From an optimization exercise on the open Yosys and OpenROAD flow, aimed at small area and a short achievable clock period; shortcuts taken in it are not production practice. At most, simulation tests tie the RTL to the original design; equivalence was not proved. The series may have gaps, and a smaller design here may also do less where the tests do not look. The RTL of run 20 was laid out without a check of its function.

<file path="design/flow/flow/run.sh">
#!/bin/bash
# Standard ORFS layout with the standard synthesis; only placement/CTS options differ.
set -o pipefail
bash standard.sh  "BUFFER_PORTS_ARGS=-buffer_cell sky130_fd_sc_hd__buf_2" "CTS_CLUSTER_SIZE=30" "CTS_CLUSTER_DIAMETER=150" finish > standard.log 2>&1
</file>
<file path="design/flow/standard.sh">
#!/bin/bash
# synth_recipe.tcl (not shown) runs the flow's synth.tcl, then flattens the netlist and writes it again
# the make line also repeats each setting of config.mk as NAME=value (left out here)
make -C /OpenROAD-flow-scripts/flow DESIGN_CONFIG=/design/flow/config.mk WORK_HOME=/design/flow/orfs CLKGATE_MAP_FILE= SYNTH_SCRIPT=/design/flow/synth_recipe.tcl "${@:-finish}"
</file>
<file path="design/flow/config.mk">
export PLATFORM = sky130hd
export DESIGN_NAME = ntt_block_radix2_pipelined
export DESIGN_NICKNAME = ntt_block_radix2_pipelined
export VERILOG_FILES = /design/flow/design.v
export SDC_FILE = /design/flow/constraint.sdc
export NUM_CORES = 4
export LEC_CHECK = 0
export CAP_MARGIN = 20
export CORE_MARGIN = 2
export CORE_UTILIZATION = 45
export SLEW_MARGIN = 20
export SYNTH_HIERARCHICAL = 1
export SYNTH_MINIMUM_KEEP_SIZE = 0
</file>
<file path="design/flow/constraint.sdc">
create_clock -name core_clock -period 65.0 [get_ports {clk}]
set_input_delay 13.0000 -clock core_clock [delete_from_list [all_inputs] [get_ports {clk}]]
set_output_delay 13.0000 -clock core_clock [all_outputs]
set_load 0.01 [all_outputs]
</file>
<file path="design/flow/design.v">
module ntt_fa (
    input  logic a,
    input  logic b,
    input  logic c,
    output logic s,
    output logic co
);
    assign s  = a ^ b ^ c;
    assign co = (a & b) | (c & (a ^ b));
endmodule
module ntt_ha (
    input  logic a,
    input  logic b,
    output logic s,
    output logic co
);
    assign s  = a ^ b;
    assign co = a & b;
endmodule
module ntt_block_radix2_pipelined (
    input  logic         clk,
    input  logic         reset,
    input  logic         data_valid_in,
    input  logic         iNTT_mode,
    input  logic [127:0] Data_in,
    output logic [127:0] Data_out,
    output logic         data_valid_out,
    output logic         mode_out
);
    logic n1, n2, n3, n4, n5, n6, n7, n8, n9, n10, n11, n12, n13, n14, n15, n16;
    logic n17, n18, n19, n20, n21, n22, n23, n24, n25, n26, n27, n28, n29, n30, n31, n32;
    logic n33, n34, n35, n36, n37, n38, n39, n40, n41, n42, n43, n44, n45, n46, n47, n48;
    logic n49, n50, n51, n52, n53, n54, n55, n56, n57, n58, n59, n60, n61, n62, n63, n64;
    logic n65, n66, n67, n68, n69, n70, n71, n72, n73, n74, n75, n76, n77, n78, n79, n80;
    logic n81, n82, n83, n84, n85, n86, n87, n88, n89, n90, n91, n92, n93, n94, n95, n96;
    logic n97, n98, n99, n100, n101, n102, n103, n104, n105, n106, n107, n108, n109, n110, n111, n112;
    logic n113, n114, n115, n116, n117, n118, n119, n120, n121, n122, n123, n124, n125, n126, n127, n128;
    logic n129, n130, n131, n132, n133, n134, n135, n136, n137, n138, n139, n140, n141, n142, n143, n144;
    logic n145, n146, n147, n148, n149, n150, n151, n152, n153, n154, n155, n156, n157, n158, n159, n160;
    logic n161, n162, n163, n164, n165, n166, n167, n168, n169, n170, n171, n172, n173, n174, n175, n176;
    logic n177, n178, n179, n180, n181, n182, n183, n184, n185, n186, n187, n188, n189, n190, n191, n192;
    logic n193, n194, n195, n196, n197, n198, n199, n200, n201, n202, n203, n204, n205, n206, n207, n208;
    logic n209, n210, n211, n212, n213, n214, n215, n216, n217, n218, n219, n220, n221, n222, n223, n224;
    logic n225, n226, n227, n228, n229, n230, n231, n232, n233, n234, n235, n236, n237, n238, n239, n240;
    logic n241, n242, n243, n244, n245, n246, n247, n248, n249, n250, n251, n252, n253, n254, n255, n256;
    logic n257, n258, n259, n260, n261, n262, n263, n264, n265, n266, n267, n268, n269, n270, n271, n272;
    logic n273, n274, n275, n276, n277, n278, n279, n280, n281, n282, n283, n284, n285, n286, n287, n288;
    logic n289, n290, n291, n292, n293, n294, n295, n296, n297, n298, n299, n300, n301, n302, n303, n304;
    logic n305, n306, n307, n308, n309, n310, n311, n312, n313, n314, n315, n316, n317, n318, n319, n320;
    logic n321, n322, n323, n324, n325, n326, n327, n328, n329, n330, n331, n332, n333, n334, n335, n336;
    logic n337, n338, n339, n340, n341, n342, n343, n344, n345, n346, n347, n348, n349, n350, n351, n352;
    logic n353, n354, n355, n356, n357, n358, n359, n360, n361, n362, n363, n364, n365, n366, n367, n368;
    logic n369, n370, n371, n372, n373, n374, n375, n376, n377, n378, n379, n380, n381, n382, n383, n384;
    logic n385, n386, n387, n388, n389, n390, n391, n392, n393, n394, n395, n396, n397, n398, n399, n400;
    logic n401, n402, n403, n404, n405, n406, n407, n408, n409, n410, n411, n412, n413, n414, n415, n416;
    logic n417, n418, n419, n420, n421, n422, n423, n424, n425, n426, n427, n428, n429, n430, n431, n432;
    logic n433, n434, n435, n436, n437, n438, n439, n440, n441, n442, n443, n444, n445, n446, n447, n448;
    logic n449, n450, n451, n452, n453, n454, n455, n456, n457, n458, n459, n460, n461, n462, n463, n464;
    logic n465, n466, n467, n468, n469, n470, n471, n472, n473, n474, n475, n476, n477, n478, n479, n480;
    logic n481, n482, n483, n484, n485, n486, n487, n488, n489, n490, n491, n492, n493, n494, n495, n496;
    logic n497, n498, n499, n500, n501, n502, n503, n504, n505, n506, n507, n508, n509, n510, n511, n512;
    logic n513, n514, n515, n516, n517, n518, n519, n520, n521, n522, n523, n524, n525, n526, n527, n528;
    logic n529, n530, n531, n532, n533, n534, n535, n536, n537, n538, n539, n540, n541, n542, n543, n544;
    logic n545, n546, n547, n548, n549, n550, n551, n552, n553, n554, n555, n556, n557, n558, n559, n560;
    logic n561, n562, n563, n564, n565, n566, n567, n568, n569, n570, n571, n572, n573, n574, n575, n576;
    logic n577, n578, n579, n580, n581, n582, n583, n584, n585, n586, n587, n588, n589, n590, n591, n592;
    logic n593, n594, n595, n596, n597, n598, n599, n600, n601, n602, n603, n604, n605, n606, n607, n608;
    logic n609, n610, n611, n612, n613, n614, n615, n616, n617, n618, n619, n620, n621, n622, n623, n624;
    logic n625, n626, n627, n628, n629, n630, n631, n632, n633, n634, n635, n636, n637, n638, n639, n640;
    logic n641, n642, n643, n644, n645, n646, n647, n648, n649, n650, n651, n652, n653, n654, n655, n656;
    logic n657, n658, n659, n660, n661, n662, n663, n664, n665, n666, n667, n668, n669, n670, n671, n672;
    logic n673, n674, n675, n676, n677, n678, n679, n680, n681, n682, n683, n684, n685, n686, n687, n688;
    logic n689, n690, n691, n692, n693, n694, n695, n696, n697, n698, n699, n700, n701, n702, n703, n704;
    logic n705, n706, n707, n708, n709, n710, n711, n712, n713, n714, n715, n716, n717, n718, n719, n720;
    logic n721, n722, n723, n724, n725, n726, n727, n728, n729, n730, n731, n732, n733, n734, n735, n736;
    logic n737, n738, n739, n740, n741, n742, n743, n744, n745, n746, n747, n748, n749, n750, n751, n752;
    logic n753, n754, n755, n756, n757, n758, n759, n760, n761, n762, n763, n764, n765, n766, n767, n768;
    logic n769, n770, n771, n772, n773, n774, n775, n776, n777, n778, n779, n780, n781, n782, n783, n784;
    logic n785, n786, n787, n788, n789, n790, n791, n792, n793, n794, n795, n796, n797, n798, n799, n800;
    logic n801, n802, n803, n804, n805, n806, n807, n808, n809, n810, n811, n812, n813, n814, n815, n816;
    logic n817, n818, n819, n820, n821, n822, n823, n824, n825, n826, n827, n828, n829, n830, n831, n832;
    logic n833, n834, n835, n836, n837, n838, n839, n840, n841, n842, n843, n844, n845, n846, n847, n848;
    logic n849, n850, n851, n852, n853, n854, n855, n856, n857, n858, n859, n860, n861, n862, n863, n864;
    logic n865, n866, n867, n868, n869, n870, n871, n872, n873, n874, n875, n876, n877, n878, n879, n880;
    logic n881, n882, n883, n884, n885, n886, n887, n888, n889, n890, n891, n892, n893, n894, n895, n896;
    logic n897, n898, n899, n900, n901, n902, n903, n904, n905, n906, n907, n908, n909, n910, n911, n912;
    logic n913, n914, n915, n916, n917, n918, n919, n920, n921, n922, n923, n924, n925, n926, n927, n928;
    logic n929, n930, n931, n932, n933, n934, n935, n936, n937, n938, n939, n940, n941, n942, n943, n944;
    logic n945, n946, n947, n948, n949, n950, n951, n952, n953, n954, n955, n956, n957, n958, n959, n960;
    logic n961, n962, n963, n964, n965, n966, n967, n968, n969, n970, n971, n972, n973, n974, n975, n976;
    logic n977, n978, n979, n980, n981, n982, n983, n984, n985, n986, n987, n988, n989, n990, n991, n992;
    logic n993, n994, n995, n996, n997, n998, n999, n1000, n1001, n1002, n1003, n1004, n1005, n1006, n1007, n1008;
    logic n1009, n1010, n1011, n1012, n1013, n1014, n1015, n1016, n1017, n1018, n1019, n1020, n1021, n1022, n1023, n1024;
    logic n1025, n1026, n1027, n1028, n1029, n1030, n1031, n1032, n1033, n1034, n1035, n1036, n1037, n1038, n1039, n1040;
    logic n1041, n1042, n1043, n1044, n1045, n1046, n1047, n1048, n1049, n1050, n1051, n1052, n1053, n1054, n1055, n1056;
    logic n1057, n1058, n1059, n1060, n1061, n1062, n1063, n1064, n1065, n1066, n1067, n1068, n1069, n1070, n1071, n1072;
    logic n1073, n1074, n1075, n1076, n1077, n1078, n1079, n1080, n1081, n1082, n1083, n1084, n1085, n1086, n1087, n1088;
    logic n1089, n1090, n1091, n1092, n1093, n1094, n1095, n1096, n1097, n1098, n1099, n1100, n1101, n1102, n1103, n1104;
    logic n1105, n1106, n1107, n1108, n1109, n1110, n1111, n1112, n1113, n1114, n1115, n1116, n1117, n1118, n1119, n1120;
    logic n1121, n1122, n1123, n1124, n1125, n1126, n1127, n1128, n1129, n1130, n1131, n1132, n1134, n1135, n1136, n1137;
    logic n1138, n1139, n1140, n1141, n1142, n1143, n1144, n1145, n1146, n1147, n1148, n1149, n1150, n1151, n1152, n1153;
    logic n1154, n1155, n1156, n1157, n1158, n1159, n1160, n1161, n1162, n1163, n1164, n1165, n1166, n1167, n1168, n1169;
    logic n1170, n1171, n1172, n1173, n1174, n1175, n1176, n1177, n1178, n1179, n1180, n1181, n1182, n1183, n1184, n1185;
    logic n1186, n1187, n1188, n1189, n1190, n1191, n1192, n1193, n1194, n1195, n1196, n1197, n1198, n1199, n1200, n1201;
    logic n1202, n1203, n1204, n1205, n1206, n1207, n1208, n1209, n1210, n1211, n1212, n1213, n1214, n1215, n1216, n1217;
    logic n1218, n1219, n1220, n1221, n1222, n1223, n1224, n1225, n1226, n1227, n1228, n1229, n1230, n1231, n1232, n1233;
    logic n1234, n1235, n1236, n1237, n1238, n1239, n1240, n1241, n1242, n1243, n1244, n1245, n1246, n1247, n1248, n1249;
    logic n1250, n1251, n1252, n1253, n1254, n1255, n1256, n1257, n1258, n1259, n1260, n1261, n1262, n1263, n1264, n1265;
    logic n1266, n1267, n1268, n1269, n1270, n1271, n1272, n1273, n1274, n1275, n1276, n1277, n1278, n1279, n1280, n1281;
    logic n1282, n1283, n1284, n1285, n1286, n1287, n1288, n1289, n1290, n1291, n1292, n1293, n1294, n1295, n1296, n1297;
    logic n1298, n1299, n1300, n1301, n1302, n1303, n1304, n1305, n1306, n1307, n1308, n1309, n1310, n1311, n1312, n1313;
    logic n1314, n1315, n1316, n1318, n1319, n1320, n1321, n1322, n1323, n1324, n1325, n1326, n1327, n1328, n1329, n1330;
    logic n1331, n1332, n1333, n1334, n1335, n1336, n1337, n1338, n1339, n1340, n1341, n1342, n1343, n1344, n1345, n1346;
    logic n1347, n1348, n1349, n1350, n1351, n1352, n1353, n1354, n1355, n1356, n1357, n1358, n1359, n1360, n1361, n1362;
    logic n1363, n1364, n1365, n1366, n1367, n1368, n1369, n1370, n1371, n1372, n1373, n1374, n1375, n1376, n1377, n1378;
    logic n1379, n1380, n1381, n1382, n1383, n1384, n1385, n1386, n1387, n1388, n1389, n1390, n1391, n1392, n1393, n1394;
    logic n1395, n1396, n1397, n1398, n1399, n1400, n1401, n1402, n1403, n1404, n1405, n1406, n1407, n1408, n1409, n1410;
    logic n1411, n1412, n1413, n1414, n1415, n1416, n1417, n1418, n1419, n1420, n1421, n1422, n1423, n1424, n1425, n1426;
    logic n1427, n1428, n1429, n1430, n1431, n1432, n1433, n1434, n1435, n1436, n1437, n1438, n1439, n1440, n1441, n1442;
    logic n1443, n1444, n1445, n1446, n1447, n1448, n1449, n1450, n1451, n1452, n1453, n1454, n1455, n1456, n1457, n1458;
    logic n1459, n1460, n1461, n1462, n1463, n1464, n1465, n1466, n1467, n1468, n1469, n1470, n1471, n1472, n1473, n1474;
    logic n1475, n1476, n1477, n1478, n1479, n1480, n1481, n1482, n1483, n1484, n1485, n1486, n1487, n1488, n1489, n1490;
    logic n1491, n1492, n1493, n1494, n1495, n1496, n1497, n1498, n1499, n1500, n1501, n1502, n1503, n1504, n1505, n1506;
    logic n1507, n1508, n1509, n1510, n1511, n1512, n1513, n1514, n1515, n1516, n1517, n1518, n1519, n1520, n1521, n1522;
    logic n1523, n1524, n1525, n1526, n1527, n1528, n1529, n1530, n1531, n1532, n1533, n1534, n1535, n1536, n1537, n1538;
    logic n1539, n1540, n1541, n1542, n1543, n1544, n1545, n1546, n1547, n1548, n1549, n1550, n1551, n1552, n1553, n1554;
    logic n1555, n1556, n1557, n1558, n1559, n1560, n1561, n1562, n1563, n1564, n1565, n1566, n1567, n1568, n1569, n1570;
    logic n1571, n1572, n1573, n1574, n1575, n1576, n1577, n1578, n1579, n1580, n1581, n1582, n1583, n1584, n1585, n1586;
    logic n1587, n1588, n1589, n1590, n1591, n1592, n1593, n1594, n1595, n1596, n1597, n1598, n1599, n1600, n1601, n1602;
    logic n1603, n1604, n1605, n1606, n1607, n1608, n1609, n1610, n1611, n1612, n1613, n1614, n1615, n1616, n1617, n1618;
    logic n1619, n1620, n1621, n1622, n1623, n1624, n1625, n1626, n1627, n1628, n1629, n1630, n1631, n1632, n1633, n1634;
    logic n1635, n1636, n1637, n1638, n1639, n1640, n1641, n1642, n1643, n1644, n1645, n1646, n1647, n1648, n1649, n1650;
    logic n1651, n1652, n1653, n1654, n1655, n1656, n1657, n1658, n1659, n1660, n1661, n1662, n1663, n1664, n1665, n1666;
    logic n1667, n1668, n1669, n1670, n1671, n1672, n1673, n1674, n1675, n1676, n1677, n1678, n1679, n1680, n1681, n1682;
    logic n1683, n1684, n1685, n1686, n1687, n1688, n1689, n1690, n1691, n1692, n1693, n1694, n1695, n1696, n1697, n1698;
    logic n1699, n1700, n1701, n1702, n1703, n1704, n1705, n1706, n1707, n1708, n1709, n1710, n1711, n1712, n1713, n1714;
    logic n1715, n1716, n1717, n1718, n1719, n1720, n1721, n1722, n1723, n1724, n1725, n1726, n1727, n1728, n1729, n1730;
    logic n1731, n1732, n1733, n1734, n1735, n1736, n1737, n1738, n1739, n1740, n1741, n1742, n1743, n1744, n1745, n1746;
    logic n1747, n1748, n1749, n1750, n1751, n1752, n1753, n1754, n1755, n1756, n1757, n1758, n1759, n1760, n1761, n1762;
    logic n1763, n1764, n1765, n1766, n1767, n1768, n1769, n1770, n1771, n1772, n1773, n1774, n1775, n1776, n1777, n1778;
    logic n1779, n1780, n1781, n1782, n1783, n1784, n1785, n1786, n1787, n1788, n1789, n1790, n1791, n1792, n1793, n1794;
    logic n1795, n1796, n1797, n1798, n1799, n1800, n1801, n1802, n1803, n1804, n1805, n1806, n1807, n1808, n1809, n1810;
    logic n1811, n1812, n1813, n1814, n1815, n1816, n1817, n1818, n1819, n1820, n1821, n1822, n1823, n1824, n1825, n1826;
    logic n1827, n1828, n1829, n1830, n1831, n1832, n1833, n1834, n1835, n1836, n1837, n1838, n1839, n1840, n1841, n1842;
    logic n1843, n1844, n1845, n1846, n1847, n1848, n1849, n1850, n1851, n1852, n1853, n1854, n1855, n1856, n1857, n1858;
    logic n1859, n1860, n1861, n1862, n1863, n1864, n1865, n1866, n1867, n1868, n1869, n1870, n1871, n1872, n1873, n1874;
    logic n1875, n1876, n1877, n1878, n1879, n1880, n1881, n1882, n1883, n1884, n1885, n1886, n1887, n1888, n1889, n1890;
    logic n1891, n1892, n1893, n1894, n1895, n1896, n1897, n1898, n1899, n1900, n1901, n1902, n1903, n1904, n1905, n1906;
    logic n1907, n1908, n1909, n1910, n1911, n1912, n1913, n1914, n1915, n1916, n1917, n1918, n1919, n1920, n1921, n1922;
    logic n1923, n1924, n1925, n1926, n1927, n1928, n1929, n1930, n1931, n1932, n1933, n1934, n1935, n1936, n1937, n1938;
    logic n1939, n1940, n1941, n1942, n1943, n1944, n1945, n1946, n1947, n1948, n1949, n1950, n1951, n1952, n1953, n1954;
    logic n1955, n1956, n1957, n1958, n1959, n1960, n1961, n1962, n1963, n1964, n1965, n1966, n1967, n1968, n1969, n1970;
    logic n1971, n1972, n1973, n1974, n1975, n1976, n1977, n1978, n1979, n1980, n1981, n1982, n1983, n1984, n1985, n1986;
    logic n1987, n1988, n1989, n1990, n1991, n1992, n1993, n1994, n1995, n1996, n1997, n1998, n1999, n2000, n2001, n2002;
    logic n2003, n2004, n2005, n2006, n2007, n2008, n2009, n2010, n2011, n2012, n2013, n2014, n2015, n2016, n2017, n2018;
    logic n2019, n2020, n2021, n2022, n2023, n2024, n2025, n2026, n2027, n2028, n2029, n2030, n2031, n2032, n2033, n2034;
    logic n2035, n2036, n2037, n2038, n2039, n2040, n2041, n2042, n2043, n2044, n2045, n2046, n2047, n2048, n2049, n2050;
    logic n2051, n2052, n2053, n2054, n2055, n2056, n2057, n2058, n2059, n2060, n2061, n2062, n2063, n2064, n2065, n2066;
    logic n2067, n2068, n2069, n2070, n2071, n2072, n2073, n2074, n2075, n2076, n2077, n2078, n2079, n2080, n2081, n2082;
    logic n2083, n2084, n2085, n2086, n2087, n2088, n2089, n2090, n2091, n2092, n2093, n2094, n2095, n2096, n2097, n2098;
    logic n2099, n2100, n2101, n2102, n2103, n2104, n2105, n2106, n2107, n2108, n2109, n2110, n2111, n2112, n2113, n2114;
    logic n2115, n2116, n2117, n2118, n2119, n2120, n2121, n2122, n2123, n2124, n2125, n2126, n2127, n2128, n2129, n2130;
    logic n2131, n2132, n2133, n2134, n2135, n2136, n2137, n2138, n2139, n2140, n2141, n2142, n2143, n2144, n2145, n2146;
    logic n2147, n2148, n2149, n2150, n2151, n2152, n2153, n2154, n2155, n2156, n2157, n2158, n2159, n2160, n2161, n2162;
    logic n2163, n2164, n2165, n2166, n2167, n2168, n2169, n2170, n2171, n2172, n2173, n2174, n2175, n2176, n2177, n2178;
    logic n2179, n2180, n2181, n2182, n2183, n2184, n2185, n2186, n2187, n2188, n2189, n2190, n2191, n2192, n2193, n2194;
    logic n2195, n2196, n2197, n2198, n2199, n2200, n2201, n2202, n2203, n2204, n2205, n2206, n2207, n2208, n2209, n2210;
    logic n2211, n2212, n2213, n2214, n2215, n2216, n2217, n2218, n2219, n2220, n2221, n2222, n2223, n2224, n2225, n2226;
    logic n2227, n2228, n2229, n2230, n2231, n2232, n2233, n2234, n2235, n2236, n2237, n2238, n2239, n2240, n2241, n2242;
    logic n2243, n2244, n2245, n2246, n2247, n2248;
    logic q1, q2, q3, q4, q5, q6, q7, q8, q9, q10, q11, q12, q13, q14, q15, q16;
    logic q17, q18, q19, q20, q21, q22, q23, q24, q25, q26, q27, q28, q29, q30, q31, q32;
    logic q33, q34, q35, q36, q37, q38, q39, q40, q41, q42, q43, q44, q45, q46, q47, q48;
    logic q49, q50, q51, q52, q53, q54, q55, q56, q57, q58, q59, q60, q61, q62, q63, q64;
    logic q65, q66, q67, q68, q69, q70, q71, q72, q73, q74, q75, q76, q77, q78, q79, q80;
    logic q81, q82, q83, q84, q85, q86, q87, q88, q89, q90, q91, q92, q93, q94, q95, q96;
    logic q97, q98, q99, q100, q101, q102, q103, q104, q105, q106, q107, q108, q109, q110, q111, q112;
    logic q113, q114, q115, q116, q117, q118, q119, q120, q121, q122, q123, q124, q125, q126, q127, q128;
    logic q129, q130, q131, q132, q133, q134, q135, q136, q137, q138, q139, q140, q141, q142, q143, q144;
    logic q145, q146, q147, q148, q149, q150, q151, q152, q153, q154, q155, q156, q157, q158, q159, q160;
    logic q161, q162, q163, q164, q165, q166, q167, q168, q169, q170, q171, q172, q173, q174, q175, q176;
    logic q177, q178, q179, q180, q181, q182, q183, q184, q185, q186, q187, q188, q189, q190, q191, q192;
    logic q193, q194, q195, q196, q197, q198, q199, q200, q201, q202, q203, q204, q205, q206, q207, q208;
    logic q209, q210, q211, q212, q213, q214, q215, q216, q217, q218, q219, q220, q221, q222, q223, q224;
    logic q225, q226, q227, q228, q229, q230, q231, q232, q233, q234, q235, q236, q237, q238, q239, q240;
    logic q241, q242, q243, q244, q245, q246, q247, q248, q249, q250, q251, q252, q253, q254, q255, q256;
    logic q257, q258, q259, q260, q261, q262, q263, q264, q265, q266, q267, q268, q269, q270, q271, q272;
    logic q273, q274, q275, q276, q277, q278, q279, q280, q281, q282, q283, q284, q285, q286, q287, q288;
    logic q289, q290, q291, q292, q293, q294, q295, q296, q297, q298, q299, q300, q301, q302, q303, q304;
    logic q305, q306, q307, q308, q309, q310, q311, q312, q313, q314, q315, q316, q317, q318, q319, q320;
    logic q321, q322, q323, q324, q325, q326, q327, q328, q329, q330, q331, q332, q333, q334, q335, q336;
    logic q337, q338, q339, q340, q341, q342, q343, q344, q345, q346, q347, q348, q349, q350, q351, q352;
    logic q353, q354, q355, q356, q357, q358, q359, q360, q361, q362, q363, q364, q365, q366, q367, q368;
    logic q369, q370, q371, q372, q373, q374, q375, q376, q377, q378, q379, q380, q381, q382, q383, q384;
    logic q385, q386, q387, q388, q389, q390, q391, q392, q393, q394, q395, q396, q397, q398, q399, q400;
    logic q401, q402, q403, q404, q405, q406, q407, q408, q409, q410, q411, q412, q413, q414, q415, q416;
    logic q417, q418, q419, q420, q421, q422, q423, q424, q425, q426, q427, q428, q429, q430, q431, q432;
    logic q433, q434, q435, q436, q437, q438, q439, q440, q441, q442, q443, q444, q445, q446, q447, q448;
    logic q449, q450, q451, q452, q453, q454, q455, q456, q457, q458, q459, q460, q461, q462, q463, q464;
    logic q465, q466, q467, q468, q469, q470, q471, q472, q473, q474, q475, q476, q477, q478, q479, q480;
    logic q481, q482, q483, q484, q485, q486, q487, q488, q489, q490, q491, q492, q493, q494, q495, q496;
    logic q497, q498, q499, q500, q501, q502, q503, q504, q505, q506, q507, q508, q509, q510, q511, q512;
    logic q513, q514, q515, q516, q517, q518, q519, q520, q521, q522, q523, q524, q525, q526, q527, q528;
    logic q529, q530, q531, q532, q533, q534, q535, q536;
    logic [16:0] n1133;
    assign n1133 = {1'b0, n1010, n1093, n1091, n1089, n1087, n1085, n1083, n1081, n1078, n1075, n1072, n1069, n1066, n1063, n1061, n1058} + {1'b0, n1094, n1092, n1090, n1088, n1086, n1084, n1082, n1079, n1076, n1073, n1070, n1067, n1064, n1062, n1059, n1057} + n1132;
    logic [18:0] n1317;
    assign n1317 = {1'b0, 1'b0, 1'b0, n1010, n1275, n1271, n1267, n1263, n1259, n1255, n1251, n1248, n1245, n1242, n1239, n1236, n1233, n1229, n1226} + {1'b0, 1'b1, n1277, n1276, n1272, n1268, n1264, n1260, n1256, n1252, n1249, n1246, n1243, n1240, n1237, n1234, n1230, n1227, n1223} + n1316;
    assign n1 = q1 ^ q65;
    assign n2 = q1 & q65;
    ntt_fa u_fa1 (.a(q2), .b(q66), .c(n2), .s(n3), .co(n4));
    ntt_fa u_fa2 (.a(q3), .b(q67), .c(n4), .s(n5), .co(n6));
    ntt_fa u_fa3 (.a(q4), .b(q68), .c(n6), .s(n7), .co(n8));
    ntt_fa u_fa4 (.a(q5), .b(q69), .c(n8), .s(n9), .co(n10));
    ntt_fa u_fa5 (.a(q6), .b(q70), .c(n10), .s(n11), .co(n12));
    ntt_fa u_fa6 (.a(q7), .b(q71), .c(n12), .s(n13), .co(n14));
    ntt_fa u_fa7 (.a(q8), .b(q72), .c(n14), .s(n15), .co(n16));
    ntt_fa u_fa8 (.a(q9), .b(q73), .c(n16), .s(n17), .co(n18));
    ntt_fa u_fa9 (.a(q10), .b(q74), .c(n18), .s(n19), .co(n20));
    ntt_fa u_fa10 (.a(q11), .b(q75), .c(n20), .s(n21), .co(n22));
    ntt_fa u_fa11 (.a(q12), .b(q76), .c(n22), .s(n23), .co(n24));
    ntt_fa u_fa12 (.a(q13), .b(q77), .c(n24), .s(n25), .co(n26));
    ntt_fa u_fa13 (.a(q14), .b(q78), .c(n26), .s(n27), .co(n28));
    ntt_fa u_fa14 (.a(q15), .b(q79), .c(n28), .s(n29), .co(n30));
    ntt_fa u_fa15 (.a(q16), .b(q80), .c(n30), .s(n31), .co(n32));
    ntt_fa u_fa16 (.a(q17), .b(q81), .c(n32), .s(n33), .co(n34));
    ntt_fa u_fa17 (.a(q18), .b(q82), .c(n34), .s(n35), .co(n36));
    ntt_fa u_fa18 (.a(q19), .b(q83), .c(n36), .s(n37), .co(n38));
    ntt_fa u_fa19 (.a(q20), .b(q84), .c(n38), .s(n39), .co(n40));
    ntt_fa u_fa20 (.a(q21), .b(q85), .c(n40), .s(n41), .co(n42));
    ntt_fa u_fa21 (.a(q22), .b(q86), .c(n42), .s(n43), .co(n44));
    ntt_fa u_fa22 (.a(q23), .b(q87), .c(n44), .s(n45), .co(n46));
    ntt_fa u_fa23 (.a(q24), .b(q88), .c(n46), .s(n47), .co(n48));
    ntt_fa u_fa24 (.a(q25), .b(q89), .c(n48), .s(n49), .co(n50));
    ntt_fa u_fa25 (.a(q26), .b(q90), .c(n50), .s(n51), .co(n52));
    ntt_fa u_fa26 (.a(q27), .b(q91), .c(n52), .s(n53), .co(n54));
    ntt_fa u_fa27 (.a(q28), .b(q92), .c(n54), .s(n55), .co(n56));
    ntt_fa u_fa28 (.a(q29), .b(q93), .c(n56), .s(n57), .co(n58));
    ntt_fa u_fa29 (.a(q30), .b(q94), .c(n58), .s(n59), .co(n60));
    ntt_fa u_fa30 (.a(q31), .b(q95), .c(n60), .s(n61), .co(n62));
    ntt_fa u_fa31 (.a(q32), .b(q96), .c(n62), .s(n63), .co(n64));
    assign n65 = q33 ^ q97;
    assign n66 = q33 & q97;
    ntt_fa u_fa32 (.a(q34), .b(q98), .c(n66), .s(n67), .co(n68));
    ntt_fa u_fa33 (.a(q35), .b(q99), .c(n68), .s(n69), .co(n70));
    ntt_fa u_fa34 (.a(q36), .b(q100), .c(n70), .s(n71), .co(n72));
    ntt_fa u_fa35 (.a(q37), .b(q101), .c(n72), .s(n73), .co(n74));
    ntt_fa u_fa36 (.a(q38), .b(q102), .c(n74), .s(n75), .co(n76));
    ntt_fa u_fa37 (.a(q39), .b(q103), .c(n76), .s(n77), .co(n78));
    ntt_fa u_fa38 (.a(q40), .b(q104), .c(n78), .s(n79), .co(n80));
    ntt_fa u_fa39 (.a(q41), .b(q105), .c(n80), .s(n81), .co(n82));
    ntt_fa u_fa40 (.a(q42), .b(q106), .c(n82), .s(n83), .co(n84));
    ntt_fa u_fa41 (.a(q43), .b(q107), .c(n84), .s(n85), .co(n86));
    ntt_fa u_fa42 (.a(q44), .b(q108), .c(n86), .s(n87), .co(n88));
    ntt_fa u_fa43 (.a(q45), .b(q109), .c(n88), .s(n89), .co(n90));
    ntt_fa u_fa44 (.a(q46), .b(q110), .c(n90), .s(n91), .co(n92));
    ntt_fa u_fa45 (.a(q47), .b(q111), .c(n92), .s(n93), .co(n94));
    ntt_fa u_fa46 (.a(q48), .b(q112), .c(n94), .s(n95), .co(n96));
    ntt_fa u_fa47 (.a(q49), .b(q113), .c(n96), .s(n97), .co(n98));
    ntt_fa u_fa48 (.a(q50), .b(q114), .c(n98), .s(n99), .co(n100));
    ntt_fa u_fa49 (.a(q51), .b(q115), .c(n100), .s(n101), .co(n102));
    ntt_fa u_fa50 (.a(q52), .b(q116), .c(n102), .s(n103), .co(n104));
    ntt_fa u_fa51 (.a(q53), .b(q117), .c(n104), .s(n105), .co(n106));
    ntt_fa u_fa52 (.a(q54), .b(q118), .c(n106), .s(n107), .co(n108));
    ntt_fa u_fa53 (.a(q55), .b(q119), .c(n108), .s(n109), .co(n110));
    ntt_fa u_fa54 (.a(q56), .b(q120), .c(n110), .s(n111), .co(n112));
    ntt_fa u_fa55 (.a(q57), .b(q121), .c(n112), .s(n113), .co(n114));
    ntt_fa u_fa56 (.a(q58), .b(q122), .c(n114), .s(n115), .co(n116));
    ntt_fa u_fa57 (.a(q59), .b(q123), .c(n116), .s(n117), .co(n118));
    ntt_fa u_fa58 (.a(q60), .b(q124), .c(n118), .s(n119), .co(n120));
    ntt_fa u_fa59 (.a(q61), .b(q125), .c(n120), .s(n121), .co(n122));
    ntt_fa u_fa60 (.a(q62), .b(q126), .c(n122), .s(n123), .co(n124));
    ntt_fa u_fa61 (.a(q63), .b(q127), .c(n124), .s(n125), .co(n126));
    ntt_fa u_fa62 (.a(q64), .b(q128), .c(n126), .s(n127), .co(n128));
    assign n129 = ~q65;
    assign n130 = ~q66;
    assign n131 = ~q67;
    assign n132 = ~q68;
    assign n133 = ~q69;
    assign n134 = ~q70;
    assign n135 = ~q71;
    assign n136 = ~q72;
    assign n137 = ~q73;
    assign n138 = ~q74;
    assign n139 = ~q75;
    assign n140 = ~q76;
    assign n141 = ~q77;
    assign n142 = ~q78;
    assign n143 = ~q79;
    assign n144 = ~q80;
    assign n145 = ~q81;
    assign n146 = ~q82;
    assign n147 = ~q83;
    assign n148 = ~q84;
    assign n149 = ~q85;
    assign n150 = ~q86;
    assign n151 = ~q87;
    assign n152 = ~q88;
    assign n153 = ~q89;
    assign n154 = ~q90;
    assign n155 = ~q91;
    assign n156 = ~q92;
    assign n157 = ~q93;
    assign n158 = ~q94;
    assign n159 = ~q95;
    assign n160 = ~q96;
    assign n161 = q1 ^ n129;
    assign n162 = ~n161;
    assign n163 = q1 | n129;
    ntt_fa u_fa63 (.a(q2), .b(n130), .c(n163), .s(n164), .co(n165));
    ntt_fa u_fa64 (.a(q3), .b(n131), .c(n165), .s(n166), .co(n167));
    ntt_fa u_fa65 (.a(q4), .b(n132), .c(n167), .s(n168), .co(n169));
    ntt_fa u_fa66 (.a(q5), .b(n133), .c(n169), .s(n170), .co(n171));
    ntt_fa u_fa67 (.a(q6), .b(n134), .c(n171), .s(n172), .co(n173));
    ntt_fa u_fa68 (.a(q7), .b(n135), .c(n173), .s(n174), .co(n175));
    ntt_fa u_fa69 (.a(q8), .b(n136), .c(n175), .s(n176), .co(n177));
    ntt_fa u_fa70 (.a(q9), .b(n137), .c(n177), .s(n178), .co(n179));
    ntt_fa u_fa71 (.a(q10), .b(n138), .c(n179), .s(n180), .co(n181));
    ntt_fa u_fa72 (.a(q11), .b(n139), .c(n181), .s(n182), .co(n183));
    ntt_fa u_fa73 (.a(q12), .b(n140), .c(n183), .s(n184), .co(n185));
    ntt_fa u_fa74 (.a(q13), .b(n141), .c(n185), .s(n186), .co(n187));
    ntt_fa u_fa75 (.a(q14), .b(n142), .c(n187), .s(n188), .co(n189));
    ntt_fa u_fa76 (.a(q15), .b(n143), .c(n189), .s(n190), .co(n191));
    ntt_fa u_fa77 (.a(q16), .b(n144), .c(n191), .s(n192), .co(n193));
    ntt_fa u_fa78 (.a(q17), .b(n145), .c(n193), .s(n194), .co(n195));
    ntt_fa u_fa79 (.a(q18), .b(n146), .c(n195), .s(n196), .co(n197));
    ntt_fa u_fa80 (.a(q19), .b(n147), .c(n197), .s(n198), .co(n199));
    ntt_fa u_fa81 (.a(q20), .b(n148), .c(n199), .s(n200), .co(n201));
    ntt_fa u_fa82 (.a(q21), .b(n149), .c(n201), .s(n202), .co(n203));
    ntt_fa u_fa83 (.a(q22), .b(n150), .c(n203), .s(n204), .co(n205));
    ntt_fa u_fa84 (.a(q23), .b(n151), .c(n205), .s(n206), .co(n207));
    ntt_fa u_fa85 (.a(q24), .b(n152), .c(n207), .s(n208), .co(n209));
    ntt_fa u_fa86 (.a(q25), .b(n153), .c(n209), .s(n210), .co(n211));
    ntt_fa u_fa87 (.a(q26), .b(n154), .c(n211), .s(n212), .co(n213));
    ntt_fa u_fa88 (.a(q27), .b(n155), .c(n213), .s(n214), .co(n215));
    ntt_fa u_fa89 (.a(q28), .b(n156), .c(n215), .s(n216), .co(n217));
    ntt_fa u_fa90 (.a(q29), .b(n157), .c(n217), .s(n218), .co(n219));
    ntt_fa u_fa91 (.a(q30), .b(n158), .c(n219), .s(n220), .co(n221));
    ntt_fa u_fa92 (.a(q31), .b(n159), .c(n221), .s(n222), .co(n223));
    ntt_fa u_fa93 (.a(q32), .b(n160), .c(n223), .s(n224), .co(n225));
    assign n226 = ~q97;
    assign n227 = ~q98;
    assign n228 = ~q99;
    assign n229 = ~q100;
    assign n230 = ~q101;
    assign n231 = ~q102;
    assign n232 = ~q103;
    assign n233 = ~q104;
    assign n234 = ~q105;
    assign n235 = ~q106;
    assign n236 = ~q107;
    assign n237 = ~q108;
    assign n238 = ~q109;
    assign n239 = ~q110;
    assign n240 = ~q111;
    assign n241 = ~q112;
    assign n242 = ~q113;
    assign n243 = ~q114;
    assign n244 = ~q115;
    assign n245 = ~q116;
    assign n246 = ~q117;
    assign n247 = ~q118;
    assign n248 = ~q119;
    assign n249 = ~q120;
    assign n250 = ~q121;
    assign n251 = ~q122;
    assign n252 = ~q123;
    assign n253 = ~q124;
    assign n254 = ~q125;
    assign n255 = ~q126;
    assign n256 = ~q127;
    assign n257 = ~q128;
    assign n258 = q33 ^ n226;
    assign n259 = q33 & n226;
    ntt_fa u_fa94 (.a(q34), .b(n227), .c(n259), .s(n260), .co(n261));
    ntt_fa u_fa95 (.a(q35), .b(n228), .c(n261), .s(n262), .co(n263));
    ntt_fa u_fa96 (.a(q36), .b(n229), .c(n263), .s(n264), .co(n265));
    ntt_fa u_fa97 (.a(q37), .b(n230), .c(n265), .s(n266), .co(n267));
    ntt_fa u_fa98 (.a(q38), .b(n231), .c(n267), .s(n268), .co(n269));
    ntt_fa u_fa99 (.a(q39), .b(n232), .c(n269), .s(n270), .co(n271));
    ntt_fa u_fa100 (.a(q40), .b(n233), .c(n271), .s(n272), .co(n273));
    ntt_fa u_fa101 (.a(q41), .b(n234), .c(n273), .s(n274), .co(n275));
    ntt_fa u_fa102 (.a(q42), .b(n235), .c(n275), .s(n276), .co(n277));
    ntt_fa u_fa103 (.a(q43), .b(n236), .c(n277), .s(n278), .co(n279));
    ntt_fa u_fa104 (.a(q44), .b(n237), .c(n279), .s(n280), .co(n281));
    ntt_fa u_fa105 (.a(q45), .b(n238), .c(n281), .s(n282), .co(n283));
    ntt_fa u_fa106 (.a(q46), .b(n239), .c(n283), .s(n284), .co(n285));
    ntt_fa u_fa107 (.a(q47), .b(n240), .c(n285), .s(n286), .co(n287));
    ntt_fa u_fa108 (.a(q48), .b(n241), .c(n287), .s(n288), .co(n289));
    ntt_fa u_fa109 (.a(q49), .b(n242), .c(n289), .s(n290), .co(n291));
    ntt_fa u_fa110 (.a(q50), .b(n243), .c(n291), .s(n292), .co(n293));
    ntt_fa u_fa111 (.a(q51), .b(n244), .c(n293), .s(n294), .co(n295));
    ntt_fa u_fa112 (.a(q52), .b(n245), .c(n295), .s(n296), .co(n297));
    ntt_fa u_fa113 (.a(q53), .b(n246), .c(n297), .s(n298), .co(n299));
    ntt_fa u_fa114 (.a(q54), .b(n247), .c(n299), .s(n300), .co(n301));
    ntt_fa u_fa115 (.a(q55), .b(n248), .c(n301), .s(n302), .co(n303));
    ntt_fa u_fa116 (.a(q56), .b(n249), .c(n303), .s(n304), .co(n305));
    ntt_fa u_fa117 (.a(q57), .b(n250), .c(n305), .s(n306), .co(n307));
    ntt_fa u_fa118 (.a(q58), .b(n251), .c(n307), .s(n308), .co(n309));
    ntt_fa u_fa119 (.a(q59), .b(n252), .c(n309), .s(n310), .co(n311));
    ntt_fa u_fa120 (.a(q60), .b(n253), .c(n311), .s(n312), .co(n313));
    ntt_fa u_fa121 (.a(q61), .b(n254), .c(n313), .s(n314), .co(n315));
    ntt_fa u_fa122 (.a(q62), .b(n255), .c(n315), .s(n316), .co(n317));
    ntt_fa u_fa123 (.a(q63), .b(n256), .c(n317), .s(n318), .co(n319));
    ntt_fa u_fa124 (.a(q64), .b(n257), .c(n319), .s(n320), .co(n321));
    assign n322 = n258 ^ q129;
    assign n323 = n260 ^ q129;
    assign n324 = n262 ^ q129;
    assign n325 = n264 ^ q129;
    assign n326 = n266 ^ q129;
    assign n327 = n268 ^ q129;
    assign n328 = n270 ^ q129;
    assign n329 = n272 ^ q129;
    assign n330 = n274 ^ q129;
    assign n331 = n276 ^ q129;
    assign n332 = n278 ^ q129;
    assign n333 = n280 ^ q129;
    assign n334 = n282 ^ q129;
    assign n335 = n284 ^ q129;
    assign n336 = n286 ^ q129;
    assign n337 = n288 ^ q129;
    assign n338 = n290 ^ q129;
    assign n339 = n292 ^ q129;
    assign n340 = n294 ^ q129;
    assign n341 = n296 ^ q129;
    assign n342 = n298 ^ q129;
    assign n343 = n300 ^ q129;
    assign n344 = n302 ^ q129;
    assign n345 = n304 ^ q129;
    assign n346 = n306 ^ q129;
    assign n347 = n308 ^ q129;
    assign n348 = n310 ^ q129;
    assign n349 = n312 ^ q129;
    assign n350 = n314 ^ q129;
    assign n351 = n316 ^ q129;
    assign n352 = n318 ^ q129;
    assign n353 = n320 ^ q129;
    assign n354 = n321 ^ q129;
    assign n355 = ~q130;
    assign n356 = ~q131;
    assign n357 = ~q132;
    assign n358 = ~q133;
    assign n359 = ~q134;
    assign n360 = ~q135;
    assign n361 = ~q136;
    assign n362 = ~q137;
    assign n363 = ~q138;
    assign n364 = ~q139;
    assign n365 = ~q140;
    assign n366 = ~q141;
    assign n367 = ~q142;
    assign n368 = ~q143;
    assign n369 = ~q144;
    assign n370 = ~q145;
    assign n371 = ~q146;
    assign n372 = ~q147;
    assign n373 = ~q148;
    assign n374 = ~q149;
    assign n375 = ~q150;
    assign n376 = ~q151;
    assign n377 = ~q152;
    assign n378 = ~q153;
    assign n379 = ~q154;
    assign n380 = ~q155;
    assign n381 = ~q156;
    assign n382 = ~q157;
    assign n383 = ~q158;
    assign n384 = ~q159;
    assign n385 = ~q160;
    assign n386 = ~q161;
    assign n387 = ~q162;
    assign n388 = ~q163;
    assign n389 = q132 ^ q137;
    assign n390 = q132 & q137;
    assign n391 = q133 ^ q138;
    assign n392 = q133 & q138;
    assign n393 = q134 ^ q139;
    assign n394 = q134 & q139;
    assign n395 = q137 ^ q142;
    assign n396 = q137 & q142;
    ntt_fa u_fa125 (.a(q138), .b(q143), .c(q147), .s(n397), .co(n398));
    assign n399 = q156 ^ q158;
    assign n400 = q156 & q158;
    ntt_fa u_fa126 (.a(q130), .b(q139), .c(q144), .s(n401), .co(n402));
    ntt_fa u_fa127 (.a(q148), .b(q157), .c(q159), .s(n403), .co(n404));
    ntt_fa u_fa128 (.a(n357), .b(n360), .c(n366), .s(n405), .co(n406));
    ntt_fa u_fa129 (.a(q131), .b(q140), .c(q145), .s(n407), .co(n408));
    ntt_fa u_fa130 (.a(q149), .b(q158), .c(q160), .s(n409), .co(n410));
    ntt_fa u_fa131 (.a(n358), .b(n361), .c(n367), .s(n411), .co(n412));
    ntt_fa u_fa132 (.a(q132), .b(q141), .c(q146), .s(n413), .co(n414));
    ntt_fa u_fa133 (.a(q150), .b(q157), .c(q159), .s(n415), .co(n416));
    ntt_fa u_fa134 (.a(n359), .b(n362), .c(n368), .s(n417), .co(n418));
    ntt_fa u_fa135 (.a(q130), .b(q136), .c(q141), .s(n419), .co(n420));
    ntt_fa u_fa136 (.a(q143), .b(q150), .c(q156), .s(n421), .co(n422));
    ntt_fa u_fa137 (.a(q131), .b(q137), .c(q142), .s(n423), .co(n424));
    ntt_fa u_fa138 (.a(q144), .b(q151), .c(q157), .s(n425), .co(n426));
    ntt_fa u_fa139 (.a(q132), .b(q138), .c(q143), .s(n427), .co(n428));
    ntt_fa u_fa140 (.a(q145), .b(q152), .c(q158), .s(n429), .co(n430));
    assign n431 = q160 ^ n359;
    assign n432 = q160 & n359;
    ntt_fa u_fa141 (.a(q133), .b(q139), .c(q144), .s(n433), .co(n434));
    ntt_fa u_fa142 (.a(q146), .b(q153), .c(q159), .s(n435), .co(n436));
    ntt_fa u_fa143 (.a(q161), .b(n360), .c(n362), .s(n437), .co(n438));
    ntt_fa u_fa144 (.a(q134), .b(q140), .c(q145), .s(n439), .co(n440));
    ntt_fa u_fa145 (.a(q147), .b(q154), .c(q160), .s(n441), .co(n442));
    assign n443 = q162 ^ n361;
    assign n444 = q162 & n361;
    ntt_fa u_fa146 (.a(q135), .b(q141), .c(q146), .s(n445), .co(n446));
    ntt_fa u_fa147 (.a(q148), .b(q155), .c(q161), .s(n447), .co(n448));
    assign n449 = n362 ^ n364;
    assign n450 = n362 & n364;
    ntt_fa u_fa148 (.a(q136), .b(q142), .c(q147), .s(n451), .co(n452));
    ntt_fa u_fa149 (.a(q149), .b(q156), .c(q162), .s(n453), .co(n454));
    ntt_fa u_fa150 (.a(q137), .b(q143), .c(q148), .s(n455), .co(n456));
    ntt_fa u_fa151 (.a(q150), .b(q157), .c(q163), .s(n457), .co(n458));
    assign n459 = n355 ^ n364;
    assign n460 = n355 & n364;
    ntt_fa u_fa152 (.a(q138), .b(q144), .c(q149), .s(n461), .co(n462));
    ntt_fa u_fa153 (.a(q151), .b(q158), .c(n356), .s(n463), .co(n464));
    assign n465 = n365 ^ n367;
    assign n466 = n365 & n367;
    ntt_fa u_fa154 (.a(q130), .b(q139), .c(q145), .s(n467), .co(n468));
    ntt_fa u_fa155 (.a(q150), .b(q152), .c(q159), .s(n469), .co(n470));
    ntt_fa u_fa156 (.a(n357), .b(n366), .c(n368), .s(n471), .co(n472));
    assign n473 = n373 ^ n386;
    assign n474 = n373 & n386;
    ntt_fa u_fa157 (.a(q131), .b(q140), .c(q146), .s(n475), .co(n476));
    ntt_fa u_fa158 (.a(q151), .b(q153), .c(q160), .s(n477), .co(n478));
    ntt_fa u_fa159 (.a(n358), .b(n367), .c(n369), .s(n479), .co(n480));
    ntt_fa u_fa160 (.a(q132), .b(q141), .c(q147), .s(n481), .co(n482));
    ntt_fa u_fa161 (.a(q152), .b(q154), .c(q161), .s(n483), .co(n484));
    ntt_fa u_fa162 (.a(q163), .b(n355), .c(n359), .s(n485), .co(n486));
    assign n487 = n368 ^ n370;
    assign n488 = n368 & n370;
    ntt_fa u_fa163 (.a(q133), .b(q142), .c(q148), .s(n489), .co(n490));
    ntt_fa u_fa164 (.a(q153), .b(q155), .c(q162), .s(n491), .co(n492));
    ntt_fa u_fa165 (.a(n356), .b(n360), .c(n369), .s(n493), .co(n494));
    ntt_fa u_fa166 (.a(q134), .b(q143), .c(q149), .s(n495), .co(n496));
    ntt_fa u_fa167 (.a(q154), .b(q156), .c(n357), .s(n497), .co(n498));
    assign n499 = n361 ^ n370;
    assign n500 = n361 & n370;
    ntt_fa u_fa168 (.a(q130), .b(q135), .c(q144), .s(n501), .co(n502));
    ntt_fa u_fa169 (.a(q150), .b(q155), .c(q157), .s(n503), .co(n504));
    ntt_fa u_fa170 (.a(n358), .b(n362), .c(n371), .s(n505), .co(n506));
    assign n507 = n373 ^ n378;
    assign n508 = n373 & n378;
    ntt_fa u_fa171 (.a(q131), .b(q136), .c(q145), .s(n509), .co(n510));
    ntt_fa u_fa172 (.a(q151), .b(q156), .c(q158), .s(n511), .co(n512));
    ntt_fa u_fa173 (.a(n359), .b(n363), .c(n372), .s(n513), .co(n514));
    assign n515 = n374 ^ n379;
    assign n516 = n374 & n379;
    ntt_fa u_fa174 (.a(q146), .b(q152), .c(q157), .s(n517), .co(n518));
    ntt_fa u_fa175 (.a(q159), .b(q163), .c(n355), .s(n519), .co(n520));
    ntt_fa u_fa176 (.a(n360), .b(n364), .c(n373), .s(n521), .co(n522));
    ntt_fa u_fa177 (.a(n375), .b(n380), .c(n516), .s(n523), .co(n524));
    ntt_fa u_fa178 (.a(q147), .b(q153), .c(q158), .s(n525), .co(n526));
    ntt_fa u_fa179 (.a(q160), .b(n356), .c(n361), .s(n527), .co(n528));
    ntt_fa u_fa180 (.a(n365), .b(n374), .c(n376), .s(n529), .co(n530));
    ntt_fa u_fa181 (.a(n381), .b(n390), .c(n391), .s(n531), .co(n532));
    ntt_fa u_fa182 (.a(q148), .b(q154), .c(q159), .s(n533), .co(n534));
    ntt_fa u_fa183 (.a(q161), .b(n357), .c(n362), .s(n535), .co(n536));
    ntt_fa u_fa184 (.a(n366), .b(n375), .c(n377), .s(n537), .co(n538));
    ntt_fa u_fa185 (.a(n382), .b(n392), .c(n393), .s(n539), .co(n540));
    ntt_fa u_fa186 (.a(q135), .b(q140), .c(q149), .s(n541), .co(n542));
    ntt_fa u_fa187 (.a(q155), .b(q160), .c(q162), .s(n543), .co(n544));
    ntt_fa u_fa188 (.a(n358), .b(n363), .c(n367), .s(n545), .co(n546));
    ntt_fa u_fa189 (.a(n376), .b(n378), .c(n383), .s(n547), .co(n548));
    ntt_fa u_fa190 (.a(q130), .b(q136), .c(q141), .s(n549), .co(n550));
    ntt_fa u_fa191 (.a(q150), .b(q156), .c(n359), .s(n551), .co(n552));
    ntt_fa u_fa192 (.a(n364), .b(n368), .c(n377), .s(n553), .co(n554));
    ntt_fa u_fa193 (.a(n379), .b(n384), .c(n386), .s(n555), .co(n556));
    ntt_fa u_fa194 (.a(q135), .b(q144), .c(q157), .s(n557), .co(n558));
    ntt_fa u_fa195 (.a(q146), .b(q155), .c(q162), .s(n559), .co(n560));
    assign n561 = q163 ^ n355;
    assign n562 = q163 & n355;
    ntt_fa u_fa196 (.a(n356), .b(n359), .c(n365), .s(n563), .co(n564));
    ntt_fa u_fa197 (.a(n370), .b(n379), .c(n385), .s(n565), .co(n566));
    assign n567 = n396 ^ n562;
    assign n568 = n396 & n562;
    ntt_fa u_fa198 (.a(n371), .b(n380), .c(n386), .s(n569), .co(n570));
    ntt_fa u_fa199 (.a(n388), .b(n400), .c(n568), .s(n571), .co(n572));
    ntt_fa u_fa200 (.a(n398), .b(n401), .c(n403), .s(n573), .co(n574));
    ntt_fa u_fa201 (.a(n372), .b(n381), .c(n387), .s(n575), .co(n576));
    ntt_fa u_fa202 (.a(n402), .b(n404), .c(n407), .s(n577), .co(n578));
    ntt_fa u_fa203 (.a(n409), .b(n406), .c(n570), .s(n579), .co(n580));
    ntt_fa u_fa204 (.a(n373), .b(n386), .c(n408), .s(n581), .co(n582));
    ntt_fa u_fa205 (.a(n410), .b(n413), .c(n415), .s(n583), .co(n584));
    ntt_fa u_fa206 (.a(n412), .b(n576), .c(n417), .s(n585), .co(n586));
    ntt_fa u_fa207 (.a(q133), .b(q147), .c(q158), .s(n587), .co(n588));
    ntt_fa u_fa208 (.a(n363), .b(n374), .c(n414), .s(n589), .co(n590));
    assign n591 = n416 ^ n418;
    assign n592 = n416 & n418;
    ntt_fa u_fa209 (.a(q134), .b(q148), .c(q159), .s(n593), .co(n594));
    ntt_fa u_fa210 (.a(q163), .b(n355), .c(n364), .s(n595), .co(n596));
    ntt_fa u_fa211 (.a(n375), .b(n385), .c(n588), .s(n597), .co(n598));
    ntt_fa u_fa212 (.a(q135), .b(q140), .c(q142), .s(n599), .co(n600));
    ntt_fa u_fa213 (.a(q149), .b(q155), .c(q158), .s(n601), .co(n602));
    ntt_fa u_fa214 (.a(n356), .b(n376), .c(n386), .s(n603), .co(n604));
    ntt_fa u_fa215 (.a(q159), .b(n357), .c(n359), .s(n605), .co(n606));
    ntt_fa u_fa216 (.a(n377), .b(n385), .c(n387), .s(n607), .co(n608));
    ntt_fa u_fa217 (.a(n388), .b(n600), .c(n602), .s(n609), .co(n610));
    ntt_fa u_fa218 (.a(n358), .b(n360), .c(n365), .s(n611), .co(n612));
    ntt_fa u_fa219 (.a(n378), .b(n386), .c(n420), .s(n613), .co(n614));
    ntt_fa u_fa220 (.a(n422), .b(n423), .c(n425), .s(n615), .co(n616));
    ntt_fa u_fa221 (.a(n361), .b(n366), .c(n379), .s(n617), .co(n618));
    ntt_fa u_fa222 (.a(n387), .b(n431), .c(n424), .s(n619), .co(n620));
    ntt_fa u_fa223 (.a(n426), .b(n427), .c(n429), .s(n621), .co(n622));
    ntt_fa u_fa224 (.a(n367), .b(n380), .c(n432), .s(n623), .co(n624));
    ntt_fa u_fa225 (.a(n428), .b(n430), .c(n433), .s(n625), .co(n626));
    ntt_fa u_fa226 (.a(n435), .b(n618), .c(n437), .s(n627), .co(n628));
    ntt_fa u_fa227 (.a(n363), .b(n368), .c(n381), .s(n629), .co(n630));
    ntt_fa u_fa228 (.a(n443), .b(n434), .c(n436), .s(n631), .co(n632));
    ntt_fa u_fa229 (.a(n439), .b(n441), .c(n438), .s(n633), .co(n634));
    ntt_fa u_fa230 (.a(n369), .b(n382), .c(n444), .s(n635), .co(n636));
    ntt_fa u_fa231 (.a(n449), .b(n440), .c(n442), .s(n637), .co(n638));
    ntt_fa u_fa232 (.a(n445), .b(n447), .c(n630), .s(n639), .co(n640));
    ntt_fa u_fa233 (.a(n363), .b(n365), .c(n370), .s(n641), .co(n642));
    ntt_fa u_fa234 (.a(n383), .b(n450), .c(n446), .s(n643), .co(n644));
    ntt_fa u_fa235 (.a(n448), .b(n451), .c(n453), .s(n645), .co(n646));
    ntt_fa u_fa236 (.a(n366), .b(n371), .c(n384), .s(n647), .co(n648));
    ntt_fa u_fa237 (.a(n459), .b(n452), .c(n454), .s(n649), .co(n650));
    ntt_fa u_fa238 (.a(n455), .b(n457), .c(n642), .s(n651), .co(n652));
    ntt_fa u_fa239 (.a(n372), .b(n385), .c(n460), .s(n653), .co(n654));
    ntt_fa u_fa240 (.a(n465), .b(n456), .c(n458), .s(n655), .co(n656));
    ntt_fa u_fa241 (.a(n461), .b(n463), .c(n648), .s(n657), .co(n658));
    ntt_fa u_fa242 (.a(n388), .b(n466), .c(n473), .s(n659), .co(n660));
    ntt_fa u_fa243 (.a(n462), .b(n464), .c(n467), .s(n661), .co(n662));
    ntt_fa u_fa244 (.a(n469), .b(n471), .c(n654), .s(n663), .co(n664));
    ntt_fa u_fa245 (.a(n374), .b(n387), .c(n474), .s(n665), .co(n666));
    ntt_fa u_fa246 (.a(n468), .b(n470), .c(n475), .s(n667), .co(n668));
    ntt_fa u_fa247 (.a(n477), .b(n472), .c(n479), .s(n669), .co(n670));
    ntt_fa u_fa248 (.a(n375), .b(n487), .c(n476), .s(n671), .co(n672));
    ntt_fa u_fa249 (.a(n478), .b(n481), .c(n483), .s(n673), .co(n674));
    ntt_fa u_fa250 (.a(n480), .b(n485), .c(n666), .s(n675), .co(n676));
    ntt_fa u_fa251 (.a(n371), .b(n376), .c(n488), .s(n677), .co(n678));
    ntt_fa u_fa252 (.a(n482), .b(n484), .c(n489), .s(n679), .co(n680));
    ntt_fa u_fa253 (.a(n491), .b(n486), .c(n493), .s(n681), .co(n682));
    ntt_fa u_fa254 (.a(n372), .b(n377), .c(n499), .s(n683), .co(n684));
    ntt_fa u_fa255 (.a(n490), .b(n492), .c(n495), .s(n685), .co(n686));
    ntt_fa u_fa256 (.a(n497), .b(n494), .c(n678), .s(n687), .co(n688));
    ntt_fa u_fa257 (.a(n388), .b(n500), .c(n507), .s(n689), .co(n690));
    ntt_fa u_fa258 (.a(n496), .b(n498), .c(n501), .s(n691), .co(n692));
    ntt_fa u_fa259 (.a(n503), .b(n505), .c(n684), .s(n693), .co(n694));
    ntt_fa u_fa260 (.a(n508), .b(n515), .c(n502), .s(n695), .co(n696));
    ntt_fa u_fa261 (.a(n504), .b(n509), .c(n511), .s(n697), .co(n698));
    ntt_fa u_fa262 (.a(n506), .b(n513), .c(n690), .s(n699), .co(n700));
    ntt_fa u_fa263 (.a(n389), .b(n510), .c(n512), .s(n701), .co(n702));
    ntt_fa u_fa264 (.a(n517), .b(n519), .c(n514), .s(n703), .co(n704));
    ntt_fa u_fa265 (.a(n521), .b(n523), .c(n696), .s(n705), .co(n706));
    ntt_fa u_fa266 (.a(n518), .b(n520), .c(n525), .s(n707), .co(n708));
    ntt_fa u_fa267 (.a(n522), .b(n527), .c(n529), .s(n709), .co(n710));
    ntt_fa u_fa268 (.a(n524), .b(n531), .c(n702), .s(n711), .co(n712));
    ntt_fa u_fa269 (.a(n526), .b(n533), .c(n528), .s(n713), .co(n714));
    ntt_fa u_fa270 (.a(n530), .b(n535), .c(n537), .s(n715), .co(n716));
    ntt_fa u_fa271 (.a(n532), .b(n539), .c(n708), .s(n717), .co(n718));
    ntt_fa u_fa272 (.a(n394), .b(n534), .c(n541), .s(n719), .co(n720));
    ntt_fa u_fa273 (.a(n543), .b(n536), .c(n538), .s(n721), .co(n722));
    ntt_fa u_fa274 (.a(n545), .b(n547), .c(n540), .s(n723), .co(n724));
    ntt_fa u_fa275 (.a(n388), .b(n542), .c(n544), .s(n725), .co(n726));
    ntt_fa u_fa276 (.a(n549), .b(n551), .c(n546), .s(n727), .co(n728));
    ntt_fa u_fa277 (.a(n548), .b(n553), .c(n555), .s(n729), .co(n730));
    ntt_fa u_fa278 (.a(q131), .b(q137), .c(n365), .s(n731), .co(n732));
    ntt_fa u_fa279 (.a(n378), .b(n380), .c(n550), .s(n733), .co(n734));
    ntt_fa u_fa280 (.a(n552), .b(n554), .c(n556), .s(n735), .co(n736));
    ntt_fa u_fa281 (.a(q132), .b(q138), .c(n366), .s(n737), .co(n738));
    assign n739 = n379 ^ n381;
    assign n740 = n379 & n381;
    ntt_fa u_fa282 (.a(q160), .b(q161), .c(n367), .s(n741), .co(n742));
    ntt_fa u_fa283 (.a(q136), .b(q145), .c(n368), .s(n743), .co(n744));
    assign n745 = n377 ^ n383;
    assign n746 = n377 & n383;
    ntt_fa u_fa284 (.a(n369), .b(n378), .c(n384), .s(n747), .co(n748));
    ntt_fa u_fa285 (.a(n746), .b(n395), .c(n561), .s(n749), .co(n750));
    ntt_fa u_fa286 (.a(n399), .b(n567), .c(n560), .s(n751), .co(n752));
    ntt_fa u_fa287 (.a(n397), .b(n748), .c(n563), .s(n753), .co(n754));
    ntt_fa u_fa288 (.a(n564), .b(n566), .c(n569), .s(n755), .co(n756));
    ntt_fa u_fa289 (.a(n405), .b(n571), .c(n752), .s(n757), .co(n758));
    ntt_fa u_fa290 (.a(n575), .b(n411), .c(n572), .s(n759), .co(n760));
    ntt_fa u_fa291 (.a(n577), .b(n574), .c(n756), .s(n761), .co(n762));
    ntt_fa u_fa292 (.a(n581), .b(n578), .c(n580), .s(n763), .co(n764));
    ntt_fa u_fa293 (.a(n583), .b(n585), .c(n760), .s(n765), .co(n766));
    ntt_fa u_fa294 (.a(n587), .b(n591), .c(n582), .s(n767), .co(n768));
    ntt_fa u_fa295 (.a(n589), .b(n584), .c(n586), .s(n769), .co(n770));
    ntt_fa u_fa296 (.a(n593), .b(n595), .c(n592), .s(n771), .co(n772));
    ntt_fa u_fa297 (.a(n590), .b(n597), .c(n768), .s(n773), .co(n774));
    ntt_fa u_fa298 (.a(n594), .b(n599), .c(n601), .s(n775), .co(n776));
    ntt_fa u_fa299 (.a(n596), .b(n603), .c(n598), .s(n777), .co(n778));
    ntt_fa u_fa300 (.a(n419), .b(n421), .c(n604), .s(n779), .co(n780));
    ntt_fa u_fa301 (.a(n605), .b(n607), .c(n609), .s(n781), .co(n782));
    ntt_fa u_fa302 (.a(n606), .b(n608), .c(n611), .s(n783), .co(n784));
    ntt_fa u_fa303 (.a(n613), .b(n610), .c(n780), .s(n785), .co(n786));
    ntt_fa u_fa304 (.a(n612), .b(n617), .c(n614), .s(n787), .co(n788));
    ntt_fa u_fa305 (.a(n619), .b(n616), .c(n784), .s(n789), .co(n790));
    ntt_fa u_fa306 (.a(n623), .b(n620), .c(n625), .s(n791), .co(n792));
    ntt_fa u_fa307 (.a(n622), .b(n627), .c(n788), .s(n793), .co(n794));
    ntt_fa u_fa308 (.a(n629), .b(n624), .c(n626), .s(n795), .co(n796));
    ntt_fa u_fa309 (.a(n631), .b(n628), .c(n633), .s(n797), .co(n798));
    ntt_fa u_fa310 (.a(n635), .b(n632), .c(n637), .s(n799), .co(n800));
    ntt_fa u_fa311 (.a(n634), .b(n639), .c(n796), .s(n801), .co(n802));
    ntt_fa u_fa312 (.a(n641), .b(n636), .c(n643), .s(n803), .co(n804));
    ntt_fa u_fa313 (.a(n638), .b(n640), .c(n645), .s(n805), .co(n806));
    ntt_fa u_fa314 (.a(n647), .b(n644), .c(n649), .s(n807), .co(n808));
    ntt_fa u_fa315 (.a(n646), .b(n651), .c(n804), .s(n809), .co(n810));
    ntt_fa u_fa316 (.a(n653), .b(n650), .c(n655), .s(n811), .co(n812));
    ntt_fa u_fa317 (.a(n652), .b(n657), .c(n808), .s(n813), .co(n814));
    ntt_fa u_fa318 (.a(n659), .b(n656), .c(n658), .s(n815), .co(n816));
    ntt_fa u_fa319 (.a(n661), .b(n663), .c(n812), .s(n817), .co(n818));
    ntt_fa u_fa320 (.a(n665), .b(n660), .c(n662), .s(n819), .co(n820));
    ntt_fa u_fa321 (.a(n667), .b(n669), .c(n664), .s(n821), .co(n822));
    ntt_fa u_fa322 (.a(n671), .b(n668), .c(n670), .s(n823), .co(n824));
    ntt_fa u_fa323 (.a(n673), .b(n675), .c(n820), .s(n825), .co(n826));
    ntt_fa u_fa324 (.a(n677), .b(n672), .c(n679), .s(n827), .co(n828));
    ntt_fa u_fa325 (.a(n674), .b(n681), .c(n676), .s(n829), .co(n830));
    ntt_fa u_fa326 (.a(n683), .b(n680), .c(n685), .s(n831), .co(n832));
    ntt_fa u_fa327 (.a(n682), .b(n687), .c(n828), .s(n833), .co(n834));
    ntt_fa u_fa328 (.a(n689), .b(n686), .c(n691), .s(n835), .co(n836));
    ntt_fa u_fa329 (.a(n688), .b(n693), .c(n832), .s(n837), .co(n838));
    ntt_fa u_fa330 (.a(n695), .b(n692), .c(n697), .s(n839), .co(n840));
    ntt_fa u_fa331 (.a(n694), .b(n699), .c(n836), .s(n841), .co(n842));
    ntt_fa u_fa332 (.a(n701), .b(n698), .c(n703), .s(n843), .co(n844));
    ntt_fa u_fa333 (.a(n700), .b(n705), .c(n840), .s(n845), .co(n846));
    ntt_fa u_fa334 (.a(n704), .b(n707), .c(n709), .s(n847), .co(n848));
    ntt_fa u_fa335 (.a(n706), .b(n711), .c(n844), .s(n849), .co(n850));
    ntt_fa u_fa336 (.a(n713), .b(n710), .c(n715), .s(n851), .co(n852));
    ntt_fa u_fa337 (.a(n712), .b(n717), .c(n848), .s(n853), .co(n854));
    ntt_fa u_fa338 (.a(n719), .b(n714), .c(n721), .s(n855), .co(n856));
    ntt_fa u_fa339 (.a(n716), .b(n723), .c(n718), .s(n857), .co(n858));
    ntt_fa u_fa340 (.a(n720), .b(n725), .c(n722), .s(n859), .co(n860));
    ntt_fa u_fa341 (.a(n727), .b(n724), .c(n729), .s(n861), .co(n862));
    ntt_fa u_fa342 (.a(n731), .b(n733), .c(n726), .s(n863), .co(n864));
    ntt_fa u_fa343 (.a(n728), .b(n735), .c(n730), .s(n865), .co(n866));
    ntt_fa u_fa344 (.a(n382), .b(n739), .c(n732), .s(n867), .co(n868));
    ntt_fa u_fa345 (.a(n737), .b(n734), .c(n736), .s(n869), .co(n870));
    ntt_fa u_fa346 (.a(q133), .b(q139), .c(n740), .s(n871), .co(n872));
    assign n873 = n376 ^ n387;
    assign n874 = n376 & n387;
    ntt_fa u_fa347 (.a(n874), .b(n745), .c(n558), .s(n875), .co(n876));
    ntt_fa u_fa348 (.a(n744), .b(n559), .c(n747), .s(n877), .co(n878));
    ntt_fa u_fa349 (.a(n565), .b(n750), .c(n751), .s(n879), .co(n880));
    ntt_fa u_fa350 (.a(n754), .b(n755), .c(n573), .s(n881), .co(n882));
    ntt_fa u_fa351 (.a(n579), .b(n759), .c(n758), .s(n883), .co(n884));
    ntt_fa u_fa352 (.a(n762), .b(n763), .c(n765), .s(n885), .co(n886));
    ntt_fa u_fa353 (.a(n767), .b(n764), .c(n769), .s(n887), .co(n888));
    ntt_fa u_fa354 (.a(n771), .b(n770), .c(n773), .s(n889), .co(n890));
    ntt_fa u_fa355 (.a(n775), .b(n772), .c(n777), .s(n891), .co(n892));
    ntt_fa u_fa356 (.a(n776), .b(n779), .c(n778), .s(n893), .co(n894));
    ntt_fa u_fa357 (.a(n783), .b(n615), .c(n782), .s(n895), .co(n896));
    ntt_fa u_fa358 (.a(n621), .b(n787), .c(n786), .s(n897), .co(n898));
    ntt_fa u_fa359 (.a(n791), .b(n790), .c(n793), .s(n899), .co(n900));
    ntt_fa u_fa360 (.a(n795), .b(n792), .c(n797), .s(n901), .co(n902));
    ntt_fa u_fa361 (.a(n799), .b(n798), .c(n801), .s(n903), .co(n904));
    ntt_fa u_fa362 (.a(n803), .b(n800), .c(n805), .s(n905), .co(n906));
    ntt_fa u_fa363 (.a(n807), .b(n806), .c(n809), .s(n907), .co(n908));
    ntt_fa u_fa364 (.a(n811), .b(n810), .c(n813), .s(n909), .co(n910));
    ntt_fa u_fa365 (.a(n815), .b(n814), .c(n817), .s(n911), .co(n912));
    ntt_fa u_fa366 (.a(n819), .b(n816), .c(n821), .s(n913), .co(n914));
    ntt_fa u_fa367 (.a(n823), .b(n822), .c(n825), .s(n915), .co(n916));
    ntt_fa u_fa368 (.a(n824), .b(n827), .c(n829), .s(n917), .co(n918));
    ntt_fa u_fa369 (.a(n831), .b(n830), .c(n833), .s(n919), .co(n920));
    ntt_fa u_fa370 (.a(n835), .b(n834), .c(n837), .s(n921), .co(n922));
    ntt_fa u_fa371 (.a(n839), .b(n838), .c(n841), .s(n923), .co(n924));
    ntt_fa u_fa372 (.a(n843), .b(n842), .c(n845), .s(n925), .co(n926));
    ntt_fa u_fa373 (.a(n847), .b(n846), .c(n849), .s(n927), .co(n928));
    ntt_fa u_fa374 (.a(n851), .b(n850), .c(n853), .s(n929), .co(n930));
    ntt_fa u_fa375 (.a(n855), .b(n852), .c(n857), .s(n931), .co(n932));
    ntt_fa u_fa376 (.a(n856), .b(n859), .c(n861), .s(n933), .co(n934));
    ntt_fa u_fa377 (.a(n863), .b(n860), .c(n862), .s(n935), .co(n936));
    ntt_fa u_fa378 (.a(n867), .b(n864), .c(n869), .s(n937), .co(n938));
    ntt_fa u_fa379 (.a(n738), .b(n871), .c(n868), .s(n939), .co(n940));
    assign n941 = n873 ^ n741;
    assign n942 = n873 & n741;
    ntt_fa u_fa380 (.a(n742), .b(n743), .c(n942), .s(n943), .co(n944));
    ntt_fa u_fa381 (.a(n749), .b(n876), .c(n877), .s(n945), .co(n946));
    ntt_fa u_fa382 (.a(n878), .b(n753), .c(n879), .s(n947), .co(n948));
    ntt_fa u_fa383 (.a(n757), .b(n880), .c(n881), .s(n949), .co(n950));
    ntt_fa u_fa384 (.a(n761), .b(n882), .c(n883), .s(n951), .co(n952));
    ntt_fa u_fa385 (.a(n884), .b(n885), .c(n952), .s(n953), .co(n954));
    ntt_fa u_fa386 (.a(n766), .b(n887), .c(n886), .s(n955), .co(n956));
    ntt_fa u_fa387 (.a(n888), .b(n889), .c(n956), .s(n957), .co(n958));
    ntt_fa u_fa388 (.a(n774), .b(n891), .c(n890), .s(n959), .co(n960));
    ntt_fa u_fa389 (.a(n781), .b(n893), .c(n892), .s(n961), .co(n962));
    ntt_fa u_fa390 (.a(n785), .b(n894), .c(n895), .s(n963), .co(n964));
    ntt_fa u_fa391 (.a(n789), .b(n896), .c(n897), .s(n965), .co(n966));
    ntt_fa u_fa392 (.a(n898), .b(n899), .c(n966), .s(n967), .co(n968));
    ntt_fa u_fa393 (.a(n794), .b(n901), .c(n900), .s(n969), .co(n970));
    ntt_fa u_fa394 (.a(n902), .b(n903), .c(n970), .s(n971), .co(n972));
    ntt_fa u_fa395 (.a(n802), .b(n905), .c(n904), .s(n973), .co(n974));
    ntt_fa u_fa396 (.a(n906), .b(n907), .c(n974), .s(n975), .co(n976));
    ntt_fa u_fa397 (.a(n908), .b(n909), .c(n976), .s(n977), .co(n978));
    ntt_fa u_fa398 (.a(n910), .b(n911), .c(n978), .s(n979), .co(n980));
    ntt_fa u_fa399 (.a(n818), .b(n913), .c(n912), .s(n981), .co(n982));
    ntt_fa u_fa400 (.a(n914), .b(n915), .c(n982), .s(n983), .co(n984));
    ntt_fa u_fa401 (.a(n826), .b(n917), .c(n916), .s(n985), .co(n986));
    ntt_fa u_fa402 (.a(n918), .b(n919), .c(n986), .s(n987), .co(n988));
    ntt_fa u_fa403 (.a(n920), .b(n921), .c(n988), .s(n989), .co(n990));
    ntt_fa u_fa404 (.a(n922), .b(n923), .c(n990), .s(n991), .co(n992));
    ntt_fa u_fa405 (.a(n924), .b(n925), .c(n992), .s(n993), .co(n994));
    ntt_fa u_fa406 (.a(n926), .b(n927), .c(n994), .s(n995), .co(n996));
    ntt_fa u_fa407 (.a(n928), .b(n929), .c(n996), .s(n997), .co(n998));
    ntt_fa u_fa408 (.a(n854), .b(n931), .c(n930), .s(n999), .co(n1000));
    ntt_fa u_fa409 (.a(n858), .b(n933), .c(n932), .s(n1001), .co(n1002));
    ntt_fa u_fa410 (.a(n865), .b(n935), .c(n934), .s(n1003), .co(n1004));
    ntt_fa u_fa411 (.a(n866), .b(n937), .c(n936), .s(n1005), .co(n1006));
    ntt_fa u_fa412 (.a(n939), .b(n870), .c(n938), .s(n1007), .co(n1008));
    assign n1009 = n872 ^ n940;
    assign n1010 = n872 & n940;
    ntt_fa u_fa413 (.a(q164), .b(n941), .c(n557), .s(n1011), .co(n1012));
    ntt_fa u_fa414 (.a(q165), .b(n943), .c(n875), .s(n1013), .co(n1014));
    ntt_fa u_fa415 (.a(q166), .b(n945), .c(n944), .s(n1015), .co(n1016));
    ntt_fa u_fa416 (.a(q167), .b(n947), .c(n946), .s(n1017), .co(n1018));
    ntt_fa u_fa417 (.a(q168), .b(n949), .c(n948), .s(n1019), .co(n1020));
    ntt_fa u_fa418 (.a(q169), .b(n951), .c(n950), .s(n1021), .co(n1022));
    assign n1023 = q170 ^ n953;
    assign n1024 = ~n1023;
    assign n1025 = q170 | n953;
    ntt_fa u_fa419 (.a(q171), .b(n955), .c(n954), .s(n1026), .co(n1027));
    assign n1028 = q172 ^ n957;
    assign n1029 = ~n1028;
    assign n1030 = q172 | n957;
    ntt_fa u_fa420 (.a(q173), .b(n959), .c(n958), .s(n1031), .co(n1032));
    ntt_fa u_fa421 (.a(q174), .b(n961), .c(n960), .s(n1033), .co(n1034));
    ntt_fa u_fa422 (.a(q175), .b(n963), .c(n962), .s(n1035), .co(n1036));
    ntt_fa u_fa423 (.a(q176), .b(n965), .c(n964), .s(n1037), .co(n1038));
    assign n1039 = q177 ^ n967;
    assign n1040 = ~n1039;
    assign n1041 = q177 | n967;
    ntt_fa u_fa424 (.a(q178), .b(n969), .c(n968), .s(n1042), .co(n1043));
    assign n1044 = q179 ^ n971;
    assign n1045 = ~n1044;
    assign n1046 = q179 | n971;
    ntt_fa u_fa425 (.a(q180), .b(n973), .c(n972), .s(n1047), .co(n1048));
    assign n1049 = q181 ^ n975;
    assign n1050 = ~n1049;
    assign n1051 = q181 | n975;
    assign n1052 = q182 ^ n977;
    assign n1053 = ~n1052;
    assign n1054 = q182 | n977;
    assign n1055 = q183 ^ n979;
    assign n1056 = ~n1055;
    assign n1057 = q183 | n979;
    ntt_fa u_fa426 (.a(q184), .b(n981), .c(n980), .s(n1058), .co(n1059));
    assign n1060 = q185 ^ n983;
    assign n1061 = ~n1060;
    assign n1062 = q185 | n983;
    ntt_fa u_fa427 (.a(q186), .b(n985), .c(n984), .s(n1063), .co(n1064));
    assign n1065 = q187 ^ n987;
    assign n1066 = ~n1065;
    assign n1067 = q187 | n987;
    assign n1068 = q188 ^ n989;
    assign n1069 = ~n1068;
    assign n1070 = q188 | n989;
    assign n1071 = q189 ^ n991;
    assign n1072 = ~n1071;
    assign n1073 = q189 | n991;
    assign n1074 = q190 ^ n993;
    assign n1075 = ~n1074;
    assign n1076 = q190 | n993;
    assign n1077 = q191 ^ n995;
    assign n1078 = ~n1077;
    assign n1079 = q191 | n995;
    assign n1080 = q192 ^ n997;
    assign n1081 = ~n1080;
    assign n1082 = q192 | n997;
    ntt_fa u_fa428 (.a(q193), .b(n999), .c(n998), .s(n1083), .co(n1084));
    ntt_fa u_fa429 (.a(q194), .b(n1001), .c(n1000), .s(n1085), .co(n1086));
    ntt_fa u_fa430 (.a(q195), .b(n1003), .c(n1002), .s(n1087), .co(n1088));
    ntt_fa u_fa431 (.a(q196), .b(n1005), .c(n1004), .s(n1089), .co(n1090));
    assign n1091 = n1007 ^ n1006;
    assign n1092 = n1007 & n1006;
    assign n1093 = n1009 ^ n1008;
    assign n1094 = n1009 & n1008;
    assign n1095 = n1013 ^ n1012;
    assign n1096 = n1013 & n1012;
    ntt_fa u_fa432 (.a(n1015), .b(n1014), .c(n1096), .s(n1097), .co(n1098));
    ntt_fa u_fa433 (.a(n1017), .b(n1016), .c(n1098), .s(n1099), .co(n1100));
    ntt_fa u_fa434 (.a(n1019), .b(n1018), .c(n1100), .s(n1101), .co(n1102));
    ntt_fa u_fa435 (.a(n1021), .b(n1020), .c(n1102), .s(n1103), .co(n1104));
    ntt_fa u_fa436 (.a(n1024), .b(n1022), .c(n1104), .s(n1105), .co(n1106));
    ntt_fa u_fa437 (.a(n1026), .b(n1025), .c(n1106), .s(n1107), .co(n1108));
    ntt_fa u_fa438 (.a(n1029), .b(n1027), .c(n1108), .s(n1109), .co(n1110));
    ntt_fa u_fa439 (.a(n1031), .b(n1030), .c(n1110), .s(n1111), .co(n1112));
    ntt_fa u_fa440 (.a(n1033), .b(n1032), .c(n1112), .s(n1113), .co(n1114));
    ntt_fa u_fa441 (.a(n1035), .b(n1034), .c(n1114), .s(n1115), .co(n1116));
    ntt_fa u_fa442 (.a(n1037), .b(n1036), .c(n1116), .s(n1117), .co(n1118));
    ntt_fa u_fa443 (.a(n1040), .b(n1038), .c(n1118), .s(n1119), .co(n1120));
    ntt_fa u_fa444 (.a(n1042), .b(n1041), .c(n1120), .s(n1121), .co(n1122));
    ntt_fa u_fa445 (.a(n1045), .b(n1043), .c(n1122), .s(n1123), .co(n1124));
    ntt_fa u_fa446 (.a(n1047), .b(n1046), .c(n1124), .s(n1125), .co(n1126));
    ntt_fa u_fa447 (.a(n1050), .b(n1048), .c(n1126), .s(n1127), .co(n1128));
    ntt_fa u_fa448 (.a(n1053), .b(n1051), .c(n1128), .s(n1129), .co(n1130));
    ntt_fa u_fa449 (.a(n1056), .b(n1054), .c(n1130), .s(n1131), .co(n1132));
    assign n1134 = n1133[0];
    assign n1135 = n1133[1];
    assign n1136 = n1133[2];
    assign n1137 = n1133[3];
    assign n1138 = n1133[4];
    assign n1139 = n1133[5];
    assign n1140 = n1133[6];
    assign n1141 = n1133[7];
    assign n1142 = n1133[8];
    assign n1143 = n1133[9];
    assign n1144 = n1133[10];
    assign n1145 = n1133[11];
    assign n1146 = n1133[12];
    assign n1147 = n1133[13];
    assign n1148 = n1133[14];
    assign n1149 = n1133[15];
    assign n1150 = n1133[16];
    assign n1151 = ~n941;
    assign n1152 = ~n557;
    ntt_fa u_fa450 (.a(q164), .b(n1151), .c(n1152), .s(n1153), .co(n1154));
    assign n1155 = ~n943;
    assign n1156 = ~n875;
    ntt_fa u_fa451 (.a(q165), .b(n1155), .c(n1156), .s(n1157), .co(n1158));
    assign n1159 = ~n945;
    assign n1160 = ~n944;
    ntt_fa u_fa452 (.a(q166), .b(n1159), .c(n1160), .s(n1161), .co(n1162));
    assign n1163 = ~n947;
    assign n1164 = ~n946;
    ntt_fa u_fa453 (.a(q167), .b(n1163), .c(n1164), .s(n1165), .co(n1166));
    assign n1167 = ~n949;
    assign n1168 = ~n948;
    ntt_fa u_fa454 (.a(q168), .b(n1167), .c(n1168), .s(n1169), .co(n1170));
    assign n1171 = ~n951;
    assign n1172 = ~n950;
    ntt_fa u_fa455 (.a(q169), .b(n1171), .c(n1172), .s(n1173), .co(n1174));
    assign n1175 = ~n953;
    assign n1176 = q170 ^ n1175;
    assign n1177 = q170 & n1175;
    assign n1178 = ~n955;
    assign n1179 = ~n954;
    ntt_fa u_fa456 (.a(q171), .b(n1178), .c(n1179), .s(n1180), .co(n1181));
    assign n1182 = ~n957;
    assign n1183 = q172 ^ n1182;
    assign n1184 = q172 & n1182;
    assign n1185 = ~n959;
    assign n1186 = ~n958;
    ntt_fa u_fa457 (.a(q173), .b(n1185), .c(n1186), .s(n1187), .co(n1188));
    assign n1189 = ~n961;
    assign n1190 = ~n960;
    ntt_fa u_fa458 (.a(q174), .b(n1189), .c(n1190), .s(n1191), .co(n1192));
    assign n1193 = ~n963;
    assign n1194 = ~n962;
    ntt_fa u_fa459 (.a(q175), .b(n1193), .c(n1194), .s(n1195), .co(n1196));
    assign n1197 = ~n965;
    assign n1198 = ~n964;
    ntt_fa u_fa460 (.a(q176), .b(n1197), .c(n1198), .s(n1199), .co(n1200));
    assign n1201 = ~n967;
    assign n1202 = q177 ^ n1201;
    assign n1203 = q177 & n1201;
    assign n1204 = ~n969;
    assign n1205 = ~n968;
    ntt_fa u_fa461 (.a(q178), .b(n1204), .c(n1205), .s(n1206), .co(n1207));
    assign n1208 = ~n971;
    assign n1209 = q179 ^ n1208;
    assign n1210 = q179 & n1208;
    assign n1211 = ~n973;
    assign n1212 = ~n972;
    ntt_fa u_fa462 (.a(q180), .b(n1211), .c(n1212), .s(n1213), .co(n1214));
    assign n1215 = ~n975;
    assign n1216 = q181 ^ n1215;
    assign n1217 = q181 & n1215;
    assign n1218 = ~n977;
    assign n1219 = q182 ^ n1218;
    assign n1220 = q182 & n1218;
    assign n1221 = ~n979;
    assign n1222 = q183 ^ n1221;
    assign n1223 = q183 & n1221;
    assign n1224 = ~n981;
    assign n1225 = ~n980;
    ntt_fa u_fa463 (.a(q184), .b(n1224), .c(n1225), .s(n1226), .co(n1227));
    assign n1228 = ~n983;
    assign n1229 = q185 ^ n1228;
    assign n1230 = q185 & n1228;
    assign n1231 = ~n985;
    assign n1232 = ~n984;
    ntt_fa u_fa464 (.a(q186), .b(n1231), .c(n1232), .s(n1233), .co(n1234));
    assign n1235 = ~n987;
    assign n1236 = q187 ^ n1235;
    assign n1237 = q187 & n1235;
    assign n1238 = ~n989;
    assign n1239 = q188 ^ n1238;
    assign n1240 = q188 & n1238;
    assign n1241 = ~n991;
    assign n1242 = q189 ^ n1241;
    assign n1243 = q189 & n1241;
    assign n1244 = ~n993;
    assign n1245 = q190 ^ n1244;
    assign n1246 = q190 & n1244;
    assign n1247 = ~n995;
    assign n1248 = q191 ^ n1247;
    assign n1249 = q191 & n1247;
    assign n1250 = ~n997;
    assign n1251 = q192 ^ n1250;
    assign n1252 = q192 & n1250;
    assign n1253 = ~n999;
    assign n1254 = ~n998;
    ntt_fa u_fa465 (.a(q193), .b(n1253), .c(n1254), .s(n1255), .co(n1256));
    assign n1257 = ~n1001;
    assign n1258 = ~n1000;
    ntt_fa u_fa466 (.a(q194), .b(n1257), .c(n1258), .s(n1259), .co(n1260));
    assign n1261 = ~n1003;
    assign n1262 = ~n1002;
    ntt_fa u_fa467 (.a(q195), .b(n1261), .c(n1262), .s(n1263), .co(n1264));
    assign n1265 = ~n1005;
    assign n1266 = ~n1004;
    ntt_fa u_fa468 (.a(q196), .b(n1265), .c(n1266), .s(n1267), .co(n1268));
    assign n1269 = ~n1007;
    assign n1270 = ~n1006;
    assign n1271 = n1269 ^ n1270;
    assign n1272 = n1269 & n1270;
    assign n1273 = ~n1009;
    assign n1274 = ~n1008;
    assign n1275 = n1273 ^ n1274;
    assign n1276 = n1273 & n1274;
    assign n1277 = ~n1010;
    assign n1278 = n1157 ^ n1154;
    assign n1279 = ~n1278;
    assign n1280 = n1157 | n1154;
    ntt_fa u_fa469 (.a(n1161), .b(n1158), .c(n1280), .s(n1281), .co(n1282));
    ntt_fa u_fa470 (.a(n1165), .b(n1162), .c(n1282), .s(n1283), .co(n1284));
    ntt_fa u_fa471 (.a(n1169), .b(n1166), .c(n1284), .s(n1285), .co(n1286));
    ntt_fa u_fa472 (.a(n1173), .b(n1170), .c(n1286), .s(n1287), .co(n1288));
    ntt_fa u_fa473 (.a(n1176), .b(n1174), .c(n1288), .s(n1289), .co(n1290));
    ntt_fa u_fa474 (.a(n1180), .b(n1177), .c(n1290), .s(n1291), .co(n1292));
    ntt_fa u_fa475 (.a(n1183), .b(n1181), .c(n1292), .s(n1293), .co(n1294));
    ntt_fa u_fa476 (.a(n1187), .b(n1184), .c(n1294), .s(n1295), .co(n1296));
    ntt_fa u_fa477 (.a(n1191), .b(n1188), .c(n1296), .s(n1297), .co(n1298));
    ntt_fa u_fa478 (.a(n1195), .b(n1192), .c(n1298), .s(n1299), .co(n1300));
    ntt_fa u_fa479 (.a(n1199), .b(n1196), .c(n1300), .s(n1301), .co(n1302));
    ntt_fa u_fa480 (.a(n1202), .b(n1200), .c(n1302), .s(n1303), .co(n1304));
    ntt_fa u_fa481 (.a(n1206), .b(n1203), .c(n1304), .s(n1305), .co(n1306));
    ntt_fa u_fa482 (.a(n1209), .b(n1207), .c(n1306), .s(n1307), .co(n1308));
    ntt_fa u_fa483 (.a(n1213), .b(n1210), .c(n1308), .s(n1309), .co(n1310));
    ntt_fa u_fa484 (.a(n1216), .b(n1214), .c(n1310), .s(n1311), .co(n1312));
    ntt_fa u_fa485 (.a(n1219), .b(n1217), .c(n1312), .s(n1313), .co(n1314));
    ntt_fa u_fa486 (.a(n1222), .b(n1220), .c(n1314), .s(n1315), .co(n1316));
    assign n1318 = n1317[0];
    assign n1319 = n1317[1];
    assign n1320 = n1317[2];
    assign n1321 = n1317[3];
    assign n1322 = n1317[4];
    assign n1323 = n1317[5];
    assign n1324 = n1317[6];
    assign n1325 = n1317[7];
    assign n1326 = n1317[8];
    assign n1327 = n1317[9];
    assign n1328 = n1317[10];
    assign n1329 = n1317[11];
    assign n1330 = n1317[12];
    assign n1331 = n1317[13];
    assign n1332 = n1317[14];
    assign n1333 = n1317[15];
    assign n1334 = n1317[16];
    assign n1335 = n1317[17];
    assign n1336 = n1317[18];
    assign n1337 = q197 ^ q230;
    assign n1338 = q197 & q230;
    ntt_fa u_fa487 (.a(q198), .b(q231), .c(n1338), .s(n1339), .co(n1340));
    ntt_fa u_fa488 (.a(q199), .b(q232), .c(n1340), .s(n1341), .co(n1342));
    ntt_fa u_fa489 (.a(q200), .b(q233), .c(n1342), .s(n1343), .co(n1344));
    ntt_fa u_fa490 (.a(q201), .b(q234), .c(n1344), .s(n1345), .co(n1346));
    ntt_fa u_fa491 (.a(q202), .b(q235), .c(n1346), .s(n1347), .co(n1348));
    ntt_fa u_fa492 (.a(q203), .b(q236), .c(n1348), .s(n1349), .co(n1350));
    ntt_fa u_fa493 (.a(q204), .b(q237), .c(n1350), .s(n1351), .co(n1352));
    ntt_fa u_fa494 (.a(q205), .b(q238), .c(n1352), .s(n1353), .co(n1354));
    ntt_fa u_fa495 (.a(q206), .b(q239), .c(n1354), .s(n1355), .co(n1356));
    ntt_fa u_fa496 (.a(q207), .b(q240), .c(n1356), .s(n1357), .co(n1358));
    ntt_fa u_fa497 (.a(q208), .b(q241), .c(n1358), .s(n1359), .co(n1360));
    ntt_fa u_fa498 (.a(q209), .b(q242), .c(n1360), .s(n1361), .co(n1362));
    ntt_fa u_fa499 (.a(q210), .b(q243), .c(n1362), .s(n1363), .co(n1364));
    ntt_fa u_fa500 (.a(q211), .b(q244), .c(n1364), .s(n1365), .co(n1366));
    ntt_fa u_fa501 (.a(q212), .b(q245), .c(n1366), .s(n1367), .co(n1368));
    ntt_fa u_fa502 (.a(q213), .b(q246), .c(n1368), .s(n1369), .co(n1370));
    ntt_fa u_fa503 (.a(q214), .b(q247), .c(n1370), .s(n1371), .co(n1372));
    ntt_fa u_fa504 (.a(q215), .b(q248), .c(n1372), .s(n1373), .co(n1374));
    ntt_fa u_fa505 (.a(q216), .b(q249), .c(n1374), .s(n1375), .co(n1376));
    ntt_fa u_fa506 (.a(q217), .b(q250), .c(n1376), .s(n1377), .co(n1378));
    ntt_fa u_fa507 (.a(q218), .b(q251), .c(n1378), .s(n1379), .co(n1380));
    ntt_fa u_fa508 (.a(q219), .b(q252), .c(n1380), .s(n1381), .co(n1382));
    ntt_fa u_fa509 (.a(q220), .b(q253), .c(n1382), .s(n1383), .co(n1384));
    ntt_fa u_fa510 (.a(q221), .b(q254), .c(n1384), .s(n1385), .co(n1386));
    ntt_fa u_fa511 (.a(q222), .b(q255), .c(n1386), .s(n1387), .co(n1388));
    ntt_fa u_fa512 (.a(q223), .b(q256), .c(n1388), .s(n1389), .co(n1390));
    ntt_fa u_fa513 (.a(q224), .b(q257), .c(n1390), .s(n1391), .co(n1392));
    ntt_fa u_fa514 (.a(q225), .b(q258), .c(n1392), .s(n1393), .co(n1394));
    ntt_fa u_fa515 (.a(q226), .b(q259), .c(n1394), .s(n1395), .co(n1396));
    ntt_fa u_fa516 (.a(q227), .b(q260), .c(n1396), .s(n1397), .co(n1398));
    ntt_fa u_fa517 (.a(q228), .b(q261), .c(n1398), .s(n1399), .co(n1400));
    ntt_fa u_fa518 (.a(q229), .b(q262), .c(n1400), .s(n1401), .co(n1402));
    assign n1403 = ~q230;
    assign n1404 = ~q231;
    assign n1405 = ~q232;
    assign n1406 = ~q233;
    assign n1407 = ~q234;
    assign n1408 = ~q235;
    assign n1409 = ~q236;
    assign n1410 = ~q237;
    assign n1411 = ~q238;
    assign n1412 = ~q239;
    assign n1413 = ~q240;
    assign n1414 = ~q241;
    assign n1415 = ~q242;
    assign n1416 = ~q243;
    assign n1417 = ~q244;
    assign n1418 = ~q245;
    assign n1419 = ~q246;
    assign n1420 = ~q247;
    assign n1421 = ~q248;
    assign n1422 = ~q249;
    assign n1423 = ~q250;
    assign n1424 = ~q251;
    assign n1425 = ~q252;
    assign n1426 = ~q253;
    assign n1427 = ~q254;
    assign n1428 = ~q255;
    assign n1429 = ~q256;
    assign n1430 = ~q257;
    assign n1431 = ~q258;
    assign n1432 = ~q259;
    assign n1433 = ~q260;
    assign n1434 = ~q261;
    assign n1435 = ~q262;
    assign n1436 = q197 ^ n1403;
    assign n1437 = ~n1436;
    assign n1438 = q197 | n1403;
    ntt_fa u_fa519 (.a(q198), .b(n1404), .c(n1438), .s(n1439), .co(n1440));
    ntt_fa u_fa520 (.a(q199), .b(n1405), .c(n1440), .s(n1441), .co(n1442));
    ntt_fa u_fa521 (.a(q200), .b(n1406), .c(n1442), .s(n1443), .co(n1444));
    ntt_fa u_fa522 (.a(q201), .b(n1407), .c(n1444), .s(n1445), .co(n1446));
    ntt_fa u_fa523 (.a(q202), .b(n1408), .c(n1446), .s(n1447), .co(n1448));
    ntt_fa u_fa524 (.a(q203), .b(n1409), .c(n1448), .s(n1449), .co(n1450));
    ntt_fa u_fa525 (.a(q204), .b(n1410), .c(n1450), .s(n1451), .co(n1452));
    ntt_fa u_fa526 (.a(q205), .b(n1411), .c(n1452), .s(n1453), .co(n1454));
    ntt_fa u_fa527 (.a(q206), .b(n1412), .c(n1454), .s(n1455), .co(n1456));
    ntt_fa u_fa528 (.a(q207), .b(n1413), .c(n1456), .s(n1457), .co(n1458));
    ntt_fa u_fa529 (.a(q208), .b(n1414), .c(n1458), .s(n1459), .co(n1460));
    ntt_fa u_fa530 (.a(q209), .b(n1415), .c(n1460), .s(n1461), .co(n1462));
    ntt_fa u_fa531 (.a(q210), .b(n1416), .c(n1462), .s(n1463), .co(n1464));
    ntt_fa u_fa532 (.a(q211), .b(n1417), .c(n1464), .s(n1465), .co(n1466));
    ntt_fa u_fa533 (.a(q212), .b(n1418), .c(n1466), .s(n1467), .co(n1468));
    ntt_fa u_fa534 (.a(q213), .b(n1419), .c(n1468), .s(n1469), .co(n1470));
    ntt_fa u_fa535 (.a(q214), .b(n1420), .c(n1470), .s(n1471), .co(n1472));
    ntt_fa u_fa536 (.a(q215), .b(n1421), .c(n1472), .s(n1473), .co(n1474));
    ntt_fa u_fa537 (.a(q216), .b(n1422), .c(n1474), .s(n1475), .co(n1476));
    ntt_fa u_fa538 (.a(q217), .b(n1423), .c(n1476), .s(n1477), .co(n1478));
    ntt_fa u_fa539 (.a(q218), .b(n1424), .c(n1478), .s(n1479), .co(n1480));
    ntt_fa u_fa540 (.a(q219), .b(n1425), .c(n1480), .s(n1481), .co(n1482));
    ntt_fa u_fa541 (.a(q220), .b(n1426), .c(n1482), .s(n1483), .co(n1484));
    ntt_fa u_fa542 (.a(q221), .b(n1427), .c(n1484), .s(n1485), .co(n1486));
    ntt_fa u_fa543 (.a(q222), .b(n1428), .c(n1486), .s(n1487), .co(n1488));
    ntt_fa u_fa544 (.a(q223), .b(n1429), .c(n1488), .s(n1489), .co(n1490));
    ntt_fa u_fa545 (.a(q224), .b(n1430), .c(n1490), .s(n1491), .co(n1492));
    ntt_fa u_fa546 (.a(q225), .b(n1431), .c(n1492), .s(n1493), .co(n1494));
    ntt_fa u_fa547 (.a(q226), .b(n1432), .c(n1494), .s(n1495), .co(n1496));
    ntt_fa u_fa548 (.a(q227), .b(n1433), .c(n1496), .s(n1497), .co(n1498));
    ntt_fa u_fa549 (.a(q228), .b(n1434), .c(n1498), .s(n1499), .co(n1500));
    ntt_fa u_fa550 (.a(q229), .b(n1435), .c(n1500), .s(n1501), .co(n1502));
    assign n1503 = ~q294;
    assign n1504 = ~q295;
    assign n1505 = ~q296;
    assign n1506 = ~q294;
    assign n1507 = ~q295;
    assign n1508 = ~q296;
    assign n1509 = q263 ^ n1503;
    assign n1510 = ~n1509;
    assign n1511 = q263 | n1503;
    ntt_fa u_fa551 (.a(q264), .b(n1504), .c(n1511), .s(n1512), .co(n1513));
    ntt_fa u_fa552 (.a(q265), .b(n1505), .c(n1513), .s(n1514), .co(n1515));
    assign n1516 = q266 ^ n1515;
    assign n1517 = ~n1516;
    assign n1518 = q266 | n1515;
    assign n1519 = q267 ^ n1518;
    assign n1520 = ~n1519;
    assign n1521 = q267 | n1518;
    assign n1522 = q268 ^ n1521;
    assign n1523 = ~n1522;
    assign n1524 = q268 | n1521;
    assign n1525 = q269 ^ n1524;
    assign n1526 = ~n1525;
    assign n1527 = q269 | n1524;
    ntt_fa u_fa553 (.a(q270), .b(n1506), .c(n1527), .s(n1528), .co(n1529));
    ntt_fa u_fa554 (.a(q271), .b(n1507), .c(n1529), .s(n1530), .co(n1531));
    ntt_fa u_fa555 (.a(q272), .b(n1508), .c(n1531), .s(n1532), .co(n1533));
    assign n1534 = ~n1533;
    assign n1535 = q273 ^ n1534;
    assign n1536 = ~q273;
    assign n1537 = n1534 & n1536;
    assign n1538 = q274 ^ n1537;
    assign n1539 = ~q274;
    assign n1540 = n1537 & n1539;
    assign n1541 = q275 ^ n1540;
    assign n1542 = ~q275;
    assign n1543 = n1540 & n1542;
    assign n1544 = q276 ^ n1543;
    assign n1545 = ~q276;
    assign n1546 = n1543 & n1545;
    assign n1547 = q277 ^ n1546;
    assign n1548 = ~q277;
    assign n1549 = n1546 & n1548;
    assign n1550 = q278 ^ n1549;
    assign n1551 = ~q278;
    assign n1552 = n1549 & n1551;
    assign n1553 = q279 ^ n1552;
    assign n1554 = ~q279;
    assign n1555 = n1552 & n1554;
    assign n1556 = q280 ^ n1555;
    assign n1557 = ~q280;
    assign n1558 = n1555 & n1557;
    assign n1559 = q281 ^ n1558;
    assign n1560 = ~q281;
    assign n1561 = n1558 & n1560;
    assign n1562 = q282 ^ n1561;
    assign n1563 = ~q282;
    assign n1564 = n1561 & n1563;
    assign n1565 = q283 ^ n1564;
    assign n1566 = ~q283;
    assign n1567 = n1564 & n1566;
    assign n1568 = q284 ^ n1567;
    assign n1569 = ~q284;
    assign n1570 = n1567 & n1569;
    assign n1571 = q285 ^ n1570;
    assign n1572 = ~q285;
    assign n1573 = n1570 & n1572;
    assign n1574 = q286 ^ n1573;
    assign n1575 = ~q286;
    assign n1576 = n1573 & n1575;
    assign n1577 = q287 ^ n1576;
    assign n1578 = ~q287;
    assign n1579 = n1576 & n1578;
    assign n1580 = q288 ^ n1579;
    assign n1581 = ~q288;
    assign n1582 = n1579 & n1581;
    assign n1583 = q289 ^ n1582;
    assign n1584 = ~q289;
    assign n1585 = n1582 & n1584;
    assign n1586 = q290 ^ n1585;
    assign n1587 = ~q290;
    assign n1588 = n1585 & n1587;
    assign n1589 = q291 ^ n1588;
    assign n1590 = ~q291;
    assign n1591 = n1588 & n1590;
    assign n1592 = q292 ^ n1591;
    assign n1593 = ~q292;
    assign n1594 = n1591 & n1593;
    assign n1595 = q293 ^ n1594;
    assign n1596 = ~q293;
    assign n1597 = n1594 & n1596;
    assign n1598 = ~n1533;
    assign n1599 = q273 | q274;
    assign n1600 = q275 | q276;
    assign n1601 = q277 | q278;
    assign n1602 = q279 | q280;
    assign n1603 = q281 | q282;
    assign n1604 = q283 | q284;
    assign n1605 = q285 | q286;
    assign n1606 = q287 | q288;
    assign n1607 = q289 | q290;
    assign n1608 = q291 | q292;
    assign n1609 = n1599 | n1600;
    assign n1610 = n1601 | n1602;
    assign n1611 = n1603 | n1604;
    assign n1612 = n1605 | n1606;
    assign n1613 = n1607 | n1608;
    assign n1614 = n1609 | n1610;
    assign n1615 = n1611 | n1612;
    assign n1616 = n1613 | q293;
    assign n1617 = n1614 | n1615;
    assign n1618 = n1617 | n1616;
    assign n1619 = ~n1618;
    assign n1620 = n1598 & n1619;
    assign n1621 = n1510 ^ n1620;
    assign n1622 = n1510 & n1620;
    assign n1623 = n1512 ^ n1622;
    assign n1624 = n1512 & n1622;
    assign n1625 = n1514 ^ n1624;
    assign n1626 = n1514 & n1624;
    assign n1627 = n1517 ^ n1626;
    assign n1628 = n1517 & n1626;
    assign n1629 = n1520 ^ n1628;
    assign n1630 = n1520 & n1628;
    assign n1631 = n1523 ^ n1630;
    assign n1632 = n1523 & n1630;
    assign n1633 = n1526 ^ n1632;
    assign n1634 = n1526 & n1632;
    ntt_fa u_fa556 (.a(n1528), .b(n1620), .c(n1634), .s(n1635), .co(n1636));
    assign n1637 = n1530 ^ n1636;
    assign n1638 = n1530 & n1636;
    assign n1639 = n1532 ^ n1638;
    assign n1640 = n1532 & n1638;
    assign n1641 = n1620 & n1640;
    assign n1642 = ~n1641;
    assign n1643 = n1535 & n1642;
    assign n1644 = ~n1641;
    assign n1645 = n1538 & n1644;
    assign n1646 = ~n1641;
    assign n1647 = n1541 & n1646;
    assign n1648 = ~n1641;
    assign n1649 = n1544 & n1648;
    assign n1650 = ~n1641;
    assign n1651 = n1547 & n1650;
    assign n1652 = ~n1641;
    assign n1653 = n1550 & n1652;
    assign n1654 = ~n1641;
    assign n1655 = n1553 & n1654;
    assign n1656 = ~n1641;
    assign n1657 = n1556 & n1656;
    assign n1658 = ~n1641;
    assign n1659 = n1559 & n1658;
    assign n1660 = ~n1641;
    assign n1661 = n1562 & n1660;
    assign n1662 = ~n1641;
    assign n1663 = n1565 & n1662;
    assign n1664 = ~n1641;
    assign n1665 = n1568 & n1664;
    assign n1666 = ~n1641;
    assign n1667 = n1571 & n1666;
    assign n1668 = ~n1641;
    assign n1669 = n1574 & n1668;
    assign n1670 = ~n1641;
    assign n1671 = n1577 & n1670;
    assign n1672 = ~n1641;
    assign n1673 = n1580 & n1672;
    assign n1674 = ~n1641;
    assign n1675 = n1583 & n1674;
    assign n1676 = ~n1641;
    assign n1677 = n1586 & n1676;
    assign n1678 = ~n1641;
    assign n1679 = n1589 & n1678;
    assign n1680 = ~n1641;
    assign n1681 = n1592 & n1680;
    assign n1682 = ~n1641;
    assign n1683 = n1595 & n1682;
    assign n1684 = n1620 & n1640;
    assign n1685 = ~q328;
    assign n1686 = ~q329;
    assign n1687 = ~q330;
    assign n1688 = ~q331;
    assign n1689 = ~q332;
    assign n1690 = ~q333;
    assign n1691 = n1686 ^ n1685;
    assign n1692 = n1686 & n1685;
    assign n1693 = n1687 ^ n1692;
    assign n1694 = ~n1693;
    assign n1695 = n1687 | n1692;
    assign n1696 = n1688 ^ n1695;
    assign n1697 = n1688 & n1695;
    assign n1698 = n1689 ^ n1697;
    assign n1699 = n1689 & n1697;
    assign n1700 = n1690 ^ n1699;
    assign n1701 = n1690 & n1699;
    assign n1702 = q297 ^ q328;
    assign n1703 = q297 & q328;
    ntt_fa u_fa557 (.a(q298), .b(n1691), .c(n1703), .s(n1704), .co(n1705));
    ntt_fa u_fa558 (.a(q299), .b(n1694), .c(n1705), .s(n1706), .co(n1707));
    ntt_fa u_fa559 (.a(q300), .b(n1696), .c(n1707), .s(n1708), .co(n1709));
    ntt_fa u_fa560 (.a(q301), .b(n1698), .c(n1709), .s(n1710), .co(n1711));
    ntt_fa u_fa561 (.a(q302), .b(n1700), .c(n1711), .s(n1712), .co(n1713));
    ntt_fa u_fa562 (.a(q303), .b(n1701), .c(n1713), .s(n1714), .co(n1715));
    ntt_fa u_fa563 (.a(q304), .b(q328), .c(n1715), .s(n1716), .co(n1717));
    ntt_fa u_fa564 (.a(q305), .b(n1691), .c(n1717), .s(n1718), .co(n1719));
    ntt_fa u_fa565 (.a(q306), .b(n1694), .c(n1719), .s(n1720), .co(n1721));
    ntt_fa u_fa566 (.a(q307), .b(n1696), .c(n1721), .s(n1722), .co(n1723));
    ntt_fa u_fa567 (.a(q308), .b(n1698), .c(n1723), .s(n1724), .co(n1725));
    ntt_fa u_fa568 (.a(q309), .b(n1700), .c(n1725), .s(n1726), .co(n1727));
    ntt_fa u_fa569 (.a(q310), .b(n1701), .c(n1727), .s(n1728), .co(n1729));
    assign n1730 = q311 ^ n1729;
    assign n1731 = q311 & n1729;
    assign n1732 = q312 ^ n1731;
    assign n1733 = q312 & n1731;
    assign n1734 = q313 ^ n1733;
    assign n1735 = q313 & n1733;
    assign n1736 = q314 ^ n1735;
    assign n1737 = q314 & n1735;
    assign n1738 = q315 ^ n1737;
    assign n1739 = q315 & n1737;
    assign n1740 = q316 ^ n1739;
    assign n1741 = q316 & n1739;
    assign n1742 = q317 ^ n1741;
    assign n1743 = q317 & n1741;
    assign n1744 = q318 ^ n1743;
    assign n1745 = q318 & n1743;
    assign n1746 = q319 ^ n1745;
    assign n1747 = q319 & n1745;
    assign n1748 = q320 ^ n1747;
    assign n1749 = q320 & n1747;
    assign n1750 = q321 ^ n1749;
    assign n1751 = q321 & n1749;
    assign n1752 = q322 ^ n1751;
    assign n1753 = q322 & n1751;
    assign n1754 = q323 ^ n1753;
    assign n1755 = q323 & n1753;
    assign n1756 = q324 ^ n1755;
    assign n1757 = q324 & n1755;
    assign n1758 = q325 ^ n1757;
    assign n1759 = q325 & n1757;
    assign n1760 = q326 ^ n1759;
    assign n1761 = q326 & n1759;
    assign n1762 = q327 ^ n1761;
    assign n1763 = q327 & n1761;
    assign n1764 = ~q311;
    assign n1765 = ~q312;
    assign n1766 = ~q313;
    assign n1767 = ~q314;
    assign n1768 = ~q315;
    assign n1769 = ~q316;
    assign n1770 = ~q317;
    assign n1771 = ~q318;
    assign n1772 = ~q319;
    assign n1773 = ~q320;
    assign n1774 = ~q321;
    assign n1775 = ~q322;
    assign n1776 = ~q323;
    assign n1777 = ~q324;
    assign n1778 = ~q325;
    assign n1779 = ~q326;
    assign n1780 = ~q327;
    assign n1781 = n1764 | n1765;
    assign n1782 = n1766 | n1767;
    assign n1783 = n1768 | n1769;
    assign n1784 = n1770 | n1771;
    assign n1785 = n1772 | n1773;
    assign n1786 = n1774 | n1775;
    assign n1787 = n1776 | n1777;
    assign n1788 = n1778 | n1779;
    assign n1789 = n1781 | n1782;
    assign n1790 = n1783 | n1784;
    assign n1791 = n1785 | n1786;
    assign n1792 = n1787 | n1788;
    assign n1793 = n1789 | n1790;
    assign n1794 = n1791 | n1792;
    assign n1795 = n1793 | n1794;
    assign n1796 = n1795 | n1780;
    assign n1797 = ~n1796;
    assign n1798 = n1729 & n1797;
    assign n1799 = n1718 | n1720;
    assign n1800 = n1722 | n1724;
    assign n1801 = n1726 | n1728;
    assign n1802 = n1799 | n1800;
    assign n1803 = n1802 | n1801;
    assign n1804 = n1702 | n1704;
    assign n1805 = n1706 | n1708;
    assign n1806 = n1710 | n1712;
    assign n1807 = n1804 | n1805;
    assign n1808 = n1806 | n1714;
    assign n1809 = n1807 | n1808;
    assign n1810 = n1716 & n1809;
    assign n1811 = n1803 | n1810;
    assign n1812 = n1798 & n1811;
    assign n1813 = n1702 ^ n1812;
    assign n1814 = n1702 & n1812;
    ntt_fa u_fa570 (.a(n1704), .b(n1812), .c(n1814), .s(n1815), .co(n1816));
    ntt_fa u_fa571 (.a(n1706), .b(n1812), .c(n1816), .s(n1817), .co(n1818));
    ntt_fa u_fa572 (.a(n1708), .b(n1812), .c(n1818), .s(n1819), .co(n1820));
    ntt_fa u_fa573 (.a(n1710), .b(n1812), .c(n1820), .s(n1821), .co(n1822));
    ntt_fa u_fa574 (.a(n1712), .b(n1812), .c(n1822), .s(n1823), .co(n1824));
    ntt_fa u_fa575 (.a(n1714), .b(n1812), .c(n1824), .s(n1825), .co(n1826));
    assign n1827 = n1716 ^ n1826;
    assign n1828 = n1716 & n1826;
    ntt_fa u_fa576 (.a(n1718), .b(n1812), .c(n1828), .s(n1829), .co(n1830));
    ntt_fa u_fa577 (.a(n1720), .b(n1812), .c(n1830), .s(n1831), .co(n1832));
    ntt_fa u_fa578 (.a(n1722), .b(n1812), .c(n1832), .s(n1833), .co(n1834));
    ntt_fa u_fa579 (.a(n1724), .b(n1812), .c(n1834), .s(n1835), .co(n1836));
    ntt_fa u_fa580 (.a(n1726), .b(n1812), .c(n1836), .s(n1837), .co(n1838));
    ntt_fa u_fa581 (.a(n1728), .b(n1812), .c(n1838), .s(n1839), .co(n1840));
    assign n1841 = ~n1812;
    assign n1842 = n1798 & n1841;
    assign n1843 = ~q365;
    assign n1844 = ~q366;
    assign n1845 = ~q367;
    assign n1846 = n1844 ^ n1843;
    assign n1847 = n1844 & n1843;
    assign n1848 = n1845 ^ n1847;
    assign n1849 = ~n1848;
    assign n1850 = n1845 | n1847;
    assign n1851 = ~n1850;
    assign n1852 = n1849 ^ q365;
    assign n1853 = n1849 & q365;
    ntt_fa u_fa582 (.a(n1849), .b(n1846), .c(n1853), .s(n1854), .co(n1855));
    ntt_fa u_fa583 (.a(n1849), .b(n1849), .c(n1855), .s(n1856), .co(n1857));
    ntt_fa u_fa584 (.a(n1849), .b(n1849), .c(n1857), .s(n1858), .co(n1859));
    assign n1860 = q334 ^ q365;
    assign n1861 = q334 & q365;
    ntt_fa u_fa585 (.a(q335), .b(n1846), .c(n1861), .s(n1862), .co(n1863));
    ntt_fa u_fa586 (.a(q336), .b(n1849), .c(n1863), .s(n1864), .co(n1865));
    ntt_fa u_fa587 (.a(q337), .b(n1849), .c(n1865), .s(n1866), .co(n1867));
    ntt_fa u_fa588 (.a(q338), .b(n1849), .c(n1867), .s(n1868), .co(n1869));
    ntt_fa u_fa589 (.a(q339), .b(n1849), .c(n1869), .s(n1870), .co(n1871));
    ntt_fa u_fa590 (.a(q340), .b(n1849), .c(n1871), .s(n1872), .co(n1873));
    ntt_fa u_fa591 (.a(q341), .b(n1852), .c(n1873), .s(n1874), .co(n1875));
    ntt_fa u_fa592 (.a(q342), .b(n1854), .c(n1875), .s(n1876), .co(n1877));
    ntt_fa u_fa593 (.a(q343), .b(n1856), .c(n1877), .s(n1878), .co(n1879));
    ntt_fa u_fa594 (.a(q344), .b(n1858), .c(n1879), .s(n1880), .co(n1881));
    ntt_fa u_fa595 (.a(q345), .b(n1858), .c(n1881), .s(n1882), .co(n1883));
    ntt_fa u_fa596 (.a(q346), .b(n1858), .c(n1883), .s(n1884), .co(n1885));
    ntt_fa u_fa597 (.a(q347), .b(n1858), .c(n1885), .s(n1886), .co(n1887));
    ntt_fa u_fa598 (.a(q348), .b(n1858), .c(n1887), .s(n1888), .co(n1889));
    ntt_fa u_fa599 (.a(q349), .b(n1858), .c(n1889), .s(n1890), .co(n1891));
    ntt_fa u_fa600 (.a(q350), .b(n1858), .c(n1891), .s(n1892), .co(n1893));
    ntt_fa u_fa601 (.a(q351), .b(n1858), .c(n1893), .s(n1894), .co(n1895));
    ntt_fa u_fa602 (.a(q352), .b(n1858), .c(n1895), .s(n1896), .co(n1897));
    ntt_fa u_fa603 (.a(q353), .b(n1858), .c(n1897), .s(n1898), .co(n1899));
    ntt_fa u_fa604 (.a(q354), .b(n1858), .c(n1899), .s(n1900), .co(n1901));
    ntt_fa u_fa605 (.a(q355), .b(n1858), .c(n1901), .s(n1902), .co(n1903));
    ntt_fa u_fa606 (.a(q356), .b(n1858), .c(n1903), .s(n1904), .co(n1905));
    ntt_fa u_fa607 (.a(q357), .b(n1858), .c(n1905), .s(n1906), .co(n1907));
    ntt_fa u_fa608 (.a(q358), .b(n1858), .c(n1907), .s(n1908), .co(n1909));
    ntt_fa u_fa609 (.a(q359), .b(n1858), .c(n1909), .s(n1910), .co(n1911));
    ntt_fa u_fa610 (.a(q360), .b(n1858), .c(n1911), .s(n1912), .co(n1913));
    ntt_fa u_fa611 (.a(q361), .b(n1858), .c(n1913), .s(n1914), .co(n1915));
    ntt_fa u_fa612 (.a(q362), .b(n1858), .c(n1915), .s(n1916), .co(n1917));
    ntt_fa u_fa613 (.a(q363), .b(n1858), .c(n1917), .s(n1918), .co(n1919));
    ntt_fa u_fa614 (.a(q364), .b(n1858), .c(n1919), .s(n1920), .co(n1921));
    assign n1922 = ~n1879;
    assign n1923 = n1858 & n1922;
    assign n1924 = q344 | q345;
    assign n1925 = q346 | q347;
    assign n1926 = q348 | q349;
    assign n1927 = q350 | q351;
    assign n1928 = q352 | q353;
    assign n1929 = q354 | q355;
    assign n1930 = q356 | q357;
    assign n1931 = q358 | q359;
    assign n1932 = q360 | q361;
    assign n1933 = q362 | q363;
    assign n1934 = n1924 | n1925;
    assign n1935 = n1926 | n1927;
    assign n1936 = n1928 | n1929;
    assign n1937 = n1930 | n1931;
    assign n1938 = n1932 | n1933;
    assign n1939 = n1934 | n1935;
    assign n1940 = n1936 | n1937;
    assign n1941 = n1938 | q364;
    assign n1942 = n1939 | n1940;
    assign n1943 = n1942 | n1941;
    assign n1944 = ~n1943;
    assign n1945 = n1923 & n1944;
    assign n1946 = ~n1858;
    assign n1947 = n1946 & n1879;
    assign n1948 = ~q344;
    assign n1949 = ~q345;
    assign n1950 = ~q346;
    assign n1951 = ~q347;
    assign n1952 = ~q348;
    assign n1953 = ~q349;
    assign n1954 = ~q350;
    assign n1955 = ~q351;
    assign n1956 = ~q352;
    assign n1957 = ~q353;
    assign n1958 = ~q354;
    assign n1959 = ~q355;
    assign n1960 = ~q356;
    assign n1961 = ~q357;
    assign n1962 = ~q358;
    assign n1963 = ~q359;
    assign n1964 = ~q360;
    assign n1965 = ~q361;
    assign n1966 = ~q362;
    assign n1967 = ~q363;
    assign n1968 = ~q364;
    assign n1969 = n1948 | n1949;
    assign n1970 = n1950 | n1951;
    assign n1971 = n1952 | n1953;
    assign n1972 = n1954 | n1955;
    assign n1973 = n1956 | n1957;
    assign n1974 = n1958 | n1959;
    assign n1975 = n1960 | n1961;
    assign n1976 = n1962 | n1963;
    assign n1977 = n1964 | n1965;
    assign n1978 = n1966 | n1967;
    assign n1979 = n1969 | n1970;
    assign n1980 = n1971 | n1972;
    assign n1981 = n1973 | n1974;
    assign n1982 = n1975 | n1976;
    assign n1983 = n1977 | n1978;
    assign n1984 = n1979 | n1980;
    assign n1985 = n1981 | n1982;
    assign n1986 = n1983 | n1968;
    assign n1987 = n1984 | n1985;
    assign n1988 = n1987 | n1986;
    assign n1989 = ~n1988;
    assign n1990 = n1947 & n1989;
    assign n1991 = n1860 | n1862;
    assign n1992 = n1864 | n1866;
    assign n1993 = n1868 | n1870;
    assign n1994 = n1991 | n1992;
    assign n1995 = n1993 | n1872;
    assign n1996 = n1994 | n1995;
    assign n1997 = n1874 & n1996;
    assign n1998 = n1876 | n1997;
    assign n1999 = n1990 & n1998;
    assign n2000 = n1945 | n1999;
    assign n2001 = n1860 ^ n2000;
    assign n2002 = n1860 & n2000;
    ntt_fa u_fa615 (.a(n1862), .b(n1999), .c(n2002), .s(n2003), .co(n2004));
    ntt_fa u_fa616 (.a(n1864), .b(n1999), .c(n2004), .s(n2005), .co(n2006));
    ntt_fa u_fa617 (.a(n1866), .b(n1999), .c(n2006), .s(n2007), .co(n2008));
    ntt_fa u_fa618 (.a(n1868), .b(n1999), .c(n2008), .s(n2009), .co(n2010));
    ntt_fa u_fa619 (.a(n1870), .b(n1999), .c(n2010), .s(n2011), .co(n2012));
    ntt_fa u_fa620 (.a(n1872), .b(n1999), .c(n2012), .s(n2013), .co(n2014));
    ntt_fa u_fa621 (.a(n1874), .b(n1945), .c(n2014), .s(n2015), .co(n2016));
    ntt_fa u_fa622 (.a(n1876), .b(n1999), .c(n2016), .s(n2017), .co(n2018));
    assign n2019 = n1945 & n2018;
    assign n2020 = ~n2019;
    assign n2021 = n1878 & n2020;
    assign n2022 = ~n2019;
    assign n2023 = n1880 & n2022;
    assign n2024 = ~n2019;
    assign n2025 = n1882 & n2024;
    assign n2026 = ~n2019;
    assign n2027 = n1884 & n2026;
    assign n2028 = ~n2019;
    assign n2029 = n1886 & n2028;
    assign n2030 = ~n2019;
    assign n2031 = n1888 & n2030;
    assign n2032 = ~n2019;
    assign n2033 = n1890 & n2032;
    assign n2034 = ~n2019;
    assign n2035 = n1892 & n2034;
    assign n2036 = ~n2019;
    assign n2037 = n1894 & n2036;
    assign n2038 = ~n2019;
    assign n2039 = n1896 & n2038;
    assign n2040 = ~n2019;
    assign n2041 = n1898 & n2040;
    assign n2042 = ~n2019;
    assign n2043 = n1900 & n2042;
    assign n2044 = ~n2019;
    assign n2045 = n1902 & n2044;
    assign n2046 = ~n2019;
    assign n2047 = n1904 & n2046;
    assign n2048 = ~n2019;
    assign n2049 = n1906 & n2048;
    assign n2050 = ~n2019;
    assign n2051 = n1908 & n2050;
    assign n2052 = ~n2019;
    assign n2053 = n1910 & n2052;
    assign n2054 = ~n2019;
    assign n2055 = n1912 & n2054;
    assign n2056 = ~n2019;
    assign n2057 = n1914 & n2056;
    assign n2058 = ~n2019;
    assign n2059 = n1916 & n2058;
    assign n2060 = ~n2019;
    assign n2061 = n1918 & n2060;
    assign n2062 = ~n2019;
    assign n2063 = n1920 & n2062;
    assign n2064 = ~n1999;
    assign n2065 = n1990 & n2064;
    assign n2066 = n1945 & n2018;
    assign n2067 = n2065 | n2066;
    assign n2068 = ~q405;
    assign n2069 = q406 ^ q405;
    assign n2070 = ~n2069;
    assign n2071 = q406 | q405;
    assign n2072 = ~n2071;
    assign n2073 = ~q399;
    assign n2074 = ~q400;
    assign n2075 = ~q401;
    assign n2076 = ~q402;
    assign n2077 = ~q403;
    assign n2078 = ~q404;
    assign n2079 = ~q399;
    assign n2080 = ~q400;
    assign n2081 = ~q401;
    assign n2082 = ~q402;
    assign n2083 = ~q403;
    assign n2084 = ~q404;
    assign n2085 = q368 ^ n2073;
    assign n2086 = ~n2085;
    assign n2087 = q368 | n2073;
    ntt_fa u_fa623 (.a(q369), .b(n2074), .c(n2087), .s(n2088), .co(n2089));
    ntt_fa u_fa624 (.a(q370), .b(n2075), .c(n2089), .s(n2090), .co(n2091));
    ntt_fa u_fa625 (.a(q371), .b(n2076), .c(n2091), .s(n2092), .co(n2093));
    ntt_fa u_fa626 (.a(q372), .b(n2077), .c(n2093), .s(n2094), .co(n2095));
    ntt_fa u_fa627 (.a(q373), .b(n2078), .c(n2095), .s(n2096), .co(n2097));
    ntt_fa u_fa628 (.a(q374), .b(q405), .c(n2097), .s(n2098), .co(n2099));
    ntt_fa u_fa629 (.a(q375), .b(n2079), .c(n2099), .s(n2100), .co(n2101));
    ntt_fa u_fa630 (.a(q376), .b(n2080), .c(n2101), .s(n2102), .co(n2103));
    ntt_fa u_fa631 (.a(q377), .b(n2081), .c(n2103), .s(n2104), .co(n2105));
    ntt_fa u_fa632 (.a(q378), .b(n2082), .c(n2105), .s(n2106), .co(n2107));
    ntt_fa u_fa633 (.a(q379), .b(n2083), .c(n2107), .s(n2108), .co(n2109));
    ntt_fa u_fa634 (.a(q380), .b(n2084), .c(n2109), .s(n2110), .co(n2111));
    ntt_fa u_fa635 (.a(q381), .b(q405), .c(n2111), .s(n2112), .co(n2113));
    assign n2114 = ~n2113;
    assign n2115 = q382 ^ n2114;
    assign n2116 = ~q382;
    assign n2117 = n2114 & n2116;
    assign n2118 = q383 ^ n2117;
    assign n2119 = ~q383;
    assign n2120 = n2117 & n2119;
    assign n2121 = q384 ^ n2120;
    assign n2122 = ~q384;
    assign n2123 = n2120 & n2122;
    assign n2124 = q385 ^ n2123;
    assign n2125 = ~q385;
    assign n2126 = n2123 & n2125;
    assign n2127 = q386 ^ n2126;
    assign n2128 = ~q386;
    assign n2129 = n2126 & n2128;
    assign n2130 = q387 ^ n2129;
    assign n2131 = ~q387;
    assign n2132 = n2129 & n2131;
    assign n2133 = q388 ^ n2132;
    assign n2134 = ~q388;
    assign n2135 = n2132 & n2134;
    assign n2136 = q389 ^ n2135;
    assign n2137 = ~q389;
    assign n2138 = n2135 & n2137;
    assign n2139 = q390 ^ n2138;
    assign n2140 = ~q390;
    assign n2141 = n2138 & n2140;
    assign n2142 = q391 ^ n2141;
    assign n2143 = ~q391;
    assign n2144 = n2141 & n2143;
    assign n2145 = q392 ^ n2144;
    assign n2146 = ~q392;
    assign n2147 = n2144 & n2146;
    assign n2148 = q393 ^ n2147;
    assign n2149 = ~q393;
    assign n2150 = n2147 & n2149;
    assign n2151 = q394 ^ n2150;
    assign n2152 = ~q394;
    assign n2153 = n2150 & n2152;
    assign n2154 = q395 ^ n2153;
    assign n2155 = ~q395;
    assign n2156 = n2153 & n2155;
    assign n2157 = q396 ^ n2156;
    assign n2158 = ~q396;
    assign n2159 = n2156 & n2158;
    assign n2160 = q397 ^ n2159;
    assign n2161 = ~q397;
    assign n2162 = n2159 & n2161;
    assign n2163 = q398 ^ n2162;
    assign n2164 = ~q398;
    assign n2165 = n2162 & n2164;
    assign n2166 = ~n2113;
    assign n2167 = q382 | q383;
    assign n2168 = q384 | q385;
    assign n2169 = q386 | q387;
    assign n2170 = q388 | q389;
    assign n2171 = q390 | q391;
    assign n2172 = q392 | q393;
    assign n2173 = q394 | q395;
    assign n2174 = q396 | q397;
    assign n2175 = n2167 | n2168;
    assign n2176 = n2169 | n2170;
    assign n2177 = n2171 | n2172;
    assign n2178 = n2173 | n2174;
    assign n2179 = n2175 | n2176;
    assign n2180 = n2177 | n2178;
    assign n2181 = n2179 | n2180;
    assign n2182 = n2181 | q398;
    assign n2183 = ~n2182;
    assign n2184 = n2166 & n2183;
    assign n2185 = n2086 ^ n2184;
    assign n2186 = n2086 & n2184;
    assign n2187 = n2088 ^ n2186;
    assign n2188 = n2088 & n2186;
    assign n2189 = n2090 ^ n2188;
    assign n2190 = n2090 & n2188;
    assign n2191 = n2092 ^ n2190;
    assign n2192 = n2092 & n2190;
    assign n2193 = n2094 ^ n2192;
    assign n2194 = n2094 & n2192;
    assign n2195 = n2096 ^ n2194;
    assign n2196 = n2096 & n2194;
    assign n2197 = n2098 ^ n2196;
    assign n2198 = n2098 & n2196;
    ntt_fa u_fa636 (.a(n2100), .b(n2184), .c(n2198), .s(n2199), .co(n2200));
    assign n2201 = n2102 ^ n2200;
    assign n2202 = n2102 & n2200;
    assign n2203 = n2104 ^ n2202;
    assign n2204 = n2104 & n2202;
    assign n2205 = n2106 ^ n2204;
    assign n2206 = n2106 & n2204;
    assign n2207 = n2108 ^ n2206;
    assign n2208 = n2108 & n2206;
    assign n2209 = n2110 ^ n2208;
    assign n2210 = n2110 & n2208;
    assign n2211 = n2112 ^ n2210;
    assign n2212 = n2112 & n2210;
    assign n2213 = n2184 & n2212;
    assign n2214 = ~n2213;
    assign n2215 = n2115 & n2214;
    assign n2216 = ~n2213;
    assign n2217 = n2118 & n2216;
    assign n2218 = ~n2213;
    assign n2219 = n2121 & n2218;
    assign n2220 = ~n2213;
    assign n2221 = n2124 & n2220;
    assign n2222 = ~n2213;
    assign n2223 = n2127 & n2222;
    assign n2224 = ~n2213;
    assign n2225 = n2130 & n2224;
    assign n2226 = ~n2213;
    assign n2227 = n2133 & n2226;
    assign n2228 = ~n2213;
    assign n2229 = n2136 & n2228;
    assign n2230 = ~n2213;
    assign n2231 = n2139 & n2230;
    assign n2232 = ~n2213;
    assign n2233 = n2142 & n2232;
    assign n2234 = ~n2213;
    assign n2235 = n2145 & n2234;
    assign n2236 = ~n2213;
    assign n2237 = n2148 & n2236;
    assign n2238 = ~n2213;
    assign n2239 = n2151 & n2238;
    assign n2240 = ~n2213;
    assign n2241 = n2154 & n2240;
    assign n2242 = ~n2213;
    assign n2243 = n2157 & n2242;
    assign n2244 = ~n2213;
    assign n2245 = n2160 & n2244;
    assign n2246 = ~n2213;
    assign n2247 = n2163 & n2246;
    assign n2248 = n2184 & n2212;
    always_ff @(posedge clk) begin
        q1 <= Data_in[0];
        q2 <= Data_in[1];
        q3 <= Data_in[2];
        q4 <= Data_in[3];
        q5 <= Data_in[4];
        q6 <= Data_in[5];
        q7 <= Data_in[6];
        q8 <= Data_in[7];
        q9 <= Data_in[8];
        q10 <= Data_in[9];
        q11 <= Data_in[10];
        q12 <= Data_in[11];
        q13 <= Data_in[12];
        q14 <= Data_in[13];
        q15 <= Data_in[14];
        q16 <= Data_in[15];
        q17 <= Data_in[16];
        q18 <= Data_in[17];
        q19 <= Data_in[18];
        q20 <= Data_in[19];
        q21 <= Data_in[20];
        q22 <= Data_in[21];
        q23 <= Data_in[22];
        q24 <= Data_in[23];
        q25 <= Data_in[24];
        q26 <= Data_in[25];
        q27 <= Data_in[26];
        q28 <= Data_in[27];
        q29 <= Data_in[28];
        q30 <= Data_in[29];
        q31 <= Data_in[30];
        q32 <= Data_in[31];
        q33 <= Data_in[32];
        q34 <= Data_in[33];
        q35 <= Data_in[34];
        q36 <= Data_in[35];
        q37 <= Data_in[36];
        q38 <= Data_in[37];
        q39 <= Data_in[38];
        q40 <= Data_in[39];
        q41 <= Data_in[40];
        q42 <= Data_in[41];
        q43 <= Data_in[42];
        q44 <= Data_in[43];
        q45 <= Data_in[44];
        q46 <= Data_in[45];
        q47 <= Data_in[46];
        q48 <= Data_in[47];
        q49 <= Data_in[48];
        q50 <= Data_in[49];
        q51 <= Data_in[50];
        q52 <= Data_in[51];
        q53 <= Data_in[52];
        q54 <= Data_in[53];
        q55 <= Data_in[54];
        q56 <= Data_in[55];
        q57 <= Data_in[56];
        q58 <= Data_in[57];
        q59 <= Data_in[58];
        q60 <= Data_in[59];
        q61 <= Data_in[60];
        q62 <= Data_in[61];
        q63 <= Data_in[62];
        q64 <= Data_in[63];
        q65 <= Data_in[64];
        q66 <= Data_in[65];
        q67 <= Data_in[66];
        q68 <= Data_in[67];
        q69 <= Data_in[68];
        q70 <= Data_in[69];
        q71 <= Data_in[70];
        q72 <= Data_in[71];
        q73 <= Data_in[72];
        q74 <= Data_in[73];
        q75 <= Data_in[74];
        q76 <= Data_in[75];
        q77 <= Data_in[76];
        q78 <= Data_in[77];
        q79 <= Data_in[78];
        q80 <= Data_in[79];
        q81 <= Data_in[80];
        q82 <= Data_in[81];
        q83 <= Data_in[82];
        q84 <= Data_in[83];
        q85 <= Data_in[84];
        q86 <= Data_in[85];
        q87 <= Data_in[86];
        q88 <= Data_in[87];
        q89 <= Data_in[88];
        q90 <= Data_in[89];
        q91 <= Data_in[90];
        q92 <= Data_in[91];
        q93 <= Data_in[92];
        q94 <= Data_in[93];
        q95 <= Data_in[94];
        q96 <= Data_in[95];
        q97 <= Data_in[96];
        q98 <= Data_in[97];
        q99 <= Data_in[98];
        q100 <= Data_in[99];
        q101 <= Data_in[100];
        q102 <= Data_in[101];
        q103 <= Data_in[102];
        q104 <= Data_in[103];
        q105 <= Data_in[104];
        q106 <= Data_in[105];
        q107 <= Data_in[106];
        q108 <= Data_in[107];
        q109 <= Data_in[108];
        q110 <= Data_in[109];
        q111 <= Data_in[110];
        q112 <= Data_in[111];
        q113 <= Data_in[112];
        q114 <= Data_in[113];
        q115 <= Data_in[114];
        q116 <= Data_in[115];
        q117 <= Data_in[116];
        q118 <= Data_in[117];
        q119 <= Data_in[118];
        q120 <= Data_in[119];
        q121 <= Data_in[120];
        q122 <= Data_in[121];
        q123 <= Data_in[122];
        q124 <= Data_in[123];
        q125 <= Data_in[124];
        q126 <= Data_in[125];
        q127 <= Data_in[126];
        q128 <= Data_in[127];
        q129 <= iNTT_mode;
        q130 <= n322;
        q131 <= n323;
        q132 <= n324;
        q133 <= n325;
        q134 <= n326;
        q135 <= n327;
        q136 <= n328;
        q137 <= n329;
        q138 <= n330;
        q139 <= n331;
        q140 <= n332;
        q141 <= n333;
        q142 <= n334;
        q143 <= n335;
        q144 <= n336;
        q145 <= n337;
        q146 <= n338;
        q147 <= n339;
        q148 <= n340;
        q149 <= n341;
        q150 <= n342;
        q151 <= n343;
        q152 <= n344;
        q153 <= n345;
        q154 <= n346;
        q155 <= n347;
        q156 <= n348;
        q157 <= n349;
        q158 <= n350;
        q159 <= n351;
        q160 <= n352;
        q161 <= n353;
        q162 <= n354;
        q163 <= q129;
        q164 <= n162;
        q165 <= n164;
        q166 <= n166;
        q167 <= n168;
        q168 <= n170;
        q169 <= n172;
        q170 <= n174;
        q171 <= n176;
        q172 <= n178;
        q173 <= n180;
        q174 <= n182;
        q175 <= n184;
        q176 <= n186;
        q177 <= n188;
        q178 <= n190;
        q179 <= n192;
        q180 <= n194;
        q181 <= n196;
        q182 <= n198;
        q183 <= n200;
        q184 <= n202;
        q185 <= n204;
        q186 <= n206;
        q187 <= n208;
        q188 <= n210;
        q189 <= n212;
        q190 <= n214;
        q191 <= n216;
        q192 <= n218;
        q193 <= n220;
        q194 <= n222;
        q195 <= n224;
        q196 <= n225;
        q197 <= n1;
        q198 <= n3;
        q199 <= n5;
        q200 <= n7;
        q201 <= n9;
        q202 <= n11;
        q203 <= n13;
        q204 <= n15;
        q205 <= n17;
        q206 <= n19;
        q207 <= n21;
        q208 <= n23;
        q209 <= n25;
        q210 <= n27;
        q211 <= n29;
        q212 <= n31;
        q213 <= n33;
        q214 <= n35;
        q215 <= n37;
        q216 <= n39;
        q217 <= n41;
        q218 <= n43;
        q219 <= n45;
        q220 <= n47;
        q221 <= n49;
        q222 <= n51;
        q223 <= n53;
        q224 <= n55;
        q225 <= n57;
        q226 <= n59;
        q227 <= n61;
        q228 <= n63;
        q229 <= n64;
        q230 <= n65;
        q231 <= n67;
        q232 <= n69;
        q233 <= n71;
        q234 <= n73;
        q235 <= n75;
        q236 <= n77;
        q237 <= n79;
        q238 <= n81;
        q239 <= n83;
        q240 <= n85;
        q241 <= n87;
        q242 <= n89;
        q243 <= n91;
        q244 <= n93;
        q245 <= n95;
        q246 <= n97;
        q247 <= n99;
        q248 <= n101;
        q249 <= n103;
        q250 <= n105;
        q251 <= n107;
        q252 <= n109;
        q253 <= n111;
        q254 <= n113;
        q255 <= n115;
        q256 <= n117;
        q257 <= n119;
        q258 <= n121;
        q259 <= n123;
        q260 <= n125;
        q261 <= n127;
        q262 <= n128;
        q263 <= n1337;
        q264 <= n1339;
        q265 <= n1341;
        q266 <= n1343;
        q267 <= n1345;
        q268 <= n1347;
        q269 <= n1349;
        q270 <= n1351;
        q271 <= n1353;
        q272 <= n1355;
        q273 <= n1357;
        q274 <= n1359;
        q275 <= n1361;
        q276 <= n1363;
        q277 <= n1365;
        q278 <= n1367;
        q279 <= n1369;
        q280 <= n1371;
        q281 <= n1373;
        q282 <= n1375;
        q283 <= n1377;
        q284 <= n1379;
        q285 <= n1381;
        q286 <= n1383;
        q287 <= n1385;
        q288 <= n1387;
        q289 <= n1389;
        q290 <= n1391;
        q291 <= n1393;
        q292 <= n1395;
        q293 <= n1397;
        q294 <= n1399;
        q295 <= n1401;
        q296 <= n1402;
        q297 <= n1011;
        q298 <= n1095;
        q299 <= n1097;
        q300 <= n1099;
        q301 <= n1101;
        q302 <= n1103;
        q303 <= n1105;
        q304 <= n1107;
        q305 <= n1109;
        q306 <= n1111;
        q307 <= n1113;
        q308 <= n1115;
        q309 <= n1117;
        q310 <= n1119;
        q311 <= n1121;
        q312 <= n1123;
        q313 <= n1125;
        q314 <= n1127;
        q315 <= n1129;
        q316 <= n1131;
        q317 <= n1134;
        q318 <= n1135;
        q319 <= n1136;
        q320 <= n1137;
        q321 <= n1138;
        q322 <= n1139;
        q323 <= n1140;
        q324 <= n1141;
        q325 <= n1142;
        q326 <= n1143;
        q327 <= n1144;
        q328 <= n1145;
        q329 <= n1146;
        q330 <= n1147;
        q331 <= n1148;
        q332 <= n1149;
        q333 <= n1150;
        q334 <= n1437;
        q335 <= n1439;
        q336 <= n1441;
        q337 <= n1443;
        q338 <= n1445;
        q339 <= n1447;
        q340 <= n1449;
        q341 <= n1451;
        q342 <= n1453;
        q343 <= n1455;
        q344 <= n1457;
        q345 <= n1459;
        q346 <= n1461;
        q347 <= n1463;
        q348 <= n1465;
        q349 <= n1467;
        q350 <= n1469;
        q351 <= n1471;
        q352 <= n1473;
        q353 <= n1475;
        q354 <= n1477;
        q355 <= n1479;
        q356 <= n1481;
        q357 <= n1483;
        q358 <= n1485;
        q359 <= n1487;
        q360 <= n1489;
        q361 <= n1491;
        q362 <= n1493;
        q363 <= n1495;
        q364 <= n1497;
        q365 <= n1499;
        q366 <= n1501;
        q367 <= n1502;
        q368 <= n1153;
        q369 <= n1279;
        q370 <= n1281;
        q371 <= n1283;
        q372 <= n1285;
        q373 <= n1287;
        q374 <= n1289;
        q375 <= n1291;
        q376 <= n1293;
        q377 <= n1295;
        q378 <= n1297;
        q379 <= n1299;
        q380 <= n1301;
        q381 <= n1303;
        q382 <= n1305;
        q383 <= n1307;
        q384 <= n1309;
        q385 <= n1311;
        q386 <= n1313;
        q387 <= n1315;
        q388 <= n1318;
        q389 <= n1319;
        q390 <= n1320;
        q391 <= n1321;
        q392 <= n1322;
        q393 <= n1323;
        q394 <= n1324;
        q395 <= n1325;
        q396 <= n1326;
        q397 <= n1327;
        q398 <= n1328;
        q399 <= n1329;
        q400 <= n1330;
        q401 <= n1331;
        q402 <= n1332;
        q403 <= n1333;
        q404 <= n1334;
        q405 <= n1335;
        q406 <= n1336;
        q407 <= n1621;
        q408 <= n1623;
        q409 <= n1625;
        q410 <= n1627;
        q411 <= n1629;
        q412 <= n1631;
        q413 <= n1633;
        q414 <= n1635;
        q415 <= n1637;
        q416 <= n1639;
        q417 <= n1643;
        q418 <= n1645;
        q419 <= n1647;
        q420 <= n1649;
        q421 <= n1651;
        q422 <= n1653;
        q423 <= n1655;
        q424 <= n1657;
        q425 <= n1659;
        q426 <= n1661;
        q427 <= n1663;
        q428 <= n1665;
        q429 <= n1667;
        q430 <= n1669;
        q431 <= n1671;
        q432 <= n1673;
        q433 <= n1675;
        q434 <= n1677;
        q435 <= n1679;
        q436 <= n1681;
        q437 <= n1683;
        q438 <= n1684;
        q439 <= n1813;
        q440 <= n1815;
        q441 <= n1817;
        q442 <= n1819;
        q443 <= n1821;
        q444 <= n1823;
        q445 <= n1825;
        q446 <= n1827;
        q447 <= n1829;
        q448 <= n1831;
        q449 <= n1833;
        q450 <= n1835;
        q451 <= n1837;
        q452 <= n1839;
        q453 <= n1730;
        q454 <= n1732;
        q455 <= n1734;
        q456 <= n1736;
        q457 <= n1738;
        q458 <= n1740;
        q459 <= n1742;
        q460 <= n1744;
        q461 <= n1746;
        q462 <= n1748;
        q463 <= n1750;
        q464 <= n1752;
        q465 <= n1754;
        q466 <= n1756;
        q467 <= n1758;
        q468 <= n1760;
        q469 <= n1762;
        q470 <= n1842;
        q471 <= n2001;
        q472 <= n2003;
        q473 <= n2005;
        q474 <= n2007;
        q475 <= n2009;
        q476 <= n2011;
        q477 <= n2013;
        q478 <= n2015;
        q479 <= n2017;
        q480 <= n2021;
        q481 <= n2023;
        q482 <= n2025;
        q483 <= n2027;
        q484 <= n2029;
        q485 <= n2031;
        q486 <= n2033;
        q487 <= n2035;
        q488 <= n2037;
        q489 <= n2039;
        q490 <= n2041;
        q491 <= n2043;
        q492 <= n2045;
        q493 <= n2047;
        q494 <= n2049;
        q495 <= n2051;
        q496 <= n2053;
        q497 <= n2055;
        q498 <= n2057;
        q499 <= n2059;
        q500 <= n2061;
        q501 <= n2063;
        q502 <= n2067;
        q503 <= n2185;
        q504 <= n2187;
        q505 <= n2189;
        q506 <= n2191;
        q507 <= n2193;
        q508 <= n2195;
        q509 <= n2197;
        q510 <= n2199;
        q511 <= n2201;
        q512 <= n2203;
        q513 <= n2205;
        q514 <= n2207;
        q515 <= n2209;
        q516 <= n2211;
        q517 <= n2215;
        q518 <= n2217;
        q519 <= n2219;
        q520 <= n2221;
        q521 <= n2223;
        q522 <= n2225;
        q523 <= n2227;
        q524 <= n2229;
        q525 <= n2231;
        q526 <= n2233;
        q527 <= n2235;
        q528 <= n2237;
        q529 <= n2239;
        q530 <= n2241;
        q531 <= n2243;
        q532 <= n2245;
        q533 <= n2247;
        q534 <= n2248;
        q535 <= q163;
        q536 <= q535;
    end
    logic [3:0] valid_pipe;
    always_ff @(posedge clk or posedge reset) begin
        if (reset) valid_pipe <= '0;
        else valid_pipe <= {valid_pipe[2:0], data_valid_in};
    end
    assign data_valid_out = valid_pipe[3];
    assign mode_out = q536;
    assign Data_out = {q534, q533, q532, q531, q530, q529, q528, q527, q526, q525, q524, q523, q522, q521, q520, q519, q518, q517, q516, q515, q514, q513, q512, q511, q510, q509, q508, q507, q506, q505, q504, q503, q502, q501, q500, q499, q498, q497, q496, q495, q494, q493, q492, q491, q490, q489, q488, q487, q486, q485, q484, q483, q482, q481, q480, q479, q478, q477, q476, q475, q474, q473, q472, q471, q470, q469, q468, q467, q466, q465, q464, q463, q462, q461, q460, q459, q458, q457, q456, q455, q454, q453, q452, q451, q450, q449, q448, q447, q446, q445, q444, q443, q442, q441, q440, q439, q438, q437, q436, q435, q434, q433, q432, q431, q430, q429, q428, q427, q426, q425, q424, q423, q422, q421, q420, q419, q418, q417, q416, q415, q414, q413, q412, q411, q410, q409, q408, q407};
endmodule
</file>
==> impl_metrics.tcl, run 1 <==
set metrics [dict create \
    cts_sinks 537 \
    antenna_cells 0 \
    dp_cells 3129 \
    io_pins 262 \
    fmaxAchievable_mhz 70.92 \
    syn_area_um2 30120 \
    r2r_end "q501" \
    syn_inst 2135 \
    cpMaxStageDelayCell "dfrtp_1" \
    yosysWarnings 7 \
    numCtsBuffers 22 \
    synth-edff-count 0 \
    htree_levels 1 \
    cts_root_buffer "clkbuf_16" \
    drive_gt1_frac 0.1340 \
    post_drt_via_cell_ratio 4.728 \
    critPathBufInv 1 \
    min_period_ns 14.10 \
    period_share 0.2169 \
    post_cts_buffers 0 \
    ff2ff_path_depth 33 \
    fin_skew_ns 0.04458 \
    fin_util 0.4876 \
    synthFlopType "dfxtp_1" \
    drt_pass1_iterations 5 \
    cts_hold_buf 0 \
    synth_area_per_cell_um2 14.11 \
    yosys.area.top_type "fa_1" \
    endpoint_kind "output pin" \
    path_delay_family "flip-flops" \
    min-delay-path-class "reg2reg" \
    setup_tns_ns 0 \
    hold_viol 0 \
    die_w_um 262.7 \
    cts.path.max_buffers 3 \
    cp.arrival_ns 1.10 \
    synth_top_area_frac 0.4261 \
    run_status "finished clean" \
    largest_reg_flops 4 \
    required_ns 52.00 \
    cts_resized 0 \
    ys_types 59 \
    remaining_drc_errors 0 \
    start_util 0.4564 \
    grt_pass1_vias 17568 \
    final_cell_count_no_fill 3155 \
    die-area_um2 69010 \
]
## run 1: metal layers
metal | vias to the layer above | GRT usage | share of wire
li1 | 6633 | - | -
met1 | 7912 | 0.2826 | 0.43
met2 | 301 | 0.3683 | 0.50
met3 | 72 | 0.03411 | 0.048
met4 | 0 | 0.05157 | 0.025
met5 | - | 0 | 0
## run 1: modules after synthesis (local to each module, per instance)
module	flip-flops and latches	cells inside	copies in the design	area [µm²]
ntt_block_radix2_pipelined	537	1499	1	17380
ntt_fa	0	1	636	20.02
## run 1: cell type report
cell class / count / area (µm²) / area share
clock buffer: 23 / 554.3 / 0.01723
clock inverter: 3 / 57.56 / 0.001789
inverter: 322 / 1209 / 0.03757
multi-input combinational: 1136 / 17130 / 0.5323
sequential: 537 / 10770 / 0.3348
tap: 864 / 1081 / 0.03360
timing repair buffer: 270 / 1374 / 0.04270
## run 1: logic make-up after synthesis
logic type / after synthesis / share of synthesized area
AOI/OAI and AO/OA: 83 / 0.01849
xor gates and xnor gates: 64 / 0.01861
adders and majority gates: 827 / 0.5034
buffers and inverters: 462 / 0.07395
DFF: 537 / 0.3576
and+or+nand+nor: 162 / 0.02792
## run 1: cell usage in the layout (no fill, tap or decap), drive strengths merged, types with 4 or more instances in the layout
cell	n
and3	5
dfrtp	4
nand2	14
clkbuf	23
o21ai	11
nor2b	25
nor2	61
dfxtp	533
xor2	42
nand2b	6
nand3	5
buf	270
a21oi	27
xnor2	22
inv	323
nor4	16
nand4	13
a21o	13
fa	641
ha	186
## run 1: cells in the mapped netlist, drive strengths merged (6+ instances only)
cell	count
fa	641
dfxtp	533
inv	322
ha	186
buf	135
nor2	61
xor2	42
a21oi	27
nor2b	25
xnor2	22
nor4	16
nand2	14
a21o	13
nand4	13
o21ai	11
nand2b	6
## run 1: metrics by stage
step           cell area [µm²]  setup slack, ns
5_1_grt                  32170            50.86
3_3_place_gp             31560            51.54
3_5_place_dp             31560            51.54
2_1_floorplan            30120            51.60
4_1_cts                  32170            50.85
6_report                 32170            50.90
run_1/m4.png
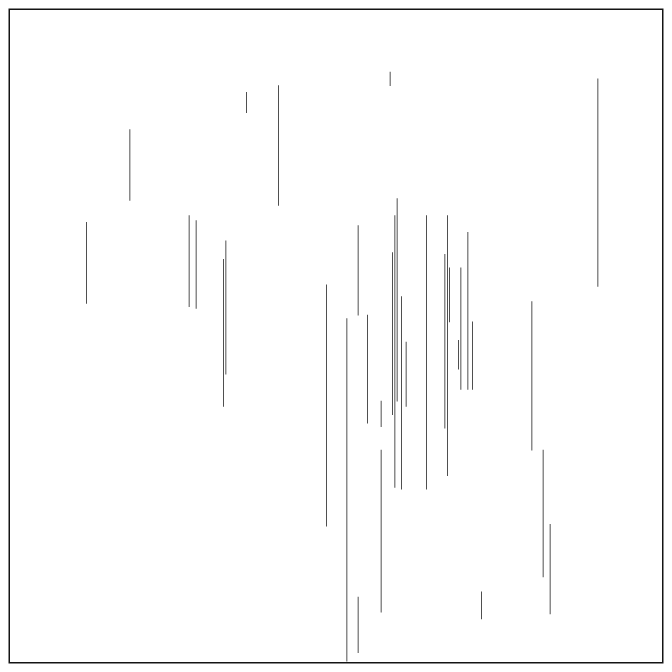
24 nets have wire on it. The layer holds 2.5% of the routed length. The layer carries 1780 µm of wire.
WL final: 70300 µm
via count: 14918

run_1/route_heat.png
The die is cut into 26 by 26 equal tiles; white is low, dark blue is high, scaled to the fullest tile. Values are wire area over tile area, all layers added.
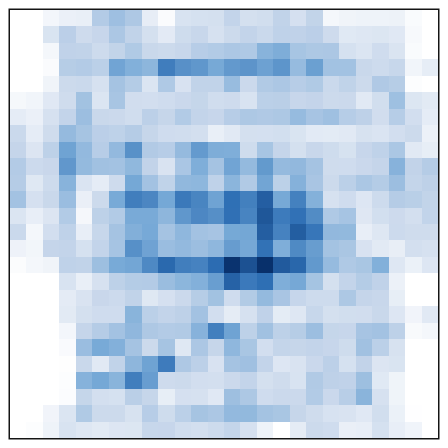
The mean over all tiles is 0.16. The densest ninth of the die: center. 11% of the tiles are over half the peak.
GRT Overall Usage: 0.2133
drt wl/cell: 22.28 µm

run_1/clock_nets.png
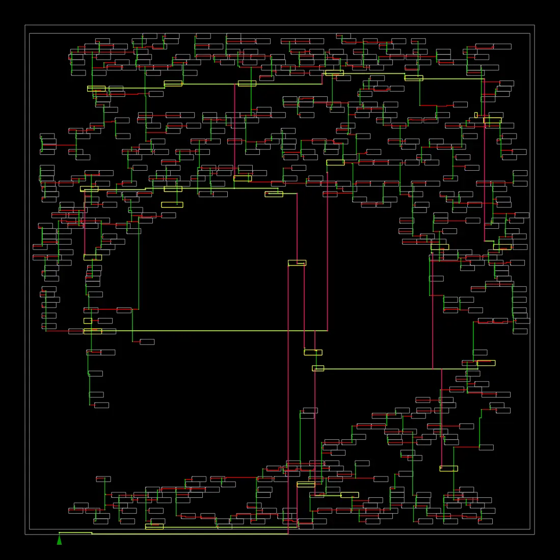
CLK BUF: 23
Clock Latency Late Sink: 0.61 ns

==> run 1 -> run 2 <==
==> design/flow/flow/run.sh (replaced) <==
#!/bin/bash
# Standard ORFS layout with the standard synthesis; only placement/CTS options differ.
set -o pipefail
bash standard.sh  "BUFFER_PORTS_ARGS=-buffer_cell sky130_fd_sc_hd__buf_2" "CTS_CLUSTER_SIZE=24" "CTS_CLUSTER_DIAMETER=120" finish > standard.log 2>&1
run_2/routed.png
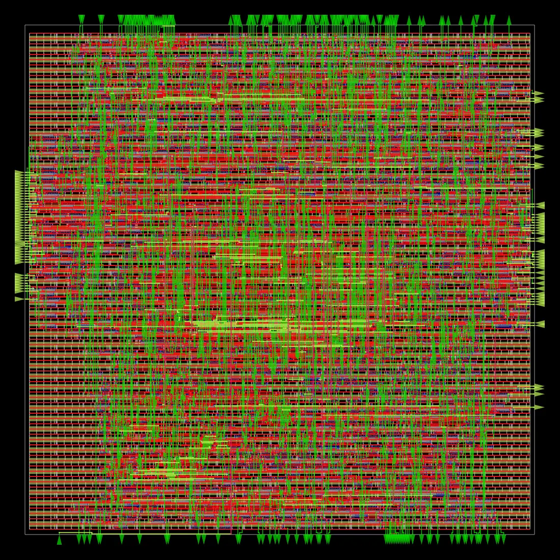
WL final: 70750 µm
DR top layer: met4
DR WL met2: 35430 µm
GRT Overall Usage: 0.2141
via count: 15022

==> impl_metrics.tcl, run 2 <==
set metrics [dict create \
    hold_viol 0 \
    gp_congestion 0.9459 \
    synthArstFlopShare 0.007449 \
    drive_gt1_frac 0.1366 \
    cts_root_buffer "clkbuf_16" \
    cts.path.max_buffers 3 \
    synth_common_cells "641 x fa_1, 533 x dfxtp_1, 322 x inv_1, 186 x ha_1, 128 x buf_4" \
    cts_tree "built" \
    yosysWarnings 7 \
    ys_types 59 \
    numCtsBuffers 27 \
    synthFlopType "dfxtp_1" \
    cts_hold_buf 0 \
    synth-edff-count 0 \
    cpMaxStageDelayCell "dfrtp_1" \
    die_w_um 262.7 \
    syn_area_um2 30120 \
    htree_levels 1 \
    min_period_ns 14.11 \
    mostFrequentLayoutCells "641 x fa_1, 532 x dfxtp_1, 322 x inv_1" \
    largest_reg_flops 4 \
    run_status "finished clean" \
    drt_pass1_iterations 5 \
    required_ns 52.00 \
    multi_input_area_um2 17130 \
    cp_cell_sequence "buf_2" \
    layout_commonest_cell "fa_1" \
    synth_area_per_cell_um2 14.11 \
    seq_area_um2 10770 \
    endpoint_kind "output pin" \
    start_util 0.4564 \
    post_cts_buffers 0 \
    cts_resized 0 \
    fin_util 0.4902 \
    critPathBufInv 1 \
    post_drt_via_cell_ratio 4.749 \
    yosys.area.top_type "fa_1" \
    period_share 0.2171 \
    path_delay_family "flip-flops" \
    cp.arrival_ns 1.11 \
    min-delay-path-class "reg2reg" \
    syn_inst 2135 \
    clk_latency_ns 0.63 \
    yosysMostFrequentCell "fa_1" \
    die-area_um2 69010 \
    setup_tns_ns 0 \
    drt-wirelength-per-cell_um 22.37 \
]
run_2/clock_nets.png
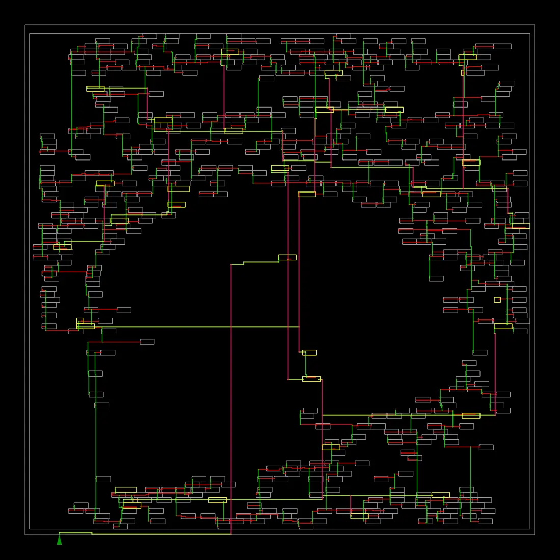
CLK BUF: 28
clk_skew: 0.03140 ns
Clock Sinks: 537

-- run 2: cells by family (layout without fill, tap and decap cells) --
| logic type | count (synthesis) | in the layout | synth area share |
|---|---|---|---|
| other | 0 | 1 | 0 |
| buffers and inverters | 462 | 625 | 0.07395 |
| DFF | 537 | 537 | 0.3576 |
| adders and majority gates | 827 | 827 | 0.5034 |
| AOI/OAI and AO/OA | 83 | 83 | 0.01849 |
| and+or+nand+nor | 162 | 162 | 0.02792 |
| xor gates and xnor gates | 64 | 64 | 0.01861 |
-- run 2: per-layer routing --
layer,track usage,vias up,wire (µm)
li1,-,6653,-
met1,0.2820,7937,29910
met2,0.3692,346,35430
met3,0.03430,86,3530
met4,0.05669,0,1884
met5,0,-,0
-- run 2: per-stage QoR --
stage               hold slack (ns)  instances  setup WS, ns  area [µm²]
floorplan                    0.3096       2135         51.60       30120
global route                 0.3668       3162         50.83       32340
CTS                          0.3571       3162         50.83       32330
global placement             0.3379       3129         51.54       31560
finish                       0.3540       3163         50.89       32340
detailed placement           0.3347       3129         51.54       31560
-- run 2: cell type report --
class,instances,share of cell area
well taps,864,0.03343
diodes,1,0.00007738
flip-flops and latches,537,0.3331
multi-input cells,1136,0.5296
inverters,322,0.03737
clock inverters,5,0.003018
clock buffers,28,0.02101
repair buffers,270,0.04248
-- run 2: modules after synthesis (local to each module, per instance) --
module                      flops+latches  copies in the design
ntt_block_radix2_pipelined            537                     1
ntt_fa                                  0                   636
-- run 2: worst paths after layout --
check,endpoint,slack (ns),depth (start not counted)
worst min-delay path,valid_pipe[1],0.35,0
worst min register to register,valid_pipe[1],0.35,0
worst max register to register,q501,51.58,33
max in group asynchronous,valid_pipe[2],52.61,2
min in group asynchronous,valid_pipe[0],12.24,2
worst max-delay path,data_valid_out,50.89,1
==> run 3: too many edits to list; what changed since run 2 <==
design/flow/design.v: 2365 -> 2333 lines; modules unchanged: 2
  ntt_block_radix2_pipelined: edited, 2346 -> 2314 lines
==> design/flow/flow/run.sh (replaced) <==
#!/bin/bash
# Standard ORFS layout with the standard synthesis; only placement/CTS options differ.
set -o pipefail
bash standard.sh  "BUFFER_PORTS_ARGS=-buffer_cell sky130_fd_sc_hd__buf_2" "CTS_CLUSTER_SIZE=30" "CTS_CLUSTER_DIAMETER=150" finish > standard.log 2>&1
run_3/route_heat.png
The die is cut into 26 by 26 equal tiles; white is low, dark blue is high, scaled to the fullest tile. Values are wire area over tile area, all layers added.
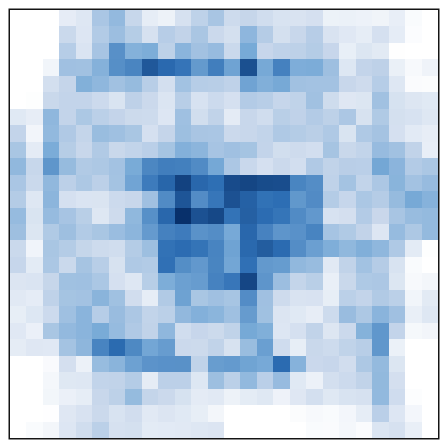
8.0% of the tiles are nearly empty. The mean over all tiles is 0.16. 17% of the tiles are over half the peak. The fullest tile reaches 0.53. The densest ninth of the die: center.
via count: 14804
GRT Overall Usage: 0.2143
drt wl/cell: 22.20 µm

==> impl_metrics.tcl, run 3 <==
set metrics [dict create \
    run_status "finished clean" \
    yosys.area.top_type "fa_1" \
    cts.path.max_buffers 3 \
    cp.arrival_ns 1.05 \
    syn_inst 2104 \
    hold_ws_ns 0.3370 \
    ys_types 54 \
    die_w_um 259.8 \
    min-delay-path-class "reg2reg" \
    htree_levels 1 \
    synth_fa_ha_area_frac 0.4907 \
    largest_reg_flops 3 \
    cts_tree "built" \
    layout_commonest_cell "fa_1" \
    hold_viol 0 \
    synth.area.mux_share 0 \
    synth_top_area_frac 0.4134 \
    synth_top_family_by_area "adder cells" \
    synth_common_cells "608 x fa_1, 533 x dfxtp_1, 289 x inv_1, 182 x ha_1, 128 x buf_4" \
    start_util 0.4559 \
    drt_pass1_iterations 5 \
    syn_area_um2 29440 \
    required_ns 52.00 \
    cts_hold_buf 0 \
    post_drt_via_cell_ratio 4.748 \
    drive_gt1_frac 0.1353 \
    endpoint_kind "output pin" \
    cts_resized 0 \
    numCtsBuffers 21 \
    post_cts_buffers 0 \
    setup_tns_ns 0 \
    path_delay_family "flip-flops" \
    cpMaxStageDelayCell "dfxtp_1" \
    synth-simple-area-share 0.03081 \
    min_period_ns 14.05 \
    mostFrequentLayoutCells "608 x fa_1, 532 x dfxtp_1, 289 x inv_1" \
    clk_latency_ns 0.59 \
    yosysWarnings 7 \
    synthArstFlopShare 0.005597 \
    synthFlopType "dfxtp_1" \
    fin_util 0.4869 \
    fmaxAchievable_mhz 71.17 \
    synth-edff-count 0 \
    drt-total-wl_um 69230 \
    remaining_drc_errors 0 \
    grt_pass1_vias 17116 \
    die-area_um2 67490 \
    synth_area_per_cell_um2 13.99 \
    r2r_setup_slack_ns 51.56 \
    critPathBufInv 1 \
    cp_cell_sequence "buf_2" \
    synth_xor_area_frac 0.01844 \
    io_pins 262 \
    fin_skew_ns 0.03091 \
    yosysMostFrequentCell "fa_1" \
    gp_congestion 0.9170 \
]
run_3/m4.png
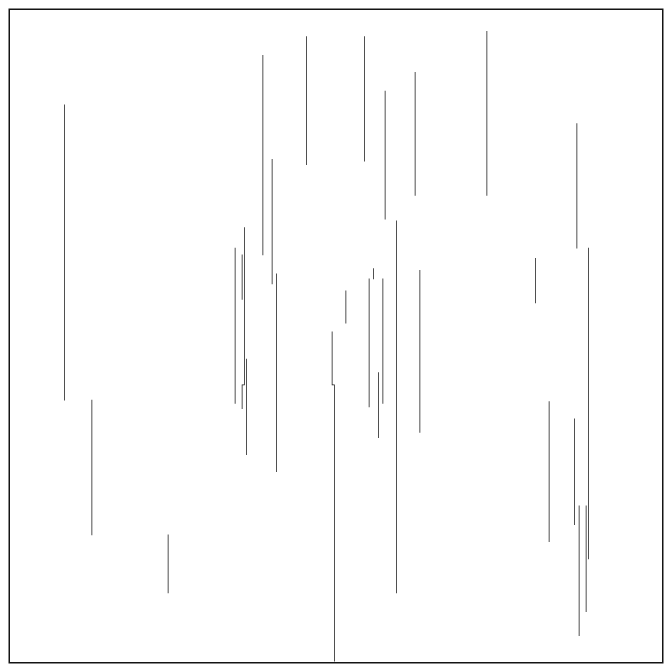
21 nets have wire on it. The layer carries 1730 µm of wire.

run 3: cell count changes in the layout (fill, tap and decap cells not counted), sizes merged, moves of 6 or more:
cell	previous run	this run
a21o	13	21
inv	325	289
nor3	2	8
fa	641	608
o21ai	11	35
nand2	14	34
nor2	61	50
run 3: per-module statistics from Yosys (local to each module, per instance):
module | cell area, µm² | copies in the design
ntt_block_radix2_pipelined | 17370 | 1
ntt_fa | 20.02 | 603
run 3: worst paths after layout:
path,start,endpoint,depth (start not counted)
worst max register to register,q198,q367,35
max in group asynchronous,reset,valid_pipe[0],2
worst min-delay path,q164,q535,0
worst max-delay path,q507,Data_out[100],1
worst min register to register,q164,q535,0
min in group asynchronous,reset,valid_pipe[2],2
run 3: final cells by class:
type / instances / area, µm² / area share
sequential: 536 / 10750 / 0.3417
inverter: 289 / 1085 / 0.03450
antenna: 1 / 2.502 / 0.00007958
timing repair buffer: 273 / 1396 / 0.04440
tap: 855 / 1070 / 0.03402
clock inverter: 1 / 5.005 / 0.0001592
clock buffer: 23 / 533.0 / 0.01695
multi-input combinational: 1140 / 16610 / 0.5281
run 3: layer usage:
layer,wire (µm),global-route usage,vias to the layer above
met4,1730,0.04885,0
li1,-,-,6625
met1,29510,0.2918,7713
met3,4333,0.04211,68
met5,0,0,-
met2,33650,0.3557,398
run 3: logic make-up (layout without fill, tap and decap cells):
group / count (synthesis) / in the layout
compound gates: 110 / 110
xor+xnor: 62 / 62
fa+ha+maj: 790 / 790
buf+inv: 428 / 586
flops: 536 / 536
other cells: 0 / 1
simple gates: 178 / 178
run 3: stage by stage:
step / setup WS [ns] / std cells / instance area (µm²)
final: 50.95 / 3118 / 31450
after global routing: 50.89 / 3117 / 31440
after floorplan: 51.60 / 2104 / 29440
after global placement: 51.57 / 3093 / 30910
after CTS: 50.90 / 3117 / 31440
after detailed placement: 51.50 / 3093 / 30910
==> run 3 -> run 4 <==
==> design/flow/flow/run.sh (replaced) <==
#!/bin/bash
# Standard ORFS layout of the standard synthesis. Differences from the default flow:
# ports are buffered with buf_1
# and the CTS sink clustering is set explicitly.
set -o pipefail
bash standard.sh "BUFFER_PORTS_ARGS=-buffer_cell sky130_fd_sc_hd__buf_1"  "CTS_CLUSTER_SIZE=30" "CTS_CLUSTER_DIAMETER=150" finish > standard.log 2>&1
--- a/design/flow/config.mk
+++ b/design/flow/config.mk
@@ -8,5 +8,5 @@
 export CAP_MARGIN = 20
 export CORE_MARGIN = 2
-export CORE_UTILIZATION = 45
+export CORE_UTILIZATION = 55
 export SLEW_MARGIN = 20
 export SYNTH_HIERARCHICAL = 1
run_4/m4.png
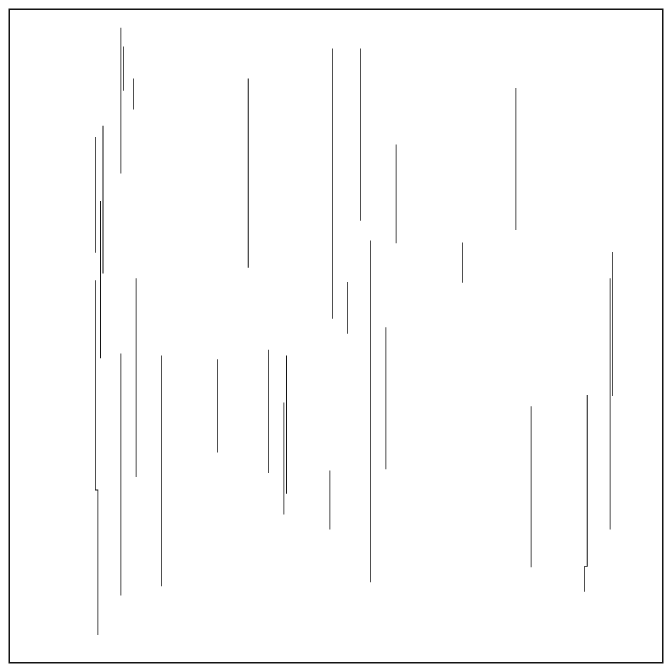
22 nets have wire on it. The longest straight run is 123 µm. The layer carries 1580 µm of wire. The wires run mostly vertical.
via count: 14779
WL final: 66820 µm

==> impl_metrics.tcl, run 4 <==
set metrics [dict create \
    run_status "finished clean" \
    min-delay-path-class "reg2reg" \
    grt_use_met1 0.3608 \
    syn_area_um2 29440 \
    grt_util_met2 0.4142 \
    required_ns 52.00 \
    synth_common_cells "608 x fa_1, 533 x dfxtp_1, 289 x inv_1, 182 x ha_1, 128 x buf_4" \
    final_cell_count_no_fill 2947 \
    ff2ff_path_depth 33 \
    layout_commonest_cell "fa_1" \
    synth-edff-count 0 \
    placed_cell_area_um2 30350 \
    post_cts_buffers 0 \
    min_period_ns 14.09 \
    cts_hold_buf 0 \
    syn_inst 2104 \
    r2r_end "q296" \
    die_w_um 235.4 \
    synthArstFlopShare 0.005597 \
    endpoint_kind "output pin" \
    start_util 0.5581 \
    hold_path_end "q535" \
    synth_top_area_frac 0.4134 \
    r2r_setup_slack_ns 51.40 \
    fmaxAchievable_mhz 70.99 \
]
run_4/routed.png
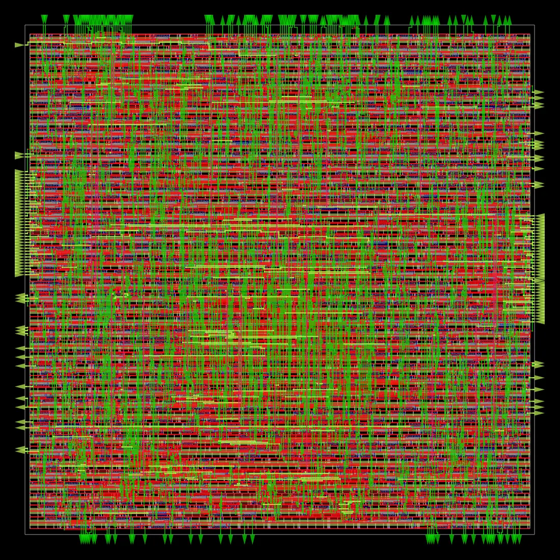
GRT Overall Usage: 0.2530
Metal-1 WL: 29900 µm
drt wl/cell: 22.68 µm
DR WL met2: 32500 µm
WL met3: 2837 µm

[run 4: modules after synthesis, one instance, submodules excluded]
module	cell area, µm²	flops+latches
ntt_fa	20.02	0
ntt_block_radix2_pipelined	17370	536
[run 4: worst max path at each step]
| stage | startpoint | endpoint | slack, ns | cells past startpoint |
|---|---|---|---|---|
| finish | q426 | Data_out[19] | 50.91 | 1 |
| floorplan | q407 | Data_out[0] | 51.60 | 1 |
| CTS | q426 | Data_out[19] | 50.89 | 1 |
| global placement | q415 | Data_out[8] | 51.54 | 1 |
| detailed placement | q198 | q296 | 51.42 | 33 |
| global route | q513 | Data_out[106] | 50.87 | 1 |
[run 4: final cells by class]
cell class | count | area (µm²)
multi-input cells | 1140 | 16610
clock inverters | 1 | 30.03
flip-flops and latches | 536 | 10750
clock buffers | 22 | 529.3
well taps | 688 | 860.8
inverters | 289 | 1085
diodes | 1 | 2.502
repair buffers | 270 | 1047
fillers | 4304 | 21850
[run 4: cell families (layout without fill, tap and decap cells)]
group,Yosys count,count (layout),share of synthesized area
buffers and inverters,428,582,0.07101
DFF,536,536,0.3649
AOI/OAI and AO/OA,110,110,0.02409
adders and majority gates,790,790,0.4907
xor gates and xnor gates,62,62,0.01844
and+or+nand+nor,178,178,0.03081
other,0,1,0
[run 4: per-stage QoR]
stage | utilization | hold slack [ns] | worst slack [ns]
3_3_place_gp | 0.5752 | 0.3105 | 51.54
6_report | 0.5858 | 0.3384 | 50.91
3_5_place_dp | 0.5752 | 0.3121 | 51.42
5_1_grt | 0.5858 | 0.3454 | 50.87
2_1_floorplan | - | 0.3096 | 51.60
4_1_cts | 0.5858 | 0.3389 | 50.89
[run 4: layer usage]
| metal | vias to the layer above | share of wire | routed length (µm) |
|---|---|---|---|
| met3 | 63 | 0.042 | 2837 |
| li1 | 6624 | - | - |
| met4 | 0 | 0.024 | 1580 |
| met1 | 7761 | 0.45 | 29900 |
| met2 | 331 | 0.49 | 32500 |
| met5 | - | 0 | 0 |
==> run 4 -> run 5 <==
==> design/flow/flow/run.sh (replaced) <==
#!/bin/bash
# Standard ORFS layout of the standard synthesis. Differences from the default flow:
# ports are buffered with buf_1 and the output-port buffers are then resized to buf_2
# (flow/post_gpl.tcl), and the CTS sink clustering is set explicitly.
set -o pipefail
bash standard.sh "POST_GLOBAL_PLACE_TCL=$PWD/flow/post_gpl.tcl" "BUFFER_PORTS_ARGS=-buffer_cell sky130_fd_sc_hd__buf_1"  "CTS_CLUSTER_SIZE=20" "CTS_CLUSTER_DIAMETER=100" finish > standard.log 2>&1
==> design/flow/flow/post_gpl.tcl (new file) <==
# The standard port buffering used buf_1 on every port; give the output ports a buf_2 instead.
set block [ord::get_db_block]
foreach bterm [$block getBTerms] {
  if {[$bterm getIoType] ne "OUTPUT"} { continue }
  set net [$bterm getNet]
  if {$net eq "NULL"} { continue }
  foreach iterm [$net getITerms] {
    if {![$iterm isOutputSignal]} { continue }
    set inst [$iterm getInst]
    if {[[$inst getMaster] getName] eq "sky130_fd_sc_hd__buf_1"} {
      replace_cell [get_cells [$inst getName]] sky130_fd_sc_hd__buf_2
    }
  }
}
--- a/design/flow/config.mk
+++ b/design/flow/config.mk
@@ -8,5 +8,5 @@
 export CAP_MARGIN = 20
 export CORE_MARGIN = 2
-export CORE_UTILIZATION = 55
+export CORE_UTILIZATION = 45
 export SLEW_MARGIN = 20
 export SYNTH_HIERARCHICAL = 1
run_5/m4.png
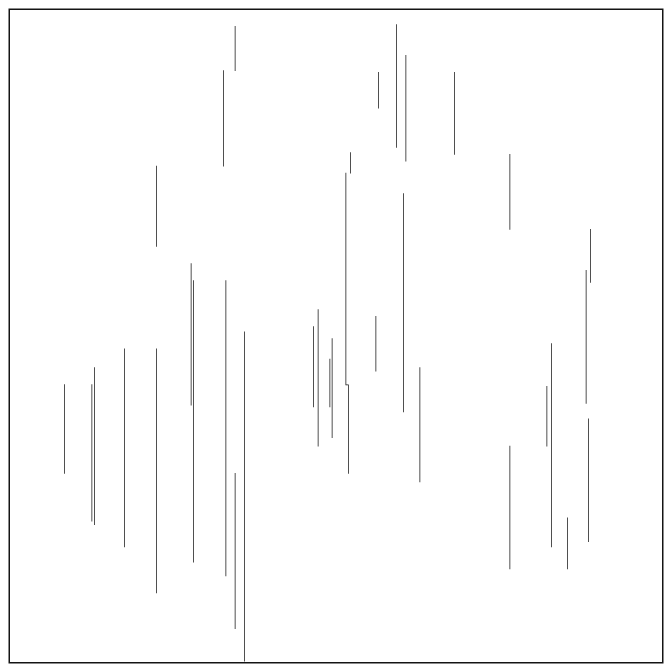
The layer holds 2.5% of the routed length. The wires run mostly vertical. 24 nets have wire on it.

==> impl_metrics.tcl, run 5 <==
set metrics [dict create \
    run_status "finished clean" \
    syn_area_um2 29440 \
    cp_cell_sequence "buf_2" \
    r2r_end "q402" \
    synthFlopType "dfxtp_1" \
    mostFrequentLayoutCells "608 x fa_1, 532 x dfxtp_1, 289 x inv_1" \
    setup_tns_ns 0 \
    yosys.area.top_type "fa_1" \
    grt_pass1_vias 17394 \
    fin_skew_ns 0.01870 \
    drt_pass1_iterations 6 \
    synthArstFlopShare 0.005597 \
    pre_cts_slack_ns 51.49 \
    ff2ff_path_depth 32 \
    crit_end "Data_out[15]" \
    endpoint_kind "output pin" \
    hold_viol 0 \
    path_delay_family "flip-flops" \
    clk_latency_ns 0.57 \
    drt-total-wl_um 71030 \
    yosysMostFrequentCell "fa_1" \
    synth_area_per_cell_um2 13.99 \
    antenna_found_initial 0 \
    cts_sinks 536 \
    die-area_um2 67490 \
    syn_inst 2104 \
    ys_types 54 \
    worst_hold_path.num_cells 0 \
    cpMaxStageDelayCell "dfxtp_1" \
    fmaxAchievable_mhz 71.24 \
    synth-edff-count 0 \
    largest_reg_flops 3 \
    ys_top_cells_by_area "fa_1 41%, dfxtp_1 36%, ha_1 7.7%, inv_1 3.7%, buf_4 3.3%" \
    synth_common_cells "608 x fa_1, 533 x dfxtp_1, 289 x inv_1, 182 x ha_1, 128 x buf_4" \
    worstSetupStartpoint "q422" \
    layout_commonest_cell "fa_1" \
    cts.path.max_buffers 3 \
    cp.arrival_ns 1.04 \
    num_vias 14961 \
    post_cts_buffers 0 \
    die_w_um 259.8 \
    tightest_slew_ns 1.022 \
    post_drt_via_cell_ratio 4.765 \
    setup_ws_ns 50.96 \
    rr_startpoint "q146" \
    cp.depth 1 \
    period_share 0.2159 \
    critPathBufInv 1 \
    io_pins 262 \
    cts_tree "built" \
    drive_gt1_frac 0.08753 \
    yosysWarnings 7 \
    regMostFlops "valid_pipe" \
]
run_5/routed.png
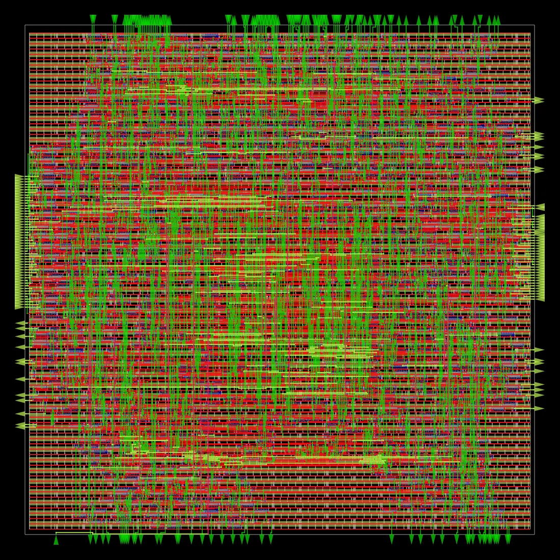
DR WL met2: 34850 µm
Metal-1 WL: 30170 µm
drt wl/cell: 22.62 µm
GRT Overall Usage: 0.2197

## run 5: cell counts after synthesis
No cell type changed its count.
## run 5: modules after synthesis, one instance, submodules excluded
| module | area (µm²) | cells |
|---|---|---|
| ntt_block_radix2_pipelined | 17370 | 1501 |
| ntt_fa | 20.02 | 1 |
## run 5: logic make-up (layout without fill, tap and decap cells)
family                     Yosys count  after routing  synth area share
buffers and inverters              428            609           0.07101
AOI/OAI and AO/OA                  110            110           0.02409
adders and majority gates          790            790            0.4907
DFF                                536            536            0.3649
and+or+nand+nor                    178            178           0.03081
xor gates and xnor gates            62             62           0.01844
## run 5: worst min-delay path by stage
stage / to / slack (ns) / startpoint
floorplan: q535 / 0.31 / q164
global placement: q535 / 0.31 / q164
detailed placement: q536 / 0.32 / q535
CTS: q536 / 0.34 / q535
global route: q536 / 0.34 / q535
finish: q536 / 0.33 / q535
## run 5: metrics by stage
stage                     hold slack, ns  std cells  cell area, µm²  utilization
after floorplan                   0.3096       2104           29440            -
after global placement            0.3112       3096           30600       0.4739
after detailed placement          0.3181       3096           30760       0.4764
after CTS                         0.3377       3140           31750       0.4916
after global routing              0.3392       3140           31760       0.4917
final                             0.3332       3140           31760       0.4917
## run 5: area by class of cell
class	count	area, µm²
sequential	536	10750
clock buffer	38	907.1
timing repair buffer	276	1255
tap	855	1070
fill	5698	32830
inverter	289	1085
clock inverter	6	77.57
multi-input combinational	1140	16610
## run 5: metal layers
layer / vias to the layer above / GRT usage / share of wire
met1: 7810 / 0.2924 / 0.42
met5: - / 0 / 0
li1: 6673 / - / -
met2: 402 / 0.3644 / 0.49
met4: 0 / 0.05699 / 0.025
met3: 76 / 0.04951 / 0.059
==> run 5 -> run 6 <==
==> design/flow/flow/run.sh (replaced) <==
#!/bin/bash
# Standard ORFS layout of the standard synthesis. Differences from the default flow:
# ports are buffered with buf_1 and the output-port buffers are then resized to buf_2
# (flow/post_gpl.tcl), and the CTS sink clustering is set explicitly.
set -o pipefail
bash standard.sh "POST_GLOBAL_PLACE_TCL=$PWD/flow/post_gpl.tcl" "BUFFER_PORTS_ARGS=-buffer_cell sky130_fd_sc_hd__buf_1"  "CTS_CLUSTER_SIZE=30" "CTS_CLUSTER_DIAMETER=150" finish > standard.log 2>&1
--- a/design/flow/config.mk
+++ b/design/flow/config.mk
@@ -8,5 +8,5 @@
 export CAP_MARGIN = 20
 export CORE_MARGIN = 2
-export CORE_UTILIZATION = 45
+export CORE_UTILIZATION = 60
 export SLEW_MARGIN = 20
 export SYNTH_HIERARCHICAL = 1
run_6/route_heat.png
The die is cut into 23 by 23 equal tiles; white is low, dark blue is high, scaled to the fullest tile. Values are wire area over tile area, all layers added.
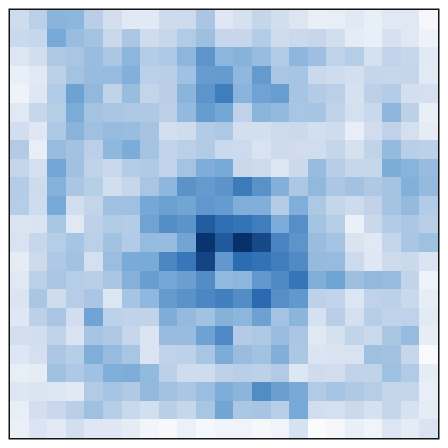
14% of the tiles are over half the peak. The fullest tile reaches 0.62. The densest ninth of the die: center. The mean over all tiles is 0.20.
GRT Overall Usage: 0.2706
drt wl/cell: 22.59 µm
WL final: 65060 µm
via count: 14820

==> impl_metrics.tcl, run 6 <==
set metrics [dict create \
    run_status "finished clean" \
    largest_reg_flops 3 \
    yosysWarnings 7 \
    synth.area.mux_share 0 \
    yosysMostFrequentCell "fa_1" \
    cts_hold_buf 0 \
    ys_top_cells_by_area "fa_1 41%, dfxtp_1 36%, ha_1 7.7%, inv_1 3.7%, buf_4 3.3%" \
    worst_hold_path.num_cells 0 \
    synth_fa_ha_area_frac 0.4907 \
    remaining_drc_errors 0 \
    synth_area_per_cell_um2 13.99 \
    fin_skew_ns 0.04627 \
    critPathBufInv 1 \
    mostFrequentLayoutCells "608 x fa_1, 532 x dfxtp_1, 289 x inv_1" \
    synth_top_family_by_area "adder cells" \
    cts_resized 0 \
    cts_root_buffer "clkbuf_16" \
    rr_startpoint "q198" \
    cts.path.max_buffers 3 \
    cpMaxStageDelayCell "dfxtp_1" \
    antenna_cells 0 \
    min_period_ns 14.05 \
    cts_tree "built" \
    r2r_setup_slack_ns 51.47 \
    synth-simple-area-share 0.03081 \
    synth_compound_area_frac 0.02409 \
    numCtsBuffers 21 \
    die-area_um2 50860 \
    r2r_end "q296" \
    min-delay-path-class "reg2reg" \
    drive_gt1_frac 0.07617 \
    hp-start "q164" \
    path_delay_family "flip-flops" \
    drt_pass1_iterations 7 \
]
run_6/sizing.png
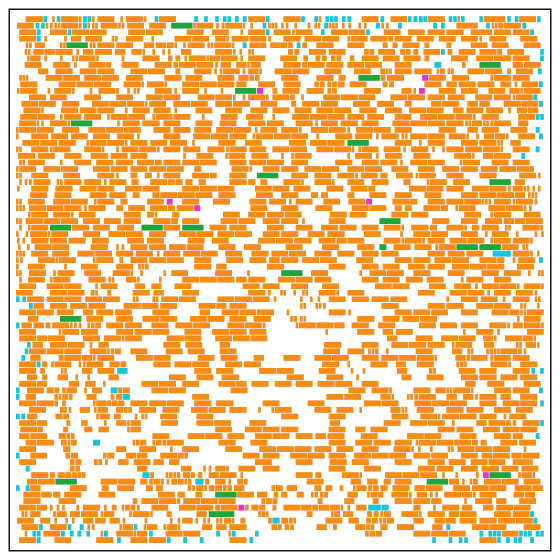
Key: magenta = x3 and x4 [cells 8, most used buf_4]; orange = x1 and smaller [cells 2086, most used fa_1]; cyan = x2 [cells 141, most used buf_2]; green = x6 and larger [cells 23, most used clkbuf_16]
Design Area, Final: 30990 µm²
Non-Clock Buffer Count: 269
PnR worst setup slack: 50.95 ns
Area Growth Syn to Fin: 5.244%

-- run 6: per-stage QoR --
step / worst slack, ns / utilization / hold WS (ns) / area (µm²) / instances
final: 50.95 / 0.6370 / 0.3399 / 30990 / 2880
after CTS: 50.91 / 0.6370 / 0.3378 / 30990 / 2880
after global routing: 50.90 / 0.6370 / 0.3550 / 30990 / 2880
after detailed placement: 51.46 / 0.6253 / 0.3132 / 30420 / 2856
after global placement: 51.53 / 0.6220 / 0.3125 / 30260 / 2856
after floorplan: 51.60 / - / 0.3096 / 29440 / 2104
-- run 6: worst max path at each step --
stage                     startpoint       endpoint  depth (start not counted)
after global placement          q447   Data_out[40]                          1
after floorplan                 q407    Data_out[0]                          1
final                           q530  Data_out[123]                          1
after CTS                       q424   Data_out[17]                          1
after detailed placement        q198           q296                         33
after global routing            q454   Data_out[47]                          1
-- run 6: layer usage --
layer / up-vias / wire length, µm / track usage
li1: 6617 / - / -
met1: 7675 / 28230 / 0.3811
met2: 444 / 31120 / 0.4362
met3: 84 / 3712 / 0.05189
met4: 0 / 1988 / 0.07199
met5: - / 0 / 0
-- run 6: cell families after synthesis --
family,Yosys count
simple gates,178
buf+inv,428
xor+xnor,62
compound gates,110
fa+ha+maj,790
flops,536
-- run 6: final cells by class --
cell class | instances | area (µm²)
clock buffer | 22 | 529.3
clock inverter | 2 | 38.79
fill | 3717 | 17660
inverter | 289 | 1085
multi-input combinational | 1140 | 16610
sequential | 536 | 10750
tap | 622 | 778.2
timing repair buffer | 269 | 1202
-- run 6: modules after synthesis (local to each module, per instance) --
module / area, µm² / times used / cells inside
ntt_fa: 20.02 / 603 / 1
ntt_block_radix2_pipelined: 17370 / 1 / 1501
==> run 6 -> run 7 <==
--- a/design/flow/config.mk
+++ b/design/flow/config.mk
@@ -8,5 +8,5 @@
 export CAP_MARGIN = 20
 export CORE_MARGIN = 2
-export CORE_UTILIZATION = 60
+export CORE_UTILIZATION = 55
 export SLEW_MARGIN = 20
 export SYNTH_HIERARCHICAL = 1
run_7/m4.png
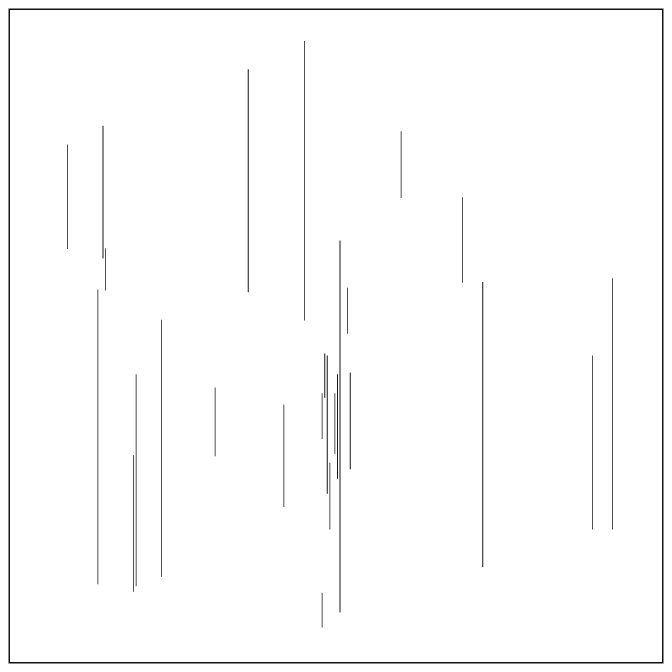
The wires run mostly vertical. 19 nets have wire on it. The layer holds 2.0% of the routed length.

==> impl_metrics.tcl, run 7 <==
set metrics [dict create \
    drive_gt1_frac 0.07617 \
    die-area_um2 55400 \
    post_cts_buffers 0 \
    remaining_drc_errors 0 \
    synthArstFlopShare 0.005597 \
    die_w_um 235.4 \
    multi_input_area_um2 16610 \
    fmaxAchievable_mhz 71.22 \
    rr_startpoint "q198" \
    endpoint_kind "output pin" \
    crit_end "Data_out[19]" \
    cts.path.max_buffers 3 \
    num_vias 14766 \
    n_fill_cell 4233 \
    drt-total-wl_um 66840 \
    ys_types 54 \
    r2r_setup_slack_ns 51.40 \
    setup_tns_ns 0 \
    syn_inst 2104 \
    cp.depth 1 \
    cp_cell_sequence "buf_2" \
    critPathBufInv 1 \
    yosysMostFrequentCell "fa_1" \
    cts_tree "built" \
    path_delay_family "flip-flops" \
    run_status "finished clean" \
    worstSetupStartpoint "q426" \
    cts_hold_buf 0 \
    min_period_ns 14.04 \
    htree_levels 1 \
    antenna_found_initial 1 \
    cpMaxStageDelayCell "dfxtp_1" \
    numCtsBuffers 21 \
    yosys.area.top_type "fa_1" \
    synth_top_area_frac 0.4134 \
    post_drt_via_cell_ratio 5.011 \
    drt-wirelength-per-cell_um 22.68 \
    grt_pass1_vias 16718 \
    synth_common_cells "608 x fa_1, 533 x dfxtp_1, 289 x inv_1, 182 x ha_1, 128 x buf_4" \
    synthToLayoutAreaGrowth_pct 5.528 \
    cts_sinks 536 \
    cp.arrival_ns 1.04 \
    period_share 0.2160 \
    tightest_slew_ns 1.003 \
    io_pins 262 \
    seq_area_um2 10750 \
    synth-edff-count 0 \
    ff2ff_path_depth 33 \
    min-delay-path-class "reg2reg" \
    start_util 0.5581 \
    synthFlopType "dfxtp_1" \
    syn_area_um2 29440 \
    drt_pass1_iterations 4 \
]
run_7/clock_wires.png
Bar = 50 µm.
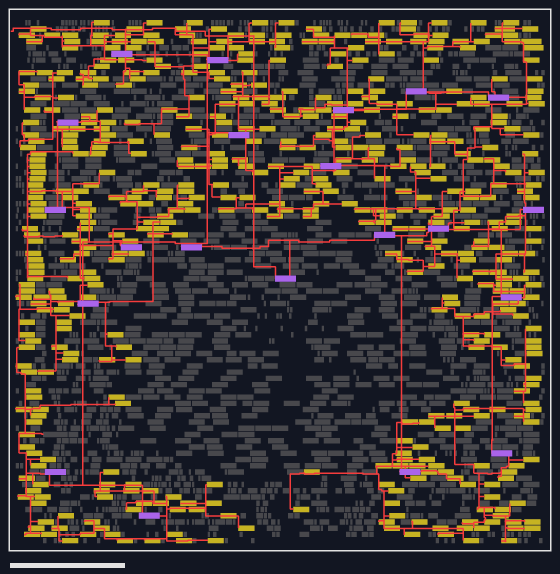
Key: red = clock wires [length 5290 µm]; yellow = flip-flops [count 536]; purple = clock-net drivers [count 21]
Position of the flops: widely spread. There are 22 routed clock nets.
Clock Latency Late Sink: 0.57 ns
clk_skew: 0.01397 ns

## run 7: cell type report
| class | instances | share of cell area |
|---|---|---|
| Clock inverter | 1 | 0.0009664 |
| Multi-Input combinational cell | 1140 | 0.5345 |
| Timing Repair Buffer | 270 | 0.03894 |
| Antenna cell | 1 | 0.00008053 |
| Sequential cell | 536 | 0.3459 |
| Tap cell | 688 | 0.02770 |
| Clock buffer | 22 | 0.01703 |
| Inverter | 289 | 0.03491 |
## run 7: routing by layer
layer	wire length [µm]	track usage	vias to the layer above
li1	-	-	6622
met1	29400	0.3584	7720
met2	32480	0.4168	369
met3	3634	0.04139	55
met4	1337	0.04767	0
met5	0	0	-
## run 7: modules after synthesis (local to each module, per instance)
module | times used | cells | cell area (µm²)
ntt_fa | 603 | 1 | 20.02
ntt_block_radix2_pipelined | 1 | 1501 | 17370
## run 7: how the worst min path moves through the flow
stage / startpoint / endpoint / depth (start not counted)
final: q164 / q535 / 0
after floorplan: q164 / q535 / 0
after global routing: q535 / q536 / 0
after global placement: q164 / q535 / 0
after CTS: q164 / q535 / 0
after detailed placement: q164 / q535 / 0
## run 7: kinds of logic (layout without fill, tap and decap cells)
kind of cell    Yosys count  in the layout  share of synthesized area
buf+inv                 428            582                    0.07101
flops                   536            536                     0.3649
simple gates            178            178                    0.03081
fa+ha+maj               790            790                     0.4907
other cells               0              1                          0
xor+xnor                 62             62                    0.01844
compound gates          110            110                    0.02409
## run 7: metrics by stage
stage                     setup WS, ns  hold WS [ns]    util  instances  area (µm²)
after floorplan                  51.60        0.3096       -       2104       29440
after global routing             50.91        0.3462  0.5889       2946       31070
after global placement           51.54        0.3105  0.5752       2923       30350
after CTS                        50.93        0.3387  0.5889       2946       31070
after detailed placement         51.40        0.3121  0.5783       2923       30510
final                            50.96        0.3393  0.5889       2947       31070
==> run 7 -> run 8 <==
==> design/flow/flow/run.sh (replaced) <==
#!/bin/bash
# Standard ORFS layout of the standard synthesis. Differences from the default flow:
# ports are buffered with buf_1 and the output-port buffers are then resized to buf_2
# (flow/post_gpl.tcl), and the CTS sink clustering is set explicitly.
set -o pipefail
bash standard.sh "POST_GLOBAL_PLACE_TCL=$PWD/flow/post_gpl.tcl" "BUFFER_PORTS_ARGS=-buffer_cell sky130_fd_sc_hd__buf_1"  "CTS_CLUSTER_SIZE=30" "CTS_CLUSTER_DIAMETER=150" "CTS_BUF_DISTANCE=400" finish > standard.log 2>&1
run_8/routed.png
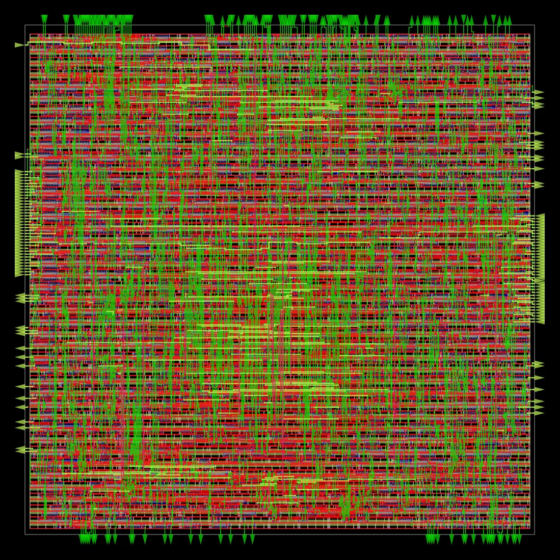
via count: 14766
GRT Overall Usage: 0.2523
WL final: 66840 µm
WL met3: 3634 µm

==> impl_metrics.tcl, run 8 <==
set metrics [dict create \
    remaining_drc_errors 0 \
    fmaxAchievable_mhz 71.22 \
    setup_tns_ns 0 \
    clk_latency_ns 0.57 \
    drt-initial-drc-count 704 \
    cts_tree "built" \
    yosysWarnings 7 \
    fin_util 0.5889 \
    synth_common_cells "608 x fa_1, 533 x dfxtp_1, 289 x inv_1, 182 x ha_1, 128 x buf_4" \
    antenna_found_initial 1 \
    yosys.area.top_type "fa_1" \
    min_period_ns 14.04 \
    drt-wirelength-per-cell_um 22.68 \
    fin_skew_ns 0.01397 \
    ys_types 54 \
    cts.path.max_buffers 3 \
    syn_inst 2104 \
    start_util 0.5581 \
    post_drt_via_cell_ratio 5.011 \
    min-delay-path-class "reg2reg" \
    endpoint_kind "output pin" \
    syn_area_um2 29440 \
    regMostFlops "valid_pipe" \
    synthToLayoutAreaGrowth_pct 5.528 \
    numCtsBuffers 21 \
    cts_sinks 536 \
    cts_resized 0 \
    crit_end "Data_out[19]" \
    synthArstFlopShare 0.005597 \
    n_fill_cell 4233 \
    ff2ff_path_depth 33 \
    mostFrequentLayoutCells "608 x fa_1, 532 x dfxtp_1, 289 x inv_1" \
    post_cts_buffers 0 \
    period_share 0.2160 \
    hp-start "q164" \
    ys_top_cells_by_area "fa_1 41%, dfxtp_1 36%, ha_1 7.7%, inv_1 3.7%, buf_4 3.3%" \
    die-area_um2 55400 \
    run_status "finished clean" \
    tightest_slew_ns 1.003 \
    largest_reg_flops 3 \
    path_delay_family "flip-flops" \
    io_pins 262 \
    synth_area_per_cell_um2 13.99 \
    synthFlopType "dfxtp_1" \
    drt_pass1_iterations 4 \
    hold_path_end "q535" \
    cpMaxStageDelayCell "dfxtp_1" \
    yosysMostFrequentCell "fa_1" \
    htree_levels 1 \
    hold_ws_ns 0.3393 \
    hold_viol 0 \
    cts_root_buffer "clkbuf_16" \
    grt_pass1_vias 16718 \
    cp.arrival_ns 1.04 \
    worstSetupStartpoint "q426" \
]
run_8/sizing.png
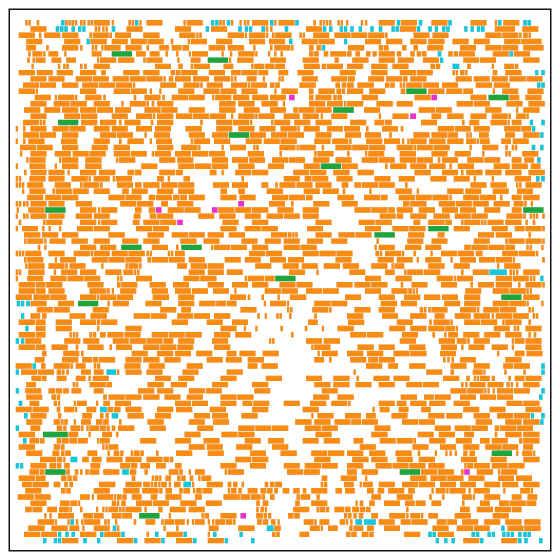
Key: magenta = x3 and x4 [cells 9, most used buf_4]; cyan = x2 [cells 141, most used buf_2]; orange = x1 and smaller [cells 2086, most used fa_1]; green = x6 and larger [cells 22, most used clkbuf_16]

-- run 8: cell counts in the layout (fill, tap and decap cells not counted) --
Identical to the previous run, type by type.
-- run 8: per-stage QoR --
| step | cells | instance area, µm² | setup slack [ns] |
|---|---|---|---|
| 5_1_grt | 2946 | 31070 | 50.91 |
| 2_1_floorplan | 2104 | 29440 | 51.60 |
| 4_1_cts | 2946 | 31070 | 50.93 |
| 6_report | 2947 | 31070 | 50.96 |
| 3_5_place_dp | 2923 | 30510 | 51.40 |
| 3_3_place_gp | 2923 | 30350 | 51.54 |
-- run 8: per-layer routing --
layer | vias to the layer above | global-route usage | routed length (µm)
li1 | 6622 | - | -
met1 | 7720 | 0.3584 | 29400
met2 | 369 | 0.4168 | 32480
met3 | 55 | 0.04139 | 3634
met4 | 0 | 0.04767 | 1337
met5 | - | 0 | 0
-- run 8: kinds of logic (layout without fill, tap and decap cells) --
group / Yosys count / count (layout) / share of synthesized area
AND/OR/NAND/NOR: 178 / 178 / 0.03081
adder cells (fa/ha/maj): 790 / 790 / 0.4907
XOR/XNOR: 62 / 62 / 0.01844
AO/OA/AOI/OAI: 110 / 110 / 0.02409
other: 0 / 1 / 0
buffers and inverters: 428 / 582 / 0.07101
flip-flops: 536 / 536 / 0.3649
-- run 8: per-module statistics from Yosys, one instance, submodules excluded --
| module | flip-flops and latches | times used | area, µm² | cells inside |
|---|---|---|---|---|
| ntt_block_radix2_pipelined | 536 | 1 | 17370 | 1501 |
| ntt_fa | 0 | 603 | 20.02 | 1 |
-- run 8: area by class of cell --
class	count	area [µm²]	share of cell area
multi-input combinational	1140	16610	0.5345
inverter	289	1085	0.03491
antenna	1	2.502	0.00008053
sequential	536	10750	0.3459
tap	688	860.8	0.02770
timing repair buffer	270	1210	0.03894
clock inverter	1	30.03	0.0009664
clock buffer	22	529.3	0.01703
==> run 8 -> run 9 <==
==> design/flow/flow/run.sh (replaced) <==
#!/bin/bash
# Standard ORFS layout of the standard synthesis. Differences from the default flow:
# ports are buffered with buf_1 and the output-port buffers are then resized to buf_2
# (flow/post_gpl.tcl), and the CTS sink clustering is set explicitly.
set -o pipefail
bash standard.sh "POST_GLOBAL_PLACE_TCL=$PWD/flow/post_gpl.tcl" "BUFFER_PORTS_ARGS=-buffer_cell sky130_fd_sc_hd__buf_1"  "CTS_ARGS=-sink_clustering_enable -repair_clock_nets -sink_clustering_size 30 -sink_clustering_max_diameter 150 -balance_levels" finish > standard.log 2>&1
run_9/clock_nets.png
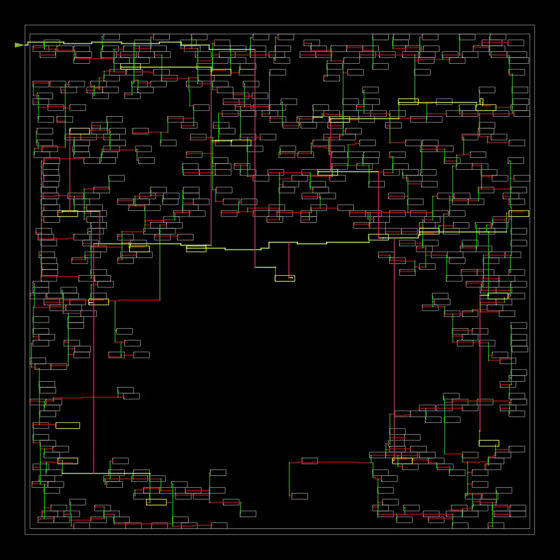
CTS buffer count: 21
Clock Sinks: 536
Seq cells: 536

==> impl_metrics.tcl, run 9 <==
set metrics [dict create \
    io_pins 262 \
    drive_gt1_frac 0.07617 \
    tightest_slew_ns 1.003 \
    synth_area_per_cell_um2 13.99 \
    worst_hold_path.num_cells 0 \
    ys_types 54 \
    num_vias 14766 \
    hold_ws_ns 0.3393 \
    grt_use_total 0.2523 \
    synth-edff-count 0 \
    synthArstFlopShare 0.005597 \
    required_ns 52.00 \
    cts_resized 0 \
    largest_reg_flops 3 \
    min_period_ns 14.04 \
    clk_latency_ns 0.57 \
    path_delay_family "flip-flops" \
    drt-total-wl_um 66840 \
    synthFlopType "dfxtp_1" \
    run_status "finished clean" \
    synth_top_family_by_area "adder cells" \
    fin_util 0.5889 \
    rr_startpoint "q198" \
    synth_xor_area_frac 0.01844 \
    critPathBufInv 1 \
    die-area_um2 55400 \
    synth.area.mux_share 0 \
    ys_top_cells_by_area "fa_1 41%, dfxtp_1 36%, ha_1 7.7%, inv_1 3.7%, buf_4 3.3%" \
    hold_path_end "q535" \
    yosysWarnings 7 \
    die_w_um 235.4 \
    fmaxAchievable_mhz 71.22 \
    drt_pass1_iterations 4 \
    n_fill_cell 4233 \
    remaining_drc_errors 0 \
    yosys.area.top_type "fa_1" \
    synth_fa_ha_area_frac 0.4907 \
    r2r_setup_slack_ns 51.40 \
    setup_tns_ns 0 \
    ff2ff_path_depth 33 \
    syn_area_um2 29440 \
    antenna_found_initial 1 \
    hold_viol 0 \
    endpoint_kind "output pin" \
]
run_9/route_heat.png
The die is cut into 24 by 24 equal tiles; white is low, dark blue is high, scaled to the fullest tile. Values are wire area over tile area, all layers added.
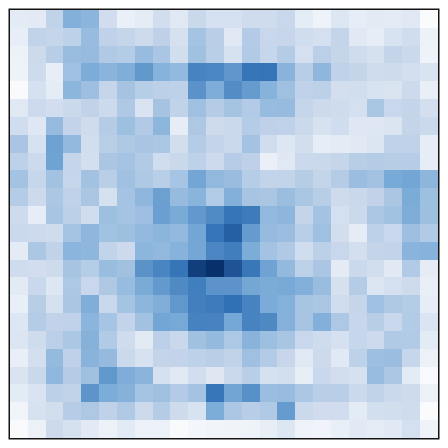
The emptiest ninth of the die: upper right. 10% of the tiles are over half the peak. The mean over all tiles is 0.19.
drt wl/cell: 22.68 µm

[run 9: cell counts after synthesis]
No cell type changed its count.
[run 9: layout make-up]
| class | instances | area [µm²] | area share |
|---|---|---|---|
| multi-input combinational | 1140 | 16610 | 0.5345 |
| tap | 688 | 860.8 | 0.02770 |
| clock buffer | 22 | 529.3 | 0.01703 |
| timing repair buffer | 270 | 1210 | 0.03894 |
| clock inverter | 1 | 30.03 | 0.0009664 |
| sequential | 536 | 10750 | 0.3459 |
| antenna | 1 | 2.502 | 0.00008053 |
| inverter | 289 | 1085 | 0.03491 |
[run 9: logic make-up after synthesis]
family	count (synthesis)
DFF	536
buffers and inverters	428
AOI/OAI and AO/OA	110
adders and majority gates	790
xor gates and xnor gates	62
and+or+nand+nor	178
[run 9: per-stage QoR]
| step | cell area (µm²) | cells | worst slack (ns) |
|---|---|---|---|
| after global placement | 30350 | 2923 | 51.54 |
| after global routing | 31070 | 2946 | 50.91 |
| after CTS | 31070 | 2946 | 50.93 |
| final | 31070 | 2947 | 50.96 |
| after floorplan | 29440 | 2104 | 51.60 |
| after detailed placement | 30510 | 2923 | 51.40 |
[run 9: Yosys stat by module, one instance, submodules excluded]
module	copies in the design	area (µm²)	flops+latches
ntt_block_radix2_pipelined	1	17370	536
ntt_fa	603	20.02	0
[run 9: how the worst max path moves through the flow]
stage / startpoint / endpoint / slack, ns / depth (start not counted)
final: q426 / Data_out[19] / 50.96 / 1
after global routing: q482 / Data_out[75] / 50.91 / 1
after CTS: q426 / Data_out[19] / 50.93 / 1
after detailed placement: q198 / q296 / 51.40 / 33
after global placement: q415 / Data_out[8] / 51.54 / 1
after floorplan: q407 / Data_out[0] / 51.60 / 1
[run 9: routing by layer]
metal,wire length (µm),global-route usage
met4,1337,0.04767
met3,3634,0.04139
met2,32480,0.4168
met5,0,0
met1,29400,0.3584
==> run 9 -> run 10 <==
==> design/flow/flow/run.sh (replaced) <==
#!/bin/bash
# Standard ORFS layout of the standard synthesis. Differences from the default flow:
# ports are buffered with buf_1 and the output-port buffers are then resized to buf_2
# (flow/post_gpl.tcl), and the CTS sink clustering is set explicitly.
set -o pipefail
bash standard.sh "POST_GLOBAL_PLACE_TCL=$PWD/flow/post_gpl.tcl" "BUFFER_PORTS_ARGS=-buffer_cell sky130_fd_sc_hd__buf_1"  "CTS_ARGS=-sink_clustering_enable -repair_clock_nets -sink_clustering_size 30 -sink_clustering_max_diameter 150 -sink_clustering_levels 1" finish > standard.log 2>&1
==> impl_metrics.tcl, run 10 <==
set metrics [dict create \
    run_status "finished clean" \
    endpoint_kind "output pin" \
    cts_root_buffer "clkbuf_16" \
    antenna_found_initial 1 \
    final_cell_area_um2 31070 \
    hold_viol 0 \
    n_fill_cell 4233 \
    r2r_end "q296" \
    clk_latency_ns 0.57 \
    synthToLayoutAreaGrowth_pct 5.528 \
    numCtsBuffers 21 \
    synth_common_cells "608 x fa_1, 533 x dfxtp_1, 289 x inv_1, 182 x ha_1, 128 x buf_4" \
    worst_hold_path.num_cells 0 \
    synth_top_area_frac 0.4134 \
    grt_util_met2 0.4168 \
    synthFlopType "dfxtp_1" \
    post_drt_via_cell_ratio 5.011 \
    r2r_setup_slack_ns 51.40 \
    top_usage_layer "met2" \
    num_vias 14766 \
    regMostFlops "valid_pipe" \
    ys_top_cells_by_area "fa_1 41%, dfxtp_1 36%, ha_1 7.7%, inv_1 3.7%, buf_4 3.3%" \
    start_util 0.5581 \
    gr-usage-met3 0.04139 \
    drive_gt1_frac 0.07617 \
    drt-initial-drc-count 704 \
    tightest_slew_ns 1.003 \
    mostFrequentLayoutCells "608 x fa_1, 532 x dfxtp_1, 289 x inv_1" \
    hold_path_end "q535" \
    post_cts_buffers 0 \
    fin_skew_ns 0.01397 \
    layout_commonest_cell "fa_1" \
    ys_types 54 \
    yosysWarnings 7 \
    cts_hold_buf 0 \
    path_delay_family "flip-flops" \
    setup_tns_ns 0 \
    yosysMostFrequentCell "fa_1" \
    cts_resized 0 \
    syn_inst 2104 \
    cp.arrival_ns 1.04 \
    cpMaxStageDelayCell "dfxtp_1" \
    die-area_um2 55400 \
    grt_pass1_vias 16718 \
    grt_use_total 0.2523 \
    min-delay-path-class "reg2reg" \
    yosys.area.top_type "fa_1" \
    htree_levels 1 \
    cp_cell_sequence "buf_2" \
    fmaxAchievable_mhz 71.22 \
    required_ns 52.00 \
    drt-total-wl_um 66840 \
]
## run 10: cell counts in the layout (fill, tap and decap cells not counted)
No cell type changed its count.
## run 10: cell families (layout without fill, tap and decap cells)
family / after synthesis / count (layout) / synth area share
compound gates: 110 / 110 / 0.02409
xor+xnor: 62 / 62 / 0.01844
fa+ha+maj: 790 / 790 / 0.4907
buf+inv: 428 / 582 / 0.07101
flops: 536 / 536 / 0.3649
other cells: 0 / 1 / 0
simple gates: 178 / 178 / 0.03081
## run 10: stage by stage
| stage | setup WS [ns] | hold WS, ns | util | std cells |
|---|---|---|---|---|
| global placement | 51.54 | 0.3105 | 0.5752 | 2923 |
| finish | 50.96 | 0.3393 | 0.5889 | 2947 |
| detailed placement | 51.40 | 0.3121 | 0.5783 | 2923 |
| CTS | 50.93 | 0.3387 | 0.5889 | 2946 |
| floorplan | 51.60 | 0.3096 | - | 2104 |
| global route | 50.91 | 0.3462 | 0.5889 | 2946 |
## run 10: how the worst max path moves through the flow
| stage | from | slack, ns | cells past startpoint | endpoint |
|---|---|---|---|---|
| after floorplan | q407 | 51.60 | 1 | Data_out[0] |
| after global placement | q415 | 51.54 | 1 | Data_out[8] |
| after detailed placement | q198 | 51.40 | 33 | q296 |
| after CTS | q426 | 50.93 | 1 | Data_out[19] |
| after global routing | q482 | 50.91 | 1 | Data_out[75] |
| final | q426 | 50.96 | 1 | Data_out[19] |
## run 10: layer usage
layer  routed length [µm]  part of all wire
met3                 3634             0.054
met5                    0                 0
met2                32480              0.49
met4                 1337             0.020
met1                29400              0.44
## run 10: layout make-up
| cell class | count | area [µm²] | share of cell area |
|---|---|---|---|
| antenna | 1 | 2.502 | 0.00008053 |
| timing repair buffer | 270 | 1210 | 0.03894 |
| inverter | 289 | 1085 | 0.03491 |
| clock buffer | 22 | 529.3 | 0.01703 |
| tap | 688 | 860.8 | 0.02770 |
| sequential | 536 | 10750 | 0.3459 |
| clock inverter | 1 | 30.03 | 0.0009664 |
| multi-input combinational | 1140 | 16610 | 0.5345 |
==> run 10 -> run 11 <==
==> design/flow/flow/run.sh (replaced) <==
#!/bin/bash
# Standard ORFS layout with the standard synthesis; only port-buffer cells and CTS clustering differ.
set -o pipefail
bash standard.sh "POST_GLOBAL_PLACE_TCL=$PWD/flow/post_gpl.tcl" "BUFFER_PORTS_ARGS=-buffer_cell sky130_fd_sc_hd__buf_1" "CTS_CLUSTER_SIZE=30" "CTS_CLUSTER_DIAMETER=150" finish > standard.log 2>&1
--- a/design/flow/config.mk
+++ b/design/flow/config.mk
@@ -8,5 +8,5 @@
 export CAP_MARGIN = 20
 export CORE_MARGIN = 2
-export CORE_UTILIZATION = 55
+export CORE_UTILIZATION = 45
 export SLEW_MARGIN = 20
 export SYNTH_HIERARCHICAL = 1
run_11/routed.png
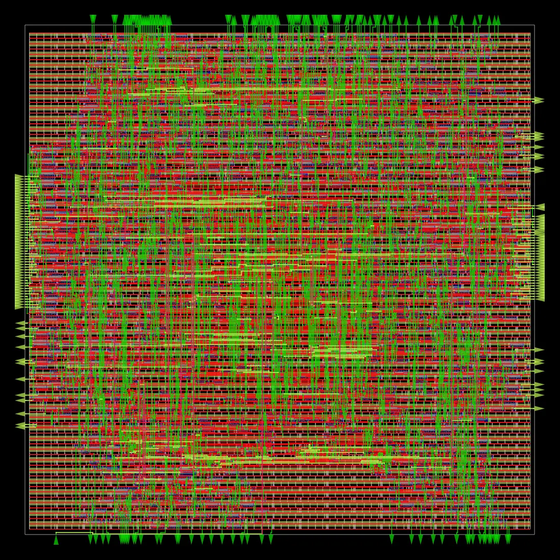
DR WL met2: 34630 µm
WL met3: 3893 µm
Metal-1 WL: 30280 µm

==> impl_metrics.tcl, run 11 <==
set metrics [dict create \
    cpMaxStageDelayCell "dfxtp_1" \
    tightest_slew_ns 1.014 \
    synth_area_per_cell_um2 13.99 \
    critPathBufInv 1 \
    syn_area_um2 29440 \
    cp_cell_sequence "buf_2" \
    yosys.area.top_type "fa_1" \
    post_cts_buffers 0 \
    cts.path.max_buffers 3 \
    htree_levels 1 \
    synth-edff-count 0 \
    ys_types 54 \
    post_drt_via_cell_ratio 4.773 \
    run_status "finished clean" \
    cts_resized 0 \
    layout_commonest_cell "fa_1" \
    cts_root_buffer "clkbuf_16" \
    fmaxAchievable_mhz 71.19 \
    setup_tns_ns 0 \
    drt_pass1_iterations 5 \
    synth_top_area_frac 0.4134 \
    r2r_setup_slack_ns 51.47 \
    n_fill_cell 5743 \
    yosysMostFrequentCell "fa_1" \
    hold_viol 0 \
    regMostFlops "valid_pipe" \
    grt_pass1_vias 17216 \
    cp.arrival_ns 1.05 \
    endpoint_kind "output pin" \
    hold_ws_ns 0.3403 \
    drive_gt1_frac 0.07947 \
    grt_use_total 0.2168 \
    synth_common_cells "608 x fa_1, 533 x dfxtp_1, 289 x inv_1, 182 x ha_1, 128 x buf_4" \
    numCtsBuffers 21 \
    syn_inst 2104 \
    start_util 0.4559 \
    io_pins 262 \
    antenna_found_initial 1 \
    cts_hold_buf 0 \
    mostFrequentLayoutCells "608 x fa_1, 532 x dfxtp_1, 289 x inv_1" \
    synthToLayoutAreaGrowth_pct 6.404 \
    die-area_um2 67490 \
    cts_sinks 536 \
]
run_11/clock_wires.png
Bar = 100 µm.
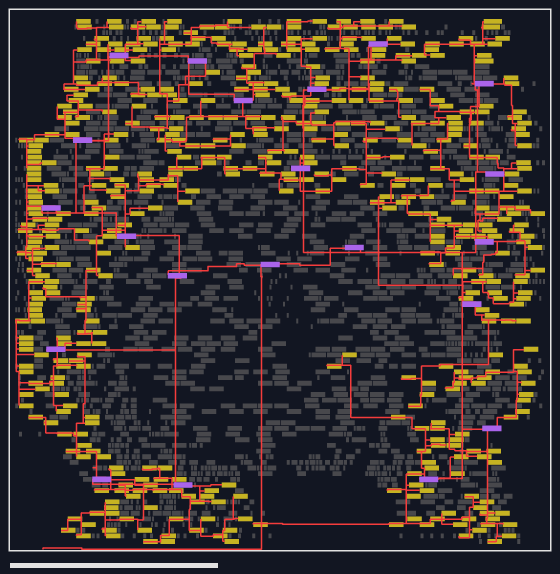
Key: yellow = flip-flops [count 536]; red = clock wires [length 5660 µm]; purple = clock-net drivers [count 21]
Position of the flops: widely spread. There are 22 routed clock nets.
clk_skew: 0.02061 ns
Clock Latency Late Sink: 0.58 ns

## run 11: cell counts after synthesis
Identical to the previous run, type by type.
## run 11: final timing paths
path | startpoint | endpoint | cells after the start
worst max-delay path | q422 | Data_out[15] | 1
worst min-delay path | q535 | q536 | 0
worst max register to register | q146 | q402 | 32
worst min register to register | q535 | q536 | 0
max in group asynchronous | reset | valid_pipe[0] | 2
min in group asynchronous | reset | valid_pipe[1] | 2
## run 11: area by class of cell
class | instances | area (µm²) | share of cell area
repair buffers | 276 | 1255 | 0.04006
clock buffers | 24 | 556.8 | 0.01777
inverters | 289 | 1085 | 0.03462
diodes | 1 | 2.502 | 0.00007987
well taps | 855 | 1070 | 0.03415
flip-flops and latches | 536 | 10750 | 0.3430
multi-input cells | 1140 | 16610 | 0.5303
## run 11: cells by family after synthesis
logic type | share of synthesized area
flops | 0.3649
xor+xnor | 0.01844
simple gates | 0.03081
fa+ha+maj | 0.4907
compound gates | 0.02409
buf+inv | 0.07101
## run 11: modules after synthesis, one instance, submodules excluded
module | area, µm² | times used
ntt_block_radix2_pipelined | 17370 | 1
ntt_fa | 20.02 | 603
## run 11: through the flow
step | cell area [µm²] | worst slack, ns | instances
after floorplan | 29440 | 51.60 | 2104
after CTS | 31320 | 50.91 | 3120
after global routing | 31330 | 50.89 | 3120
after global placement | 30600 | 51.53 | 3096
after detailed placement | 30760 | 51.49 | 3096
final | 31330 | 50.95 | 3121
## run 11: per-layer routing
| metal | track usage | vias up | share of wire |
|---|---|---|---|
| met5 | 0 | - | 0 |
| met1 | 0.2913 | 7792 | 0.43 |
| met3 | 0.04405 | 78 | 0.055 |
| met2 | 0.3627 | 394 | 0.49 |
| li1 | - | 6634 | - |
| met4 | 0.05093 | 0 | 0.026 |
## Run 12: large edit since run 11, in outline
design/flow/design.v: 2333 -> 2333 lines; modules unchanged: 2
  ntt_block_radix2_pipelined: edited, 2314 -> 2314 lines
==> design/flow/flow/run.sh (replaced) <==
#!/bin/bash
# Standard ORFS layout of the standard synthesis. Differences from the default flow:
# ports are buffered with buf_1 and the output-port buffers are then resized to buf_2
# (flow/post_gpl.tcl), and the CTS sink clustering is set explicitly.
set -o pipefail
bash standard.sh "POST_GLOBAL_PLACE_TCL=$PWD/flow/post_gpl.tcl" "BUFFER_PORTS_ARGS=-buffer_cell sky130_fd_sc_hd__buf_1"  "CTS_CLUSTER_SIZE=30" "CTS_CLUSTER_DIAMETER=150" finish > standard.log 2>&1
--- a/design/flow/config.mk
+++ b/design/flow/config.mk
@@ -8,5 +8,5 @@
 export CAP_MARGIN = 20
 export CORE_MARGIN = 2
-export CORE_UTILIZATION = 45
+export CORE_UTILIZATION = 55
 export SLEW_MARGIN = 20
 export SYNTH_HIERARCHICAL = 1
run_12/clock_wires.png
Bar = 50 µm.
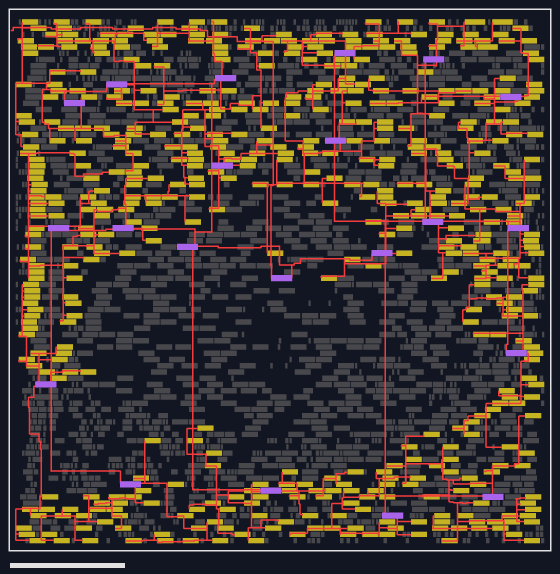
Key: purple = clock-net drivers [count 21]; red = clock wires [length 5550 µm]; yellow = flip-flops [count 536]
Position of the flops: widely spread. There are 22 routed clock nets.
clk_skew: 0.01236 ns

==> impl_metrics.tcl, run 12 <==
set metrics [dict create \
    run_status "finished clean" \
    r2r_end "q296" \
    cp.arrival_ns 1.06 \
    min_period_ns 14.06 \
    cpMaxStageDelayCell "dfxtp_1" \
    required_ns 52.00 \
    rr_startpoint "q198" \
    cts.path.max_buffers 3 \
    tightest_slew_ns 1.056 \
    cp.depth 1 \
    r2r_setup_slack_ns 51.42 \
    clk_latency_ns 0.57 \
    cts_sinks 536 \
    io_pins 262 \
    ys_types 46 \
    synth-edff-count 0 \
    fin_util 0.5887 \
    drt-total-wl_um 67410 \
    synth_area_per_cell_um2 14.10 \
    period_share 0.2162 \
    htree_levels 1 \
    crit_end "Data_out[11]" \
    remaining_drc_errors 0 \
    ys_top_cells_by_area "fa_1 42%, dfxtp_1 36%, ha_1 7.6%, inv_1 3.7%, buf_4 3.4%" \
    syn_inst 2082 \
    drt-initial-drc-count 636 \
    fmaxAchievable_mhz 71.14 \
    path_delay_family "flip-flops" \
    cts_root_buffer "clkbuf_16" \
    syn_area_um2 29360 \
    cts_tree "built" \
    min-delay-path-class "reg2reg" \
    drt-wirelength-per-cell_um 23.01 \
    antenna_cells 0 \
    start_util 0.5576 \
    synthFlopType "dfxtp_1" \
    grt_use_total 0.2540 \
    dp_cells 2906 \
    critPathBufInv 1 \
    setup_tns_ns 0 \
    numCtsBuffers 21 \
    mostFrequentLayoutCells "612 x fa_1, 532 x dfxtp_1, 288 x inv_1" \
    synth_top_area_frac 0.4173 \
    ff2ff_path_depth 33 \
    num_vias 14512 \
    synthArstFlopShare 0.005597 \
    cts_hold_buf 0 \
    layout_commonest_cell "fa_1" \
    die-area_um2 55250 \
    cp_cell_sequence "buf_2" \
    final_cell_count_no_fill 2929 \
    largest_reg_flops 3 \
    synth_common_cells "612 x fa_1, 533 x dfxtp_1, 288 x inv_1, 178 x ha_1, 132 x buf_4" \
]
run_12/sizing.png
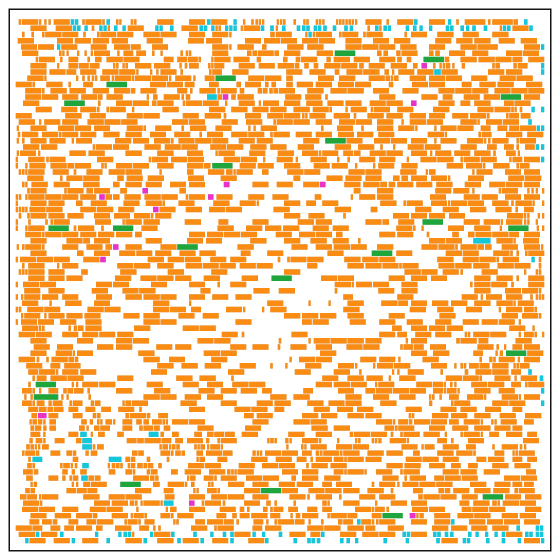
Key: magenta = x3 and x4 [cells 14, most used buf_4]; orange = x1 and smaller [cells 2063, most used fa_1]; green = x6 and larger [cells 22, most used clkbuf_16]; cyan = x2 [cells 142, most used buf_2]
Design Area, Final: 31000 µm²
Area Growth Syn to Fin: 5.569%

-- run 12: cell count changes after synthesis, moves of 4 or more --
cell      before  now
o21ai_0       32   27
clkbuf_1       6    1
a21oi_1       24   14
buf_4        128  132
o211ai_1       4    0
nor2_1        50   59
ha_1         182  178
fa_1         608  612
nand2_1       34   39
-- run 12: how the worst min path moves through the flow --
stage | start | end | slack [ns]
floorplan | q164 | q535 | 0.31
global placement | q535 | q536 | 0.31
detailed placement | q535 | q536 | 0.31
CTS | q535 | q536 | 0.34
global route | q164 | q535 | 0.35
finish | q535 | q536 | 0.34
-- run 12: kinds of logic after synthesis --
family,after synthesis,share of synthesized area
buffers and inverters,426,0.07176
flip-flops,536,0.3660
XOR/XNOR,59,0.01760
AO/OA/AOI/OAI,88,0.02011
adder cells (fa/ha/maj),790,0.4931
multiplexers,1,0.0003409
AND/OR/NAND/NOR,182,0.03111
-- run 12: through the flow --
step	hold WS, ns	setup WS [ns]	cell area [µm²]
floorplan	0.3096	51.60	29360
global placement	0.3102	51.50	30280
detailed placement	0.3150	51.23	30440
CTS	0.3407	50.92	31000
global route	0.3534	50.90	31000
finish	0.3394	50.94	31000
-- run 12: cell type report --
class	count	area, µm²
Multi-Input combinational cell	1120	16510
Clock inverter	1	30.03
Inverter	288	1081
Timing Repair Buffer	274	1240
Fill cell	4328	21660
Sequential cell	536	10750
Tap cell	688	860.8
Clock buffer	22	529.3
-- run 12: layer usage --
layer | GRT usage | wire length (µm)
met4 | 0.04373 | 1280
met3 | 0.04993 | 3449
met2 | 0.4185 | 32880
met1 | 0.3576 | 29790
met5 | 0 | 0
-- run 12: per-module statistics from Yosys, one instance, submodules excluded --
module                      flops+latches  cells inside  times used  area (µm²)
ntt_fa                                  0             1         607       20.02
ntt_block_radix2_pipelined            536          1475           1       17210
==> run 12 -> run 13 <==
==> design/flow/flow/run.sh (replaced) <==
#!/bin/bash
# Standard ORFS layout of the standard synthesis. Differences from the default flow:
# ports are buffered with buf_1
# and the CTS sink clustering is set explicitly.
set -o pipefail
bash standard.sh "BUFFER_PORTS_ARGS=-buffer_cell sky130_fd_sc_hd__buf_1"  "CTS_CLUSTER_SIZE=30" "CTS_CLUSTER_DIAMETER=150" finish > standard.log 2>&1
--- a/design/flow/config.mk
+++ b/design/flow/config.mk
@@ -8,5 +8,5 @@
 export CAP_MARGIN = 20
 export CORE_MARGIN = 2
-export CORE_UTILIZATION = 55
+export CORE_UTILIZATION = 70
 export SLEW_MARGIN = 20
 export SYNTH_HIERARCHICAL = 1
removed: design/flow/flow/post_gpl.tcl
run_13/m4.png
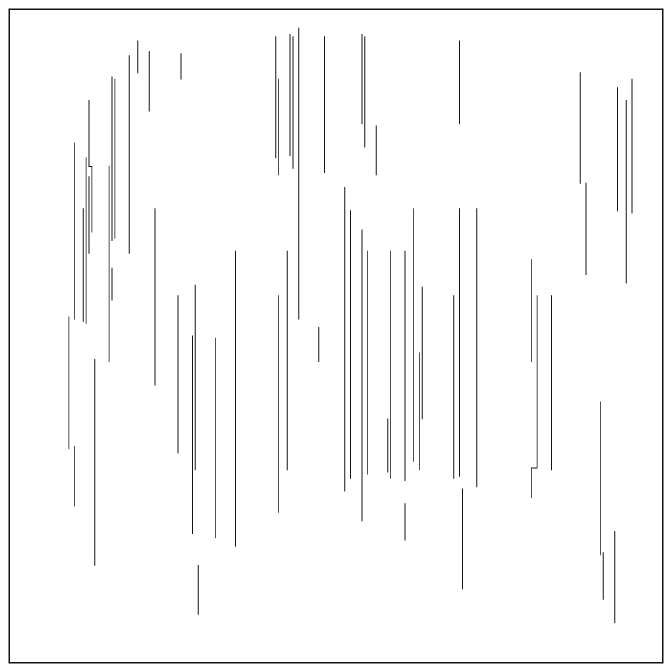
The layer carries 2960 µm of wire. The layer holds 4.3% of the routed length. 52 nets have wire on it.
via count: 15222
WL final: 68910 µm

==> impl_metrics.tcl, run 13 <==
set metrics [dict create \
    n_fill_cell 2613 \
    synthToLayoutAreaGrowth_pct 4.342 \
    antenna_found_initial 2 \
    run_status "finished clean" \
    cpMaxStageDelayCell "dfxtp_1" \
    yosysMostFrequentCell "fa_1" \
    fin_util 0.7353 \
    cts.path.max_buffers 3 \
    die-area_um2 43600 \
    ff2ff_path_depth 34 \
    required_ns 52.00 \
    min-delay-path-class "reg2reg" \
    hold_viol 0 \
    pre_cts_slack_ns 51.21 \
    die_w_um 208.8 \
    fmaxAchievable_mhz 70.80 \
    syn_inst 2082 \
    period_share 0.2173 \
    drt_pass1_iterations 5 \
    multi_input_area_um2 16510 \
    post_drt_via_cell_ratio 5.478 \
    setup_tns_ns 0 \
    mostFrequentLayoutCells "612 x fa_1, 532 x dfxtp_1, 288 x inv_1" \
    r2r_end "q162" \
    setup_ws_ns 50.88 \
    critPathBufInv 1 \
    yosys.area.top_type "fa_1" \
    synth_area_per_cell_um2 14.10 \
    r2r_setup_slack_ns 51.28 \
    io_pins 262 \
    ys_top_cells_by_area "fa_1 42%, dfxtp_1 36%, ha_1 7.6%, inv_1 3.7%, buf_4 3.4%" \
    numCtsBuffers 21 \
    synthFlopType "dfxtp_1" \
    cts_root_buffer "clkbuf_16" \
    grt_use_total 0.3338 \
    synth-edff-count 0 \
    rr_startpoint "q97" \
    cts_resized 0 \
    synth_common_cells "612 x fa_1, 533 x dfxtp_1, 288 x inv_1, 178 x ha_1, 132 x buf_4" \
    seq_area_um2 10750 \
    cp_cell_sequence "buf_1" \
    cp.depth 1 \
    drive_gt1_frac 0.02054 \
    remaining_drc_errors 0 \
    layout_commonest_cell "fa_1" \
    worstSetupStartpoint "q435" \
]
run_13/clock_nets.png
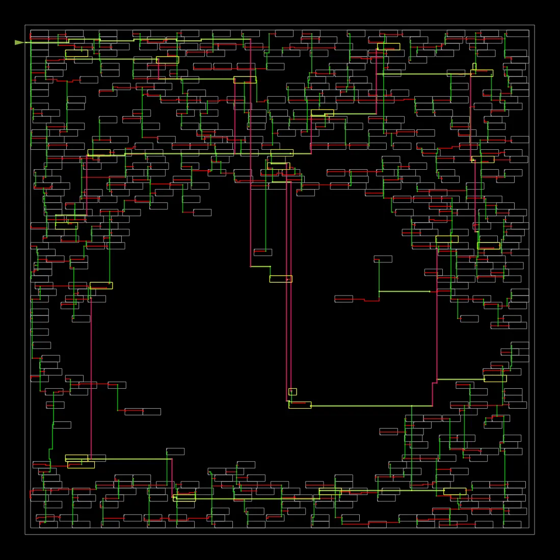
clk_skew: 0.02440 ns
CLK BUF: 22
Clock Latency Late Sink: 0.60 ns

-- run 13: per-stage QoR --
stage / hold WS [ns] / area [µm²] / cells
floorplan: 0.3096 / 29360 / 2082
global placement: 0.3113 / 30070 / 2754
detailed placement: 0.3147 / 30070 / 2754
CTS: 0.3391 / 30630 / 2778
global route: 0.3429 / 30630 / 2778
finish: 0.3394 / 30640 / 2779
-- run 13: cells by family (layout without fill, tap and decap cells) --
kind of cell | Yosys count | count (layout) | share of synthesized area
buf+inv | 426 | 583 | 0.07176
compound gates | 88 | 88 | 0.02011
mux | 1 | 1 | 0.0003409
simple gates | 182 | 182 | 0.03111
xor+xnor | 59 | 59 | 0.01760
other cells | 0 | 1 | 0
fa+ha+maj | 790 | 790 | 0.4931
flops | 536 | 536 | 0.3660
-- run 13: final cells by class --
cell class | count | share of cell area
multi-input cells | 1120 | 0.5389
flip-flops and latches | 536 | 0.3508
inverters | 288 | 0.03529
repair buffers | 271 | 0.03443
well taps | 539 | 0.02201
clock buffers | 22 | 0.01728
clock inverters | 2 | 0.001266
diodes | 1 | 0.00008168
-- run 13: per-module statistics from Yosys (local to each module, per instance) --
module | cells inside | cell area (µm²) | flip-flops and latches | times used
ntt_fa | 1 | 20.02 | 0 | 607
ntt_block_radix2_pipelined | 1475 | 17210 | 536 | 1
-- run 13: worst min path at each step --
stage | endpoint | startpoint | slack [ns] | cells past startpoint
6_report | q535 | q164 | 0.34 | 0
5_1_grt | q535 | q164 | 0.34 | 0
4_1_cts | q535 | q164 | 0.34 | 0
3_5_place_dp | q535 | q164 | 0.31 | 0
3_3_place_gp | q536 | q535 | 0.31 | 0
2_1_floorplan | q535 | q164 | 0.31 | 0
-- run 13: routing by layer --
metal / track usage / routed length, µm / vias up
met5: 0 / 0 / -
met4: 0.1320 / 2964 / 0
met3: 0.06372 / 4482 / 128
met2: 0.5578 / 34490 / 517
met1: 0.4385 / 26980 / 8058
li1: - / - / 6519
==> run 13 -> run 14 <==
--- a/design/flow/config.mk
+++ b/design/flow/config.mk
@@ -8,5 +8,5 @@
 export CAP_MARGIN = 20
 export CORE_MARGIN = 2
-export CORE_UTILIZATION = 70
+export CORE_UTILIZATION = 80
 export SLEW_MARGIN = 20
 export SYNTH_HIERARCHICAL = 1
run_14/route_heat.png
The die is cut into 39 by 39 equal tiles; white is low, dark blue is high, scaled to the fullest tile. Values are wire area over tile area, all layers added.
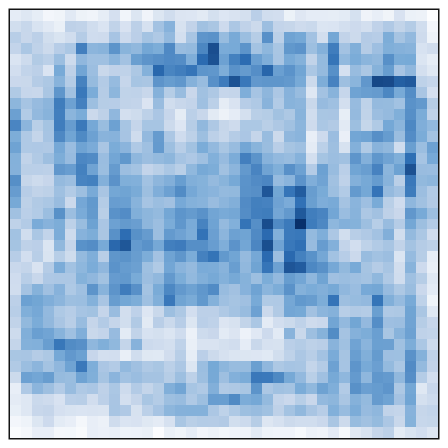
The mean over all tiles is 0.36. 0.10% of the tiles are nearly empty. The fullest tile reaches 0.91. The densest ninth of the die: center. 25% of the tiles are over half the peak.
WL final: 79040 µm
drt wl/cell: 29.19 µm
GRT Overall Usage: 0.4378

==> impl_metrics.tcl, run 14 <==
set metrics [dict create \
    worst_hold_path.num_cells 0 \
    largest_reg_flops 3 \
    drive_gt1_frac 0.02054 \
    remaining_drc_errors 0 \
    run_status "finished clean" \
    yosysMostFrequentCell "fa_1" \
    synth-edff-count 0 \
    ys_top_cells_by_area "fa_1 42%, dfxtp_1 36%, ha_1 7.6%, inv_1 3.7%, buf_4 3.4%" \
    start_util 0.8078 \
    cts.path.max_buffers 3 \
    min_period_ns 14.26 \
    mostFrequentLayoutCells "612 x fa_1, 532 x dfxtp_1, 288 x inv_1" \
    cts_resized 0 \
    gp_congestion 1.050 \
    synthToLayoutAreaGrowth_pct 4.044 \
    clk_latency_ns 0.58 \
    synth-simple-area-share 0.03111 \
    cp.arrival_ns 14.68 \
    die-area_um2 38250 \
    cts_tree "built" \
    ys_types 46 \
    synth_top_area_frac 0.4173 \
    fmaxAchievable_mhz 70.13 \
    htree_levels 1 \
    synth_compound_area_frac 0.02011 \
    hold_viol 0 \
    regMostFlops "valid_pipe" \
    drt-initial-drc-count 1256 \
    setup_tns_ns 0 \
    post_cts_buffers 0 \
    fin_skew_ns 0.02008 \
    cp.depth 34 \
    io_pins 262 \
    die_w_um 195.6 \
    synthArstFlopShare 0.005597 \
    synthFlopType "dfxtp_1" \
    synth.area.mux_share 0.0003409 \
    synth_common_cells "612 x fa_1, 533 x dfxtp_1, 288 x inv_1, 178 x ha_1, 132 x buf_4" \
    endpoint_kind "flop" \
    antenna_cells 0 \
    cts_hold_buf 0 \
]
run_14/m4.png
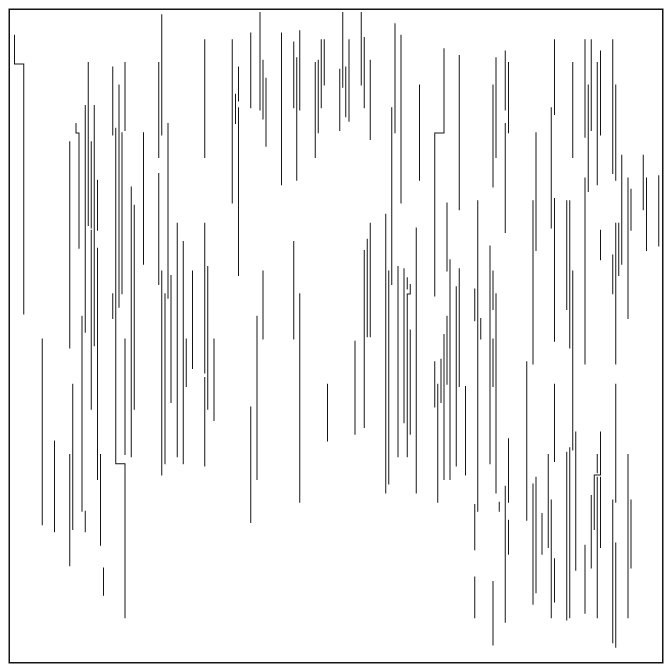
The layer holds 7.6% of the routed length. The layer carries 5990 µm of wire. 151 nets have wire on it. The longest straight run is 101 µm.

run 14: final cells by class:
type	instances	area [µm²]	area share
clock inverters	2	38.79	0.001270
inverters	288	1081	0.03539
clock buffers	23	533.0	0.01745
multi-input cells	1120	16510	0.5404
well taps	468	585.6	0.01917
repair buffers	271	1055	0.03453
flip-flops and latches	536	10750	0.3518
run 14: worst reg2reg max path, delay by kind of cell, from the launching register on:
family	cells	cell delay (ns)
xor+xnor	1	0.15
fa+ha+maj	32	13.51
buf+inv	1	0.07
flops	1	0.37
run 14: kinds of logic after synthesis:
family          count (synthesis)
xor+xnor                       59
compound gates                 88
fa+ha+maj                     790
mux                             1
simple gates                  182
flops                         536
buf+inv                       426
run 14: final timing paths:
check,slack [ns],startpoint,to
worst max-delay path,50.74,q97,q162
worst min-delay path,0.34,q164,q535
worst max register to register,50.74,q97,q162
worst min register to register,0.34,q164,q535
max in group asynchronous,52.58,reset,valid_pipe[2]
min in group asynchronous,12.28,reset,valid_pipe[0]
run 14: per-layer routing:
| metal | track usage | up-vias | wire [µm] |
|---|---|---|---|
| li1 | - | 6524 | - |
| met1 | 0.5244 | 8626 | 26770 |
| met2 | 0.7279 | 1023 | 39550 |
| met3 | 0.09896 | 362 | 6692 |
| met4 | 0.2774 | 6 | 5985 |
| met5 | 0 | - | 43 |
run 14: per-module statistics from Yosys, one instance, submodules excluded:
module,cell area (µm²),times used,cells,flops+latches
ntt_block_radix2_pipelined,17210,1,1475,536
ntt_fa,20.02,607,1,0
run 14: per-stage QoR:
stage	hold slack (ns)	worst slack, ns
6_report	0.3380	50.74
5_1_grt	0.3478	50.52
4_1_cts	0.3371	50.73
3_5_place_dp	0.3121	51.05
3_3_place_gp	0.3120	51.56
2_1_floorplan	0.3096	51.60
==> run 14 -> run 15 <==
--- a/design/flow/config.mk
+++ b/design/flow/config.mk
@@ -8,5 +8,5 @@
 export CAP_MARGIN = 20
 export CORE_MARGIN = 2
-export CORE_UTILIZATION = 80
+export CORE_UTILIZATION = 55
 export SLEW_MARGIN = 20
 export SYNTH_HIERARCHICAL = 1
run_15/routed.png
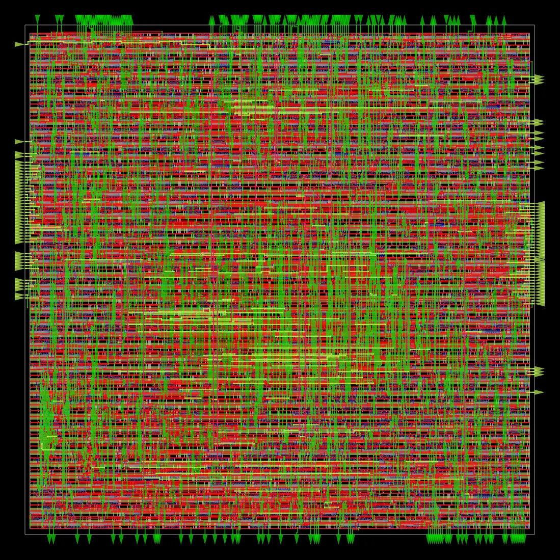
via count: 14608
WL final: 67210 µm
drt wl/cell: 22.93 µm
WL met3: 3228 µm
GRT Overall Usage: 0.2536

==> impl_metrics.tcl, run 15 <==
set metrics [dict create \
    drt_pass1_iterations 5 \
    cts_sinks 536 \
    die-area_um2 55250 \
    syn_area_um2 29360 \
    numCtsBuffers 21 \
    yosysWarnings 7 \
    run_status "finished clean" \
    largest_reg_flops 3 \
    syn_inst 2082 \
    cp_cell_sequence "buf_1" \
    hold_viol 0 \
    endpoint_kind "output pin" \
    synthArstFlopShare 0.005597 \
    htree_levels 1 \
    die_w_um 235.1 \
    start_util 0.5576 \
    antenna_found_initial 2 \
    n_fill_cell 4285 \
    min-delay-path-class "reg2reg" \
    io_pins 262 \
    critPathBufInv 1 \
    ys_top_cells_by_area "fa_1 42%, dfxtp_1 36%, ha_1 7.6%, inv_1 3.7%, buf_4 3.4%" \
    ys_types 46 \
    period_share 0.2168 \
    synth_area_per_cell_um2 14.10 \
    gp_congestion 0.9907 \
    post_cts_buffers 0 \
    synth_top_area_frac 0.4173 \
    synth-edff-count 0 \
    cpMaxStageDelayCell "dfxtp_1" \
    cts.path.max_buffers 3 \
    post_drt_via_cell_ratio 4.984 \
    drt-initial-drc-count 565 \
    remaining_drc_errors 0 \
    regMostFlops "valid_pipe" \
    cp.arrival_ns 1.09 \
    synth_common_cells "612 x fa_1, 533 x dfxtp_1, 288 x inv_1, 178 x ha_1, 132 x buf_4" \
    min_period_ns 14.09 \
    yosys.area.top_type "fa_1" \
    cts_root_buffer "clkbuf_16" \
    cts_tree "built" \
    clk_latency_ns 0.58 \
]
run_15/clock_nets.png
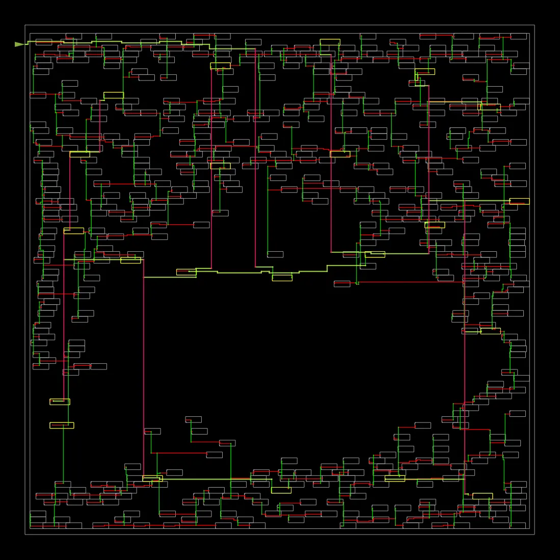
CLK BUF: 23
clk_skew: 0.02279 ns

[run 15: area by class of cell]
type                            count  area [µm²]  share of cell area
Sequential cell                   536       10750              0.3485
Multi-Input combinational cell   1120       16510              0.5353
Tap cell                          688       860.8             0.02791
Antenna cell                        1       2.502          0.00008114
Inverter                          288        1081             0.03505
Clock inverter                      1       30.03           0.0009737
Timing Repair Buffer              274        1077             0.03493
Clock buffer                       23       533.0             0.01728
[run 15: cells by family after synthesis]
logic type | after synthesis | share of synthesized area
DFF | 536 | 0.3660
muxes | 1 | 0.0003409
AOI/OAI and AO/OA | 88 | 0.02011
buffers and inverters | 426 | 0.07176
and+or+nand+nor | 182 | 0.03111
adders and majority gates | 790 | 0.4931
xor gates and xnor gates | 59 | 0.01760
[run 15: path summary, 6_finish.rpt]
kind | depth (start not counted) | endpoint | from | slack (ns)
max in group asynchronous | 2 | valid_pipe[0] | reset | 52.61
min reg2reg | 0 | q535 | q164 | 0.34
min | 0 | q535 | q164 | 0.34
max reg2reg | 33 | q296 | q198 | 51.43
min in group asynchronous | 2 | valid_pipe[2] | reset | 12.26
max | 1 | Data_out[11] | q418 | 50.91
[run 15: metrics by stage]
stage	worst slack, ns	area, µm²	hold slack, ns	util
2_1_floorplan	51.60	29360	0.3096	-
3_3_place_gp	51.50	30280	0.3102	0.5750
3_5_place_dp	51.25	30280	0.3121	0.5750
4_1_cts	50.87	30840	0.3377	0.5857
5_1_grt	50.84	30840	0.3586	0.5857
6_report	50.91	30840	0.3382	0.5857
[run 15: Yosys stat by module (local to each module, per instance)]
| module | copies in the design | cells inside |
|---|---|---|
| ntt_block_radix2_pipelined | 1 | 1475 |
| ntt_fa | 607 | 1 |
[run 15: metal layers]
layer / part of all wire / vias to the layer above / track usage / wire length, µm
met1: 0.44 / 7726 / 0.3630 / 29800
met2: 0.48 / 308 / 0.4125 / 32520
met4: 0.025 / 0 / 0.05351 / 1663
li1: - / 6517 / - / -
met3: 0.048 / 57 / 0.04218 / 3228
met5: 0 / - / 0 / 0
==> run 16: too many edits to list; what changed since run 15 <==
design/flow/design.v: 2333 -> 2292 lines; modules unchanged: 2
  ntt_block_radix2_pipelined: edited, 2314 -> 2273 lines
run_16/m4.png
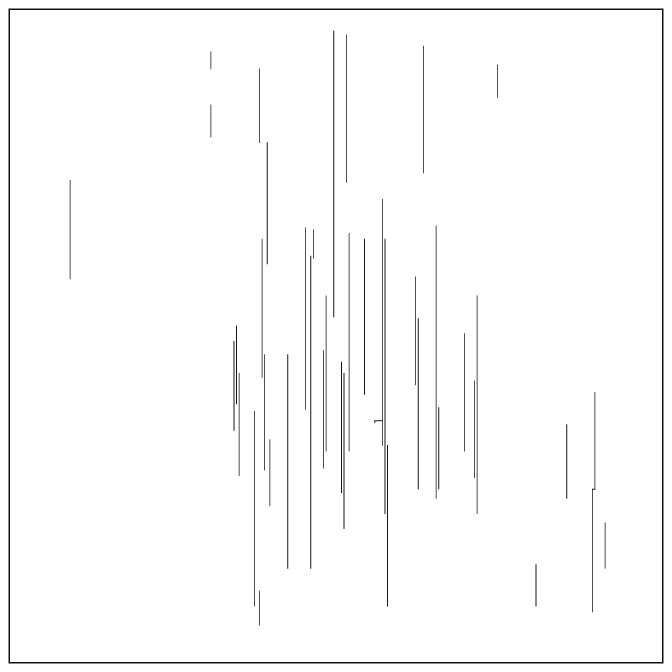
The longest straight run is 112 µm. The layer carries 2000 µm of wire. The wires run mostly vertical. 33 nets have wire on it.
via count: 14688
WL final: 65590 µm

==> impl_metrics.tcl, run 16 <==
set metrics [dict create \
    run_status "finished clean" \
    multi_input_area_um2 16490 \
    cts_sinks 536 \
    final_cell_area_um2 30660 \
    setup_tns_ns 0 \
    required_ns 52.00 \
    cp_cell_sequence "buf_1" \
    syn_inst 2062 \
    htree_levels 1 \
    min_period_ns 14.11 \
    regMostFlops "valid_pipe" \
    layout_commonest_cell "fa_1" \
    remaining_drc_errors 0 \
    grt_use_total 0.2524 \
    n_fill_cell 4289 \
    gp_congestion 0.9982 \
    fin_util 0.5834 \
    synthFlopType "dfxtp_1" \
    cp.arrival_ns 1.11 \
    drt-initial-drc-count 754 \
    cpMaxStageDelayCell "dfxtp_1" \
    drt-wirelength-per-cell_um 22.56 \
    start_util 0.5554 \
    pre_cts_slack_ns 51.21 \
    worst_hold_path.num_cells 0 \
    rr_startpoint "q145" \
    mostFrequentLayoutCells "612 x fa_1, 532 x dfxtp_1, 261 x buf_1" \
    antenna_cells 0 \
    grt_pass1_vias 16462 \
    drt_pass1_iterations 5 \
    ys_top_cells_by_area "fa_1 42%, dfxtp_1 37%, ha_1 6.1%, buf_4 3.3%, inv_1 3.3%" \
    path_delay_family "flip-flops" \
    cts_hold_buf 0 \
    post_drt_via_cell_ratio 5.051 \
    yosys.area.top_type "fa_1" \
    largest_reg_flops 3 \
    post_cts_buffers 0 \
]
run_16/clock_wires.png
Bar = 50 µm.
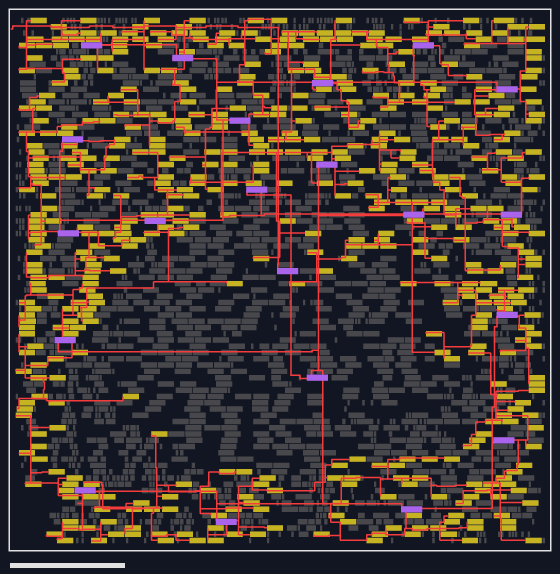
Key: yellow = flip-flops [count 536]; red = clock wires [length 6000 µm]; purple = clock-net drivers [count 21]
Position of the flops: widely spread.
clk_skew: 0.04010 ns

run 16: cell count changes in the layout (fill, tap and decap cells not counted), moves of 9 or more:
cell | previous run | this run
ha_1 | 178 | 143
nor3_1 | 5 | 14
a21o_1 | 19 | 10
o21ai_0 | 27 | 42
nor2_1 | 59 | 33
xnor2_1 | 16 | 25
xor2_1 | 43 | 58
inv_1 | 288 | 253
run 16: how the worst max path moves through the flow:
stage	cells after the start	to	start	slack, ns
2_1_floorplan	1	Data_out[0]	q407	51.60
3_3_place_gp	35	q367	q198	51.40
3_5_place_dp	35	q367	q198	51.21
4_1_cts	1	Data_out[112]	q519	50.85
5_1_grt	34	q334	q144	50.72
6_report	1	Data_out[112]	q519	50.89
run 16: modules after synthesis, one instance, submodules excluded:
module                      times used  area [µm²]  flops+latches  cells
ntt_block_radix2_pipelined           1       17030            536   1455
ntt_fa                             607       20.02              0      1
run 16: final cells by class:
type,instances,area share
multi-input combinational,1138,0.5380
clock buffer,22,0.01726
timing repair buffer,269,0.03391
tap,688,0.02808
clock inverter,2,0.001265
inverter,253,0.03097
sequential,536,0.3505
run 16: cell families (layout without fill, tap and decap cells):
kind of cell             after synthesis  in the layout  synth area share
AO/OA/AOI/OAI                        120            120           0.02637
XOR/XNOR                              83             83           0.02491
adder cells (fa/ha/maj)              755            755            0.4811
buffers and inverters                388            546           0.06662
flip-flops                           536            536            0.3682
AND/OR/NAND/NOR                      180            180           0.03280
run 16: metal layers:
layer	up-vias	GRT usage	wire length [µm]
met1	7661	0.3561	28370
met2	409	0.4042	31550
met4	0	0.07252	1996
met5	-	0	0
met3	91	0.04560	3676
li1	6527	-	-
run 16: stage by stage:
| stage | std cells | hold WS (ns) |
|---|---|---|
| finish | 2908 | 0.3400 |
| global route | 2908 | 0.3484 |
| CTS | 2908 | 0.3406 |
| detailed placement | 2884 | 0.3143 |
| global placement | 2884 | 0.3114 |
| floorplan | 2062 | 0.3096 |
==> run 16 -> run 17 <==
==> design/flow/flow/run.sh (replaced) <==
#!/bin/bash
# Standard ORFS layout of the standard synthesis. Differences from the default flow:
# ports are buffered with buf_1
# and the CTS sink clustering is set explicitly.
set -o pipefail
bash standard.sh "BUFFER_PORTS_ARGS=-buffer_cell sky130_fd_sc_hd__buf_1"  "CTS_CLUSTER_SIZE=30" "CTS_CLUSTER_DIAMETER=130" finish > standard.log 2>&1
run_17/clock_nets.png
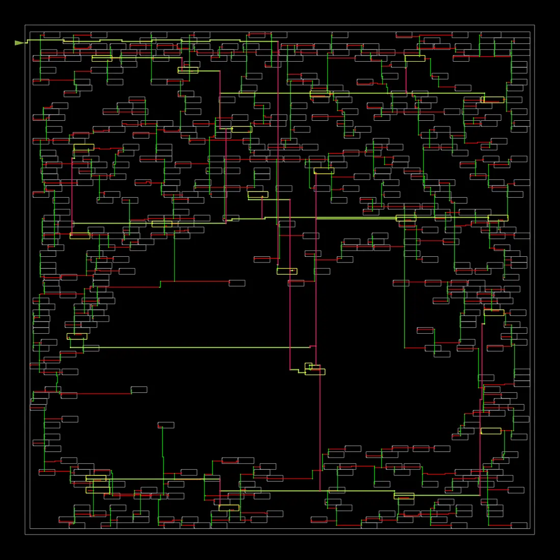
Clock Latency Late Sink: 0.62 ns
CLK BUF: 22

==> impl_metrics.tcl, run 17 <==
set metrics [dict create \
    synth_common_cells "612 x fa_1, 533 x dfxtp_1, 253 x inv_1, 143 x ha_1, 128 x buf_4" \
    drt_pass1_iterations 5 \
    tightest_slew_ns 1.049 \
    cts_root_buffer "clkbuf_16" \
    io_pins 262 \
    cts.path.max_buffers 3 \
    gr-usage-met3 0.04560 \
    die_w_um 234.4 \
    post_cts_buffers 0 \
    synthFlopType "dfxtp_1" \
    layout_commonest_cell "fa_1" \
    yosys.area.top_type "fa_1" \
    synth_top_area_frac 0.4198 \
    largest_reg_flops 3 \
    cp_cell_sequence "buf_1" \
    synth_area_per_cell_um2 14.15 \
    run_status "finished clean" \
    start_util 0.5554 \
    final_cell_count_no_fill 2908 \
    syn_area_um2 29180 \
    regMostFlops "valid_pipe" \
    yosysWarnings 7 \
    yosysMostFrequentCell "fa_1" \
    pre_cts_slack_ns 51.21 \
    syn_inst 2062 \
    grt_use_met1 0.3561 \
]
run_17/route_heat.png
The die is cut into 23 by 23 equal tiles; white is low, dark blue is high, scaled to the fullest tile. Values are wire area over tile area, all layers added.
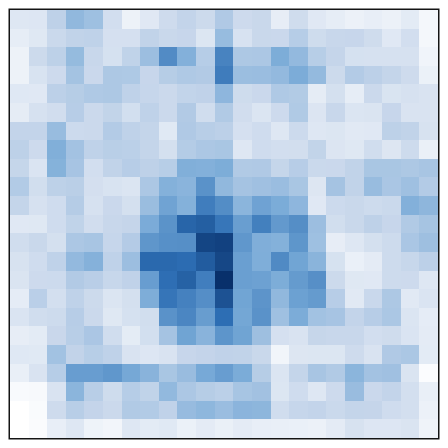
The emptiest ninth of the die: upper right. The fullest tile reaches 0.63. The densest ninth of the die: center. 0.60% of the tiles are nearly empty. 12% of the tiles are over half the peak. The mean over all tiles is 0.19.

[run 17: cell counts in the layout (fill, tap and decap cells not counted)]
Identical to the previous run, type by type.
[run 17: per-layer routing]
| layer | up-vias | share of wire |
|---|---|---|
| li1 | 6527 | - |
| met1 | 7661 | 0.43 |
| met2 | 409 | 0.48 |
| met3 | 91 | 0.056 |
| met4 | 0 | 0.030 |
| met5 | - | 0 |
[run 17: logic make-up after synthesis]
kind of cell,synth area share
adder cells (fa/ha/maj),0.4811
buffers and inverters,0.06662
XOR/XNOR,0.02491
AO/OA/AOI/OAI,0.02637
flip-flops,0.3682
AND/OR/NAND/NOR,0.03280
[run 17: worst register-to-register path, delay by kind of cell, from the launching register on]
kind	cells	cell delay, ns
flip-flops	1	0.69
buffers and inverters	2	0.40
AO/OA/AOI/OAI	5	1.78
AND/OR/NAND/NOR	1	0.07
adder cells (fa/ha/maj)	26	10.65
[run 17: worst paths after layout]
kind | slack (ns) | start | end | cells after the start
worst min register to register | 0.34 | q535 | q536 | 0
worst max-delay path | 50.89 | q519 | Data_out[112] | 1
min in group asynchronous | 12.25 | reset | valid_pipe[0] | 2
max in group asynchronous | 52.62 | reset | valid_pipe[2] | 2
worst max register to register | 51.30 | q145 | q334 | 34
worst min-delay path | 0.34 | q535 | q536 | 0
[run 17: per-stage QoR]
stage                     hold WS, ns  instance area (µm²)    util
after floorplan                0.3096                29180       -
after global placement         0.3114                30090  0.5726
after detailed placement       0.3143                30090  0.5726
after CTS                      0.3406                30660  0.5834
after global routing           0.3484                30660  0.5834
final                          0.3400                30660  0.5834
[run 17: Yosys stat by module, one instance, submodules excluded]
| module | flip-flops and latches | area (µm²) | copies in the design |
|---|---|---|---|
| ntt_fa | 0 | 20.02 | 607 |
| ntt_block_radix2_pipelined | 536 | 17030 | 1 |
[run 17: area by class of cell]
| cell class | count | area share |
|---|---|---|
| Timing Repair Buffer | 269 | 0.03391 |
| Clock inverter | 2 | 0.001265 |
| Sequential cell | 536 | 0.3505 |
| Inverter | 253 | 0.03097 |
| Tap cell | 688 | 0.02808 |
| Clock buffer | 22 | 0.01726 |
| Multi-Input combinational cell | 1138 | 0.5380 |
==> run 17 -> run 18 <==
==> design/flow/flow/run.sh (replaced) <==
#!/bin/bash
# Standard ORFS layout of the standard synthesis. Differences from the default flow:
# ports are buffered with buf_1
# and the CTS sink clustering is set explicitly.
set -o pipefail
bash standard.sh "BUFFER_PORTS_ARGS=-buffer_cell sky130_fd_sc_hd__buf_1"  "CTS_CLUSTER_SIZE=28" "CTS_CLUSTER_DIAMETER=140" finish > standard.log 2>&1
run_18/m4.png
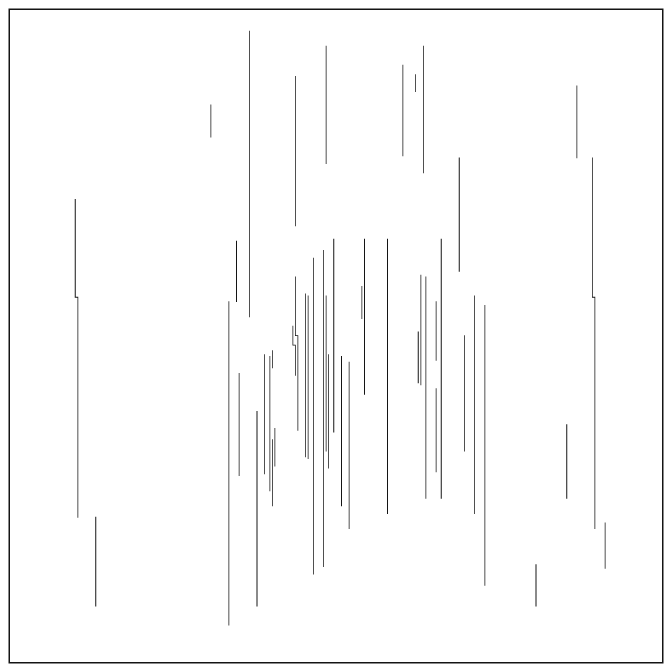
36 nets have wire on it. The wires run mostly vertical. The layer holds 3.7% of the routed length.

==> impl_metrics.tcl, run 18 <==
set metrics [dict create \
    drt_pass1_iterations 5 \
    synthToLayoutAreaGrowth_pct 5.226 \
    antenna_cells 0 \
    n_fill_cell 4265 \
    numCtsBuffers 23 \
    io_pins 262 \
    clk_latency_ns 0.60 \
    synth_top_area_frac 0.4198 \
    regMostFlops "valid_pipe" \
    tightest_slew_ns 0.9674 \
    fmaxAchievable_mhz 70.95 \
    die_w_um 234.4 \
    synthArstFlopShare 0.005597 \
    fin_util 0.5844 \
    yosysMostFrequentCell "fa_1" \
    cpMaxStageDelayCell "dfxtp_1" \
    start_util 0.5554 \
    cts_resized 0 \
    drive_gt1_frac 0.02070 \
    period_share 0.2168 \
    largest_reg_flops 3 \
    drt-initial-drc-count 672 \
    wl_met2_um 31310 \
    post_drt_via_cell_ratio 5.057 \
    cp.arrival_ns 1.09 \
    critPathBufInv 1 \
    endpoint_kind "output pin" \
    setup_tns_ns 0 \
    ys_top_cells_by_area "fa_1 42%, dfxtp_1 37%, ha_1 6.1%, buf_4 3.3%, inv_1 3.3%" \
    final_cell_area_um2 30710 \
    cts_hold_buf 0 \
    cts_sinks 536 \
    synthFlopType "dfxtp_1" \
    m1WireLength_um 27850 \
    gp_congestion 0.9982 \
    run_status "finished clean" \
    pre_cts_slack_ns 51.21 \
    hold_viol 0 \
    cp_cell_sequence "buf_1" \
    required_ns 52.00 \
    syn_inst 2062 \
    grt_pass1_vias 16506 \
]
run_18/route_heat.png
The die is cut into 23 by 23 equal tiles; white is low, dark blue is high, scaled to the fullest tile. Values are wire area over tile area, all layers added.
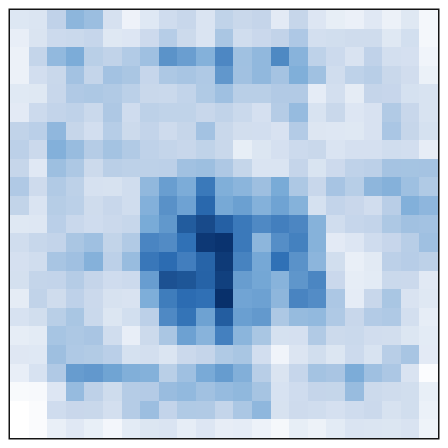
0.60% of the tiles are nearly empty. The densest ninth of the die: center. 13% of the tiles are over half the peak. The mean over all tiles is 0.19.
drt wl/cell: 22.46 µm
via count: 14715
WL final: 65360 µm

==> run 18: modules after synthesis (local to each module, per instance) <==
module	area, µm²	flops+latches	cells inside	copies in the design
ntt_fa	20.02	0	1	607
ntt_block_radix2_pipelined	17030	536	1455	1
==> run 18: final cells by class <==
cell class,instances,area share
sequential,536,0.3499
clock inverter,2,0.001263
inverter,253,0.03092
multi-input combinational,1138,0.5371
clock buffer,24,0.01886
tap,688,0.02803
timing repair buffer,269,0.03386
==> run 18: final timing paths <==
path,startpoint,to,slack [ns],depth (start not counted)
max,q519,Data_out[112],50.91,1
min,q535,q536,0.34,0
max reg2reg,q145,q334,51.27,34
min reg2reg,q535,q536,0.34,0
max in group asynchronous,reset,valid_pipe[0],52.61,2
min in group asynchronous,reset,valid_pipe[2],12.26,2
==> run 18: per-stage QoR <==
stage	hold WS (ns)	instances
floorplan	0.3096	2062
global placement	0.3114	2884
detailed placement	0.3143	2884
CTS	0.3385	2910
global route	0.3468	2910
finish	0.3377	2910
==> run 18: cell families after synthesis <==
| group | count (synthesis) | share of synthesized area |
|---|---|---|
| flip-flops | 536 | 0.3682 |
| XOR/XNOR | 83 | 0.02491 |
| AND/OR/NAND/NOR | 180 | 0.03280 |
| buffers and inverters | 388 | 0.06662 |
| adder cells (fa/ha/maj) | 755 | 0.4811 |
| AO/OA/AOI/OAI | 120 | 0.02637 |
==> run 18: routing by layer <==
metal  up-vias  GRT usage
met3       102    0.04633
met2       440     0.4027
met5         -          0
met4         0    0.08058
li1       6522          -
met1      7651     0.3509
==> run 18: worst register-to-register path: cells and delay by family (launching register included) <==
kind	cells	cell delay, ns
buffers and inverters	2	0.41
AOI/OAI and AO/OA	5	1.80
adders and majority gates	26	10.63
and+or+nand+nor	1	0.07
DFF	1	0.69
==> run 18 -> run 19 <==
==> design/flow/flow/run.sh (replaced) <==
#!/bin/bash
# Standard ORFS layout of the standard synthesis. Differences from the default flow:
# ports are buffered with buf_1 and the output-port buffers are then resized to buf_2
# (flow/post_gpl.tcl), and the CTS sink clustering is set explicitly.
set -o pipefail
bash standard.sh "POST_GLOBAL_PLACE_TCL=$PWD/flow/post_gpl.tcl" "BUFFER_PORTS_ARGS=-buffer_cell sky130_fd_sc_hd__buf_1"  "CTS_CLUSTER_SIZE=30" "CTS_CLUSTER_DIAMETER=150" finish > standard.log 2>&1
==> design/flow/flow/post_gpl.tcl (new file) <==
# The standard port buffering used buf_1 on every port; give the output ports a buf_2 instead.
set block [ord::get_db_block]
foreach bterm [$block getBTerms] {
  if {[$bterm getIoType] ne "OUTPUT"} { continue }
  set net [$bterm getNet]
  if {$net eq "NULL"} { continue }
  foreach iterm [$net getITerms] {
    if {![$iterm isOutputSignal]} { continue }
    set inst [$iterm getInst]
    if {[[$inst getMaster] getName] eq "sky130_fd_sc_hd__buf_1"} {
      replace_cell [get_cells [$inst getName]] sky130_fd_sc_hd__buf_2
    }
  }
}
run_19/route_heat.png
The die is cut into 23 by 23 equal tiles; white is low, dark blue is high, scaled to the fullest tile. Values are wire area over tile area, all layers added.
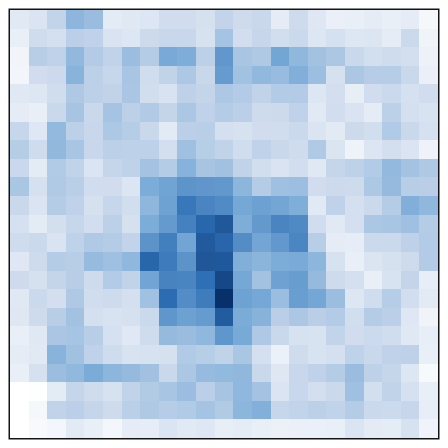
11% of the tiles are over half the peak. The fullest tile reaches 0.64. The mean over all tiles is 0.19. The densest ninth of the die: center. 0.80% of the tiles are nearly empty.
drt wl/cell: 22.49 µm
GRT Overall Usage: 0.2523
via count: 14659
WL final: 65390 µm

==> impl_metrics.tcl, run 19 <==
set metrics [dict create \
    remaining_drc_errors 0 \
    rr_startpoint "q144" \
    io_pins 262 \
    syn_inst 2062 \
    critPathBufInv 1 \
    drive_gt1_frac 0.07838 \
    yosys.area.top_type "fa_1" \
    final_cell_area_um2 30820 \
    start_util 0.5554 \
    hp-start "q535" \
    synth_common_cells "612 x fa_1, 533 x dfxtp_1, 253 x inv_1, 143 x ha_1, 128 x buf_4" \
    mostFrequentLayoutCells "612 x fa_1, 532 x dfxtp_1, 253 x inv_1" \
    cts_sinks 536 \
    drt_pass1_iterations 5 \
    required_ns 52.00 \
    synth-edff-count 0 \
    seq_area_um2 10750 \
    cp.arrival_ns 1.07 \
    die_w_um 234.4 \
    setup_tns_ns 0 \
    grt_pass1_vias 16556 \
    synth_area_per_cell_um2 14.15 \
    cts_tree "built" \
    period_share 0.2165 \
    run_status "finished clean" \
    regMostFlops "valid_pipe" \
    hold_viol 0 \
    worst_hold_path.num_cells 0 \
    min_period_ns 14.07 \
    n_fill_cell 4273 \
    r2r_setup_slack_ns 51.34 \
    yosysWarnings 7 \
    min-delay-path-class "reg2reg" \
    die-area_um2 54920 \
    post_drt_via_cell_ratio 5.041 \
    cts.path.max_buffers 3 \
    layout_commonest_cell "fa_1" \
]
run_19/clock_wires.png
Bar = 50 µm.
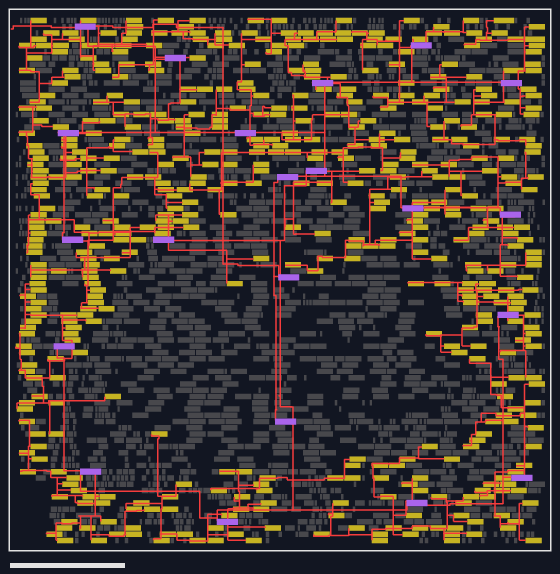
Key: red = clock wires [length 5680 µm]; yellow = flip-flops [count 536]; purple = clock-net drivers [count 21]
Position of the flops: widely spread.
Clock Latency Late Sink: 0.61 ns
clk_skew: 0.03323 ns

run 19: cell counts after synthesis:
Identical to the previous run, type by type.
run 19: worst max-delay path by stage:
stage | startpoint | to | slack, ns | cells after the start
6_report | q519 | Data_out[112] | 50.93 | 1
5_1_grt | q144 | q334 | 50.85 | 34
4_1_cts | q444 | Data_out[37] | 50.88 | 1
3_5_place_dp | q198 | q367 | 51.23 | 35
3_3_place_gp | q198 | q367 | 51.40 | 35
2_1_floorplan | q407 | Data_out[0] | 51.60 | 1
run 19: final cells by class:
| class | count | share of cell area |
|---|---|---|
| well taps | 688 | 0.02793 |
| clock buffers | 22 | 0.01717 |
| clock inverters | 2 | 0.001258 |
| inverters | 253 | 0.03081 |
| flip-flops and latches | 536 | 0.3487 |
| repair buffers | 269 | 0.03901 |
| multi-input cells | 1138 | 0.5352 |
run 19: Yosys stat by module (local to each module, per instance):
module | area (µm²) | cells inside | flip-flops and latches
ntt_fa | 20.02 | 1 | 0
ntt_block_radix2_pipelined | 17030 | 1455 | 536
run 19: cell families (layout without fill, tap and decap cells):
| logic type | Yosys count | count (layout) | share of synthesized area |
|---|---|---|---|
| AOI/OAI and AO/OA | 120 | 120 | 0.02637 |
| xor gates and xnor gates | 83 | 83 | 0.02491 |
| adders and majority gates | 755 | 755 | 0.4811 |
| buffers and inverters | 388 | 546 | 0.06662 |
| DFF | 536 | 536 | 0.3682 |
| and+or+nand+nor | 180 | 180 | 0.03280 |
run 19: layer usage:
metal	up-vias	GRT usage	part of all wire
li1	6514	-	-
met1	7691	0.3573	0.44
met2	376	0.4139	0.49
met3	78	0.03575	0.050
met4	0	0.06466	0.027
met5	-	0	0
run 19: stage by stage:
stage	worst slack, ns	hold WS (ns)	instances	util
floorplan	51.60	0.3096	2062	-
global placement	51.40	0.3114	2884	0.5726
detailed placement	51.23	0.3157	2884	0.5757
CTS	50.88	0.3420	2908	0.5865
global route	50.85	0.3485	2908	0.5865
finish	50.93	0.3412	2908	0.5865
## Run 20: large edit since run 19, in outline
design/flow/design.v: 2292 -> 2328 lines; modules unchanged: 2
  ntt_block_radix2_pipelined: edited, 2273 -> 2309 lines
==> design/flow/flow/run.sh (replaced) <==
#!/bin/bash
# Standard ORFS layout with the standard synthesis; only placement/CTS options differ.
set -o pipefail
bash standard.sh  "BUFFER_PORTS_ARGS=-buffer_cell sky130_fd_sc_hd__buf_2" "CTS_CLUSTER_SIZE=30" "CTS_CLUSTER_DIAMETER=150" finish > standard.log 2>&1
--- a/design/flow/config.mk
+++ b/design/flow/config.mk
@@ -8,5 +8,5 @@
 export CAP_MARGIN = 20
 export CORE_MARGIN = 2
-export CORE_UTILIZATION = 55
+export CORE_UTILIZATION = 45
 export SLEW_MARGIN = 20
 export SYNTH_HIERARCHICAL = 1
removed: design/flow/flow/post_gpl.tcl
run_20/clock_nets.png
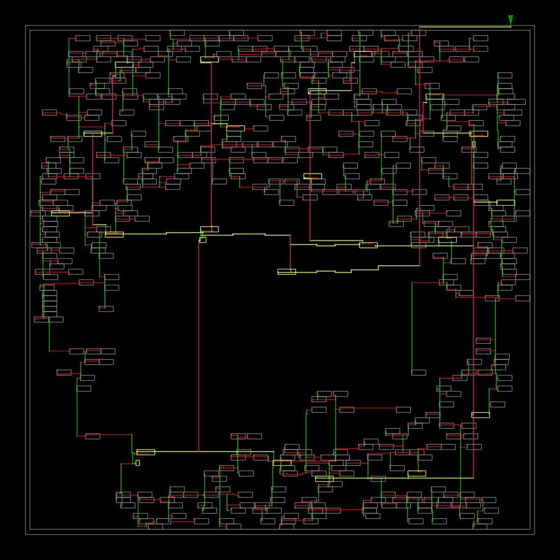
clk_skew: 0.01837 ns
Seq cells: 537
Clock Sinks: 537

==> impl_metrics.tcl, run 20 <==
set metrics [dict create \
    ys_top_cells_by_area "fa_1 41%, dfxtp_1 36%, ha_1 7.4%, inv_1 3.5%, buf_4 3.3%" \
    drt-total-wl_um 71120 \
    cpMaxStageDelayCell "dfrtp_1" \
    run_status "finished clean" \
    hold_ws_ns 0.3380 \
    setup_tns_ns 0 \
    tightest_slew_ns 1.120 \
    rr_startpoint "q366" \
    synthFlopType "dfxtp_1" \
    period_share 0.2169 \
    path_delay_family "flip-flops" \
    hp-start "q535" \
    gp_congestion 0.9321 \
    synth_top_area_frac 0.4134 \
    worstSetupStartpoint "valid_pipe[3]" \
    critPathBufInv 1 \
    cts_root_buffer "clkbuf_16" \
    drive_gt1_frac 0.1346 \
    post_cts_buffers 0 \
    num_vias 15194 \
    yosysWarnings 7 \
    cp.arrival_ns 1.10 \
    required_ns 52.00 \
    layout_commonest_cell "fa_1" \
    synth-edff-count 0 \
    remaining_drc_errors 0 \
    cts_hold_buf 0 \
    grt_pass1_vias 17677 \
    synth_area_per_cell_um2 13.90 \
    cts.path.max_buffers 3 \
    cts_resized 0 \
    cts_tree "built" \
    fmaxAchievable_mhz 70.92 \
    drt_pass1_iterations 5 \
    antenna_found_initial 2 \
    drt-initial-drc-count 719 \
    die_w_um 260.8 \
    ys_types 62 \
    synth_common_cells "613 x fa_1, 533 x dfxtp_1, 274 x inv_1, 176 x ha_1, 129 x buf_4" \
    syn_area_um2 29680 \
    endpoint_kind "output pin" \
    post_drt_via_cell_ratio 4.819 \
    htree_levels 1 \
]
run_20/clock_wires.png
Bar = 100 µm.
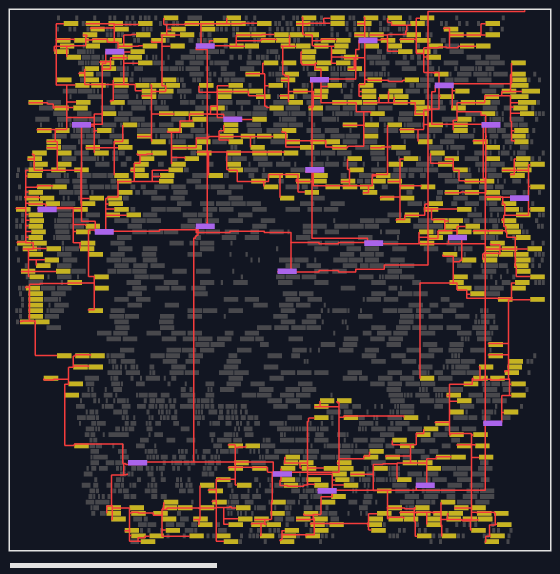
Key: purple = clock-net drivers [count 21]; yellow = flip-flops [count 537]; red = clock wires [length 5930 µm]
Position of the flops: widely spread.

==> run 20: cell count changes in the layout (fill, tap and decap cells not counted), moves of 6 or more <==
cell / change
inv_1: +21
nor2b_1: -10
nand3_1: +8
xnor2_1: -10
or3_1: -6
and2b_1: +10
xor2_1: -15
o21a_1: -8
a21o_1: +7
ha_1: +33
nor2_1: +36
buf_1: -131
buf_2: +131
==> run 20: layer usage <==
layer  routed length, µm  track usage
met3                3014      0.02642
met2               36160       0.3757
met1               29600       0.2876
met4                2351      0.06270
met5                   0            0
==> run 20: cell families after synthesis <==
group	count (synthesis)	share of synthesized area
fa+ha+maj	790	0.4879
flops	537	0.3628
buf+inv	417	0.06938
simple gates	211	0.03469
compound gates	122	0.02774
xor+xnor	58	0.01711
mux	1	0.0003372
==> run 20: stage by stage <==
step	std cells	setup WS (ns)	utilization	instance area [µm²]
6_report	3153	50.90	0.4834	31670
5_1_grt	3152	50.85	0.4833	31660
4_1_cts	3152	50.86	0.4833	31660
3_5_place_dp	3128	51.50	0.4750	31120
3_3_place_gp	3128	51.53	0.4750	31120
2_1_floorplan	2136	51.60	-	29680
==> run 20: per-module statistics from Yosys (local to each module, per instance) <==
module | flops+latches | cells | cell area [µm²] | copies in the design
ntt_fa | 0 | 1 | 20.02 | 608
ntt_block_radix2_pipelined | 537 | 1528 | 17510 | 1
==> run 20: layout make-up <==
type	instances	area [µm²]	area share
Multi-Input combinational cell	1182	16860	0.5324
Sequential cell	537	10770	0.3402
Timing Repair Buffer	271	1381	0.04362
Tap cell	864	1081	0.03414
Inverter	274	1028	0.03248
Clock buffer	22	529.3	0.01671
Clock inverter	2	13.76	0.0004346
Antenna cell	1	2.502	0.00007903
==> run 20: path summary, 6_finish.rpt <==
| path | slack [ns] | to | depth (start not counted) |
|---|---|---|---|
| setup reg to reg | 51.41 | q501 | 33 |
| setup / recovery | 50.90 | data_valid_out | 1 |
| max in group asynchronous | 52.59 | valid_pipe[0] | 2 |
| hold reg to reg | 0.34 | q536 | 0 |
| hold / removal | 0.34 | q536 | 0 |
| min in group asynchronous | 12.26 | valid_pipe[2] | 2 |

port drivers added, routing unchanged:
No port has a modelled driver above. Below, the same layouts with a new extraction and two added sets of constraints. Step 1, drivers: a clkbuf_16 drives clk and a buf_2 each remaining input, both assumed. Step 2 moves the port delays by t, midway between the first and last clock arrival at a register: inputs arrive t later, outputs are due t later. That takes back most of the time a late clock gives input paths. Slacks: ideal / step 1 / step 2; pairs: ideal / step 1.
| run | t (ns) | slack for setup (ns) | clock arrival spread, ns | worst slew at a driven data input, ns |
|---|---|---|---|---|
| run 1 | 0.651 | 50.900 / 50.841 / 51.491 | 0.045 / 0.045 | 0.06 |
| run 2 | 0.678 | 50.887 / 50.828 / 51.506 | 0.032 / 0.032 | 0.06 |
| run 3 | 0.634 | 50.949 / 50.893 / 51.527 | 0.032 / 0.032 | 0.06 |
| run 4 | 0.628 | 50.914 / 50.852 / 51.405 | 0.019 / 0.020 | 0.08 |
| run 5 | 0.621 | 50.963 / 50.906 / 51.462 | 0.020 / 0.020 | 0.06 |
| run 6 | 0.633 | 50.951 / 50.890 / 51.471 | 0.049 / 0.049 | 0.08 |
| run 7 | 0.621 | 50.959 / 50.900 / 51.402 | 0.014 / 0.015 | 0.08 |
| run 8 | 0.621 | 50.959 / 50.900 / 51.402 | 0.014 / 0.015 | 0.08 |
| run 9 | 0.621 | 50.959 / 50.900 / 51.402 | 0.014 / 0.015 | 0.08 |
| run 10 | 0.621 | 50.959 / 50.900 / 51.402 | 0.014 / 0.015 | 0.08 |
| run 11 | 0.623 | 50.953 / 50.896 / 51.472 | 0.021 / 0.021 | 0.06 |
| run 12 | 0.631 | 50.944 / 50.882 / 51.419 | 0.014 / 0.014 | 0.08 |
| run 13 | 0.641 | 50.876 / 50.818 / 51.276 | 0.025 / 0.025 | 0.06 |
| run 14 | 0.625 | 50.741 / 50.741 / 50.741 | 0.022 / 0.021 | 0.06 |
| run 15 | 0.631 | 50.911 / 50.850 / 51.425 | 0.022 / 0.023 | 0.08 |
| run 16 | 0.659 | 50.888 / 50.829 / 51.299 | 0.043 / 0.042 | 0.08 |
| run 17 | 0.659 | 50.888 / 50.829 / 51.299 | 0.043 / 0.042 | 0.08 |
| run 18 | 0.649 | 50.906 / 50.842 / 51.270 | 0.033 / 0.034 | 0.08 |
| run 19 | 0.651 | 50.929 / 50.868 / 51.339 | 0.034 / 0.034 | 0.06 |
| run 20 | 0.647 | 50.899 / 50.835 / 51.414 | 0.018 / 0.019 | 0.07 |
After both steps every run listed still meets setup and hold.
